Context: an optimization exercise on an open-source flow, tuned for small area and a short achievable clock period. The choices shown serve that exercise and are no tape-out recipe.
Only simulation tests tie the RTL to the original design; equivalence was not proved.
The series may have gaps, and a smaller design here may also do less where the tests do not look.
No activity file was given, so power comes from the tool's default toggle rates.

$ cat flow/design.v
module cpu (clk,clrn,inst,pc,alu_out,reg1,reg2);
    input  [31:0] inst;
    input         clk, clrn;
    output [31:0] pc;
    output [31:0] alu_out;
    output [31:0] reg1, reg2;
    wire [5:0] op = inst[31:26];
    wire [4:0] rc = inst[25:21];
    wire [4:0] ra = inst[20:16];
    wire [4:0] rb = inst[15:11];
    wire [3:0] f  = op[3:0];
    reg  [31:0] pc_q;
    reg  [31:0] r1, r2, r3, r4, r5;
    reg         zf_q, sf_q, cf_q;
    assign pc   = pc_q;
    assign reg1 = r5;
    assign reg2 = r4;
    wire [31:0] a = ({32{ra == 5'd1}} & r1) | ({32{ra == 5'd2}} & r2) |
                    ({32{ra == 5'd3}} & r3) | ({32{ra == 5'd4}} & r4) |
                    ({32{ra == 5'd5}} & r5);
    wire        imm_sel = ~op[5] & op[4];
    wire [31:0] b = ({32{~imm_sel & (rb == 5'd1)}} & r1) | ({32{~imm_sel & (rb == 5'd2)}} & r2) |
                    ({32{~imm_sel & (rb == 5'd3)}} & r3) | ({32{~imm_sel & (rb == 5'd4)}} & r4) |
                    ({32{~imm_sel & (rb == 5'd5)}} & r5) |
                    ({32{imm_sel}} & {{16{inst[15]}}, inst[15:0]});
    wire alu_grp = ~op[5];
    wire d_sub = alu_grp & ((f == 4'd1) | (f == 4'd9));
    wire d_mul = alu_grp & (f == 4'd2);
    wire d_and = alu_grp & (f == 4'd3);
    wire d_or  = alu_grp & (f == 4'd4);
    wire d_xor = alu_grp & (f == 4'd5);
    wire d_sll = alu_grp & (f == 4'd6);
    wire d_srl = alu_grp & (f == 4'd7);
    wire d_sra = alu_grp & (f == 4'd8);
    wire d_sum = ~(d_and | d_or | d_xor | d_sll | d_srl | d_sra);
    wire [15:0] ma = a[15:0];
    wire [15:0] mb = b[15:0];
    wire one0 = mb[0];
    wire two0 = mb[1] & ~mb[0];
    wire neg0 = mb[1];
    wire pp0_0 = (one0 & ma[0]) ^ neg0;
    wire pp0_1 = ((one0 & ma[1]) | (two0 & ma[0])) ^ neg0;
    wire pp0_2 = ((one0 & ma[2]) | (two0 & ma[1])) ^ neg0;
    wire pp0_3 = ((one0 & ma[3]) | (two0 & ma[2])) ^ neg0;
    wire pp0_4 = ((one0 & ma[4]) | (two0 & ma[3])) ^ neg0;
    wire pp0_5 = ((one0 & ma[5]) | (two0 & ma[4])) ^ neg0;
    wire pp0_6 = ((one0 & ma[6]) | (two0 & ma[5])) ^ neg0;
    wire pp0_7 = ((one0 & ma[7]) | (two0 & ma[6])) ^ neg0;
    wire pp0_8 = ((one0 & ma[8]) | (two0 & ma[7])) ^ neg0;
    wire pp0_9 = ((one0 & ma[9]) | (two0 & ma[8])) ^ neg0;
    wire pp0_10 = ((one0 & ma[10]) | (two0 & ma[9])) ^ neg0;
    wire pp0_11 = ((one0 & ma[11]) | (two0 & ma[10])) ^ neg0;
    wire pp0_12 = ((one0 & ma[12]) | (two0 & ma[11])) ^ neg0;
    wire pp0_13 = ((one0 & ma[13]) | (two0 & ma[12])) ^ neg0;
    wire pp0_14 = ((one0 & ma[14]) | (two0 & ma[13])) ^ neg0;
    wire pp0_15 = ((one0 & ma[15]) | (two0 & ma[14])) ^ neg0;
    wire pp0_16 = ((one0 & ma[15]) | (two0 & ma[15])) ^ neg0;
    wire one1 = mb[2] ^ mb[1];
    wire two1 = (mb[3] & ~mb[2] & ~mb[1]) | (~mb[3] & mb[2] & mb[1]);
    wire neg1 = mb[3];
    wire pp1_0 = (one1 & ma[0]) ^ neg1;
    wire pp1_1 = ((one1 & ma[1]) | (two1 & ma[0])) ^ neg1;
    wire pp1_2 = ((one1 & ma[2]) | (two1 & ma[1])) ^ neg1;
    wire pp1_3 = ((one1 & ma[3]) | (two1 & ma[2])) ^ neg1;
    wire pp1_4 = ((one1 & ma[4]) | (two1 & ma[3])) ^ neg1;
    wire pp1_5 = ((one1 & ma[5]) | (two1 & ma[4])) ^ neg1;
    wire pp1_6 = ((one1 & ma[6]) | (two1 & ma[5])) ^ neg1;
    wire pp1_7 = ((one1 & ma[7]) | (two1 & ma[6])) ^ neg1;
    wire pp1_8 = ((one1 & ma[8]) | (two1 & ma[7])) ^ neg1;
    wire pp1_9 = ((one1 & ma[9]) | (two1 & ma[8])) ^ neg1;
    wire pp1_10 = ((one1 & ma[10]) | (two1 & ma[9])) ^ neg1;
    wire pp1_11 = ((one1 & ma[11]) | (two1 & ma[10])) ^ neg1;
    wire pp1_12 = ((one1 & ma[12]) | (two1 & ma[11])) ^ neg1;
    wire pp1_13 = ((one1 & ma[13]) | (two1 & ma[12])) ^ neg1;
    wire pp1_14 = ((one1 & ma[14]) | (two1 & ma[13])) ^ neg1;
    wire pp1_15 = ((one1 & ma[15]) | (two1 & ma[14])) ^ neg1;
    wire pp1_16 = ((one1 & ma[15]) | (two1 & ma[15])) ^ neg1;
    wire one2 = mb[4] ^ mb[3];
    wire two2 = (mb[5] & ~mb[4] & ~mb[3]) | (~mb[5] & mb[4] & mb[3]);
    wire neg2 = mb[5];
    wire pp2_0 = (one2 & ma[0]) ^ neg2;
    wire pp2_1 = ((one2 & ma[1]) | (two2 & ma[0])) ^ neg2;
    wire pp2_2 = ((one2 & ma[2]) | (two2 & ma[1])) ^ neg2;
    wire pp2_3 = ((one2 & ma[3]) | (two2 & ma[2])) ^ neg2;
    wire pp2_4 = ((one2 & ma[4]) | (two2 & ma[3])) ^ neg2;
    wire pp2_5 = ((one2 & ma[5]) | (two2 & ma[4])) ^ neg2;
    wire pp2_6 = ((one2 & ma[6]) | (two2 & ma[5])) ^ neg2;
    wire pp2_7 = ((one2 & ma[7]) | (two2 & ma[6])) ^ neg2;
    wire pp2_8 = ((one2 & ma[8]) | (two2 & ma[7])) ^ neg2;
    wire pp2_9 = ((one2 & ma[9]) | (two2 & ma[8])) ^ neg2;
    wire pp2_10 = ((one2 & ma[10]) | (two2 & ma[9])) ^ neg2;
    wire pp2_11 = ((one2 & ma[11]) | (two2 & ma[10])) ^ neg2;
    wire pp2_12 = ((one2 & ma[12]) | (two2 & ma[11])) ^ neg2;
    wire pp2_13 = ((one2 & ma[13]) | (two2 & ma[12])) ^ neg2;
    wire pp2_14 = ((one2 & ma[14]) | (two2 & ma[13])) ^ neg2;
    wire pp2_15 = ((one2 & ma[15]) | (two2 & ma[14])) ^ neg2;
    wire pp2_16 = ((one2 & ma[15]) | (two2 & ma[15])) ^ neg2;
    wire one3 = mb[6] ^ mb[5];
    wire two3 = (mb[7] & ~mb[6] & ~mb[5]) | (~mb[7] & mb[6] & mb[5]);
    wire neg3 = mb[7];
    wire pp3_0 = (one3 & ma[0]) ^ neg3;
    wire pp3_1 = ((one3 & ma[1]) | (two3 & ma[0])) ^ neg3;
    wire pp3_2 = ((one3 & ma[2]) | (two3 & ma[1])) ^ neg3;
    wire pp3_3 = ((one3 & ma[3]) | (two3 & ma[2])) ^ neg3;
    wire pp3_4 = ((one3 & ma[4]) | (two3 & ma[3])) ^ neg3;
    wire pp3_5 = ((one3 & ma[5]) | (two3 & ma[4])) ^ neg3;
    wire pp3_6 = ((one3 & ma[6]) | (two3 & ma[5])) ^ neg3;
    wire pp3_7 = ((one3 & ma[7]) | (two3 & ma[6])) ^ neg3;
    wire pp3_8 = ((one3 & ma[8]) | (two3 & ma[7])) ^ neg3;
    wire pp3_9 = ((one3 & ma[9]) | (two3 & ma[8])) ^ neg3;
    wire pp3_10 = ((one3 & ma[10]) | (two3 & ma[9])) ^ neg3;
    wire pp3_11 = ((one3 & ma[11]) | (two3 & ma[10])) ^ neg3;
    wire pp3_12 = ((one3 & ma[12]) | (two3 & ma[11])) ^ neg3;
    wire pp3_13 = ((one3 & ma[13]) | (two3 & ma[12])) ^ neg3;
    wire pp3_14 = ((one3 & ma[14]) | (two3 & ma[13])) ^ neg3;
    wire pp3_15 = ((one3 & ma[15]) | (two3 & ma[14])) ^ neg3;
    wire pp3_16 = ((one3 & ma[15]) | (two3 & ma[15])) ^ neg3;
    wire one4 = mb[8] ^ mb[7];
    wire two4 = (mb[9] & ~mb[8] & ~mb[7]) | (~mb[9] & mb[8] & mb[7]);
    wire neg4 = mb[9];
    wire pp4_0 = (one4 & ma[0]) ^ neg4;
    wire pp4_1 = ((one4 & ma[1]) | (two4 & ma[0])) ^ neg4;
    wire pp4_2 = ((one4 & ma[2]) | (two4 & ma[1])) ^ neg4;
    wire pp4_3 = ((one4 & ma[3]) | (two4 & ma[2])) ^ neg4;
    wire pp4_4 = ((one4 & ma[4]) | (two4 & ma[3])) ^ neg4;
    wire pp4_5 = ((one4 & ma[5]) | (two4 & ma[4])) ^ neg4;
    wire pp4_6 = ((one4 & ma[6]) | (two4 & ma[5])) ^ neg4;
    wire pp4_7 = ((one4 & ma[7]) | (two4 & ma[6])) ^ neg4;
    wire pp4_8 = ((one4 & ma[8]) | (two4 & ma[7])) ^ neg4;
    wire pp4_9 = ((one4 & ma[9]) | (two4 & ma[8])) ^ neg4;
    wire pp4_10 = ((one4 & ma[10]) | (two4 & ma[9])) ^ neg4;
    wire pp4_11 = ((one4 & ma[11]) | (two4 & ma[10])) ^ neg4;
    wire pp4_12 = ((one4 & ma[12]) | (two4 & ma[11])) ^ neg4;
    wire pp4_13 = ((one4 & ma[13]) | (two4 & ma[12])) ^ neg4;
    wire pp4_14 = ((one4 & ma[14]) | (two4 & ma[13])) ^ neg4;
    wire pp4_15 = ((one4 & ma[15]) | (two4 & ma[14])) ^ neg4;
    wire pp4_16 = ((one4 & ma[15]) | (two4 & ma[15])) ^ neg4;
    wire one5 = mb[10] ^ mb[9];
    wire two5 = (mb[11] & ~mb[10] & ~mb[9]) | (~mb[11] & mb[10] & mb[9]);
    wire neg5 = mb[11];
    wire pp5_0 = (one5 & ma[0]) ^ neg5;
    wire pp5_1 = ((one5 & ma[1]) | (two5 & ma[0])) ^ neg5;
    wire pp5_2 = ((one5 & ma[2]) | (two5 & ma[1])) ^ neg5;
    wire pp5_3 = ((one5 & ma[3]) | (two5 & ma[2])) ^ neg5;
    wire pp5_4 = ((one5 & ma[4]) | (two5 & ma[3])) ^ neg5;
    wire pp5_5 = ((one5 & ma[5]) | (two5 & ma[4])) ^ neg5;
    wire pp5_6 = ((one5 & ma[6]) | (two5 & ma[5])) ^ neg5;
    wire pp5_7 = ((one5 & ma[7]) | (two5 & ma[6])) ^ neg5;
    wire pp5_8 = ((one5 & ma[8]) | (two5 & ma[7])) ^ neg5;
    wire pp5_9 = ((one5 & ma[9]) | (two5 & ma[8])) ^ neg5;
    wire pp5_10 = ((one5 & ma[10]) | (two5 & ma[9])) ^ neg5;
    wire pp5_11 = ((one5 & ma[11]) | (two5 & ma[10])) ^ neg5;
    wire pp5_12 = ((one5 & ma[12]) | (two5 & ma[11])) ^ neg5;
    wire pp5_13 = ((one5 & ma[13]) | (two5 & ma[12])) ^ neg5;
    wire pp5_14 = ((one5 & ma[14]) | (two5 & ma[13])) ^ neg5;
    wire pp5_15 = ((one5 & ma[15]) | (two5 & ma[14])) ^ neg5;
    wire pp5_16 = ((one5 & ma[15]) | (two5 & ma[15])) ^ neg5;
    wire one6 = mb[12] ^ mb[11];
    wire two6 = (mb[13] & ~mb[12] & ~mb[11]) | (~mb[13] & mb[12] & mb[11]);
    wire neg6 = mb[13];
    wire pp6_0 = (one6 & ma[0]) ^ neg6;
    wire pp6_1 = ((one6 & ma[1]) | (two6 & ma[0])) ^ neg6;
    wire pp6_2 = ((one6 & ma[2]) | (two6 & ma[1])) ^ neg6;
    wire pp6_3 = ((one6 & ma[3]) | (two6 & ma[2])) ^ neg6;
    wire pp6_4 = ((one6 & ma[4]) | (two6 & ma[3])) ^ neg6;
    wire pp6_5 = ((one6 & ma[5]) | (two6 & ma[4])) ^ neg6;
    wire pp6_6 = ((one6 & ma[6]) | (two6 & ma[5])) ^ neg6;
    wire pp6_7 = ((one6 & ma[7]) | (two6 & ma[6])) ^ neg6;
    wire pp6_8 = ((one6 & ma[8]) | (two6 & ma[7])) ^ neg6;
    wire pp6_9 = ((one6 & ma[9]) | (two6 & ma[8])) ^ neg6;
    wire pp6_10 = ((one6 & ma[10]) | (two6 & ma[9])) ^ neg6;
    wire pp6_11 = ((one6 & ma[11]) | (two6 & ma[10])) ^ neg6;
    wire pp6_12 = ((one6 & ma[12]) | (two6 & ma[11])) ^ neg6;
    wire pp6_13 = ((one6 & ma[13]) | (two6 & ma[12])) ^ neg6;
    wire pp6_14 = ((one6 & ma[14]) | (two6 & ma[13])) ^ neg6;
    wire pp6_15 = ((one6 & ma[15]) | (two6 & ma[14])) ^ neg6;
    wire pp6_16 = ((one6 & ma[15]) | (two6 & ma[15])) ^ neg6;
    wire one7 = mb[14] ^ mb[13];
    wire two7 = (mb[15] & ~mb[14] & ~mb[13]) | (~mb[15] & mb[14] & mb[13]);
    wire neg7 = mb[15];
    wire pp7_0 = (one7 & ma[0]) ^ neg7;
    wire pp7_1 = ((one7 & ma[1]) | (two7 & ma[0])) ^ neg7;
    wire pp7_2 = ((one7 & ma[2]) | (two7 & ma[1])) ^ neg7;
    wire pp7_3 = ((one7 & ma[3]) | (two7 & ma[2])) ^ neg7;
    wire pp7_4 = ((one7 & ma[4]) | (two7 & ma[3])) ^ neg7;
    wire pp7_5 = ((one7 & ma[5]) | (two7 & ma[4])) ^ neg7;
    wire pp7_6 = ((one7 & ma[6]) | (two7 & ma[5])) ^ neg7;
    wire pp7_7 = ((one7 & ma[7]) | (two7 & ma[6])) ^ neg7;
    wire pp7_8 = ((one7 & ma[8]) | (two7 & ma[7])) ^ neg7;
    wire pp7_9 = ((one7 & ma[9]) | (two7 & ma[8])) ^ neg7;
    wire pp7_10 = ((one7 & ma[10]) | (two7 & ma[9])) ^ neg7;
    wire pp7_11 = ((one7 & ma[11]) | (two7 & ma[10])) ^ neg7;
    wire pp7_12 = ((one7 & ma[12]) | (two7 & ma[11])) ^ neg7;
    wire pp7_13 = ((one7 & ma[13]) | (two7 & ma[12])) ^ neg7;
    wire pp7_14 = ((one7 & ma[14]) | (two7 & ma[13])) ^ neg7;
    wire pp7_15 = ((one7 & ma[15]) | (two7 & ma[14])) ^ neg7;
    wire pp7_16 = ((one7 & ma[15]) | (two7 & ma[15])) ^ neg7;
    wire hs1 = neg5 ^ pp0_10;
    wire hc2 = neg5 & pp0_10;
    wire hs3 = pp0_11 ^ pp1_9;
    wire hc4 = pp0_11 & pp1_9;
    wire fs5 = neg6 ^ pp0_12 ^ pp1_10;
    wire fc6 = (neg6 & pp0_12) | (neg6 & pp1_10) | (pp0_12 & pp1_10);
    wire hs7 = pp2_8 ^ pp3_6;
    wire hc8 = pp2_8 & pp3_6;
    wire fs9 = pp0_13 ^ pp1_11 ^ pp2_9;
    wire fc10 = (pp0_13 & pp1_11) | (pp0_13 & pp2_9) | (pp1_11 & pp2_9);
    wire hs11 = pp3_7 ^ pp4_5;
    wire hc12 = pp3_7 & pp4_5;
    wire fs13 = neg7 ^ pp0_14 ^ pp1_12;
    wire fc14 = (neg7 & pp0_14) | (neg7 & pp1_12) | (pp0_14 & pp1_12);
    wire fs15 = pp2_10 ^ pp3_8 ^ pp4_6;
    wire fc16 = (pp2_10 & pp3_8) | (pp2_10 & pp4_6) | (pp3_8 & pp4_6);
    wire hs17 = pp5_4 ^ pp6_2;
    wire hc18 = pp5_4 & pp6_2;
    wire fs19 = pp0_15 ^ pp1_13 ^ pp2_11;
    wire fc20 = (pp0_15 & pp1_13) | (pp0_15 & pp2_11) | (pp1_13 & pp2_11);
    wire fs21 = pp3_9 ^ pp4_7 ^ pp5_5;
    wire fc22 = (pp3_9 & pp4_7) | (pp3_9 & pp5_5) | (pp4_7 & pp5_5);
    wire hs23 = pp6_3 ^ pp7_1;
    wire hc24 = pp6_3 & pp7_1;
    wire fs25 = pp0_16 ^ pp1_14 ^ pp2_12;
    wire fc26 = (pp0_16 & pp1_14) | (pp0_16 & pp2_12) | (pp1_14 & pp2_12);
    wire fs27 = pp3_10 ^ pp4_8 ^ pp5_6;
    wire fc28 = (pp3_10 & pp4_8) | (pp3_10 & pp5_6) | (pp4_8 & pp5_6);
    wire hs29 = pp6_4 ^ pp7_2;
    wire hc30 = pp6_4 & pp7_2;
    wire fs31 = pp0_16 ^ pp1_15 ^ pp2_13;
    wire fc32 = (pp0_16 & pp1_15) | (pp0_16 & pp2_13) | (pp1_15 & pp2_13);
    wire fs33 = pp3_11 ^ pp4_9 ^ pp5_7;
    wire fc34 = (pp3_11 & pp4_9) | (pp3_11 & pp5_7) | (pp4_9 & pp5_7);
    wire hs35 = pp6_5 ^ pp7_3;
    wire hc36 = pp6_5 & pp7_3;
    wire fs37 = ~pp0_16 ^ ~pp1_16 ^ pp2_14;
    wire fc38 = (~pp0_16 & ~pp1_16) | (~pp0_16 & pp2_14) | (~pp1_16 & pp2_14);
    wire fs39 = pp3_12 ^ pp4_10 ^ pp5_8;
    wire fc40 = (pp3_12 & pp4_10) | (pp3_12 & pp5_8) | (pp4_10 & pp5_8);
    wire hs41 = pp6_6 ^ pp7_4;
    wire hc42 = pp6_6 & pp7_4;
    wire fs43 = 1'b1 ^ pp2_15 ^ pp3_13;
    wire fc44 = (1'b1 & pp2_15) | (1'b1 & pp3_13) | (pp2_15 & pp3_13);
    wire fs45 = pp4_11 ^ pp5_9 ^ pp6_7;
    wire fc46 = (pp4_11 & pp5_9) | (pp4_11 & pp6_7) | (pp5_9 & pp6_7);
    wire fs47 = ~pp2_16 ^ pp3_14 ^ pp4_12;
    wire fc48 = (~pp2_16 & pp3_14) | (~pp2_16 & pp4_12) | (pp3_14 & pp4_12);
    wire hs49 = 1'b1 ^ pp3_15;
    wire hc50 = 1'b1 & pp3_15;
    wire hs51 = neg3 ^ pp0_6;
    wire hc52 = neg3 & pp0_6;
    wire hs53 = pp0_7 ^ pp1_5;
    wire hc54 = pp0_7 & pp1_5;
    wire fs55 = neg4 ^ pp0_8 ^ pp1_6;
    wire fc56 = (neg4 & pp0_8) | (neg4 & pp1_6) | (pp0_8 & pp1_6);
    wire hs57 = pp2_4 ^ pp3_2;
    wire hc58 = pp2_4 & pp3_2;
    wire fs59 = pp0_9 ^ pp1_7 ^ pp2_5;
    wire fc60 = (pp0_9 & pp1_7) | (pp0_9 & pp2_5) | (pp1_7 & pp2_5);
    wire hs61 = pp3_3 ^ pp4_1;
    wire hc62 = pp3_3 & pp4_1;
    wire fs63 = pp1_8 ^ pp2_6 ^ pp3_4;
    wire fc64 = (pp1_8 & pp2_6) | (pp1_8 & pp3_4) | (pp2_6 & pp3_4);
    wire fs65 = pp4_2 ^ pp5_0 ^ hs1;
    wire fc66 = (pp4_2 & pp5_0) | (pp4_2 & hs1) | (pp5_0 & hs1);
    wire fs67 = pp2_7 ^ pp3_5 ^ pp4_3;
    wire fc68 = (pp2_7 & pp3_5) | (pp2_7 & pp4_3) | (pp3_5 & pp4_3);
    wire fs69 = pp5_1 ^ hc2 ^ hs3;
    wire fc70 = (pp5_1 & hc2) | (pp5_1 & hs3) | (hc2 & hs3);
    wire fs71 = pp4_4 ^ pp5_2 ^ pp6_0;
    wire fc72 = (pp4_4 & pp5_2) | (pp4_4 & pp6_0) | (pp5_2 & pp6_0);
    wire fs73 = hc4 ^ hs7 ^ fs5;
    wire fc74 = (hc4 & hs7) | (hc4 & fs5) | (hs7 & fs5);
    wire fs75 = pp5_3 ^ pp6_1 ^ hc8;
    wire fc76 = (pp5_3 & pp6_1) | (pp5_3 & hc8) | (pp6_1 & hc8);
    wire fs77 = hs11 ^ fc6 ^ fs9;
    wire fc78 = (hs11 & fc6) | (hs11 & fs9) | (fc6 & fs9);
    wire fs79 = pp7_0 ^ hc12 ^ hs17;
    wire fc80 = (pp7_0 & hc12) | (pp7_0 & hs17) | (hc12 & hs17);
    wire fs81 = fc10 ^ fs13 ^ fs15;
    wire fc82 = (fc10 & fs13) | (fc10 & fs15) | (fs13 & fs15);
    wire fs83 = hc18 ^ hs23 ^ fc14;
    wire fc84 = (hc18 & hs23) | (hc18 & fc14) | (hs23 & fc14);
    wire fs85 = fc16 ^ fs19 ^ fs21;
    wire fc86 = (fc16 & fs19) | (fc16 & fs21) | (fs19 & fs21);
    wire fs87 = hc24 ^ hs29 ^ fc20;
    wire fc88 = (hc24 & hs29) | (hc24 & fc20) | (hs29 & fc20);
    wire fs89 = fc22 ^ fs25 ^ fs27;
    wire fc90 = (fc22 & fs25) | (fc22 & fs27) | (fs25 & fs27);
    wire fs91 = hc30 ^ hs35 ^ fc26;
    wire fc92 = (hc30 & hs35) | (hc30 & fc26) | (hs35 & fc26);
    wire fs93 = fc28 ^ fs31 ^ fs33;
    wire fc94 = (fc28 & fs31) | (fc28 & fs33) | (fs31 & fs33);
    wire fs95 = hc36 ^ hs41 ^ fc32;
    wire fc96 = (hc36 & hs41) | (hc36 & fc32) | (hs41 & fc32);
    wire fs97 = fc34 ^ fs37 ^ fs39;
    wire fc98 = (fc34 & fs37) | (fc34 & fs39) | (fs37 & fs39);
    wire fs99 = pp7_5 ^ hc42 ^ fc38;
    wire fc100 = (pp7_5 & hc42) | (pp7_5 & fc38) | (hc42 & fc38);
    wire fs101 = fc40 ^ fs43 ^ fs45;
    wire fc102 = (fc40 & fs43) | (fc40 & fs45) | (fs43 & fs45);
    wire fs103 = pp5_10 ^ pp6_8 ^ pp7_6;
    wire fc104 = (pp5_10 & pp6_8) | (pp5_10 & pp7_6) | (pp6_8 & pp7_6);
    wire fs105 = fc44 ^ fc46 ^ fs47;
    wire fc106 = (fc44 & fc46) | (fc44 & fs47) | (fc46 & fs47);
    wire fs107 = pp4_13 ^ pp5_11 ^ pp6_9;
    wire fc108 = (pp4_13 & pp5_11) | (pp4_13 & pp6_9) | (pp5_11 & pp6_9);
    wire fs109 = pp7_7 ^ hs49 ^ fc48;
    wire fc110 = (pp7_7 & hs49) | (pp7_7 & fc48) | (hs49 & fc48);
    wire fs111 = ~pp3_16 ^ pp4_14 ^ pp5_12;
    wire fc112 = (~pp3_16 & pp4_14) | (~pp3_16 & pp5_12) | (pp4_14 & pp5_12);
    wire fs113 = pp6_10 ^ pp7_8 ^ hc50;
    wire fc114 = (pp6_10 & pp7_8) | (pp6_10 & hc50) | (pp7_8 & hc50);
    wire fs115 = 1'b1 ^ pp4_15 ^ pp5_13;
    wire fc116 = (1'b1 & pp4_15) | (1'b1 & pp5_13) | (pp4_15 & pp5_13);
    wire hs117 = pp6_11 ^ pp7_9;
    wire hc118 = pp6_11 & pp7_9;
    wire fs119 = ~pp4_16 ^ pp5_14 ^ pp6_12;
    wire fc120 = (~pp4_16 & pp5_14) | (~pp4_16 & pp6_12) | (pp5_14 & pp6_12);
    wire hs121 = 1'b1 ^ pp5_15;
    wire hc122 = 1'b1 & pp5_15;
    wire hs123 = neg2 ^ pp0_4;
    wire hc124 = neg2 & pp0_4;
    wire hs125 = pp0_5 ^ pp1_3;
    wire hc126 = pp0_5 & pp1_3;
    wire fs127 = pp1_4 ^ pp2_2 ^ pp3_0;
    wire fc128 = (pp1_4 & pp2_2) | (pp1_4 & pp3_0) | (pp2_2 & pp3_0);
    wire fs129 = pp2_3 ^ pp3_1 ^ hc52;
    wire fc130 = (pp2_3 & pp3_1) | (pp2_3 & hc52) | (pp3_1 & hc52);
    wire fs131 = pp4_0 ^ hc54 ^ hs57;
    wire fc132 = (pp4_0 & hc54) | (pp4_0 & hs57) | (hc54 & hs57);
    wire fs133 = hc58 ^ hs61 ^ fc56;
    wire fc134 = (hc58 & hs61) | (hc58 & fc56) | (hs61 & fc56);
    wire fs135 = hc62 ^ fc60 ^ fs63;
    wire fc136 = (hc62 & fc60) | (hc62 & fs63) | (fc60 & fs63);
    wire fs137 = fc64 ^ fs67 ^ fc66;
    wire fc138 = (fc64 & fs67) | (fc64 & fc66) | (fs67 & fc66);
    wire fs139 = fc68 ^ fs71 ^ fc70;
    wire fc140 = (fc68 & fs71) | (fc68 & fc70) | (fs71 & fc70);
    wire fs141 = fc72 ^ fs75 ^ fc74;
    wire fc142 = (fc72 & fs75) | (fc72 & fc74) | (fs75 & fc74);
    wire fs143 = fc76 ^ fs79 ^ fc78;
    wire fc144 = (fc76 & fs79) | (fc76 & fc78) | (fs79 & fc78);
    wire fs145 = fc80 ^ fs83 ^ fc82;
    wire fc146 = (fc80 & fs83) | (fc80 & fc82) | (fs83 & fc82);
    wire fs147 = fc84 ^ fs87 ^ fc86;
    wire fc148 = (fc84 & fs87) | (fc84 & fc86) | (fs87 & fc86);
    wire fs149 = fc88 ^ fs91 ^ fc90;
    wire fc150 = (fc88 & fs91) | (fc88 & fc90) | (fs91 & fc90);
    wire fs151 = fc92 ^ fs95 ^ fc94;
    wire fc152 = (fc92 & fs95) | (fc92 & fc94) | (fs95 & fc94);
    wire fs153 = fc96 ^ fs99 ^ fc98;
    wire fc154 = (fc96 & fs99) | (fc96 & fc98) | (fs99 & fc98);
    wire fs155 = fs103 ^ fc100 ^ fc102;
    wire fc156 = (fs103 & fc100) | (fs103 & fc102) | (fc100 & fc102);
    wire fs157 = fc104 ^ fs107 ^ fs109;
    wire fc158 = (fc104 & fs107) | (fc104 & fs109) | (fs107 & fs109);
    wire fs159 = fc108 ^ fs111 ^ fs113;
    wire fc160 = (fc108 & fs111) | (fc108 & fs113) | (fs111 & fs113);
    wire fs161 = hs117 ^ fc112 ^ fs115;
    wire fc162 = (hs117 & fc112) | (hs117 & fs115) | (fc112 & fs115);
    wire fs163 = pp7_10 ^ hc118 ^ fc116;
    wire fc164 = (pp7_10 & hc118) | (pp7_10 & fc116) | (hc118 & fc116);
    wire fs165 = pp6_13 ^ pp7_11 ^ hs121;
    wire fc166 = (pp6_13 & pp7_11) | (pp6_13 & hs121) | (pp7_11 & hs121);
    wire fs167 = ~pp5_16 ^ pp6_14 ^ pp7_12;
    wire fc168 = (~pp5_16 & pp6_14) | (~pp5_16 & pp7_12) | (pp6_14 & pp7_12);
    wire hs169 = 1'b1 ^ pp6_15;
    wire hc170 = 1'b1 & pp6_15;
    wire hs171 = neg1 ^ pp0_2;
    wire hc172 = neg1 & pp0_2;
    wire hs173 = pp0_3 ^ pp1_1;
    wire hc174 = pp0_3 & pp1_1;
    wire fs175 = pp1_2 ^ pp2_0 ^ hs123;
    wire fc176 = (pp1_2 & pp2_0) | (pp1_2 & hs123) | (pp2_0 & hs123);
    wire fs177 = pp2_1 ^ hc124 ^ hs125;
    wire fc178 = (pp2_1 & hc124) | (pp2_1 & hs125) | (hc124 & hs125);
    wire fs179 = hc126 ^ hs51 ^ fs127;
    wire fc180 = (hc126 & hs51) | (hc126 & fs127) | (hs51 & fs127);
    wire fs181 = hs53 ^ fc128 ^ fs129;
    wire fc182 = (hs53 & fc128) | (hs53 & fs129) | (fc128 & fs129);
    wire fs183 = fs55 ^ fc130 ^ fs131;
    wire fc184 = (fs55 & fc130) | (fs55 & fs131) | (fc130 & fs131);
    wire fs185 = fs59 ^ fc132 ^ fs133;
    wire fc186 = (fs59 & fc132) | (fs59 & fs133) | (fc132 & fs133);
    wire fs187 = fs65 ^ fc134 ^ fs135;
    wire fc188 = (fs65 & fc134) | (fs65 & fs135) | (fc134 & fs135);
    wire fs189 = fs69 ^ fc136 ^ fs137;
    wire fc190 = (fs69 & fc136) | (fs69 & fs137) | (fc136 & fs137);
    wire fs191 = fs73 ^ fc138 ^ fs139;
    wire fc192 = (fs73 & fc138) | (fs73 & fs139) | (fc138 & fs139);
    wire fs193 = fs77 ^ fc140 ^ fs141;
    wire fc194 = (fs77 & fc140) | (fs77 & fs141) | (fc140 & fs141);
    wire fs195 = fs81 ^ fc142 ^ fs143;
    wire fc196 = (fs81 & fc142) | (fs81 & fs143) | (fc142 & fs143);
    wire fs197 = fs85 ^ fc144 ^ fs145;
    wire fc198 = (fs85 & fc144) | (fs85 & fs145) | (fc144 & fs145);
    wire fs199 = fs89 ^ fc146 ^ fs147;
    wire fc200 = (fs89 & fc146) | (fs89 & fs147) | (fc146 & fs147);
    wire fs201 = fs93 ^ fc148 ^ fs149;
    wire fc202 = (fs93 & fc148) | (fs93 & fs149) | (fc148 & fs149);
    wire fs203 = fs97 ^ fc150 ^ fs151;
    wire fc204 = (fs97 & fc150) | (fs97 & fs151) | (fc150 & fs151);
    wire fs205 = fs101 ^ fc152 ^ fs153;
    wire fc206 = (fs101 & fc152) | (fs101 & fs153) | (fc152 & fs153);
    wire fs207 = fs105 ^ fc154 ^ fs155;
    wire fc208 = (fs105 & fc154) | (fs105 & fs155) | (fc154 & fs155);
    wire fs209 = fc106 ^ fc156 ^ fs157;
    wire fc210 = (fc106 & fc156) | (fc106 & fs157) | (fc156 & fs157);
    wire fs211 = fc110 ^ fs159 ^ fc158;
    wire fc212 = (fc110 & fs159) | (fc110 & fc158) | (fs159 & fc158);
    wire fs213 = fc114 ^ fs161 ^ fc160;
    wire fc214 = (fc114 & fs161) | (fc114 & fc160) | (fs161 & fc160);
    wire fs215 = fs119 ^ fs163 ^ fc162;
    wire fc216 = (fs119 & fs163) | (fs119 & fc162) | (fs163 & fc162);
    wire fs217 = fc120 ^ fs165 ^ fc164;
    wire fc218 = (fc120 & fs165) | (fc120 & fc164) | (fs165 & fc164);
    wire fs219 = hc122 ^ fs167 ^ fc166;
    wire fc220 = (hc122 & fs167) | (hc122 & fc166) | (fs167 & fc166);
    wire fs221 = pp7_13 ^ hs169 ^ fc168;
    wire fc222 = (pp7_13 & hs169) | (pp7_13 & fc168) | (hs169 & fc168);
    wire fs223 = ~pp6_16 ^ pp7_14 ^ hc170;
    wire fc224 = (~pp6_16 & pp7_14) | (~pp6_16 & hc170) | (pp7_14 & hc170);
    wire hs225 = 1'b1 ^ pp7_15;
    wire hc226 = 1'b1 & pp7_15;
    wire [31:0] ms = {1'b1, ~pp7_16, hs225, fs223, fs221, fs219, fs217, fs215, fs213, fs211, fs209, fs207, fs205, fs203, fs201, fs199, fs197, fs195, fs193, fs191, fs189, fs187, fs185, fs183, fs181, fs179, fs177, fs175, hs173, hs171, pp0_1, neg0};
    wire [31:0] mc = {1'b0, hc226, fc224, fc222, fc220, fc218, fc216, fc214, fc212, fc210, fc208, fc206, fc204, fc202, fc200, fc198, fc196, fc194, fc192, fc190, fc188, fc186, fc184, fc182, fc180, fc178, fc176, hc174, hc172, pp1_0, 1'b0, pp0_0};
    wire [31:0] x = d_mul ? ms : a;
    wire [31:0] y = d_mul ? mc : (b ^ {32{d_sub}});
    wire        cin = d_sub;
    wire g0_0 = x[0] & y[0];
    wire p0_0 = x[0] ^ y[0];
    wire g0_1 = x[1] & y[1];
    wire p0_1 = x[1] ^ y[1];
    wire g0_2 = x[2] & y[2];
    wire p0_2 = x[2] ^ y[2];
    wire g0_3 = x[3] & y[3];
    wire p0_3 = x[3] ^ y[3];
    wire g0_4 = x[4] & y[4];
    wire p0_4 = x[4] ^ y[4];
    wire g0_5 = x[5] & y[5];
    wire p0_5 = x[5] ^ y[5];
    wire g0_6 = x[6] & y[6];
    wire p0_6 = x[6] ^ y[6];
    wire g0_7 = x[7] & y[7];
    wire p0_7 = x[7] ^ y[7];
    wire g0_8 = x[8] & y[8];
    wire p0_8 = x[8] ^ y[8];
    wire g0_9 = x[9] & y[9];
    wire p0_9 = x[9] ^ y[9];
    wire g0_10 = x[10] & y[10];
    wire p0_10 = x[10] ^ y[10];
    wire g0_11 = x[11] & y[11];
    wire p0_11 = x[11] ^ y[11];
    wire g0_12 = x[12] & y[12];
    wire p0_12 = x[12] ^ y[12];
    wire g0_13 = x[13] & y[13];
    wire p0_13 = x[13] ^ y[13];
    wire g0_14 = x[14] & y[14];
    wire p0_14 = x[14] ^ y[14];
    wire g0_15 = x[15] & y[15];
    wire p0_15 = x[15] ^ y[15];
    wire g0_16 = x[16] & y[16];
    wire p0_16 = x[16] ^ y[16];
    wire g0_17 = x[17] & y[17];
    wire p0_17 = x[17] ^ y[17];
    wire g0_18 = x[18] & y[18];
    wire p0_18 = x[18] ^ y[18];
    wire g0_19 = x[19] & y[19];
    wire p0_19 = x[19] ^ y[19];
    wire g0_20 = x[20] & y[20];
    wire p0_20 = x[20] ^ y[20];
    wire g0_21 = x[21] & y[21];
    wire p0_21 = x[21] ^ y[21];
    wire g0_22 = x[22] & y[22];
    wire p0_22 = x[22] ^ y[22];
    wire g0_23 = x[23] & y[23];
    wire p0_23 = x[23] ^ y[23];
    wire g0_24 = x[24] & y[24];
    wire p0_24 = x[24] ^ y[24];
    wire g0_25 = x[25] & y[25];
    wire p0_25 = x[25] ^ y[25];
    wire g0_26 = x[26] & y[26];
    wire p0_26 = x[26] ^ y[26];
    wire g0_27 = x[27] & y[27];
    wire p0_27 = x[27] ^ y[27];
    wire g0_28 = x[28] & y[28];
    wire p0_28 = x[28] ^ y[28];
    wire g0_29 = x[29] & y[29];
    wire p0_29 = x[29] ^ y[29];
    wire g0_30 = x[30] & y[30];
    wire p0_30 = x[30] ^ y[30];
    wire g0_31 = x[31] & y[31];
    wire p0_31 = x[31] ^ y[31];
    wire gg0 = g0_0 | (p0_0 & cin);
    wire G227 = g0_1 | (p0_1 & gg0);
    wire G229 = g0_3 | (p0_3 & g0_2);
    wire P230 = p0_3 & p0_2;
    wire G231 = g0_5 | (p0_5 & g0_4);
    wire P232 = p0_5 & p0_4;
    wire G233 = g0_7 | (p0_7 & g0_6);
    wire P234 = p0_7 & p0_6;
    wire G235 = g0_9 | (p0_9 & g0_8);
    wire P236 = p0_9 & p0_8;
    wire G237 = g0_11 | (p0_11 & g0_10);
    wire P238 = p0_11 & p0_10;
    wire G239 = g0_13 | (p0_13 & g0_12);
    wire P240 = p0_13 & p0_12;
    wire G241 = g0_15 | (p0_15 & g0_14);
    wire P242 = p0_15 & p0_14;
    wire G243 = g0_17 | (p0_17 & g0_16);
    wire P244 = p0_17 & p0_16;
    wire G245 = g0_19 | (p0_19 & g0_18);
    wire P246 = p0_19 & p0_18;
    wire G247 = g0_21 | (p0_21 & g0_20);
    wire P248 = p0_21 & p0_20;
    wire G249 = g0_23 | (p0_23 & g0_22);
    wire P250 = p0_23 & p0_22;
    wire G251 = g0_25 | (p0_25 & g0_24);
    wire P252 = p0_25 & p0_24;
    wire G253 = g0_27 | (p0_27 & g0_26);
    wire P254 = p0_27 & p0_26;
    wire G255 = g0_29 | (p0_29 & g0_28);
    wire P256 = p0_29 & p0_28;
    wire G257 = g0_31 | (p0_31 & g0_30);
    wire P258 = p0_31 & p0_30;
    wire G259 = g0_2 | (p0_2 & G227);
    wire G261 = G229 | (P230 & G227);
    wire G263 = g0_6 | (p0_6 & G231);
    wire P264 = p0_6 & P232;
    wire G265 = G233 | (P234 & G231);
    wire P266 = P234 & P232;
    wire G267 = g0_10 | (p0_10 & G235);
    wire P268 = p0_10 & P236;
    wire G269 = G237 | (P238 & G235);
    wire P270 = P238 & P236;
    wire G271 = g0_14 | (p0_14 & G239);
    wire P272 = p0_14 & P240;
    wire G273 = G241 | (P242 & G239);
    wire P274 = P242 & P240;
    wire G275 = g0_18 | (p0_18 & G243);
    wire P276 = p0_18 & P244;
    wire G277 = G245 | (P246 & G243);
    wire P278 = P246 & P244;
    wire G279 = g0_22 | (p0_22 & G247);
    wire P280 = p0_22 & P248;
    wire G281 = G249 | (P250 & G247);
    wire P282 = P250 & P248;
    wire G283 = g0_26 | (p0_26 & G251);
    wire P284 = p0_26 & P252;
    wire G285 = G253 | (P254 & G251);
    wire P286 = P254 & P252;
    wire G287 = g0_30 | (p0_30 & G255);
    wire P288 = p0_30 & P256;
    wire G289 = G257 | (P258 & G255);
    wire P290 = P258 & P256;
    wire G291 = g0_4 | (p0_4 & G261);
    wire G293 = G231 | (P232 & G261);
    wire G295 = G263 | (P264 & G261);
    wire G297 = G265 | (P266 & G261);
    wire G299 = g0_12 | (p0_12 & G269);
    wire P300 = p0_12 & P270;
    wire G301 = G239 | (P240 & G269);
    wire P302 = P240 & P270;
    wire G303 = G271 | (P272 & G269);
    wire P304 = P272 & P270;
    wire G305 = G273 | (P274 & G269);
    wire P306 = P274 & P270;
    wire G307 = g0_20 | (p0_20 & G277);
    wire P308 = p0_20 & P278;
    wire G309 = G247 | (P248 & G277);
    wire P310 = P248 & P278;
    wire G311 = G279 | (P280 & G277);
    wire P312 = P280 & P278;
    wire G313 = G281 | (P282 & G277);
    wire P314 = P282 & P278;
    wire G315 = g0_28 | (p0_28 & G285);
    wire P316 = p0_28 & P286;
    wire G317 = G255 | (P256 & G285);
    wire P318 = P256 & P286;
    wire G319 = G287 | (P288 & G285);
    wire P320 = P288 & P286;
    wire G321 = G289 | (P290 & G285);
    wire P322 = P290 & P286;
    wire G323 = g0_8 | (p0_8 & G297);
    wire G325 = G235 | (P236 & G297);
    wire G327 = G267 | (P268 & G297);
    wire G329 = G269 | (P270 & G297);
    wire G331 = G299 | (P300 & G297);
    wire G333 = G301 | (P302 & G297);
    wire G335 = G303 | (P304 & G297);
    wire G337 = G305 | (P306 & G297);
    wire G339 = g0_24 | (p0_24 & G313);
    wire P340 = p0_24 & P314;
    wire G341 = G251 | (P252 & G313);
    wire P342 = P252 & P314;
    wire G343 = G283 | (P284 & G313);
    wire P344 = P284 & P314;
    wire G345 = G285 | (P286 & G313);
    wire P346 = P286 & P314;
    wire G347 = G315 | (P316 & G313);
    wire P348 = P316 & P314;
    wire G349 = G317 | (P318 & G313);
    wire P350 = P318 & P314;
    wire G351 = G319 | (P320 & G313);
    wire P352 = P320 & P314;
    wire G353 = G321 | (P322 & G313);
    wire P354 = P322 & P314;
    wire G355 = g0_16 | (p0_16 & G337);
    wire G357 = G243 | (P244 & G337);
    wire G359 = G275 | (P276 & G337);
    wire G361 = G277 | (P278 & G337);
    wire G363 = G307 | (P308 & G337);
    wire G365 = G309 | (P310 & G337);
    wire G367 = G311 | (P312 & G337);
    wire G369 = G313 | (P314 & G337);
    wire G371 = G339 | (P340 & G337);
    wire G373 = G341 | (P342 & G337);
    wire G375 = G343 | (P344 & G337);
    wire G377 = G345 | (P346 & G337);
    wire G379 = G347 | (P348 & G337);
    wire G381 = G349 | (P350 & G337);
    wire G383 = G351 | (P352 & G337);
    wire G385 = G353 | (P354 & G337);
    wire [31:0] g = {g0_31, g0_30, g0_29, g0_28, g0_27, g0_26, g0_25, g0_24, g0_23, g0_22, g0_21, g0_20, g0_19, g0_18, g0_17, g0_16, g0_15, g0_14, g0_13, g0_12, g0_11, g0_10, g0_9, g0_8, g0_7, g0_6, g0_5, g0_4, g0_3, g0_2, g0_1, g0_0};
    wire [31:0] p = {p0_31, p0_30, p0_29, p0_28, p0_27, p0_26, p0_25, p0_24, p0_23, p0_22, p0_21, p0_20, p0_19, p0_18, p0_17, p0_16, p0_15, p0_14, p0_13, p0_12, p0_11, p0_10, p0_9, p0_8, p0_7, p0_6, p0_5, p0_4, p0_3, p0_2, p0_1, p0_0};
    wire [31:0] c = {G383, G381, G379, G377, G375, G373, G371, G369, G367, G365, G363, G361, G359, G357, G355, G337, G335, G333, G331, G329, G327, G325, G323, G297, G295, G293, G291, G261, G259, G227, gg0, cin};
    wire        cout = G385;
    wire [31:0] sum = p ^ c;
    wire        right = d_srl | d_sra;
    wire        fill  = d_sra & a[31];
    reg  [31:0] a_rev;
    integer i;
    always @* for (i = 0; i < 32; i = i + 1) a_rev[i] = a[31-i];
    wire [32:0] sw = {right ? a : a_rev, 1'b0};
    wire [4:0]  n  = b[4:0];
    wire [32:0] s0 = n[0] ? {{1{fill}},  sw[32:1]}  : sw;
    wire [32:0] s1 = n[1] ? {{2{fill}},  s0[32:2]}  : s0;
    wire [32:0] s2 = n[2] ? {{4{fill}},  s1[32:4]}  : s1;
    wire [32:0] s3 = n[3] ? {{8{fill}},  s2[32:8]}  : s2;
    wire [32:0] s4 = n[4] ? {{16{fill}}, s3[32:16]} : s3;
    reg  [31:0] shl;
    always @* for (i = 0; i < 32; i = i + 1) shl[i] = s4[32-i];
    wire [31:0] r = ({32{d_sum}} & sum) |
                    ({32{d_and | d_or}} & g) |
                    ({32{d_or | d_xor}} & p) |
                    ({32{d_sll}} & shl) |
                    ({32{right}} & s4[32:1]);
    wire cf = (d_sum & ~d_mul & cout) | ((d_sll | right) & s4[0]);
    assign alu_out = r;
    wire wreg = alu_grp & (f <= 4'd8);
    always @(posedge clk or negedge clrn)
        if (!clrn) begin
            r1 <= 0; r2 <= 0; r3 <= 0; r4 <= 0; r5 <= 0;
        end else if (wreg) begin
            if (rc == 5'd1) r1 <= r;
            if (rc == 5'd2) r2 <= r;
            if (rc == 5'd3) r3 <= r;
            if (rc == 5'd4) r4 <= r;
            if (rc == 5'd5) r5 <= r;
        end
    always @(posedge clk or negedge clrn)
        if (!clrn) begin
            zf_q <= 0; sf_q <= 0; cf_q <= 0;
        end else begin
            zf_q <= ~|r; sf_q <= r[31]; cf_q <= cf;
        end
    reg take;
    always @* begin
        case (f)
            4'd0:  take = 1'b1;
            4'd1:  take = zf_q & ~sf_q;
            4'd2:  take = ~zf_q;
            4'd3:  take = sf_q & ~zf_q;
            4'd4:  take = sf_q | zf_q;
            4'd5:  take = ~sf_q & ~zf_q;
            4'd6:  take = ~sf_q | zf_q;
            4'd7:  take = cf_q;
            4'd8:  take = ~cf_q;
            4'd9:  take = zf_q;
            4'd10: take = ~zf_q;
            default: take = 1'b0;
        endcase
    end
    wire jmp = op[5] & op[4] & take;
    wire [32:0] ic;
    assign ic[0] = 1'b1;
    genvar k;
    generate for (k = 0; k < 32; k = k + 1) begin : inc
        assign ic[k+1] = ic[k] & pc_q[k];
    end endgenerate
    wire [31:0] pc1 = pc_q ^ ic[31:0];
    always @(posedge clk or negedge clrn)
        if (!clrn) pc_q <= 0;
        else       pc_q <= jmp ? {24'b0, inst[25:18]} : pc1;
endmodule
$ cat flow/flow/run.sh
#!/bin/bash
# The standard layout, with the port buffers made from sky130_fd_sc_hd__buf_1
# cells instead of the cell buffer_ports picks by default.
set -euo pipefail
bash standard.sh synth > synth.log 2>&1
bash standard.sh "BUFFER_PORTS_ARGS=-buffer_cell sky130_fd_sc_hd__buf_1" finish > layout.log 2>&1
$ cat flow/standard.sh
#!/bin/bash
# synth_recipe.tcl (not shown) runs the flow's synth.tcl, then flattens the netlist and writes it again
# the make line also repeats each setting of config.mk as NAME=value (left out here)
make -C /OpenROAD-flow-scripts/flow DESIGN_CONFIG=/design/flow/config.mk WORK_HOME=/design/flow/orfs CLKGATE_MAP_FILE= SYNTH_SCRIPT=/design/flow/synth_recipe.tcl "${@:-finish}"
$ cat flow/config.mk
export PLATFORM = sky130hd
export DESIGN_NAME = cpu
export DESIGN_NICKNAME = cpu
export VERILOG_FILES = /design/flow/design.v
export SDC_FILE = /design/flow/constraint.sdc
export NUM_CORES = 4
export LEC_CHECK = 0
export CAP_MARGIN = 20
export CORE_MARGIN = 2
export CORE_UTILIZATION = 40
export SETUP_SLACK_MARGIN = 5
export SLEW_MARGIN = 20
export TNS_END_PERCENT = 10
$ cat flow/constraint.sdc
create_clock -name core_clock -period 20.0 [get_ports {clk}]
set_input_delay 4.0000 -clock core_clock [delete_from_list [all_inputs] [get_ports {clk}]]
set_output_delay 4.0000 -clock core_clock [all_outputs]
set_load 0.01 [all_outputs]
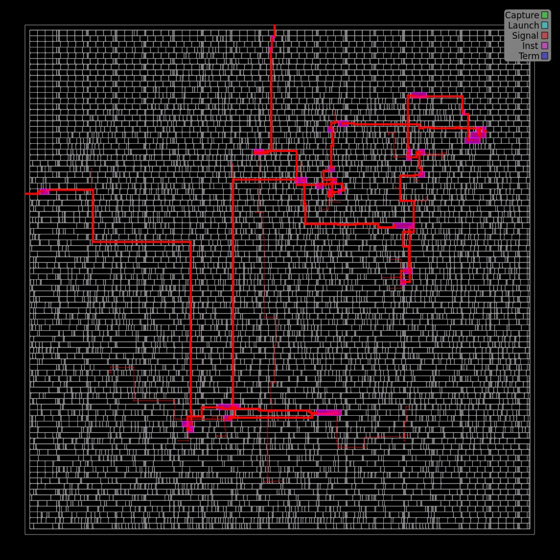
(run_1/worst_path.png)
Final WS setup: 5.005 ns
Finished Core Util: 0.4907
Fin Setup TNS: 0 ns
Non-Filler Instances: 3755
crit path time final: 14.99 ns

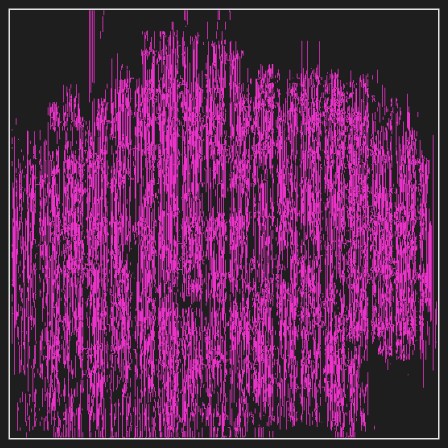
(run_1/layer_met2.png)
The layer holds 44% of the routed length. 2661 nets have wire on it. The layer carries 50.9 mm of wire.

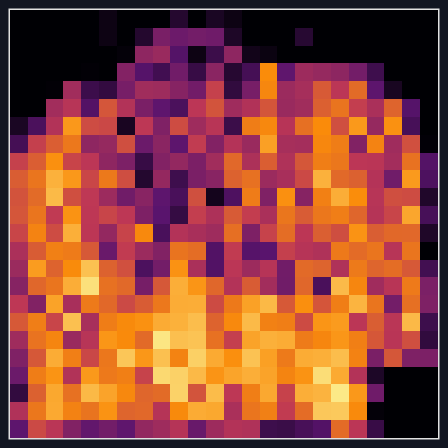
(run_1/cell_density.png)
The die is cut into 24 by 24 equal tiles; black is low, pale yellow is high, 0 to 100% covered.
16% of the tiles are over 75% full. The densest ninth of the die: bottom middle. The mean over all tiles is 46%. The emptiest ninth of the die: top left. The fullest tile reaches 95%.

==> impl_metrics.csv, run 1 <==
group,metric,value,unit
status,status,"complete, no violations",
synthesis,synth_compound_area_frac,0.2921,
cts,hold_buffers,0,
layout,mostFrequentLayoutCell,"o21ai_0",
cts,cts_tree,"built",
synthesis,synth_cell_types,97,
synthesis,ys_seq_area_frac,0.2108,
synthesis,yosys.area_share.xor_xnor,0.02308,
setup_path,arrival,10.99,ns
synthesis,synth_ff_type,"dfrtp_1",
global_route,grt_max_degree,78,
floorplan,rows,88,
synthesis,netlist_top_cells_count,"268 x o21ai_0, 249 x a21oi_1, 238 x nor2_1, 222 x clkbuf_1, 195 x dfrtp_1",
place,hpwl,78250,µm
sta,finalCritPeriodShare,0.7497,
setup_path,crit_path_end_kind,"output pin",
sta,slew_headroom,0.2194,
setup_path,required,16.00,ns
hold_path,min_path_type,"flip-flop to flip-flop",
sta,max_freq,66.69,MHz
drt,antenna_left,0,
setup_path,slowest_delay,0.80,ns
synthesis,synthesis.nets,3050,
layout,ff_latch_area,0.004880,mm²
power,peakVddDrop,0.06146,mV
synthesis,synth.top_cell.area_share,0.2108,
layout,drive_gt1_frac,0.2239,
power,p_leak,11.73,nW
drt,drt-total-wl,116100,µm
drt,drc,0,
setup_path,start_kind,"input port",
global_route,grt_pass1_wl,163400,µm
layout,fin_area,0.02820,mm²
cts,root_buffer,"clkbuf_16",
sta,skew,0.01557,ns
sta,finalSetupViolations,0,
floorplan,io_pins,162,
synthesis,synth_top_family_by_area,"compound AO/OA/AOI/OAI gates",
cts,clkLatencyLatePin,0.46,ns
drt,routed_wire_length_per_instance,30.92,µm
synthesis,synth.largest_area_cell,"dfrtp_1",
synthesis,synth-simple-area-share,0.1271,
cts,cts_buffers,17,
power,total_power,1.473,mW
sta,hold_ws,0.4850,ns
layout,layout.nets,3187,
global_route,grt_pass1_vias,23840,
place,place_inst,3573,
synthesis,syn_area,0.02315,mm²
synthesis,synth_area_leaders,"dfrtp_1 21%, fa_1 8.2%, mux2i_1 7.0%",
setup_path,path_class,"input port to output pin",
synthesis,yosys_warnings,1,
floorplan,die-area,0.05981,mm²
layout,multi_input_area,0.01795,mm²
floorplan,die_w,244.6,µm
setup_path,cp_max_fo,11,
synthesis,ys_ff_latch,195,
synthesis,synth.area.mux_share,0.1411,
place,place_ws,2.324,ns
place,place_area,0.02458,mm²
floorplan,initial_core_util,0.4027,
power,power.density,52.21,mW/mm²
synthesis,synth-async-reset-ratio,1.000,
drt,drt-vias-per-instance,6.907,
drt,dr.pass1.iters,6,
synthesis,synth_most_common_cell,"o21ai_0",
cts,clk_path_buf_depth,2,
global_route,overflow,0,
sta,rsz0062_at_grt,"yes",
synthesis,synthCells,2840,
sta,worst_slew_pin_slew,1.171,ns
floorplan,die-height,244.6,µm
cts,clk_pin_slew,0.08,ns
setup_path,crit_slowest_cell,"a211oi_2",
global_route,grt_usage,0.3654,
flow_run,max-cap-violations,0,
place,port_buffers,161,
layout,nFillCells,5552,
cts,cts_num_sinks,195,
drt,drt-initial-drc-count,3738,
sta,hold_viol_final,0,
==> run 1: cells by family after synthesis <==
family / Yosys count
muxes: 296
xor gates and xnor gates: 61
and+or+nand+nor: 636
DFF: 195
adders and majority gates: 192
buffers and inverters: 413
AOI/OAI and AO/OA: 1047
==> run 1: worst max-delay path: cells and delay by family <==
| family | cells | cell delay, ns |
|---|---|---|
| buf+inv | 12 | 1.78 |
| simple gates | 5 | 0.72 |
| compound gates | 9 | 2.73 |
| fa+ha+maj | 4 | 1.62 |
| xor+xnor | 1 | 0.13 |
==> run 1: timing repair <==
action,in CTS,in global routing
buffers inserted,57,65
resized for setup,188,205
pin swaps,28,90
hold endpoints to repair,0,0
endpoints found under the setup margin,25,20
cloned,11,17
==> run 1: power by group <==
part / leakage (nW) / internal, mW / switching, mW / total (mW)
clock: 0.267 / 0.167 / 0.170 / 0.337
sequential: 2.62 / 0.443 / 0.0573 / 0.500
combinational: 8.85 / 0.239 / 0.397 / 0.635
total: 11.7 / 0.849 / 0.624 / 1.47
==> run 1: routing by layer <==
metal	wire, µm	share of wire	GRT usage
met1	42460	0.37	0.4630
met3	13410	0.12	0.08000
met4	9274	0.080	0.2222
met5	63	0.00054	0
met2	50920	0.44	0.5686
==> run 1: area by class of cell <==
type | count | share of cell area
multi-input combinational | 2236 | 0.6365
sequential | 195 | 0.1730
timing repair buffer | 400 | 0.1180
tap | 765 | 0.03394
inverter | 124 | 0.01810
clock buffer | 19 | 0.01570
clock inverter | 11 | 0.003948
timing repair inverter | 3 | 0.0006655
antenna | 2 | 0.0001775
==> run 1: worst paths after layout <==
| path | startpoint | end | slack [ns] | cells after the start |
|---|---|---|---|---|
| worst max-delay path | inst[30] | alu_out[13] | 5.01 | 31 |
| worst min-delay path | pc_q[0] | pc_q[0] | 0.48 | 1 |
| worst max register to register | r4[4] | zf_q | 11.91 | 33 |
| worst min register to register | pc_q[0] | pc_q[0] | 0.48 | 1 |
| max in group asynchronous | clrn | r2[8] | 14.96 | 2 |
| min in group asynchronous | clrn | pc_q[8] | 3.58 | 1 |
==> run 1: flip-flops by register name, indices dropped and copies added, names as in the netlist <==
register / count
cf_q: 1
pc_q: 32
r3: 32
r4: 32
r2: 32
sf_q: 1
r1: 32
zf_q: 1
r5: 32
==> run 1 -> run 2 <==
--- a/flow/config.mk
+++ b/flow/config.mk
@@ -5,6 +5,7 @@
 export SDC_FILE = /design/flow/constraint.sdc
 export NUM_CORES = 4
 export LEC_CHECK = 0
+export ABC_AREA = 1
 export CAP_MARGIN = 20
 export CORE_MARGIN = 2
 export CORE_UTILIZATION = 40
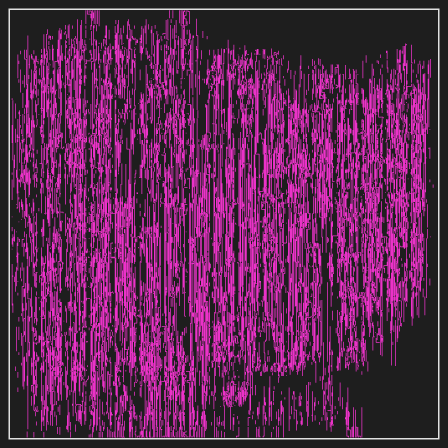
(run_2/layer_met2.png)
The layer holds 43% of the routed length. The longest straight run is 110 µm.

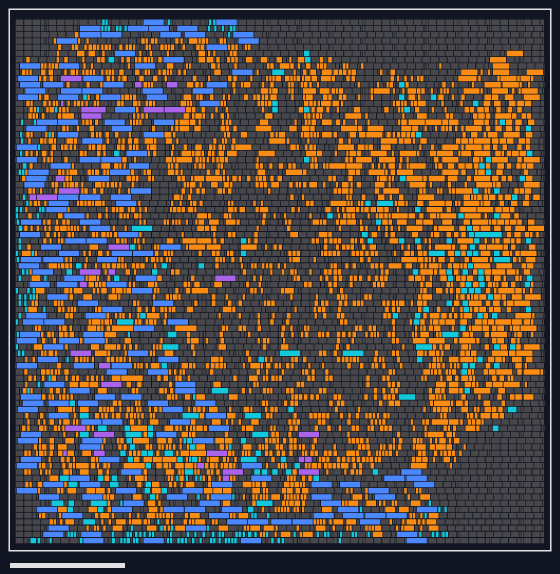
(run_2/placement_by_type.png)
The bar under the picture is 50 µm long. Fill, decap, tap and diode cells in gray.
Key: blue = flops [cells 195, share of their area 20%]; orange = combinational and other logic [cells 2689, share of their area 68%]; cyan = other buffers and delay cells [cells 322, share of their area 9.0%]; purple = clock drivers and dummy loads [cells 32, share of their area 2.4%]

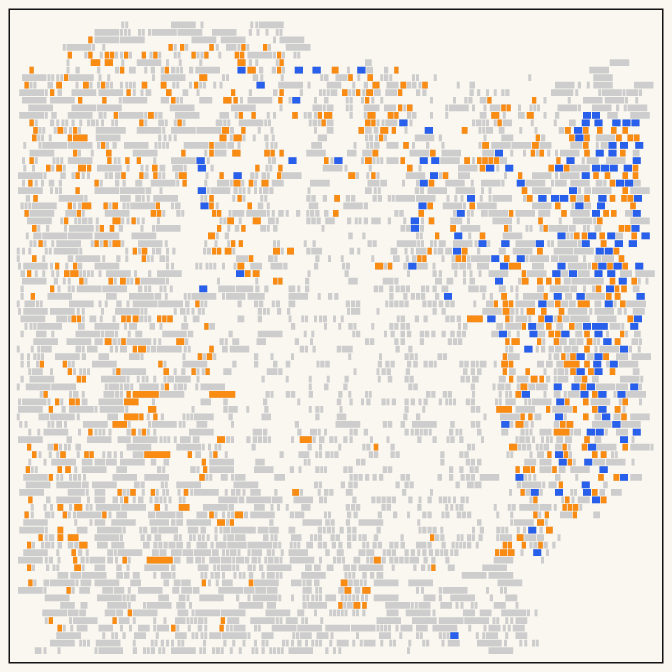
(run_2/logic_types.png)
Key: orange = inverting AOI/OAI gates [cells 521, where spread over the die]; blue = XOR/XNOR gates [cells 153]

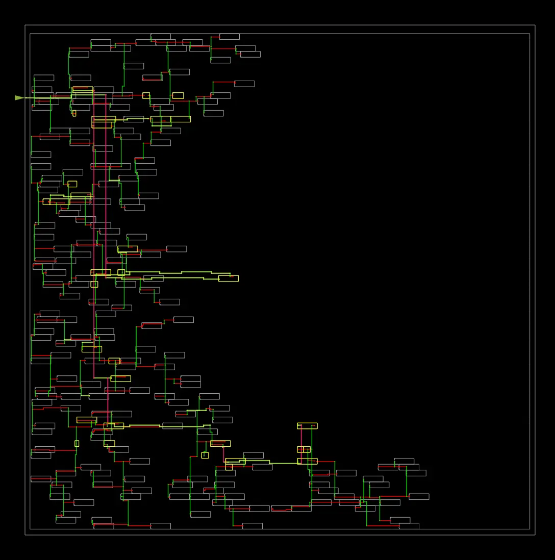
(run_2/clocks.png)
later-pin clock latency in the skew report: 0.47 ns
Seq cells: 195
Clock Sinks: 195
Power Clock: 0.354 mW
clkbuf count: 21

==> run 2 against run 1 <==
  * Sequential power increased by 6.6%
  * Synthesized area decreased by 7.6%
  * Sequential share of layout area increased by 2.3 points
  * Combinational power increased by 43%
  * Clock power increased by 5%
  * Clock skew increased by 0.0043 ns
  * Non-clock buffer count decreased by 78
  * First-iteration DRC count decreased by 15%
  * Routed wire length decreased by 12%
  * Die area decreased by 7.5%
==> impl_metrics.csv, run 2 <==
group,metric,value,unit
synthesis,synth_area_leaders,"dfrtp_1 23%, nand3_1 11%, nand2_1 9.7%",
synthesis,synth-async-reset-ratio,1.000,
setup_path,start_kind,"input port",
synthesis,synth_cell_types,54,
synthesis,ys_ff_latch,195,
synthesis,synth_most_common_cell,"nand2_1",
cts,hold_buffers,0,
sta,hold_viol_final,0,
status,status,"complete, no violations",
sta,hold_ws,0.5459,ns
place,port_buffers,161,
setup_path,crit_path_end_kind,"output pin",
global_route,grt_pass1_vias,22830,
sta,slew_headroom,0.2333,
hold_path,hp-start,"pc_q[0]",
setup_path,r2r_end,"zf_q",
layout,fin_util,0.4727,
synthesis,syn_area,0.02138,mm²
hold_path,holdPathStages,1,
power,p_leak,12.16,nW
synthesis,yosys_warnings,1,
synthesis,synth.largest_area_cell,"dfrtp_1",
floorplan,die-area,0.05532,mm²
drt,drt-initial-drc-count,3159,
floorplan,die-height,235.2,µm
global_route,grt_max_degree,93,
cts,cts_tree,"built",
power,total_power,1.793,mW
layout,layout.nets,3435,
synthesis,synthesis.nets,3278,
synthesis,ys_seq_area_frac,0.2282,
setup_path,reg2reg_from,"r2[0]",
setup_path,cp_max_fo,12,
global_route,grt_usage,0.3608,
synthesis,synthCells,3068,
drt,dr.pass1.iters,6,
power,peakVddDrop,0.07511,mV
synthesis,synth_ff_type,"dfrtp_1",
sta,fin_tns_setup,0,ns
setup_path,slowest_delay,0.56,ns
layout,mostFrequentLayoutCell,"nand2_1",
power,power.density,72.05,mW/mm²
sta,worst_slew_pin_slew,1.121,ns
global_route,grt_pass1_wl,150600,µm
synthesis,synth.top_cell.area_share,0.2282,
setup_path,ff2ff_setup_slack,12.77,ns
sta,finalCritPeriodShare,0.7430,
drt,drt-total-wl,102500,µm
drt,drc,0,
cts,clk_path_buf_depth,2,
sta,rsz0062_at_grt,"yes",
hold_path,min_to,"pc_q[0]",
layout,antenna_cells,0,
drt,antenna_left,0,
setup_path,crit_slowest_cell,"fa_1",
hold_path,min_path_type,"flip-flop to flip-flop",
flow_run,max-cap-violations,0,
sta,skew,0.01987,ns
floorplan,rows,84,
setup_path,path_buf_inv,12,
setup_path,path_class,"input port to output pin",
drt,drt-vias-per-instance,6.092,
floorplan,io_pins,162,
==> run 2: power breakdown <==
part,internal [mW],switching (mW)
logic,0.302,0.603
clock network,0.185,0.170
registers,0.472,0.0613
total,0.960,0.834
==> run 2: routing by layer <==
| layer | GRT usage | vias up | wire length (µm) |
|---|---|---|---|
| met5 | 0 | - | 13 |
| met4 | 0.1665 | 2 | 5534 |
| met3 | 0.07669 | 245 | 10160 |
| met2 | 0.5451 | 1492 | 44520 |
| met1 | 0.4928 | 11650 | 42310 |
| li1 | - | 10530 | - |
==> run 2: worst max path at each step <==
stage          startpoint           to  cells after the start
2_1_floorplan    inst[30]  alu_out[17]                     37
3_3_place_gp     inst[30]  alu_out[17]                     31
3_5_place_dp     inst[30]  alu_out[17]                     29
4_1_cts          inst[17]  alu_out[17]                     28
5_1_grt          inst[12]  alu_out[28]                     36
6_report         inst[12]  alu_out[17]                     34
==> run 2: worst register-to-register path: cells and delay by family (launching register included) <==
kind | cells | cell delay [ns]
AO/OA/AOI/OAI | 2 | 0.30
buffers and inverters | 7 | 1.37
AND/OR/NAND/NOR | 19 | 2.69
adder cells (fa/ha/maj) | 5 | 2.29
flip-flops | 1 | 0.43
==> run 2: layout make-up <==
type,instances,area [µm²]
fillers,5338,27770
multi-input cells,2266,14680
flip-flops and latches,195,4880
repair buffers,322,2167
inverters,423,1718
well taps,688,860.8
clock buffers,21,470.5
clock inverters,11,115.1
==> run 2: what timing repair did <==
action                                  4_1_cts  5_1_grt
pin swaps                                    12       38
gates resized for setup                     115       82
endpoints found under the setup margin       24       20
gates cloned                                  6        4
buffers inserted                             55       58
==> run 2: metrics by stage <==
stage / cells / cell area [µm²] / setup WS (ns)
after floorplan: 3068 / 21380 / 5.944
after global placement: 3770 / 22380 / 3.093
after detailed placement: 3770 / 22390 / 2.962
after CTS: 3863 / 23980 / 4.996
after global routing: 3926 / 24890 / 4.895
final: 3926 / 24890 / 5.141
==> run 2: kinds of logic (layout without fill, tap and decap cells) <==
group | count (synthesis) | count (layout) | synth area share
fa+ha+maj | 176 | 176 | 0.1364
buf+inv | 613 | 777 | 0.1159
xor+xnor | 153 | 153 | 0.06268
compound gates | 528 | 528 | 0.1466
mux | 39 | 39 | 0.02054
simple gates | 1364 | 1370 | 0.2897
flops | 195 | 195 | 0.2282
==> run 2 -> run 3 <==
--- a/flow/config.mk
+++ b/flow/config.mk
@@ -9,6 +9,7 @@
 export CAP_MARGIN = 20
 export CORE_MARGIN = 2
 export CORE_UTILIZATION = 40
+export PLACE_DENSITY = 0.45
 export SETUP_SLACK_MARGIN = 5
 export SLEW_MARGIN = 20
 export TNS_END_PERCENT = 10
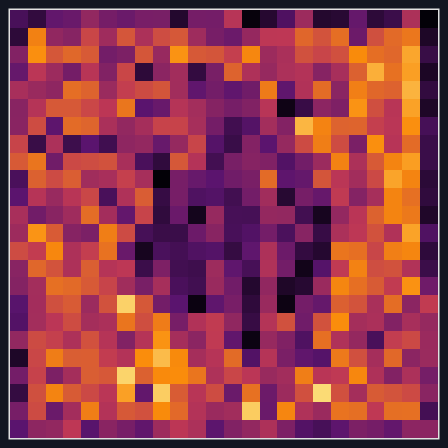
(run_3/cell_density.png)
The die is cut into 24 by 24 equal tiles; black is low, pale yellow is high, 0 to 100% covered.
The mean over all tiles is 44%. 4.7% of the tiles are over 75% full. The fullest tile reaches 92%. 0.50% of the tiles are nearly empty.

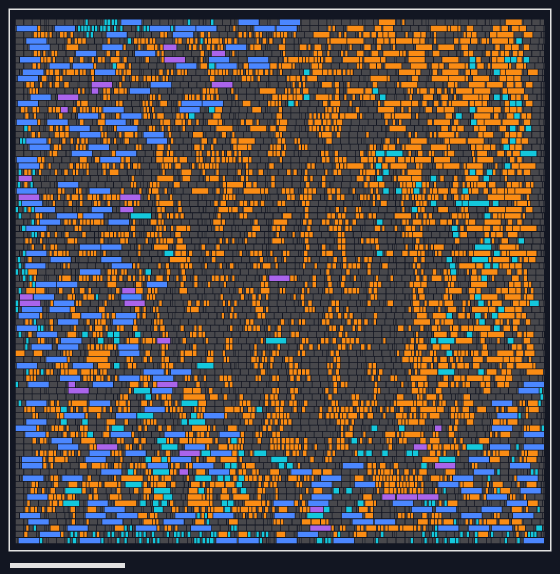
(run_3/placement_by_type.png)
The bar under the picture is 50 µm long. Fill, decap, tap and diode cells in gray.
Key: orange = combinational and other logic [cells 2687, share of their area 68%]; cyan = other buffers and delay cells [cells 321, share of their area 9.1%]; purple = clock drivers and dummy loads [cells 32, share of their area 2.6%]; blue = flops [cells 195, share of their area 20%]

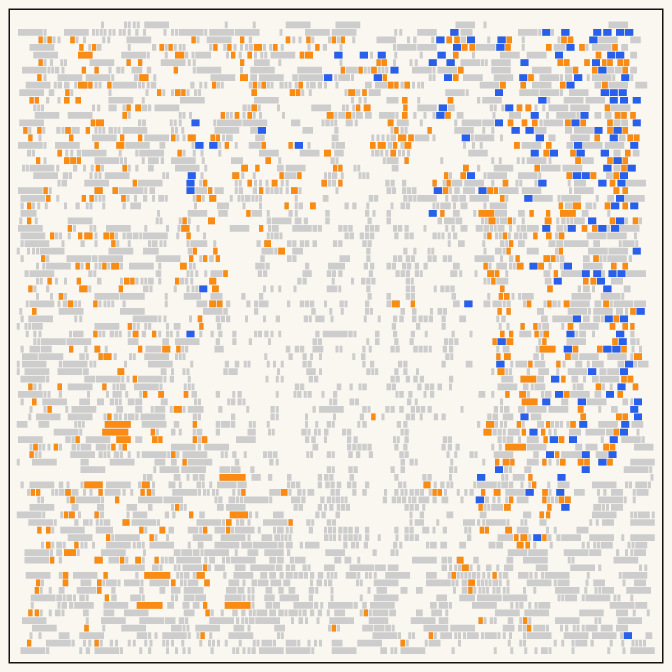
(run_3/logic_types.png)
Key: blue = XOR/XNOR gates [cells 153]; orange = inverting AOI/OAI gates [cells 521, where spread over the die]

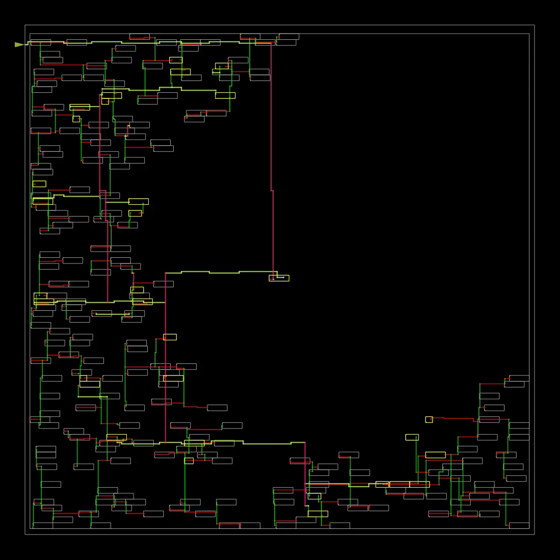
(run_3/clocks.png)
later-pin clock latency in the skew report: 0.51 ns
Post-Route Skew: 0.02019 ns
Power Clock: 0.377 mW
Inserted Clock Buffers: 17

==> run 3 against run 2 <==
  * Sequential share of layout area down 0.10 points
  * Register-to-register slack lost 0.19 ns
  * Fmax shrank 0.62%
  * Hold slack worse by 0.041 ns
  * Count of clock-buffer cells in the layout decreased by 4
  * Flip-flop and latch count unchanged
  * Power grew 0.65%
  * Critical path type unchanged
==> impl_metrics.csv, run 3 <==
group,metric,value,unit
drt,dr.pass1.iters,6,
sta,period_minus_slack,14.95,ns
sta,worst_slew_pin_slew,1.217,ns
cts,clk_pin_slew,0.08,ns
setup_path,reg2reg_from,"r5[5]",
setup_path,path_class,"input port to output pin",
setup_path,startpoint,"inst[31]",
synthesis,netlist_top_cells_count,"551 x nand2_1, 470 x nand3_1, 402 x inv_1, 219 x o21ai_0, 218 x nor2_1",
synthesis,synth.largest_area_cell,"dfrtp_1",
synthesis,yosys_warnings,1,
sta,max_freq,66.88,MHz
synthesis,synth_area_leaders,"dfrtp_1 23%, nand3_1 11%, nand2_1 9.7%",
global_route,grt_pass1_vias,21920,
sta,slew_headroom,0.1869,
sta,rsz0062_at_grt,"yes",
setup_path,arrival,10.95,ns
sta,fin_tns_setup,0,ns
power,total_power,1.805,mW
layout,mostFrequentLayoutCell,"nand2_1",
setup_path,ff2ff_setup_slack,12.58,ns
status,status,"complete, no violations",
place,port_buffers,161,
synthesis,synthesis.nets,3278,
cts,hold_buffers,0,
drt,drt-total-wl,102800,µm
synthesis,synth.top_cell.area_share,0.2282,
flow_run,max-cap-violations,0,
sta,finalCritPeriodShare,0.7476,
floorplan,die-area,0.05532,mm²
power,power.density,72.14,mW/mm²
global_route,grt_pass1_wl,149400,µm
floorplan,io_pins,162,
floorplan,die_w,235.2,µm
synthesis,syn_area,0.02138,mm²
setup_path,crit_slowest_cell,"fa_1",
setup_path,required,16.00,ns
global_route,overflow,0,
synthesis,synthCells,3068,
place,hpwl,74210,µm
setup_path,start_kind,"input port",
cts,cts_tree,"built",
synthesis,ys_ff_latch,195,
power,peakVddDrop,0.09751,mV
setup_path,rr_worst_depth,37,
drt,routed_wire_length_per_instance,26.20,µm
setup_path,crit_path_end_kind,"output pin",
floorplan,initial_core_util,0.4060,
synthesis,synth-async-reset-ratio,1.000,
[run 3: cell type report]
class                           count  area [µm²]
Inverter                          423        1730
Tap cell                          688       860.8
Clock inverter                     15       209.0
Fill cell                        5430       27640
Multi-Input combinational cell   2264       14720
Sequential cell                   195        4880
Clock buffer                       17       425.4
Timing Repair Buffer              321        2187
Antenna cell                        1       2.502
[run 3: report_power, final]
group / internal [mW] / leakage, nW / switching (mW)
Clock: 0.174 / 0.304 / 0.202
Combinational: 0.305 / 9.53 / 0.591
Sequential: 0.472 / 2.30 / 0.0598
[run 3: worst max-delay path, delay by kind of cell]
kind	cells	cell delay, ns
adders and majority gates	6	2.62
buffers and inverters	12	1.64
AOI/OAI and AO/OA	8	1.43
and+or+nand+nor	8	1.02
xor gates and xnor gates	1	0.17
[run 3: how the worst min path moves through the flow]
stage / start / endpoint / cells past startpoint
after floorplan: r1[31] / r1[31] / 1
after CTS: pc_q[0] / pc_q[0] / 1
after detailed placement: pc_q[0] / pc_q[0] / 1
after global placement: pc_q[0] / pc_q[0] / 1
after global routing: pc_q[0] / pc_q[0] / 1
final: pc_q[0] / pc_q[0] / 1
[run 3: cells by family after synthesis]
group,synth area share
and+or+nand+nor,0.2897
buffers and inverters,0.1159
AOI/OAI and AO/OA,0.1466
DFF,0.2282
adders and majority gates,0.1364
xor gates and xnor gates,0.06268
muxes,0.02054
[run 3: what timing repair did]
| item | in CTS | in global routing |
|---|---|---|
| buffers inserted | 65 | 51 |
| pin swaps | 13 | 19 |
| resized for setup | 113 | 102 |
| gates cloned | 3 | 4 |
| hold endpoints to repair | 0 | 0 |
| setup endpoints to repair | 24 | 19 |
[run 3: stage by stage]
step / setup slack [ns] / std cells / cell area, µm² / util / hold slack, ns
2_1_floorplan: 5.944 / 3068 / 21380 / - / 0.5039
3_3_place_gp: 2.893 / 3767 / 22350 / 0.4245 / 0.4954
3_5_place_dp: 3.042 / 3767 / 22360 / 0.4246 / 0.4968
4_1_cts: 4.906 / 3867 / 24090 / 0.4575 / 0.5074
5_1_grt: 4.810 / 3923 / 25020 / 0.4751 / 0.5396
6_report: 5.048 / 3924 / 25020 / 0.4751 / 0.5047
[run 3: per-layer routing]
layer  global-route usage  up-vias  part of all wire
met5                    0        -                 0
met4               0.1390        0             0.044
met3              0.07188      212             0.087
met2               0.5452     1263              0.44
met1               0.5083    11510              0.43
li1                     -    10530                 -
==> run_3/layer_met2.png <==
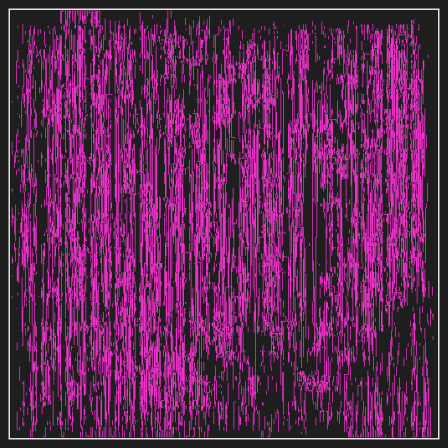

==> run 3 -> run 4 <==
--- a/flow/config.mk
+++ b/flow/config.mk
@@ -6,10 +6,9 @@
 export NUM_CORES = 4
 export LEC_CHECK = 0
 export ABC_AREA = 1
-export CAP_MARGIN = 20
+export CAP_MARGIN = 5
 export CORE_MARGIN = 2
 export CORE_UTILIZATION = 40
-export PLACE_DENSITY = 0.45
 export SETUP_SLACK_MARGIN = 5
-export SLEW_MARGIN = 20
+export SLEW_MARGIN = 5
 export TNS_END_PERCENT = 10
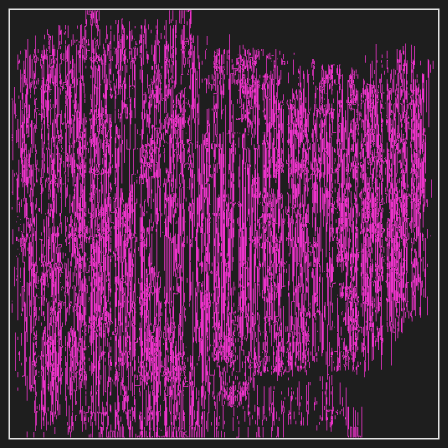
(run_4/layer_met2.png)
The longest straight run is 95.4 µm. The layer carries 44.0 mm of wire. The layer holds 43% of the routed length. 2846 nets have wire on it.

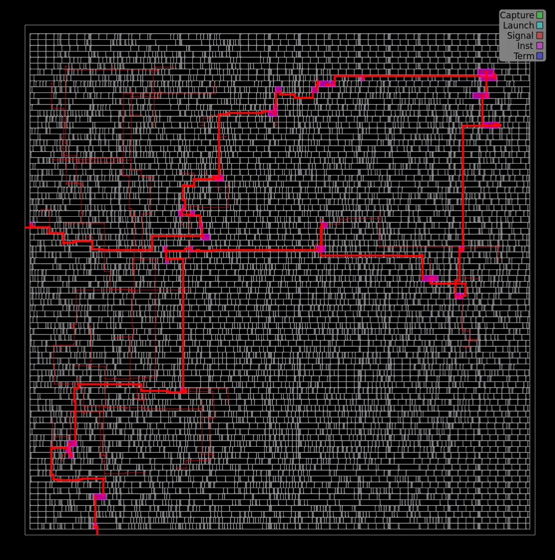
(run_4/worst_path.png)
Finished Core Util: 0.4692
Non-Filler Instances: 3914
Final WS setup: 5.066 ns

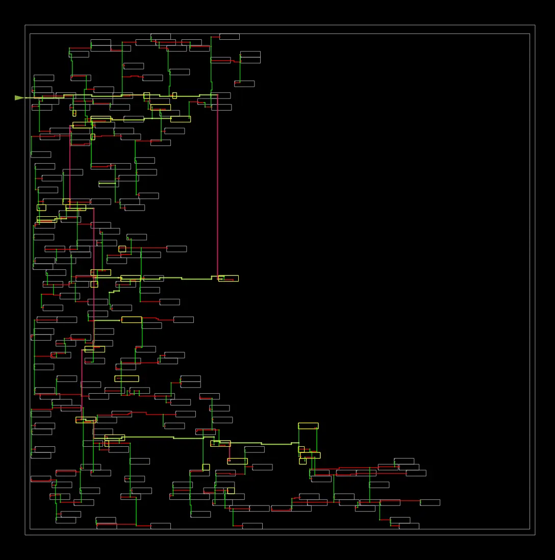
(run_4/clocks.png)
clkbuf count: 18
Power Clock: 0.343 mW

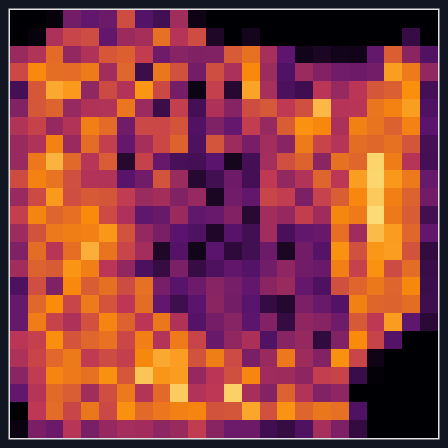
(run_4/cell_density.png)
The die is cut into 24 by 24 equal tiles; black is low, pale yellow is high, 0 to 100% covered.
7.1% of the tiles are over 75% full. 8.7% of the tiles are nearly empty. The fullest tile reaches 92%. The mean over all tiles is 43%.

==> run 4 against run 3 <==
  * Still clean
  * Global-route usage is essentially flat
  * Utilization shrank 0.59 points
  * Design area shrank 1.2%
  * Non-clock buffer count shrank 8
  * Highest routed layer unchanged
==> impl_metrics.csv, run 4 <==
group,metric,value,unit
status,status,"complete, no violations",
cts,cts_buffers,17,
floorplan,die_w,235.2,µm
setup_path,start_kind,"input port",
power,power.density,71.94,mW/mm²
power,switching_share,0.4679,
drt,wl_met1,41050,µm
power,power_frac_seq,0.300,
layout,drive_gt1_frac,0.1246,
setup_path,startpoint,"inst[17]",
cts,clk_pin_slew,0.08,ns
drt,drt-initial-drc-count,2895,
power,p_comb_frac,0.507,
floorplan,core,0.05266,mm²
power,internal_power,0.9456,mW
drt,drt-total-wl,102000,µm
setup_path,cp_top_family,"adder cells",
sta,hold_viol_final,0,
sta,fin_tns_setup,0,ns
synthesis,ys_ff_latch,195,
drt,wl_met2,44030,µm
place,hpwl,73500,µm
global_route,antenna_found_initial,2,
synthesis,syn_area,0.02138,mm²
cts,cts_tree,"built",
synthesis,synth.largest_area_cell,"dfrtp_1",
cts,cts_num_sinks,195,
synthesis,synth.top_cell.area_share,0.2282,
synthesis,synth_area_leaders,"dfrtp_1 23%, nand3_1 11%, nand2_1 9.7%",
setup_path,path_class,"input port to output pin",
synthesis,synth_most_common_cell,"nand2_1",
global_route,grt_max_degree,93,
setup_path,crit_cells,34,
cts,clk_path_buf_depth,2,
layout,mostFrequentLayoutCell,"nand2_1",
sta,worst_slew_pin_slew,1.365,ns
power,clkPwrFrac,0.193,
sta,max_freq,66.96,MHz
synthesis,ys_seq_area_frac,0.2282,
synthesis,netlist_top_cells_count,"551 x nand2_1, 470 x nand3_1, 402 x inv_1, 219 x o21ai_0, 218 x nor2_1",
setup_path,cp_max_fo,28,
sta,finalSetupViolations,0,
cts,htreeDepth,4,
power,p_leak,12.07,nW
cts,hold_buffers,0,
sta,finalCritPeriodShare,0.7467,
setup_path,ff2ff_setup_slack,12.70,ns
drt,dr.pass1.iters,6,
drt,dr_wl_met3,10890,µm
floorplan,io_pins,162,
floorplan,rows,84,
layout,fin_area,0.02471,mm²
setup_path,reg2reg_from,"r5[5]",
sta,hold_ws,0.5437,ns
sta,period_minus_slack,14.93,ns
setup_path,path_buf_inv,11,
drt,antenna_left,0,
floorplan,initial_core_util,0.4060,
global_route,grt_usage,0.3610,
global_route,grt_pass1_wl,150500,µm
layout,antenna_cells,0,
synthesis,synthCells,3068,
drt,drt-vias-per-instance,6.030,
drt,routed_wire_length_per_instance,26.05,µm
drt,dr_total_vias,23600,
synthesis,syn_area_per_cell,6.969,µm²
floorplan,die-height,235.2,µm
layout,layout.nets,3424,
sta,drv_slew,0,
place,place_ws,2.939,ns
setup_path,crit_slowest_cell,"fa_1",
synthesis,yosys_warnings,1,
power,p_switching,0.8317,mW
synthesis,synth_ff_type,"dfrtp_1",
setup_path,slowest_delay,0.65,ns
place,place_area,0.02238,mm²
sta,skew,0.01489,ns
drt,top_layer,"met4",
setup_path,cp-endpoint,"alu_out[29]",
floorplan,die-area,0.05532,mm²
synthesis,synth_enable_flop_cells,0,
place,place.gp.congestion,0.9742,
global_route,grt_pass1_vias,22840,
synthesis,synth_cell_types,54,
power,peakVddDrop,0.09360,mV
drt,drc,0,
sta,rsz0062_at_grt,"yes",
setup_path,arrival,10.93,ns
setup_path,rr_worst_depth,32,
sta,slew_headroom,0.08791,
cts,root_buffer,"clkbuf_16",
hold_path,min_path_type,"flip-flop to flip-flop",
flow_run,max-cap-violations,0,
setup_path,crit_path_end_kind,"output pin",
setup_path,r2r_end,"zf_q",
synthesis,synthesis.nets,3278,
place,port_buffers,161,
cts,clkLatencyLatePin,0.46,ns
setup_path,required,16.00,ns
global_route,overflow,0,
synthesis,synth-async-reset-ratio,1.000,
## run 4: cell types whose count changed in the layout (fill, tap and decap cells not counted), sizes merged
cell and delta:
clkinvlp -2, clkinv -2, bufbuf +1, buf -5, nor2 +1, clkbuf -3, diode -1, inv +1
bufinv +1, nand2 -1
## run 4: metrics by stage
stage	power, mW	instances
after floorplan	1.025	3068
after detailed placement	1.351	3770
after global routing	1.887	3914
after global placement	1.339	3770
after CTS	1.733	3871
final	1.777	3914
## run 4: layout make-up
| cell class | count | area, µm² |
|---|---|---|
| Tap cell | 688 | 860.8 |
| Clock inverter | 13 | 123.9 |
| Timing Repair Buffer | 313 | 2078 |
| Sequential cell | 195 | 4880 |
| Multi-Input combinational cell | 2264 | 14620 |
| Fill cell | 5444 | 27950 |
| Inverter | 423 | 1717 |
| Clock buffer | 18 | 429.2 |
## run 4: cells by family after synthesis
kind of cell             count (synthesis)  share of synthesized area
multiplexers                            39                    0.02054
flip-flops                             195                     0.2282
adder cells (fa/ha/maj)                176                     0.1364
AO/OA/AOI/OAI                          528                     0.1466
AND/OR/NAND/NOR                       1364                     0.2897
XOR/XNOR                               153                    0.06268
buffers and inverters                  613                     0.1159
## run 4: routing by layer
layer | up-vias | GRT usage
li1 | 10500 | -
met1 | 11410 | 0.4886
met2 | 1450 | 0.5460
met3 | 251 | 0.07833
met4 | 0 | 0.1745
met5 | - | 0
## run 4: power groups by stage
stage / Clock [mW] / Combinational, mW / Sequential (mW)
4_1_cts: 0.346 / 0.856 / 0.531
5_1_grt: 0.362 / 0.984 / 0.541
6_report: 0.343 / 0.902 / 0.533
2_1_floorplan: 0 / 0.487 / 0.538
3_5_place_dp: 0 / 0.812 / 0.538
3_3_place_gp: 0 / 0.805 / 0.535
## run 4: worst min-delay path by stage
stage,to,startpoint,cells past startpoint,slack [ns]
4_1_cts,r3[11],r3[11],1,0.54
2_1_floorplan,r1[31],r1[31],1,0.50
3_3_place_gp,pc_q[0],pc_q[0],1,0.50
6_report,r3[11],r3[11],1,0.54
3_5_place_dp,r3[11],r3[11],1,0.52
5_1_grt,r3[11],r3[11],1,0.57
## run 4: what timing repair did
action	4_1_cts	5_1_grt
cloned	5	2
setup endpoints to repair	24	20
pin swaps	11	27
gates resized for setup	114	78
setup buffers	65	41
==> run 4 -> run 5 <==
==> flow/flow/run.sh (replaced) <==
#!/bin/bash
# The standard layout, with the port buffers made from sky130_fd_sc_hd__buf_1
# cells instead of the cell buffer_ports picks by default, and timing repair
# aiming at a setup slack margin of 4.5 ns.
set -euo pipefail
bash standard.sh synth > synth.log 2>&1
bash standard.sh "BUFFER_PORTS_ARGS=-buffer_cell sky130_fd_sc_hd__buf_1" SETUP_SLACK_MARGIN=4.5 finish > layout.log 2>&1
--- a/flow/config.mk
+++ b/flow/config.mk
@@ -6,9 +6,9 @@
 export NUM_CORES = 4
 export LEC_CHECK = 0
 export ABC_AREA = 1
-export CAP_MARGIN = 5
+export CAP_MARGIN = 20
 export CORE_MARGIN = 2
 export CORE_UTILIZATION = 40
 export SETUP_SLACK_MARGIN = 5
-export SLEW_MARGIN = 5
+export SLEW_MARGIN = 20
 export TNS_END_PERCENT = 10
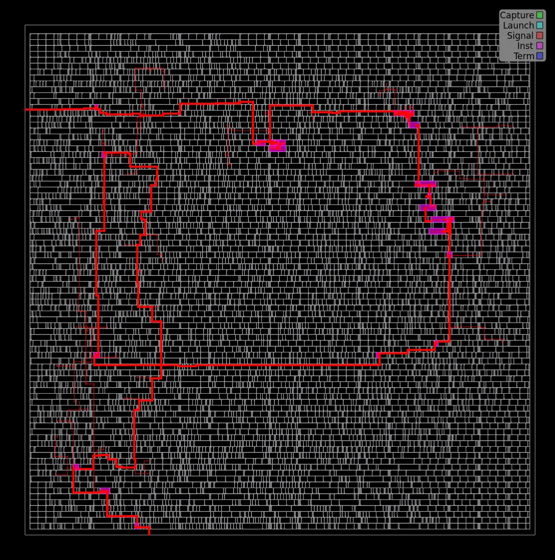
(run_5/worst_path.png)
Finished Core Util: 0.4539
Final WS setup: 4.492 ns
crit path time final: 15.51 ns

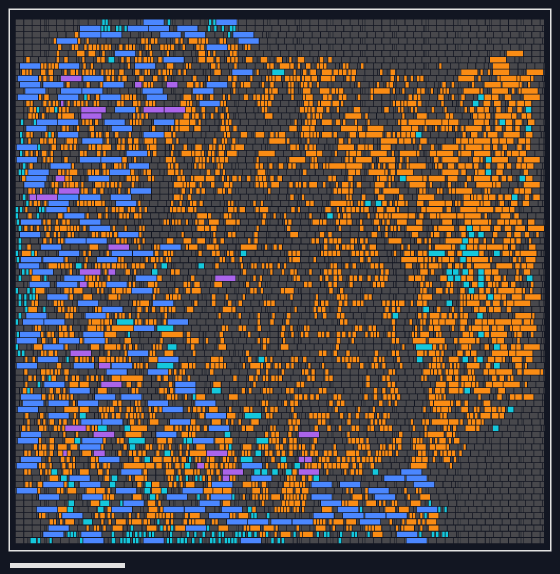
(run_5/placement_by_type.png)
The bar under the picture is 50 µm long. Fill, decap, tap and diode cells in gray.
Key: orange = combinational and other logic [cells 2687, share of their area 70%]; blue = flops [cells 195, share of their area 21%]; purple = clock drivers and dummy loads [cells 32, share of their area 2.5%]; cyan = other buffers and delay cells [cells 260, share of their area 6.5%]

==> run 5 against run 4 <==
  * Still clean
  * Routed wire length is 1.6% lower
  * Clock power is 3% higher
  * Combinational power is 3.7% lower
  * Utilization is 1.5 points lower
  * Global-route usage is 0.54 points lower
  * Critical endpoint is now alu_out[17]
  * Largest cell class unchanged
==> impl_metrics.csv, run 5 <==
group,metric,value,unit
power,p_leak,11.68,nW
cts,clk_pin_slew,0.08,ns
cts,cts_num_sinks,195,
sta,slew_headroom,0.1553,
layout,nFillCells,5454,
synthesis,synth.largest_area_cell,"dfrtp_1",
floorplan,rows,84,
synthesis,synth_ff_type,"dfrtp_1",
synthesis,ys_seq_area_frac,0.2282,
global_route,antenna_found_initial,0,
sta,worst_slew_pin_slew,1.235,ns
setup_path,ff2ff_setup_slack,12.28,ns
place,place.gp.congestion,0.9742,
setup_path,required,16.00,ns
power,power.density,73.47,mW/mm²
setup_path,path_class,"input port to output pin",
synthesis,synth_most_common_cell,"nand2_1",
power,switching_share,0.4661,
synthesis,syn_area,0.02138,mm²
layout,antenna_cells,0,
setup_path,startpoint,"inst[18]",
sta,drv_slew,0,
setup_path,cp_top_family,"adder cells",
synthesis,netlist_top_cells_count,"551 x nand2_1, 470 x nand3_1, 402 x inv_1, 219 x o21ai_0, 218 x nor2_1",
setup_path,reg2reg_from,"r5[8]",
power,p_comb_frac,0.495,
cts,hold_buffers,0,
hold_path,min_path_type,"flip-flop to flip-flop",
floorplan,die-area,0.05532,mm²
sta,finalSetupViolations,0,
synthesis,synth_area_leaders,"dfrtp_1 23%, nand3_1 11%, nand2_1 9.7%",
hold_path,hp-start,"pc_q[0]",
power,p_switching,0.8186,mW
cts,clk_path_buf_depth,2,
global_route,overflow,0,
setup_path,path_buf_inv,6,
global_route,grt_usage,0.3556,
place,place_ws,2.962,ns
floorplan,initial_core_util,0.4060,
power,clkPwrFrac,0.202,
layout,layout.nets,3371,
synthesis,yosys_warnings,1,
setup_path,worst_path_most_repeated_cell,"fa_1",
drt,antenna_left,0,
drt,routed_wire_length_per_instance,25.97,µm
global_route,grt_max_degree,93,
floorplan,die-height,235.2,µm
power,peakVddDrop,0.07510,mV
synthesis,synth.top_cell.area_share,0.2282,
cts,root_buffer,"clkbuf_16",
drt,drt-initial-drc-count,3020,
sta,finalCritPeriodShare,0.7754,
synthesis,synthCells,3068,
place,port_buffers,161,
status,status,"complete, no violations",
synthesis,synthesis.nets,3278,
sta,skew,0.01852,ns
layout,drive_gt1_frac,0.1014,
power,power_frac_seq,0.303,
drt,drt-total-wl,100300,µm
cts,cts_tree,"built",
setup_path,crit_slowest_cell,"inv_1",
floorplan,die_w,235.2,µm
synthesis,synth-async-reset-ratio,1.000,
power,internal_power,0.9377,mW
floorplan,io_pins,162,
drt,drc,0,
setup_path,slowest_delay,0.56,ns
setup_path,arrival,11.51,ns
synthesis,synth_enable_flop_cells,0,
drt,drt-vias-per-instance,6.053,
synthesis,syn_area_per_cell,6.969,µm²
drt,dr.pass1.iters,9,
sta,rsz0062_at_grt,"yes",
drt,dr_total_vias,23380,
global_route,grt_pass1_wl,148800,µm
synthesis,synth_cell_types,54,
synthesis,ys_ff_latch,195,
setup_path,crit_path_end_kind,"output pin",
cts,cts_buffers,17,
sta,fin_tns_setup,0,ns
cts,clkLatencyLatePin,0.47,ns
setup_path,start_kind,"input port",
layout,mostFrequentLayoutCell,"nand2_1",
place,hpwl,73530,µm
sta,max_freq,64.48,MHz
setup_path,cp_max_fo,37,
floorplan,core,0.05266,mm²
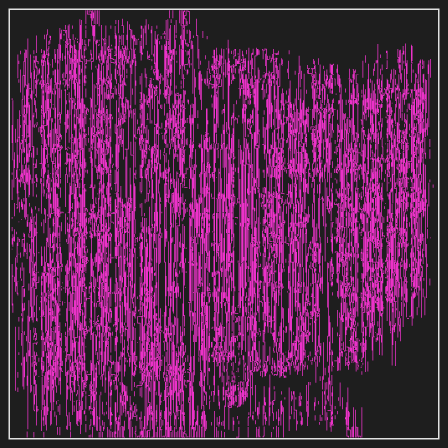
(run_5/layer_met2.png)
The layer holds 44% of the routed length. The longest straight run is 92.6 µm.

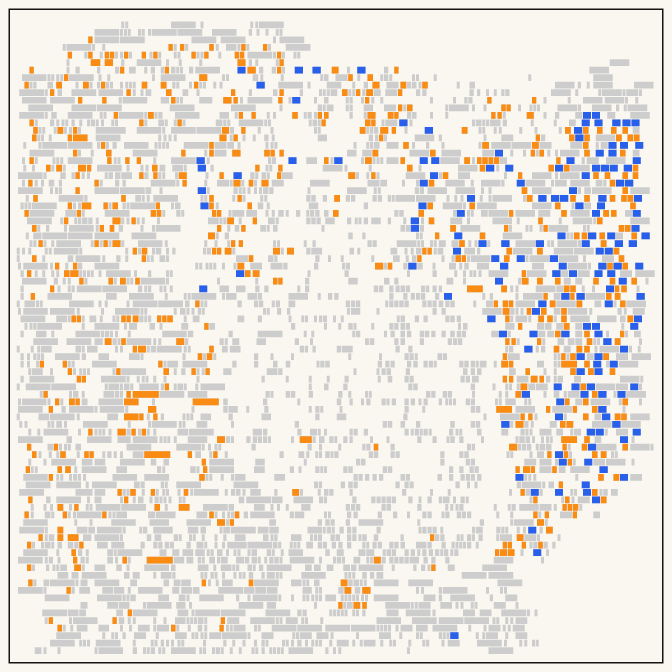
(run_5/logic_types.png)
Key: orange = inverting AOI/OAI gates [cells 521, where spread over the die]; blue = XOR/XNOR gates [cells 153]

## run 5: per-layer routing
metal	global-route usage	up-vias	routed length, µm
met5	0	-	0
met4	0.1496	0	4734
met3	0.06965	205	10010
met2	0.5414	1398	43900
met1	0.4916	11380	41660
li1	-	10400	-
## run 5: cell families after synthesis
logic type,count (synthesis),synth area share
buffers and inverters,613,0.1159
flip-flops,195,0.2282
AO/OA/AOI/OAI,528,0.1466
XOR/XNOR,153,0.06268
AND/OR/NAND/NOR,1364,0.2897
multiplexers,39,0.02054
adder cells (fa/ha/maj),176,0.1364
## run 5: timing repair
| action | in CTS | in global routing |
|---|---|---|
| gates resized for setup | 55 | 46 |
| cloned | 3 | 1 |
| pin swaps | 8 | 4 |
| endpoints found under the setup margin | 24 | 17 |
| buffers inserted | 30 | 25 |
## run 5: power groups by stage
stage | logic [mW] | clock network (mW) | registers (mW)
2_1_floorplan | 0.487 | 0 | 0.538
3_3_place_gp | 0.805 | 0 | 0.535
3_5_place_dp | 0.811 | 0 | 0.538
4_1_cts | 0.838 | 0.360 | 0.531
5_1_grt | 0.952 | 0.374 | 0.541
6_report | 0.869 | 0.355 | 0.533
## run 5: final timing paths
| path | depth (start not counted) | to |
|---|---|---|
| worst max-delay path | 27 | alu_out[17] |
| worst min-delay path | 1 | pc_q[0] |
| worst max register to register | 28 | zf_q |
| worst min register to register | 1 | pc_q[0] |
| max in group asynchronous | 3 | pc_q[19] |
| min in group asynchronous | 1 | r3[6] |
## run 5: cell type report
class	instances	area [µm²]	share of cell area
Tap cell	688	860.8	0.03601
Multi-Input combinational cell	2264	14410	0.6028
Timing Repair Buffer	260	1499	0.06271
Clock buffer	21	470.5	0.01968
Sequential cell	195	4880	0.2041
Clock inverter	11	115.1	0.004816
Inverter	423	1669	0.06983
## run 5: through the flow
stage	hold WS (ns)	instances	cell area, µm²	util	total power, mW
3_3_place_gp	0.4994	3770	22380	0.4250	1.339
4_1_cts	0.5441	3835	23480	0.4460	1.728
6_report	0.5492	3862	23900	0.4539	1.756
2_1_floorplan	0.5039	3068	21380	-	1.025
3_5_place_dp	0.5258	3770	22390	0.4252	1.349
5_1_grt	0.5705	3862	23900	0.4539	1.868
==> run 5 -> run 6 <==
==> flow/flow/run.sh (replaced) <==
#!/bin/bash
# The standard layout, with the port buffers made from sky130_fd_sc_hd__buf_1
# cells instead of the cell buffer_ports picks by default, and timing repair
# aiming at a setup slack margin of 5.5 ns.
set -euo pipefail
bash standard.sh synth > synth.log 2>&1
bash standard.sh "BUFFER_PORTS_ARGS=-buffer_cell sky130_fd_sc_hd__buf_1" SETUP_SLACK_MARGIN=5.5 finish > layout.log 2>&1
==> run 6 against run 5 <==
  * Via count increased by 6.0%
  * Register-to-register slack gained 0.69 ns
  * Synthesized area unchanged
==> impl_metrics.csv, run 6 <==
group,metric,value,unit
synthesis,synth_area_leaders,"dfrtp_1 23%, nand3_1 11%, nand2_1 9.7%",
layout,multi_input_area,0.01528,mm²
global_route,antenna_found_initial,1,
drt,antenna_left,0,
sta,hold_viol_final,0,
sta,fin_tns_setup,0,ns
synthesis,netlist_top_cells_count,"551 x nand2_1, 470 x nand3_1, 402 x inv_1, 219 x o21ai_0, 218 x nor2_1",
global_route,grt_pass1_wl,153500,µm
cts,cts_num_sinks,195,
global_route,grt_pass1_vias,23080,
synthesis,synth_ff_type,"dfrtp_1",
synthesis,synthesis.nets,3278,
layout,nFillCells,5190,
drt,drt-vias-per-instance,6.144,
cts,cts_tree,"built",
cts,hold_buffers,0,
synthesis,synth.largest_area_cell,"dfrtp_1",
layout,ff_latch_area,0.004880,mm²
layout,mostFrequentLayoutCell,"nand2_1",
sta,finalCritPeriodShare,0.7224,
synthesis,synth_most_common_cell,"nand2_1",
status,status,"complete, no violations",
place,place_area,0.02239,mm²
cts,htreeDepth,4,
layout,layout.nets,3540,
drt,dr_wl_met3,11600,µm
power,total_power,1.882,mW
setup_path,start_kind,"input port",
synthesis,ys_seq_area_frac,0.2282,
flow_run,max-cap-violations,0,
synthesis,synth-async-reset-ratio,1.000,
place,place_inst,3770,
synthesis,syn_area_per_cell,6.969,µm²
synthesis,synthCells,3068,
sta,drv_slew,0,
hold_path,min_path_type,"flip-flop to flip-flop",
power,p_leak,12.93,nW
cts,root_buffer,"clkbuf_16",
setup_path,slowest_delay,0.49,ns
setup_path,cp_max_fo,8,
drt,dr_total_vias,24770,
drt,wl_met2,46700,µm
layout,fin_area,0.02668,mm²
drt,drt-initial-drc-count,3290,
synthesis,synth_enable_flop_cells,0,
setup_path,path_class,"input port to output pin",
layout,drive_gt1_frac,0.1968,
synthesis,syn_area,0.02138,mm²
place,port_buffers,161,
sta,worst_slew_pin_slew,1.054,ns
sta,max_freq,69.22,MHz
setup_path,crit_slowest_cell,"fa_1",
drt,top_layer,"met5",
cts,postCtsSetupBuffers,103,
cts,cts.repair.resized,207,
drt,drc,0,
floorplan,initial_core_util,0.4060,
floorplan,core,0.05266,mm²
global_route,overflow,0,
sta,slew_headroom,0.2794,
synthesis,synth_cell_types,54,
power,power.density,70.52,mW/mm²
run 6: per-stage QoR:
stage / utilization / setup WS, ns / hold WS (ns)
global placement: 0.4250 / 3.093 / 0.4994
CTS: 0.4724 / 5.383 / 0.5441
global route: 0.5067 / 5.333 / 0.5626
finish: 0.5067 / 5.552 / 0.5473
floorplan: - / 5.944 / 0.5039
detailed placement: 0.4252 / 2.962 / 0.5258
run 6: worst max-delay path, delay by kind of cell:
| kind | cells | cell delay [ns] |
|---|---|---|
| adder cells (fa/ha/maj) | 5 | 2.30 |
| AND/OR/NAND/NOR | 12 | 1.51 |
| buffers and inverters | 12 | 1.48 |
| AO/OA/AOI/OAI | 7 | 0.94 |
| XOR/XNOR | 1 | 0.19 |
run 6: power by group:
group	internal [mW]	leakage [nW]	switching, mW
clock network	0.185	0.287	0.171
logic	0.354	10.3	0.637
registers	0.472	2.30	0.0621
total	1.01	12.9	0.870
run 6: per-layer routing:
layer	vias up	GRT usage
met5	-	0
met4	2	0.1757
met3	299	0.08255
met2	1646	0.5603
met1	12100	0.4937
li1	10730	-
run 6: path summary, 6_finish.rpt:
| kind | from | to | slack, ns | depth (start not counted) |
|---|---|---|---|---|
| min in group asynchronous | clrn | r3[6] | 3.52 | 1 |
| max in group asynchronous | clrn | pc_q[19] | 14.87 | 3 |
| setup reg to reg | r2[6] | zf_q | 12.97 | 37 |
| setup / recovery | inst[12] | alu_out[29] | 5.55 | 37 |
| hold / removal | r3[11] | r3[11] | 0.55 | 1 |
| hold reg to reg | r3[11] | r3[11] | 0.55 | 1 |
run 6: layout make-up:
| type | instances | share of cell area |
|---|---|---|
| timing repair inverter | 1 | 0.0003282 |
| tap | 688 | 0.03226 |
| clock buffer | 21 | 0.01763 |
| clock inverter | 11 | 0.004314 |
| timing repair buffer | 423 | 0.1233 |
| multi-input combinational | 2269 | 0.5728 |
| sequential | 195 | 0.1829 |
| antenna | 1 | 0.00009378 |
| inverter | 423 | 0.06640 |
run 6: logic make-up after synthesis:
logic type | Yosys count | synth area share
AND/OR/NAND/NOR | 1364 | 0.2897
buffers and inverters | 613 | 0.1159
AO/OA/AOI/OAI | 528 | 0.1466
flip-flops | 195 | 0.2282
adder cells (fa/ha/maj) | 176 | 0.1364
XOR/XNOR | 153 | 0.06268
multiplexers | 39 | 0.02054
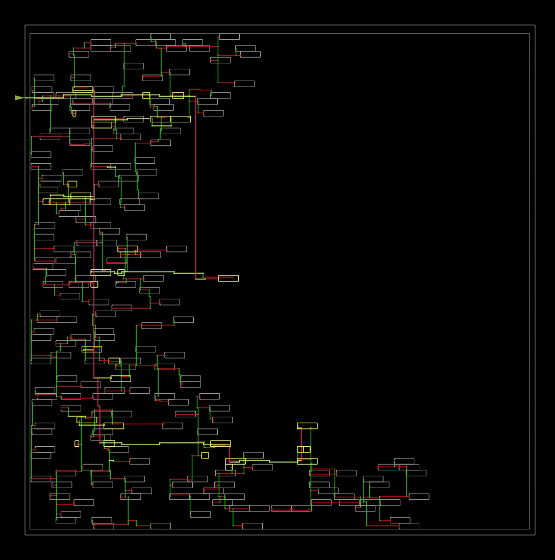
(run_6/clocks.png)
clkbuf count: 21
Power Clock: 0.356 mW
Post-Route Skew: 0.02078 ns
later-pin clock latency in the skew report: 0.47 ns

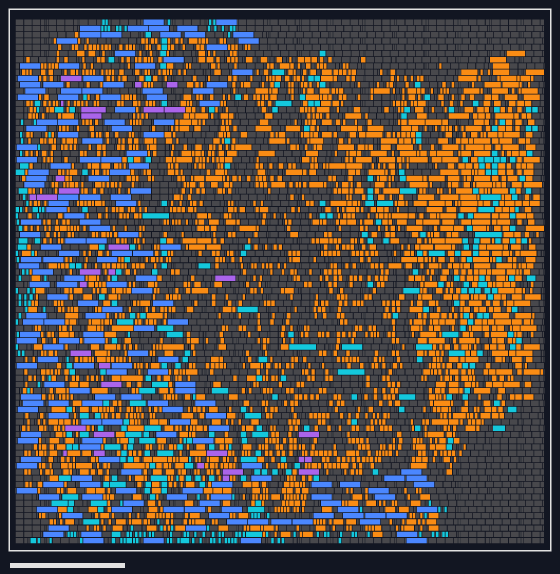
(run_6/placement_by_type.png)
The bar under the picture is 50 µm long. Fill, decap, tap and diode cells in gray.
Key: cyan = other buffers and delay cells [cells 423, share of their area 13%]; orange = combinational and other logic [cells 2693, share of their area 66%]; blue = flops [cells 195, share of their area 19%]; purple = clock drivers and dummy loads [cells 32, share of their area 2.3%]

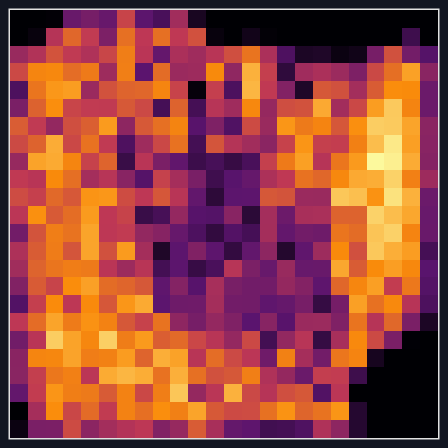
(run_6/cell_density.png)
The die is cut into 24 by 24 equal tiles; black is low, pale yellow is high, 0 to 100% covered.
The fullest tile reaches 99%. 14% of the tiles are over 75% full. The mean over all tiles is 47%. 8.9% of the tiles are nearly empty.

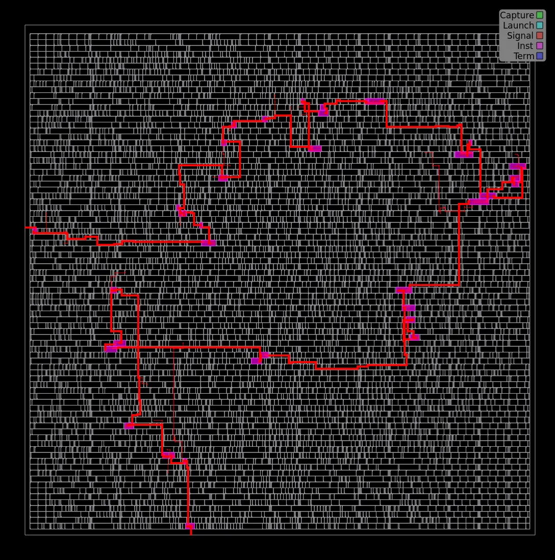
(run_6/worst_path.png)
Non-Filler Instances: 4032
Final WS setup: 5.552 ns
Finished Core Util: 0.5067
crit path time final: 14.45 ns

==> run 6 -> run 7 <==
--- a/flow/design.v
+++ b/flow/design.v
@@ -624,7 +624,6 @@
     wire [31:0] p = {p0_31, p0_30, p0_29, p0_28, p0_27, p0_26, p0_25, p0_24, p0_23, p0_22, p0_21, p0_20, p0_19, p0_18, p0_17, p0_16, p0_15, p0_14, p0_13, p0_12, p0_11, p0_10, p0_9, p0_8, p0_7, p0_6, p0_5, p0_4, p0_3, p0_2, p0_1, p0_0};
     wire [31:0] c = {G383, G381, G379, G377, G375, G373, G371, G369, G367, G365, G363, G361, G359, G357, G355, G337, G335, G333, G331, G329, G327, G325, G323, G297, G295, G293, G291, G261, G259, G227, gg0, cin};
     wire        cout = G385;
-    wire [31:0] sum = p ^ c;
     wire        right = d_srl | d_sra;
     wire        fill  = d_sra & a[31];
     reg  [31:0] a_rev;
@@ -639,11 +638,11 @@
     wire [32:0] s4 = n[4] ? {{16{fill}}, s3[32:16]} : s3;
     reg  [31:0] shl;
     always @* for (i = 0; i < 32; i = i + 1) shl[i] = s4[32-i];
-    wire [31:0] r = ({32{d_sum}} & sum) |
-                    ({32{d_and | d_or}} & g) |
-                    ({32{d_or | d_xor}} & p) |
-                    ({32{d_sll}} & shl) |
-                    ({32{right}} & s4[32:1]);
+    wire [31:0] pr = ({32{d_sum | d_or | d_xor}} & p) |
+                     ({32{d_and | d_or}} & g) |
+                     ({32{d_sll}} & shl) |
+                     ({32{right}} & s4[32:1]);
+    wire [31:0] r = pr ^ ({32{d_sum}} & c);
     wire cf = (d_sum & ~d_mul & cout) | ((d_sll | right) & s4[0]);
     assign alu_out = r;
     wire wreg = alu_grp & (f <= 4'd8);
==> flow/flow/run.sh (replaced) <==
#!/bin/bash
# The standard layout, with the port buffers made from sky130_fd_sc_hd__buf_1
# cells instead of the cell buffer_ports picks by default.
set -euo pipefail
bash standard.sh synth > synth.log 2>&1
bash standard.sh "BUFFER_PORTS_ARGS=-buffer_cell sky130_fd_sc_hd__buf_1" finish > layout.log 2>&1
--- a/flow/config.mk
+++ b/flow/config.mk
@@ -6,9 +6,9 @@
 export NUM_CORES = 4
 export LEC_CHECK = 0
 export ABC_AREA = 1
-export CAP_MARGIN = 20
+export CAP_MARGIN = 5
 export CORE_MARGIN = 2
 export CORE_UTILIZATION = 40
 export SETUP_SLACK_MARGIN = 5
-export SLEW_MARGIN = 20
+export SLEW_MARGIN = 5
 export TNS_END_PERCENT = 10
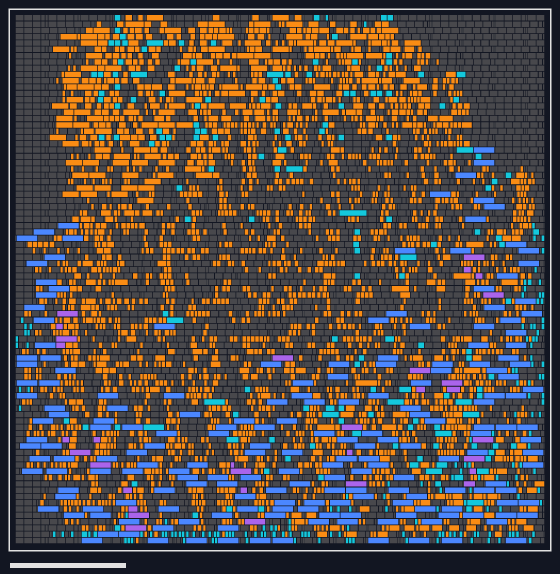
(run_7/placement_by_type.png)
The bar under the picture is 50 µm long. Fill, decap, tap and diode cells in gray.
Key: blue = flops [cells 195, share of their area 21%]; purple = clock drivers and dummy loads [cells 32, share of their area 2.4%]; cyan = other buffers and delay cells [cells 318, share of their area 8.9%]; orange = combinational and other logic [cells 2772, share of their area 68%]

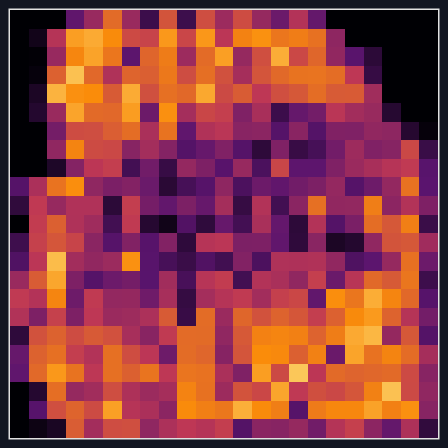
(run_7/cell_density.png)
The die is cut into 23 by 23 equal tiles; black is low, pale yellow is high, 0 to 100% covered.
The fullest tile reaches 88%. The mean over all tiles is 43%. 8.1% of the tiles are nearly empty.

==> run 7 against run 6 <==
  * Still clean on timing, DRC and antenna
  * Via count shrank 1.8%
  * Count of clock-buffer cells in the layout shrank 3
  * Register-to-register slack lost 0.52 ns
  * Hold slack lost 0.013 ns
  * Power grew 2.0%
  * Non-clock buffer count shrank 105
  * Clock skew shrank 0.0028 ns
  * Die area shrank 1.7%
  * Synthesized cell count grew 2.6%
  * Largest power group unchanged
==> impl_metrics.csv, run 7 <==
group,metric,value,unit
status,status,"complete, no violations",
setup_path,worst_path_most_repeated_cell,"inv_1",
floorplan,initial_core_util,0.4024,
synthesis,synth.top_cell.area_share,0.2322,
place,place_ws,3.273,ns
layout,fin_area,0.02434,mm²
synthesis,synth_cell_types,48,
floorplan,die_w,233.2,µm
synthesis,synthCells,3148,
setup_path,path_class,"input port to output pin",
setup_path,slowest_delay,0.53,ns
place,hpwl,76000,µm
power,total_power,1.918,mW
cts,clkLatencyLatePin,0.48,ns
floorplan,die-height,233.2,µm
place,place_inst,3861,
setup_path,required,16.00,ns
sta,worst_slew_pin_slew,1.039,ns
synthesis,synth-async-reset-ratio,1.000,
sta,finalSetupViolations,0,
cts,clk_pin_slew,0.08,ns
global_route,antenna_found_initial,2,
place,port_buffers,161,
drt,drc,0,
sta,max_freq,67.43,MHz
setup_path,crit_path_end_kind,"output pin",
flow_run,max-cap-violations,0,
sta,skew,0.01802,ns
place,place.gp.congestion,1.038,
cts,htreeDepth,4,
place,place_area,0.02216,mm²
synthesis,synth_ff_type,"dfrtp_1",
setup_path,crit_slowest_cell,"fa_1",
sta,fin_tns_setup,0,ns
cts,root_buffer,"clkbuf_16",
synthesis,syn_area_per_cell,6.677,µm²
floorplan,die-area,0.05440,mm²
sta,hold_ws,0.5346,ns
layout,multi_input_area,0.01424,mm²
setup_path,cp_max_fo,19,
floorplan,core,0.05224,mm²
drt,antenna_left,0,
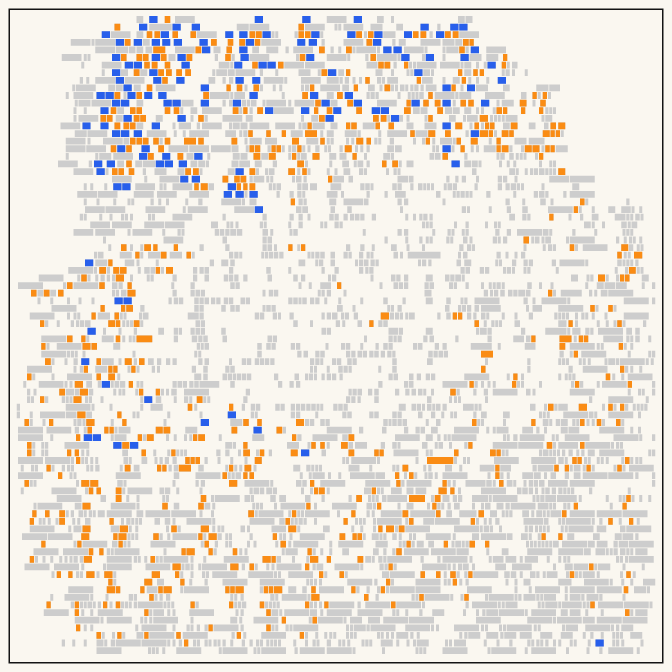
(run_7/logic_types.png)
Key: orange = inverting AOI/OAI gates [cells 560, where spread over the die]; blue = XOR/XNOR gates [cells 140]

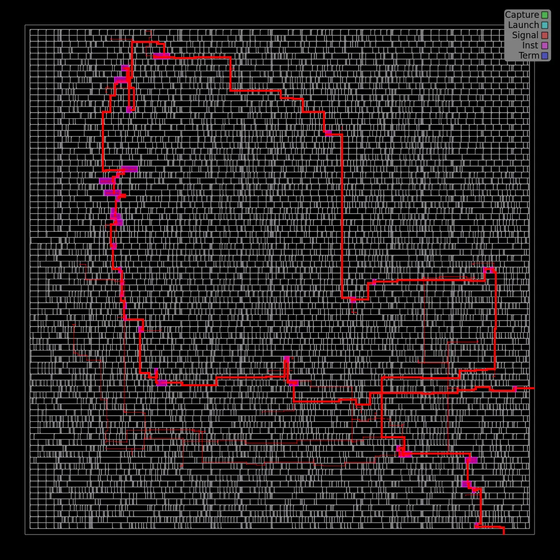
(run_7/worst_path.png)
crit path time final: 14.83 ns
Finished Core Util: 0.4661
Non-Filler Instances: 4008
Final WS setup: 5.171 ns

## run 7: cell count changes in the layout (fill, tap and decap cells not counted), sizes merged, moves of 28 or more
cell / previous run / this run
o21ai: 226 / 262
nand2: 566 / 670
buf: 414 / 309
nand3: 492 / 464
mux2: 39 / 0
## run 7: worst max-delay path, delay by kind of cell
| kind | cells | cell delay [ns] |
|---|---|---|
| AOI/OAI and AO/OA | 3 | 0.52 |
| xor gates and xnor gates | 1 | 0.23 |
| adders and majority gates | 5 | 2.28 |
| buffers and inverters | 12 | 1.86 |
| and+or+nand+nor | 15 | 1.91 |
## run 7: power by group
part	leakage [nW]	switching (mW)	internal, mW
registers	2.25	0.0644	0.474
logic	9.39	0.685	0.338
clock network	0.283	0.189	0.169
total	11.9	0.938	0.981
## run 7: area by class of cell
class	instances	area share
diodes	3	0.0003084
clock buffers	18	0.01804
repair buffers	318	0.08562
inverters	433	0.06969
well taps	688	0.03536
multi-input cells	2339	0.5850
flip-flops and latches	195	0.2004
clock inverters	14	0.005551
## run 7: logic make-up (layout without fill, tap and decap cells)
| kind of cell | after synthesis | in the layout | share of synthesized area |
|---|---|---|---|
| AO/OA/AOI/OAI | 564 | 564 | 0.1573 |
| XOR/XNOR | 140 | 140 | 0.05834 |
| adder cells (fa/ha/maj) | 169 | 169 | 0.1320 |
| buffers and inverters | 619 | 783 | 0.1158 |
| flip-flops | 195 | 195 | 0.2322 |
| other | 0 | 3 | 0 |
| AND/OR/NAND/NOR | 1461 | 1466 | 0.3044 |
## run 7: timing repair
| item | in CTS | in global routing |
|---|---|---|
| setup buffers | 45 | 59 |
| hold endpoints to repair | 0 | 0 |
| hold buffers | 0 | 0 |
| cloned | 3 | 5 |
| pin swaps | 7 | 33 |
| resized for setup | 89 | 89 |
| endpoints found under the setup margin | 22 | 17 |
## run 7: final timing paths
check,startpoint,end,slack (ns),cells past startpoint
worst max-delay path,inst[18],alu_out[31],5.17,36
worst min register to register,pc_q[0],pc_q[0],0.53,1
max in group asynchronous,clrn,r3[0],14.86,2
worst min-delay path,pc_q[0],pc_q[0],0.53,1
worst max register to register,r5[3],zf_q,12.45,37
min in group asynchronous,clrn,r1[28],3.61,1
## run 7: routing by layer
| metal | part of all wire | vias up |
|---|---|---|
| met4 | 0.059 | 2 |
| met3 | 0.088 | 311 |
| met5 | 0.00013 | - |
| met1 | 0.41 | 11750 |
| li1 | - | 10790 |
| met2 | 0.45 | 1485 |
==> run 7 -> run 8 <==
--- a/flow/config.mk
+++ b/flow/config.mk
@@ -6,9 +6,9 @@
 export NUM_CORES = 4
 export LEC_CHECK = 0
 export ABC_AREA = 1
-export CAP_MARGIN = 5
+export CAP_MARGIN = 20
 export CORE_MARGIN = 2
 export CORE_UTILIZATION = 40
 export SETUP_SLACK_MARGIN = 5
-export SLEW_MARGIN = 5
+export SLEW_MARGIN = 20
 export TNS_END_PERCENT = 10
==> run 8 against run 7 <==
  * Hold slack lost 0.0015 ns
  * First-iteration DRC count is 0.27% higher
  * Via count rose by 0.17%
  * Sequential share of layout area hardly changed
  * Fmax fell by 0.17%
  * Utilization is essentially flat
  * Critical path type unchanged
  * Critical endpoint unchanged
  * Largest cell class unchanged
  * Largest power group unchanged
  * Highest routed layer unchanged
==> impl_metrics.csv, run 8 <==
group,metric,value,unit
floorplan,core,0.05224,mm²
sta,slew_headroom,0.3448,
setup_path,crit_path_end_kind,"output pin",
cts,htreeDepth,4,
synthesis,syn_area_per_cell,6.677,µm²
sta,worst_slew_pin_slew,0.9828,ns
layout,mostFrequentLayoutCell,"nand2_1",
setup_path,start_kind,"input port",
layout,layout.nets,3508,
status,status,"complete, no violations",
synthesis,synth_area_leaders,"dfrtp_1 23%, nand2_1 12%, nand3_1 11%",
place,place_ws,3.273,ns
layout,drive_gt1_frac,0.1067,
global_route,grt_pass1_vias,22130,
sta,drv_slew,0,
global_route,grt_usage,0.3667,
drt,drt-vias-per-instance,6.083,
place,hpwl,76000,µm
synthesis,synth.largest_area_cell,"dfrtp_1",
flow_run,max-cap-violations,0,
synthesis,synth.top_cell.area_share,0.2322,
sta,finalCritPeriodShare,0.7427,
synthesis,synthesis.nets,3351,
synthesis,ys_ff_latch,195,
setup_path,required,16.00,ns
synthesis,netlist_top_cells_count,"649 x nand2_1, 464 x nand3_1, 404 x inv_1, 249 x o21ai_0, 242 x nor2_1",
floorplan,die-area,0.05440,mm²
global_route,antenna_found_initial,2,
place,place.gp.congestion,1.038,
cts,cts_buffers,17,
cts,cts_num_sinks,195,
sta,hold_viol_final,0,
drt,antenna_left,0,
power,total_power,1.921,mW
setup_path,arrival,10.85,ns
floorplan,initial_core_util,0.4024,
sta,max_freq,67.32,MHz
layout,layout.cells.non_filler,4008,
hold_path,min_path_type,"flip-flop to flip-flop",
synthesis,synth-async-reset-ratio,1.000,
place,port_buffers,161,
synthesis,ys_seq_area_frac,0.2322,
floorplan,io_pins,162,
sta,rsz0062_at_grt,"yes",
power,peakVddDrop,0.05666,mV
drt,dr.pass1.iters,7,
drt,drt-total-wl,103000,µm
setup_path,crit_slowest_cell,"fa_1",
cts,cts_tree,"built",
synthesis,synth_enable_flop_cells,0,
setup_path,cp_max_fo,20,
cts,clk_pin_slew,0.08,ns
setup_path,worst_path_most_repeated_cell,"inv_1",
sta,period_minus_slack,14.85,ns
sta,fin_tns_setup,0,ns
cts,clk_path_buf_depth,2,
synthesis,yosys_warnings,1,
-- run 8: cells by family after synthesis --
family                     share of synthesized area
AOI/OAI and AO/OA                             0.1573
xor gates and xnor gates                     0.05834
and+or+nand+nor                               0.3044
adders and majority gates                     0.1320
buffers and inverters                         0.1158
DFF                                           0.2322
-- run 8: power breakdown --
| group | leakage, nW | switching (mW) | internal, mW |
|---|---|---|---|
| registers | 2.25 | 0.0646 | 0.474 |
| clock network | 0.283 | 0.189 | 0.169 |
| logic | 9.39 | 0.687 | 0.338 |
| total | 11.9 | 0.940 | 0.981 |
-- run 8: what timing repair did --
action | in CTS | in global routing
cloned | 3 | 5
buffers inserted | 45 | 59
pin swaps | 7 | 34
gates resized for setup | 89 | 90
endpoints found under the hold margin | 0 | 0
setup endpoints to repair | 22 | 17
-- run 8: metal layers --
metal | vias to the layer above | global-route usage | wire, µm
met3 | 291 | 0.04871 | 9209
met1 | 11790 | 0.4938 | 41510
li1 | 10780 | - | -
met5 | - | 0 | 13
met2 | 1523 | 0.5804 | 46310
met4 | 2 | 0.1758 | 5998
-- run 8: path summary, 6_finish.rpt --
path,end,cells after the start,start,slack [ns]
worst max-delay path,alu_out[31],33,inst[20],5.15
worst min-delay path,pc_q[0],1,pc_q[0],0.53
worst max register to register,zf_q,37,r5[3],12.46
worst min register to register,pc_q[0],1,pc_q[0],0.53
max in group asynchronous,r3[1],2,clrn,14.91
min in group asynchronous,r1[28],1,clrn,3.61
-- run 8: stage by stage --
| stage | hold WS (ns) | instance area, µm² |
|---|---|---|
| global placement | 0.4951 | 22160 |
| detailed placement | 0.5199 | 22160 |
| finish | 0.5331 | 24360 |
| global route | 0.5534 | 24350 |
| CTS | 0.5283 | 23450 |
| floorplan | 0.4750 | 21020 |
-- run 8: area by class of cell --
cell class / count / area, µm²
Clock buffer: 18 / 439.2
Antenna cell: 2 / 5.005
Clock inverter: 14 / 135.1
Inverter: 433 / 1697
Fill cell: 5394 / 27880
Timing Repair Buffer: 319 / 2096
Tap cell: 688 / 860.8
Sequential cell: 195 / 4880
Multi-Input combinational cell: 2339 / 14250
-- run 8: worst max-delay path, delay by kind of cell --
family | cells | cell delay (ns)
AOI/OAI and AO/OA | 4 | 0.67
xor gates and xnor gates | 1 | 0.35
adders and majority gates | 5 | 2.34
buffers and inverters | 10 | 1.36
and+or+nand+nor | 13 | 2.09
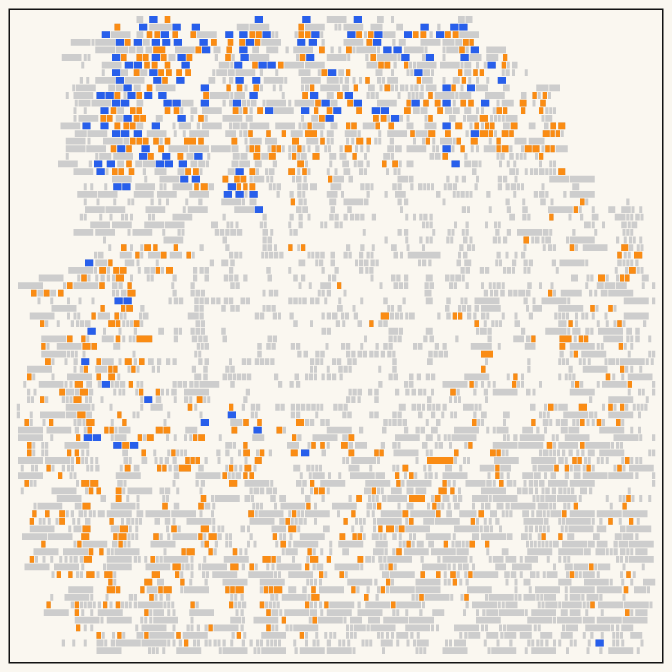
(run_8/logic_types.png)
Key: blue = XOR/XNOR gates [cells 140]; orange = inverting AOI/OAI gates [cells 560, where spread over the die]

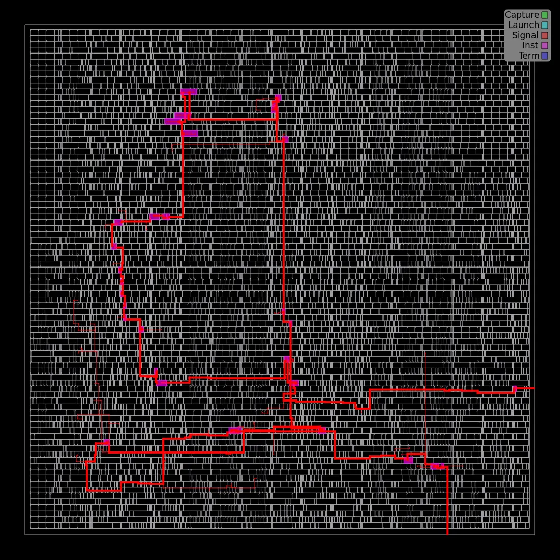
(run_8/worst_path.png)
Final WS setup: 5.145 ns
Finished Core Util: 0.4663

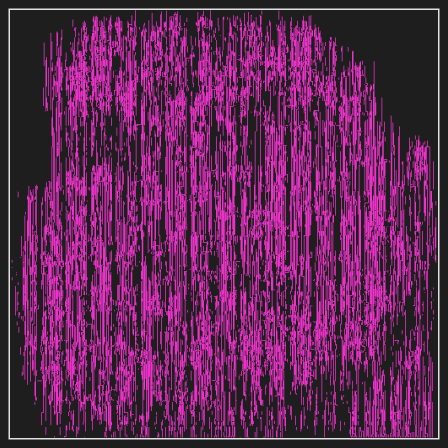
(run_8/layer_met2.png)
The layer carries 46.3 mm of wire. 2925 nets have wire on it. The wires run mostly vertical. The layer holds 45% of the routed length. The longest straight run is 101 µm.

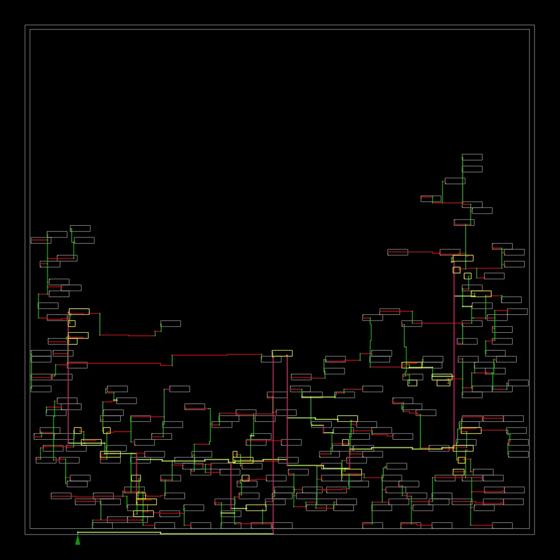
(run_8/clocks.png)
clkbuf count: 18
later-pin clock latency in the skew report: 0.48 ns
Post-Route Skew: 0.01668 ns

==> run_8/cell_density.png <==
The die is cut into 23 by 23 equal tiles; black is low, pale yellow is high, 0 to 100% covered.
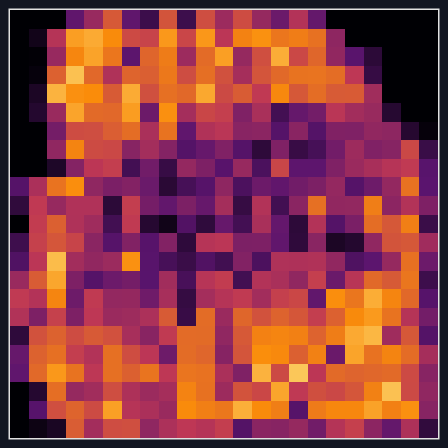

==> run 8 -> run 9 <==
==> flow/flow/run.sh (replaced) <==
#!/bin/bash
# The standard layout, with the port buffers made from sky130_fd_sc_hd__buf_1
# cells instead of the cell buffer_ports picks by default, and timing repair
# aiming at a setup slack margin of 4.5 ns.
set -euo pipefail
bash standard.sh synth > synth.log 2>&1
bash standard.sh "BUFFER_PORTS_ARGS=-buffer_cell sky130_fd_sc_hd__buf_1" SETUP_SLACK_MARGIN=4.5 finish > layout.log 2>&1
--- a/flow/config.mk
+++ b/flow/config.mk
@@ -9,6 +9,7 @@
 export CAP_MARGIN = 20
 export CORE_MARGIN = 2
 export CORE_UTILIZATION = 40
+export CTS_BUF_LIST = sky130_fd_sc_hd__clkbuf_8 sky130_fd_sc_hd__clkbuf_16
 export SETUP_SLACK_MARGIN = 5
 export SLEW_MARGIN = 20
 export TNS_END_PERCENT = 10
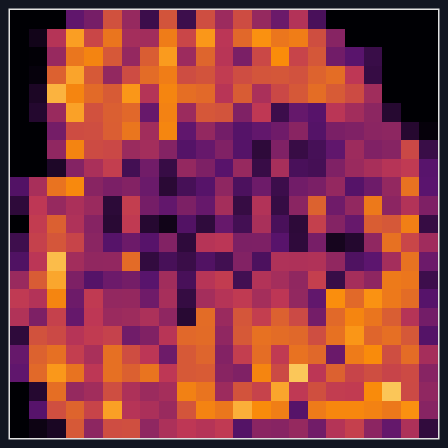
(run_9/cell_density.png)
The die is cut into 23 by 23 equal tiles; black is low, pale yellow is high, 0 to 100% covered.
8.1% of the tiles are nearly empty. The emptiest ninth of the die: top right. 3.8% of the tiles are over 75% full.

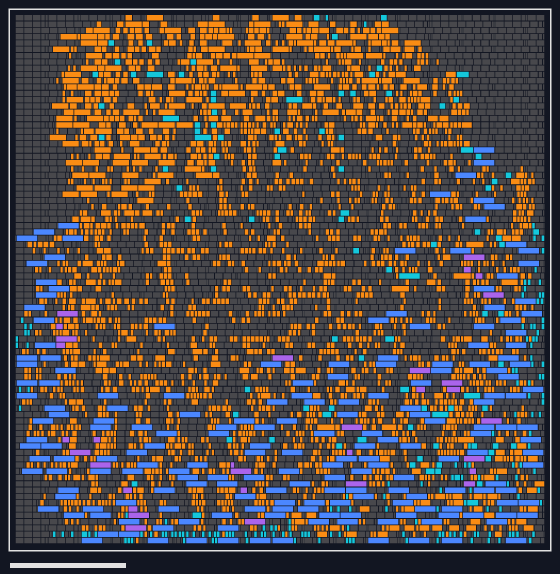
(run_9/placement_by_type.png)
The bar under the picture is 50 µm long. Fill, decap, tap and diode cells in gray.
Key: blue = flops [cells 195, share of their area 22%]; cyan = other buffers and delay cells [cells 256, share of their area 6.5%]; purple = clock drivers and dummy loads [cells 32, share of their area 2.5%]; orange = combinational and other logic [cells 2770, share of their area 69%]

==> run 9 against run 8 <==
  * Critical endpoint unchanged
  * Flip-flop and latch count stayed put
  * Worst setup slack worse by 0.47 ns
  * Power down 2.1%
  * Synthesized area unchanged
  * Critical path depth rose by 1
  * Clock skew is 0.00075 ns lower
  * Sequential power barely moved
  * Die area did not move
  * Routed wire length is 2.2% lower
  * First-iteration DRC count fell by 6.5%
  * Cell count decreased by 1.6%
  * Design area is 3.6% lower
==> impl_metrics.csv, run 9 <==
group,metric,value,unit
floorplan,io_pins,162,
sta,finalWorstSetupSlack,4.676,ns
cts,clkLatencyLatePin,0.48,ns
global_route,grt_util_met3,0.04846,
setup_path,required,16.00,ns
sta,slew_headroom,0.3334,
place,place_area,0.02216,mm²
floorplan,die-height,233.2,µm
power,power.density,80.09,mW/mm²
drt,routed_wire_length_per_instance,25.54,µm
setup_path,start_kind,"input port",
global_route,grtUsageMet1,0.4895,
global_route,met2_usage,0.5786,
sta,period_minus_slack,15.32,ns
setup_path,crit_slowest_cell,"fa_1",
sta,hold_viol_final,0,
floorplan,core,0.05224,mm²
place,place_inst,3861,
cts,hold_buffers,0,
cts,cts_num_sinks,195,
sta,max_freq,65.26,MHz
drt,dr_total_vias,23930,
hold_path,min_to,"pc_q[0]",
synthesis,synth.largest_area_cell,"dfrtp_1",
cts,cts_tree,"built",
synthesis,syn_area_per_cell,6.677,µm²
synthesis,ys_ff_latch,195,
layout,drive_gt1_frac,0.07685,
hold_path,holdPathStages,1,
place,place.gp.congestion,1.038,
setup_path,reg2reg_from,"r2[2]",
cts,htreeDepth,4,
sta,drv_slew,0,
synthesis,yosys_warnings,1,
drt,antenna_left,0,
status,status,"complete, no violations",
setup_path,cp_max_fo,19,
hold_path,min_path_type,"flip-flop to flip-flop",
global_route,antenna_found_initial,2,
floorplan,rows,84,
cts,root_buffer,"clkbuf_16",
setup_path,r2r_end,"zf_q",
synthesis,synth_ff_type,"dfrtp_1",
global_route,busiest_layer,"met2",
setup_path,rr_worst_depth,31,
setup_path,ff2ff_setup_slack,12.23,ns
floorplan,die_w,233.2,µm
layout,fin_area,0.02349,mm²
synthesis,synth_most_common_cell,"nand2_1",
setup_path,arrival,11.32,ns
global_route,grt_pass1_wl,145100,µm
drt,drt-vias-per-instance,6.065,
flow_run,max-cap-violations,0,
synthesis,netlist_top_cells_count,"649 x nand2_1, 464 x nand3_1, 404 x inv_1, 249 x o21ai_0, 242 x nor2_1",
layout,layout.cells.non_filler,3945,
place,hpwl,76000,µm
place,port_buffers,161,
hold_path,hp-start,"pc_q[0]",
synthesis,synth.top_cell.area_share,0.2322,
setup_path,crit_path_end_kind,"output pin",
synthesis,synth_enable_flop_cells,0,
cts,clk_path_buf_depth,2,
floorplan,initial_core_util,0.4024,
synthesis,synth_area_leaders,"dfrtp_1 23%, nand2_1 12%, nand3_1 11%",
setup_path,slowest_delay,0.53,ns
synthesis,synth-async-reset-ratio,1.000,
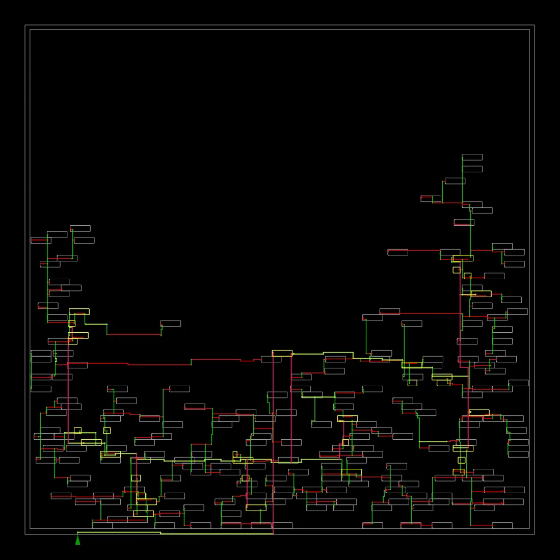
(run_9/clocks.png)
Power Clock: 0.357 mW
Post-Route Skew: 0.01593 ns

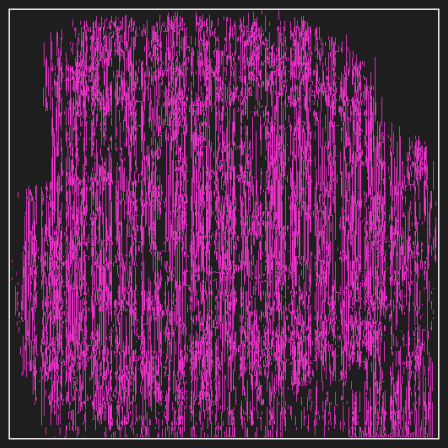
(run_9/layer_met2.png)
The layer holds 45% of the routed length. The layer carries 45.4 mm of wire. The longest straight run is 102 µm. 2856 nets have wire on it. The wires run mostly vertical.

==> run 9: how the worst max path moves through the flow <==
| stage | start | end | slack, ns | depth (start not counted) |
|---|---|---|---|---|
| after detailed placement | inst[31] | alu_out[29] | 3.27 | 37 |
| after floorplan | inst[31] | alu_out[29] | 5.86 | 36 |
| after CTS | inst[20] | alu_out[31] | 4.50 | 32 |
| after global placement | inst[31] | alu_out[30] | 3.42 | 37 |
| final | inst[18] | alu_out[31] | 4.68 | 34 |
| after global routing | inst[14] | alu_out[29] | 4.44 | 38 |
==> run 9: through the flow <==
stage	hold WS (ns)	total power [mW]	util
6_report	0.5264	1.881	0.4497
5_1_grt	0.5534	1.998	0.4495
4_1_cts	0.5283	1.859	0.4393
3_5_place_dp	0.5199	1.493	0.4241
3_3_place_gp	0.4951	1.484	0.4241
2_1_floorplan	0.4750	1.110	-
==> run 9: cell type report <==
| cell class | count | area, µm² |
|---|---|---|
| diodes | 4 | 10.01 |
| clock buffers | 18 | 439.2 |
| clock inverters | 14 | 135.1 |
| fillers | 5452 | 28750 |
| inverters | 433 | 1678 |
| multi-input cells | 2337 | 14020 |
| flip-flops and latches | 195 | 4880 |
| well taps | 688 | 860.8 |
| repair buffers | 256 | 1469 |
==> run 9: routing by layer <==
metal	wire, µm	up-vias
li1	-	10650
met1	40790	11580
met2	45380	1438
met3	9098	256
met4	5500	0
met5	0	-
==> run 9: logic make-up after synthesis <==
family                   count (synthesis)  share of synthesized area
XOR/XNOR                               140                    0.05834
AND/OR/NAND/NOR                       1461                     0.3044
flip-flops                             195                     0.2322
AO/OA/AOI/OAI                          564                     0.1573
adder cells (fa/ha/maj)                169                     0.1320
buffers and inverters                  619                     0.1158
==> run 9: timing repair <==
item,CTS,global route
setup endpoints to repair,18,16
setup buffers,9,34
cloned,1,3
pin swaps,2,5
resized for setup,44,55
==> run 9: critical path: cells and delay by family <==
family	cells	cell delay, ns
adders and majority gates	5	2.23
and+or+nand+nor	13	2.20
buffers and inverters	12	2.08
AOI/OAI and AO/OA	3	0.51
xor gates and xnor gates	1	0.24
==> run 9: power breakdown <==
| part | leakage (nW) | switching [mW] | internal [mW] | total [mW] |
|---|---|---|---|---|
| logic | 8.96 | 0.671 | 0.315 | 0.986 |
| clock network | 0.283 | 0.188 | 0.169 | 0.357 |
| registers | 2.25 | 0.0643 | 0.474 | 0.538 |
| total | 11.5 | 0.923 | 0.958 | 1.88 |
==> run 9 -> run 10 <==
--- a/flow/config.mk
+++ b/flow/config.mk
@@ -9,7 +9,6 @@
 export CAP_MARGIN = 20
 export CORE_MARGIN = 2
 export CORE_UTILIZATION = 40
-export CTS_BUF_LIST = sky130_fd_sc_hd__clkbuf_8 sky130_fd_sc_hd__clkbuf_16
 export SETUP_SLACK_MARGIN = 5
 export SLEW_MARGIN = 20
 export TNS_END_PERCENT = 10
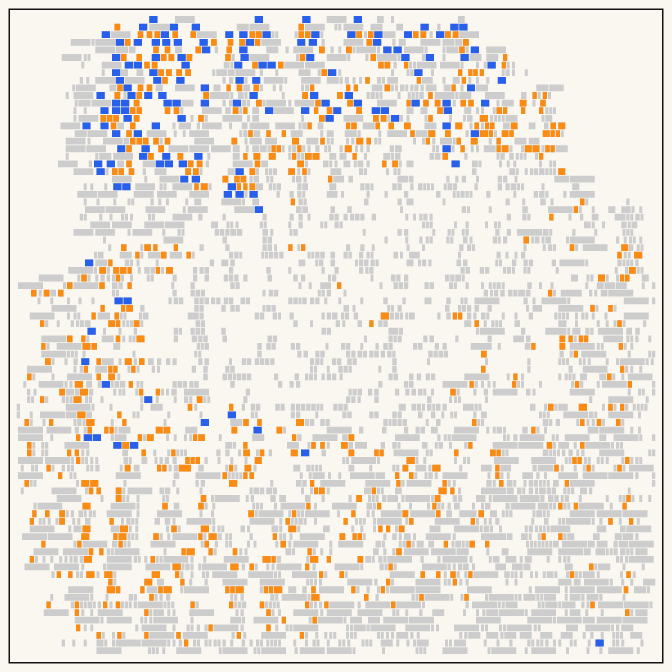
(run_10/logic_types.png)
Key: blue = XOR/XNOR gates [cells 140]; orange = inverting AOI/OAI gates [cells 560, where spread over the die]

==> run 10 against run 9 <==
  * Critical path type unchanged
  * Fmax stayed put
  * Hold slack unchanged
  * Utilization stayed put
  * Largest cell class unchanged
  * Global-route usage did not move
  * Critical endpoint unchanged
==> impl_metrics.csv, run 10 <==
group,metric,value,unit
sta,drv_slew,0,
cts,clk_pin_slew,0.08,ns
setup_path,r2r_end,"zf_q",
cts,cts_buffers,17,
floorplan,die_w,233.2,µm
setup_path,crit_path_end_kind,"output pin",
synthesis,syn_area_per_cell,6.677,µm²
power,power_frac_seq,0.286,
synthesis,synthesis.nets,3351,
synthesis,ys_ff_latch,195,
power,p_switching,0.9232,mW
sta,max_freq,65.26,MHz
status,status,"complete, no violations",
power,clkPwrFrac,0.190,
setup_path,start_kind,"input port",
synthesis,ys_seq_area_frac,0.2322,
synthesis,yosys_warnings,1,
synthesis,syn_area,0.02102,mm²
drt,drt-total-wl,100800,µm
drt,dr.pass1.iters,6,
drt,drt-initial-drc-count,3068,
synthesis,netlist_top_cells_count,"649 x nand2_1, 464 x nand3_1, 404 x inv_1, 249 x o21ai_0, 242 x nor2_1",
synthesis,synth.top_cell.area_share,0.2322,
synthesis,synth.largest_area_cell,"dfrtp_1",
sta,finalSetupViolations,0,
floorplan,die-area,0.05440,mm²
floorplan,io_pins,162,
hold_path,min_path_type,"flip-flop to flip-flop",
global_route,overflow,0,
power,power.density,80.09,mW/mm²
sta,finalCritPeriodShare,0.7662,
global_route,grt_max_degree,94,
setup_path,path_class,"input port to output pin",
power,total_power,1.881,mW
floorplan,rows,84,
sta,slew_headroom,0.3334,
cts,cts_tree,"built",
cts,root_buffer,"clkbuf_16",
layout,layout.nets,3443,
layout,drive_gt1_frac,0.07685,
global_route,grt_pass1_wl,145100,µm
synthesis,synth_most_common_cell,"nand2_1",
place,place.gp.congestion,1.038,
drt,dr_total_vias,23930,
setup_path,rr_worst_depth,31,
sta,hold_viol_final,0,
cts,hold_buffers,0,
global_route,grt_pass1_vias,21910,
synthesis,synth_ff_type,"dfrtp_1",
power,p_comb_frac,0.524,
floorplan,core,0.05224,mm²
hold_path,min_to,"pc_q[0]",
floorplan,initial_core_util,0.4024,
global_route,antenna_found_initial,2,
power,peakVddDrop,0.05646,mV
drt,routed_wire_length_per_instance,25.54,µm
place,place_inst,3861,
setup_path,slowest_delay,0.53,ns
drt,drt-vias-per-instance,6.065,
flow_run,max-cap-violations,0,
sta,rsz0062_at_grt,"yes",
layout,mostFrequentLayoutCell,"nand2_1",
sta,worst_slew_pin_slew,1.000,ns
drt,drc,0,
hold_path,holdPathStages,1,
power,switching_share,0.4907,
place,hpwl,76000,µm
synthesis,synth_enable_flop_cells,0,
hold_path,hp-start,"pc_q[0]",
place,port_buffers,161,
global_route,grt_usage,0.3630,
setup_path,arrival,11.32,ns
power,p_leak,11.49,nW
setup_path,crit_slowest_cell,"fa_1",
setup_path,reg2reg_from,"r2[2]",
cts,htreeDepth,4,
cts,clk_path_buf_depth,2,
setup_path,cp_max_fo,19,
synthesis,synth_cell_types,48,
synthesis,synth-async-reset-ratio,1.000,
cts,clkLatencyLatePin,0.48,ns
power,internal_power,0.9581,mW
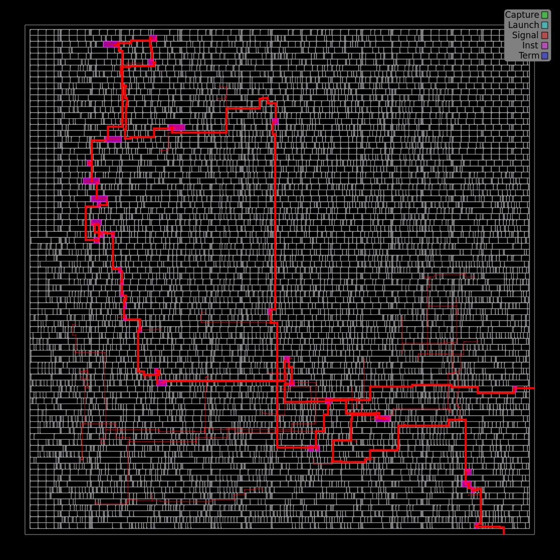
(run_10/worst_path.png)
Finished Core Util: 0.4497
Non-Filler Instances: 3945
crit path time final: 15.32 ns
Final WS setup: 4.676 ns

==> run 10: repair_timing <==
action | in CTS | in global routing
gates resized for setup | 44 | 55
gates cloned | 1 | 3
setup buffers | 9 | 34
setup endpoints to repair | 18 | 16
pin swaps | 2 | 5
==> run 10: how the worst max path moves through the flow <==
stage | from | to | slack, ns
floorplan | inst[31] | alu_out[29] | 5.86
global placement | inst[31] | alu_out[30] | 3.42
detailed placement | inst[31] | alu_out[29] | 3.27
CTS | inst[20] | alu_out[31] | 4.50
global route | inst[14] | alu_out[29] | 4.44
finish | inst[18] | alu_out[31] | 4.68
==> run 10: critical path: cells and delay by family <==
family                     cells  cell delay [ns]
xor gates and xnor gates       1             0.24
and+or+nand+nor               13             2.20
AOI/OAI and AO/OA              3             0.51
buffers and inverters         12             2.08
adders and majority gates      5             2.23
==> run 10: layer usage <==
layer / track usage / vias up / share of wire
li1: - / 10650 / -
met1: 0.4895 / 11580 / 0.40
met2: 0.5786 / 1438 / 0.45
met3: 0.04846 / 256 / 0.090
met4: 0.1626 / 0 / 0.055
met5: 0 / - / 0
==> run 10: area by class of cell <==
cell class	count	area (µm²)
clock inverters	14	135.1
diodes	4	10.01
inverters	433	1678
repair buffers	256	1469
clock buffers	18	439.2
fillers	5452	28750
multi-input cells	2337	14020
flip-flops and latches	195	4880
well taps	688	860.8
==> run 10: power groups by stage <==
stage	combinational [mW]	clock, mW	sequential, mW
CTS	0.964	0.360	0.536
finish	0.986	0.357	0.538
detailed placement	0.950	0	0.543
floorplan	0.570	0	0.540
global route	1.08	0.375	0.545
global placement	0.944	0	0.540
==> run 10: logic make-up (layout without fill, tap and decap cells) <==
family	count (synthesis)	in the layout	share of synthesized area
xor+xnor	140	140	0.05834
compound gates	564	564	0.1573
fa+ha+maj	169	169	0.1320
other cells	0	4	0
simple gates	1461	1464	0.3044
buf+inv	619	721	0.1158
flops	195	195	0.2322
==> run 10: stage by stage <==
step	hold slack, ns	setup slack, ns	instance area (µm²)
4_1_cts	0.5283	4.499	22950
3_5_place_dp	0.5199	3.273	22160
2_1_floorplan	0.4750	5.857	21020
5_1_grt	0.5534	4.439	23480
3_3_place_gp	0.4951	3.425	22160
6_report	0.5264	4.676	23490
==> run 10 -> run 11 <==
--- a/flow/config.mk
+++ b/flow/config.mk
@@ -11,4 +11,4 @@
 export CORE_UTILIZATION = 40
 export SETUP_SLACK_MARGIN = 5
 export SLEW_MARGIN = 20
-export TNS_END_PERCENT = 10
+export TNS_END_PERCENT = 0
==> run 11 against run 10 <==
  * Design area did not move
  * Synthesized area unchanged
  * Register-to-register slack hardly changed
  * Die area unchanged
  * Hold slack is the same
  * Sequential share of layout area unchanged
  * Critical endpoint unchanged
==> impl_metrics.csv, run 11 <==
group,metric,value,unit
status,status,"complete, no violations",
hold_path,hp-start,"pc_q[0]",
setup_path,reg2reg_from,"r2[2]",
cts,cts_num_sinks,195,
sta,slew_headroom,0.3334,
synthesis,synth_compound_area_frac,0.1573,
power,clkPwrFrac,0.190,
sta,finalSetupViolations,0,
sta,rsz0062_at_grt,"yes",
setup_path,required,16.00,ns
setup_path,ff2ff_setup_slack,12.23,ns
layout,layout.nets,3443,
power,switching_share,0.4907,
cts,root_buffer,"clkbuf_16",
place,place_area,0.02216,mm²
drt,dr_total_vias,23930,
sta,finalCritPeriodShare,0.7662,
synthesis,synth_cell_types,48,
power,p_leak,11.49,nW
global_route,grt_usage,0.3630,
global_route,overflow,0,
sta,skew,0.01593,ns
floorplan,io_pins,162,
place,place_inst,3861,
setup_path,r2r_end,"zf_q",
synthesis,ys_seq_area_frac,0.2322,
cts,cts_buffers,17,
layout,layout.cells.non_filler,3945,
floorplan,die-height,233.2,µm
floorplan,die-area,0.05440,mm²
layout,mostFrequentLayoutCell,"nand2_1",
synthesis,yosys.area_share.xor_xnor,0.05834,
floorplan,rows,84,
sta,worst_slew_pin_slew,1.000,ns
synthesis,synth_ff_type,"dfrtp_1",
setup_path,arrival,11.32,ns
drt,routed_wire_length_per_instance,25.54,µm
synthesis,synth.area.mux_share,0,
power,internal_power,0.9581,mW
synthesis,synth.top_cell.area_share,0.2322,
synthesis,synth.largest_area_cell,"dfrtp_1",
layout,fin_util,0.4497,
[run 11: per-layer routing]
layer | track usage | vias up | part of all wire
li1 | - | 10650 | -
met5 | 0 | - | 0
met2 | 0.5786 | 1438 | 0.45
met3 | 0.04846 | 256 | 0.090
met1 | 0.4895 | 11580 | 0.40
met4 | 0.1626 | 0 | 0.055
[run 11: logic make-up after synthesis]
family | count (synthesis)
AO/OA/AOI/OAI | 564
XOR/XNOR | 140
adder cells (fa/ha/maj) | 169
buffers and inverters | 619
flip-flops | 195
AND/OR/NAND/NOR | 1461
[run 11: what timing repair did]
action,4_1_cts,5_1_grt
gates cloned,1,3
gates resized for setup,44,55
setup buffers,9,34
pin swaps,2,5
endpoints found under the setup margin,18,16
[run 11: worst max-delay path, delay by kind of cell]
kind,cells,cell delay (ns)
fa+ha+maj,5,2.23
buf+inv,12,2.08
xor+xnor,1,0.24
simple gates,13,2.20
compound gates,3,0.51
[run 11: how the worst max path moves through the flow]
stage	slack [ns]	start	endpoint
floorplan	5.86	inst[31]	alu_out[29]
global placement	3.42	inst[31]	alu_out[30]
detailed placement	3.27	inst[31]	alu_out[29]
CTS	4.50	inst[20]	alu_out[31]
global route	4.44	inst[14]	alu_out[29]
finish	4.68	inst[18]	alu_out[31]
[run 11: cell type report]
class	instances	area, µm²
diodes	4	10.01
clock buffers	18	439.2
clock inverters	14	135.1
fillers	5452	28750
inverters	433	1678
multi-input cells	2337	14020
flip-flops and latches	195	4880
well taps	688	860.8
repair buffers	256	1469
[run 11: power by group through the flow]
stage	Clock [mW]	Combinational, mW	Sequential [mW]
after floorplan	0	0.570	0.540
after global placement	0	0.944	0.540
after detailed placement	0	0.950	0.543
after CTS	0.360	0.964	0.536
after global routing	0.375	1.08	0.545
final	0.357	0.986	0.538
==> run 11 -> run 12 <==
==> flow/flow/run.sh (replaced) <==
#!/bin/bash
# The standard layout, with the port buffers made from sky130_fd_sc_hd__buf_1
# cells instead of the cell buffer_ports picks by default, and timing repair
# aiming at a setup slack margin of 4.75 ns.
set -euo pipefail
bash standard.sh synth > synth.log 2>&1
bash standard.sh "BUFFER_PORTS_ARGS=-buffer_cell sky130_fd_sc_hd__buf_1" SETUP_SLACK_MARGIN=4.75 finish > layout.log 2>&1
==> run 12 against run 11 <==
  * Still clean
  * Synthesized area is the same
  * Synthesized cell count is the same
  * Sequential share of layout area shrank 0.46 points
  * Register-to-register slack gained 0.16 ns
  * Power grew 0.98%
  * Hold slack gained 0.0082 ns
  * Worst setup slack gained 0.28 ns
  * Cell count grew 0.89%
  * Critical endpoint is now alu_out[30]
==> impl_metrics.csv, run 12 <==
group,metric,value,unit
status,status,"complete, no violations",
power,peakVddDrop,0.05677,mV
floorplan,die-area,0.05440,mm²
hold_path,min_path_type,"flip-flop to flip-flop",
cts,clk_path_buf_depth,2,
synthesis,synth_area_leaders,"dfrtp_1 23%, nand2_1 12%, nand3_1 11%",
floorplan,die-height,233.2,µm
floorplan,io_pins,162,
drt,dr_total_vias,24340,
drt,drt-initial-drc-count,3100,
place,place_inst,3861,
synthesis,netlist_top_cells_count,"649 x nand2_1, 464 x nand3_1, 404 x inv_1, 249 x o21ai_0, 242 x nor2_1",
synthesis,synth_ff_type,"dfrtp_1",
cts,cts_buffers,17,
sta,finalCritPeriodShare,0.7522,
place,hpwl,76000,µm
setup_path,crit_slowest_cell,"fa_1",
floorplan,core,0.05224,mm²
sta,hold_ws,0.5346,ns
drt,dr.pass1.iters,7,
cts,hold_buffers,0,
floorplan,rows,84,
cts,cts_num_sinks,195,
cts,clk_pin_slew,0.08,ns
global_route,overflow,0,
sta,finalSetupViolations,0,
synthesis,synth_most_common_cell,"nand2_1",
drt,routed_wire_length_per_instance,25.81,µm
place,place_ws,3.273,ns
sta,fin_tns_setup,0,ns
setup_path,slowest_delay,0.55,ns
sta,rsz0062_at_grt,"yes",
synthesis,synth_enable_flop_cells,0,
flow_run,max-cap-violations,0,
setup_path,start_kind,"input port",
setup_path,startpoint,"inst[16]",
layout,layout.nets,3478,
setup_path,worst_path_most_repeated_cell,"inv_1",
cts,root_buffer,"clkbuf_16",
layout,syn2layout_area_growth,14.28,%
sta,hold_viol_final,0,
synthesis,synth_cell_types,48,
drt,drt-total-wl,102700,µm
setup_path,reg2reg_from,"r2[2]",
synthesis,ys_ff_latch,195,
setup_path,required,16.00,ns
place,port_buffers,161,
setup_path,path_class,"input port to output pin",
synthesis,synth.largest_area_cell,"dfrtp_1",
global_route,grt_max_degree,94,
synthesis,synthesis.nets,3351,
setup_path,cp-endpoint,"alu_out[30]",
setup_path,rr_worst_depth,32,
setup_path,arrival,11.04,ns
drt,drc,0,
setup_path,ff2ff_setup_slack,12.39,ns
synthesis,synth.top_cell.area_share,0.2322,
layout,drive_gt1_frac,0.09337,
setup_path,cp_max_fo,14,
sta,slew_headroom,0.3345,
layout,mostFrequentLayoutCell,"nand2_1",
place,place.gp.congestion,1.038,
sta,worst_slew_pin_slew,0.9982,ns
synthesis,ys_seq_area_frac,0.2322,
floorplan,die_w,233.2,µm
global_route,grt_pass1_vias,22040,
cts,cts_tree,"built",
synthesis,syn_area_per_cell,6.677,µm²
drt,drt-vias-per-instance,6.116,
global_route,grt_usage,0.3644,
cts,htreeDepth,4,
synthesis,syn_area,0.02102,mm²
synthesis,synth-async-reset-ratio,1.000,
power,p_leak,11.75,nW
power,power.density,79.09,mW/mm²
global_route,antenna_found_initial,2,
setup_path,r2r_end,"zf_q",
synthesis,yosys_warnings,1,
drt,antenna_left,0,
sta,drv_slew,0,
synthesis,synthCells,3148,
setup_path,crit_path_end_kind,"output pin",
cts,clkLatencyLatePin,0.48,ns
layout,final_cell_mix,"618 x nand2_1, 462 x nand3_1, 391 x inv_1, 239 x o21ai_0, 228 x nor2_1",
sta,max_freq,66.47,MHz
floorplan,initial_core_util,0.4024,
power,total_power,1.900,mW
global_route,grt_pass1_wl,145800,µm
[run 12: cell counts after synthesis]
No cell type changed its count.
[run 12: kinds of logic (layout without fill, tap and decap cells)]
group / after synthesis / count (layout) / share of synthesized area
AOI/OAI and AO/OA: 564 / 564 / 0.1573
and+or+nand+nor: 1461 / 1467 / 0.3044
buffers and inverters: 619 / 753 / 0.1158
DFF: 195 / 195 / 0.2322
other: 0 / 4 / 0
xor gates and xnor gates: 140 / 140 / 0.05834
adders and majority gates: 169 / 169 / 0.1320
[run 12: repair_timing]
| action | 4_1_cts | 5_1_grt |
|---|---|---|
| buffers inserted | 31 | 42 |
| setup endpoints to repair | 19 | 17 |
| pin swaps | 5 | 15 |
| resized for setup | 64 | 89 |
| cloned | 1 | 8 |
[run 12: layout make-up]
cell class	count	area, µm²
diodes	4	10.01
clock inverters	14	135.1
repair buffers	288	1794
clock buffers	18	439.2
inverters	433	1699
multi-input cells	2340	14200
flip-flops and latches	195	4880
fillers	5399	28210
well taps	688	860.8
[run 12: worst max-delay path, delay by kind of cell]
kind	cells	cell delay, ns
and+or+nand+nor	13	2.41
AOI/OAI and AO/OA	5	0.93
buffers and inverters	12	1.33
adders and majority gates	5	2.35
[run 12: how the worst min path moves through the flow]
stage / from / cells after the start / slack [ns] / endpoint
after floorplan: r1[6] / 2 / 0.48 / r1[6]
after global placement: pc_q[0] / 1 / 0.50 / pc_q[0]
after detailed placement: pc_q[0] / 1 / 0.52 / pc_q[0]
after CTS: pc_q[0] / 1 / 0.53 / pc_q[0]
after global routing: pc_q[0] / 1 / 0.55 / pc_q[0]
final: pc_q[0] / 1 / 0.53 / pc_q[0]
[run 12: where the power goes]
group | internal [mW] | total (mW) | switching (mW)
Clock | 0.169 | 0.358 | 0.188
Sequential | 0.474 | 0.538 | 0.0647
Combinational | 0.324 | 1.00 | 0.679
Total | 0.967 | 1.90 | 0.932
[run 12: through the flow]
stage | utilization | instance area, µm²
6_report | 0.4599 | 24020
3_3_place_gp | 0.4241 | 22160
5_1_grt | 0.4597 | 24010
3_5_place_dp | 0.4241 | 22160
2_1_floorplan | - | 21020
4_1_cts | 0.4443 | 23210
[run 12: per-layer routing]
layer  routed length, µm  part of all wire  track usage
met3                9244             0.090      0.04993
met5                   0                 0            0
met1               41600              0.41       0.4915
met2               46250              0.45       0.5804
met4                5611             0.055       0.1624
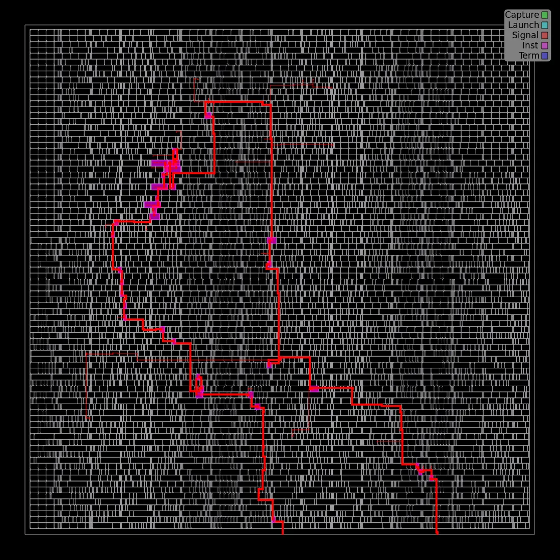
(run_12/worst_path.png)
crit path time final: 15.04 ns
Finished Core Util: 0.4599
Non-Filler Instances: 3980
Final WS setup: 4.957 ns

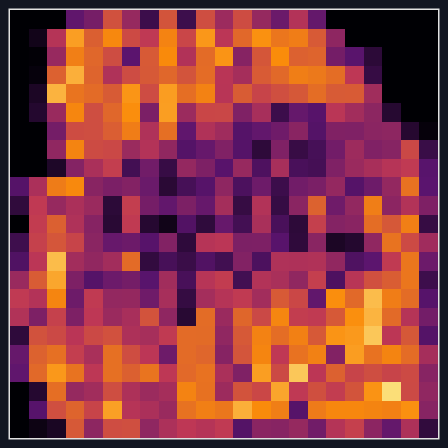
(run_12/cell_density.png)
The die is cut into 23 by 23 equal tiles; black is low, pale yellow is high, 0 to 100% covered.
The fullest tile reaches 93%. 8.1% of the tiles are nearly empty. The emptiest ninth of the die: top right.

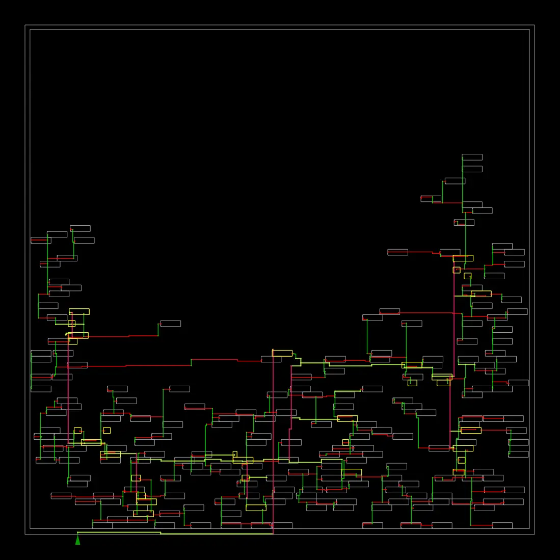
(run_12/clocks.png)
Post-Route Skew: 0.01575 ns
Power Clock: 0.358 mW

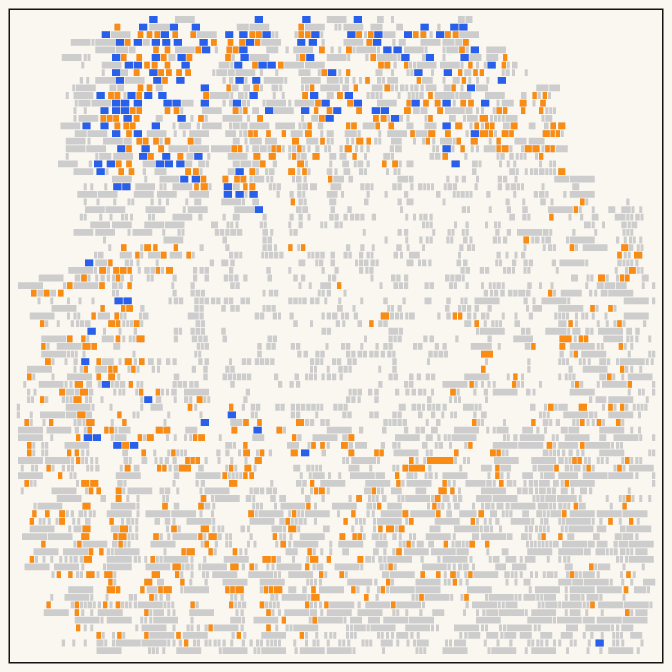
(run_12/logic_types.png)
Key: orange = inverting AOI/OAI gates [cells 560, where spread over the die]; blue = XOR/XNOR gates [cells 140]


==> gallery <==
Cells colored by class.
The bar under the picture is 50 µm long. Fill, decap, tap and diode cells in gray.
(a)
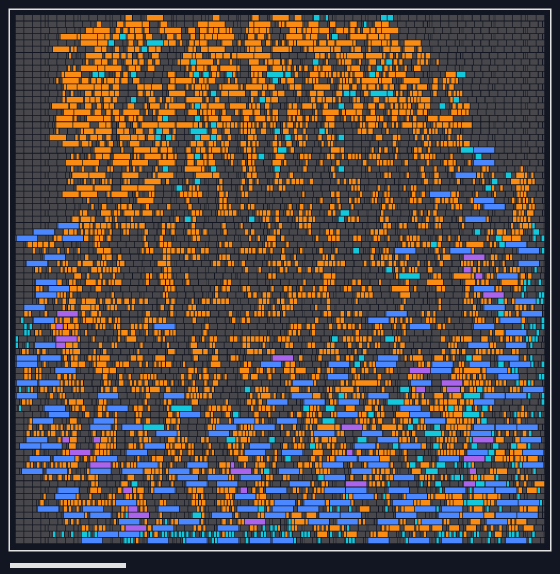
(b)
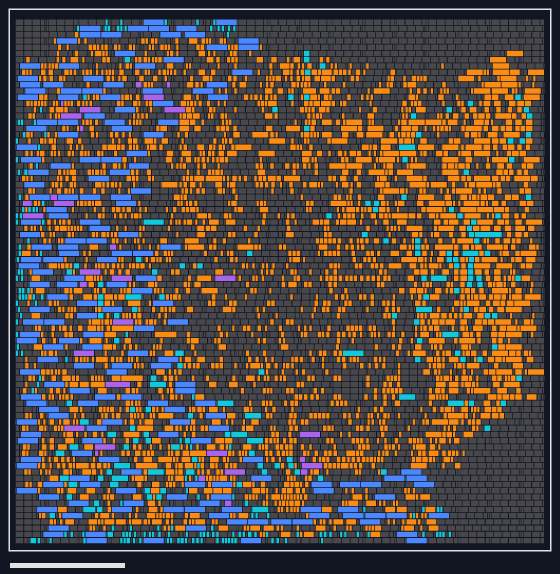
(c)
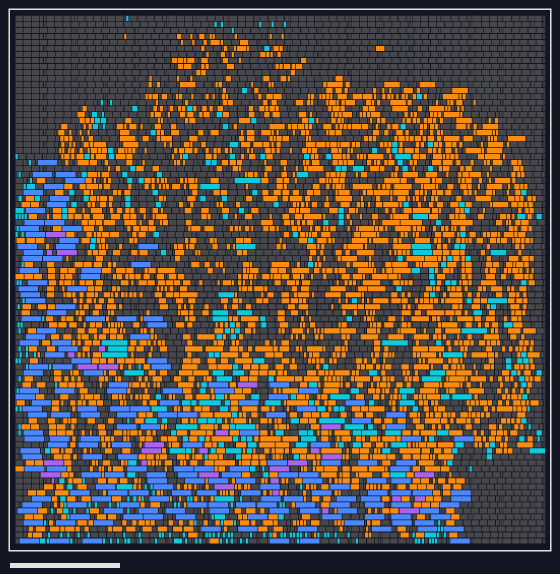
(c) comes from run 1.
(a) comes from run 12.
(b) comes from run 4.

## separate check: timing with driven ports
Ports are ideal in the flow. The routed layouts listed here were re-timed in OpenROAD. Step 1 (the two cells are an assumption about what drives the block):
set clk [get_ports {clk}]
set_driving_cell -lib_cell sky130_fd_sc_hd__clkbuf_16 $clk
set_driving_cell -lib_cell sky130_fd_sc_hd__buf_2 [delete_from_list [all_inputs] $clk]
Step 2 moves the port delays by t, midway between the first and last clock arrival at a register: inputs arrive t later, outputs are due t later. That takes back most of the time a late clock gives input paths. Slacks: no drivers / after step 1 / after step 2; pairs: no drivers / after step 1.
| run | t (ns) | setup slack, ns | clock arrival spread, ns | worst register clock-pin slew, ns | worst slew at a driven data input, ns |
|---|---|---|---|---|---|
| run 1 | 0.510 | 5.005 / 4.929 / 4.929 | 0.015 / 0.016 | 0.08 / 0.08 | 0.15 |
| run 2 | 0.516 | 5.141 / 5.117 / 5.117 | 0.020 / 0.020 | 0.08 / 0.08 | 0.05 |
| run 3 | 0.562 | 5.048 / 5.016 / 5.016 | 0.021 / 0.020 | 0.09 / 0.09 | 0.06 |
| run 4 | 0.514 | 5.066 / 5.044 / 5.044 | 0.015 / 0.015 | 0.08 / 0.08 | 0.05 |
| run 5 | 0.518 | 4.492 / 4.464 / 4.464 | 0.019 / 0.019 | 0.08 / 0.08 | 0.05 |
| run 6 | 0.518 | 5.552 / 5.505 / 5.505 | 0.022 / 0.022 | 0.09 / 0.09 | 0.07 |
| run 7 | 0.527 | 5.171 / 5.138 / 5.138 | 0.018 / 0.018 | 0.09 / 0.09 | 0.06 |
| run 8 | 0.526 | 5.145 / 5.110 / 5.110 | 0.017 / 0.017 | 0.09 / 0.09 | 0.07 |
| run 9 | 0.525 | 4.676 / 4.643 / 4.643 | 0.016 / 0.016 | 0.09 / 0.09 | 0.07 |
| run 10 | 0.525 | 4.676 / 4.643 / 4.643 | 0.016 / 0.016 | 0.09 / 0.09 | 0.07 |
| run 11 | 0.525 | 4.676 / 4.643 / 4.643 | 0.016 / 0.016 | 0.09 / 0.09 | 0.07 |
| run 12 | 0.528 | 4.957 / 4.913 / 4.913 | 0.015 / 0.016 | 0.09 / 0.09 | 0.07 |
After both steps setup and hold are still met in every run listed. For run 1, which loses most, drivers alone change the setup slack by -0.076 ns; drivers and shift together by -0.076 ns.
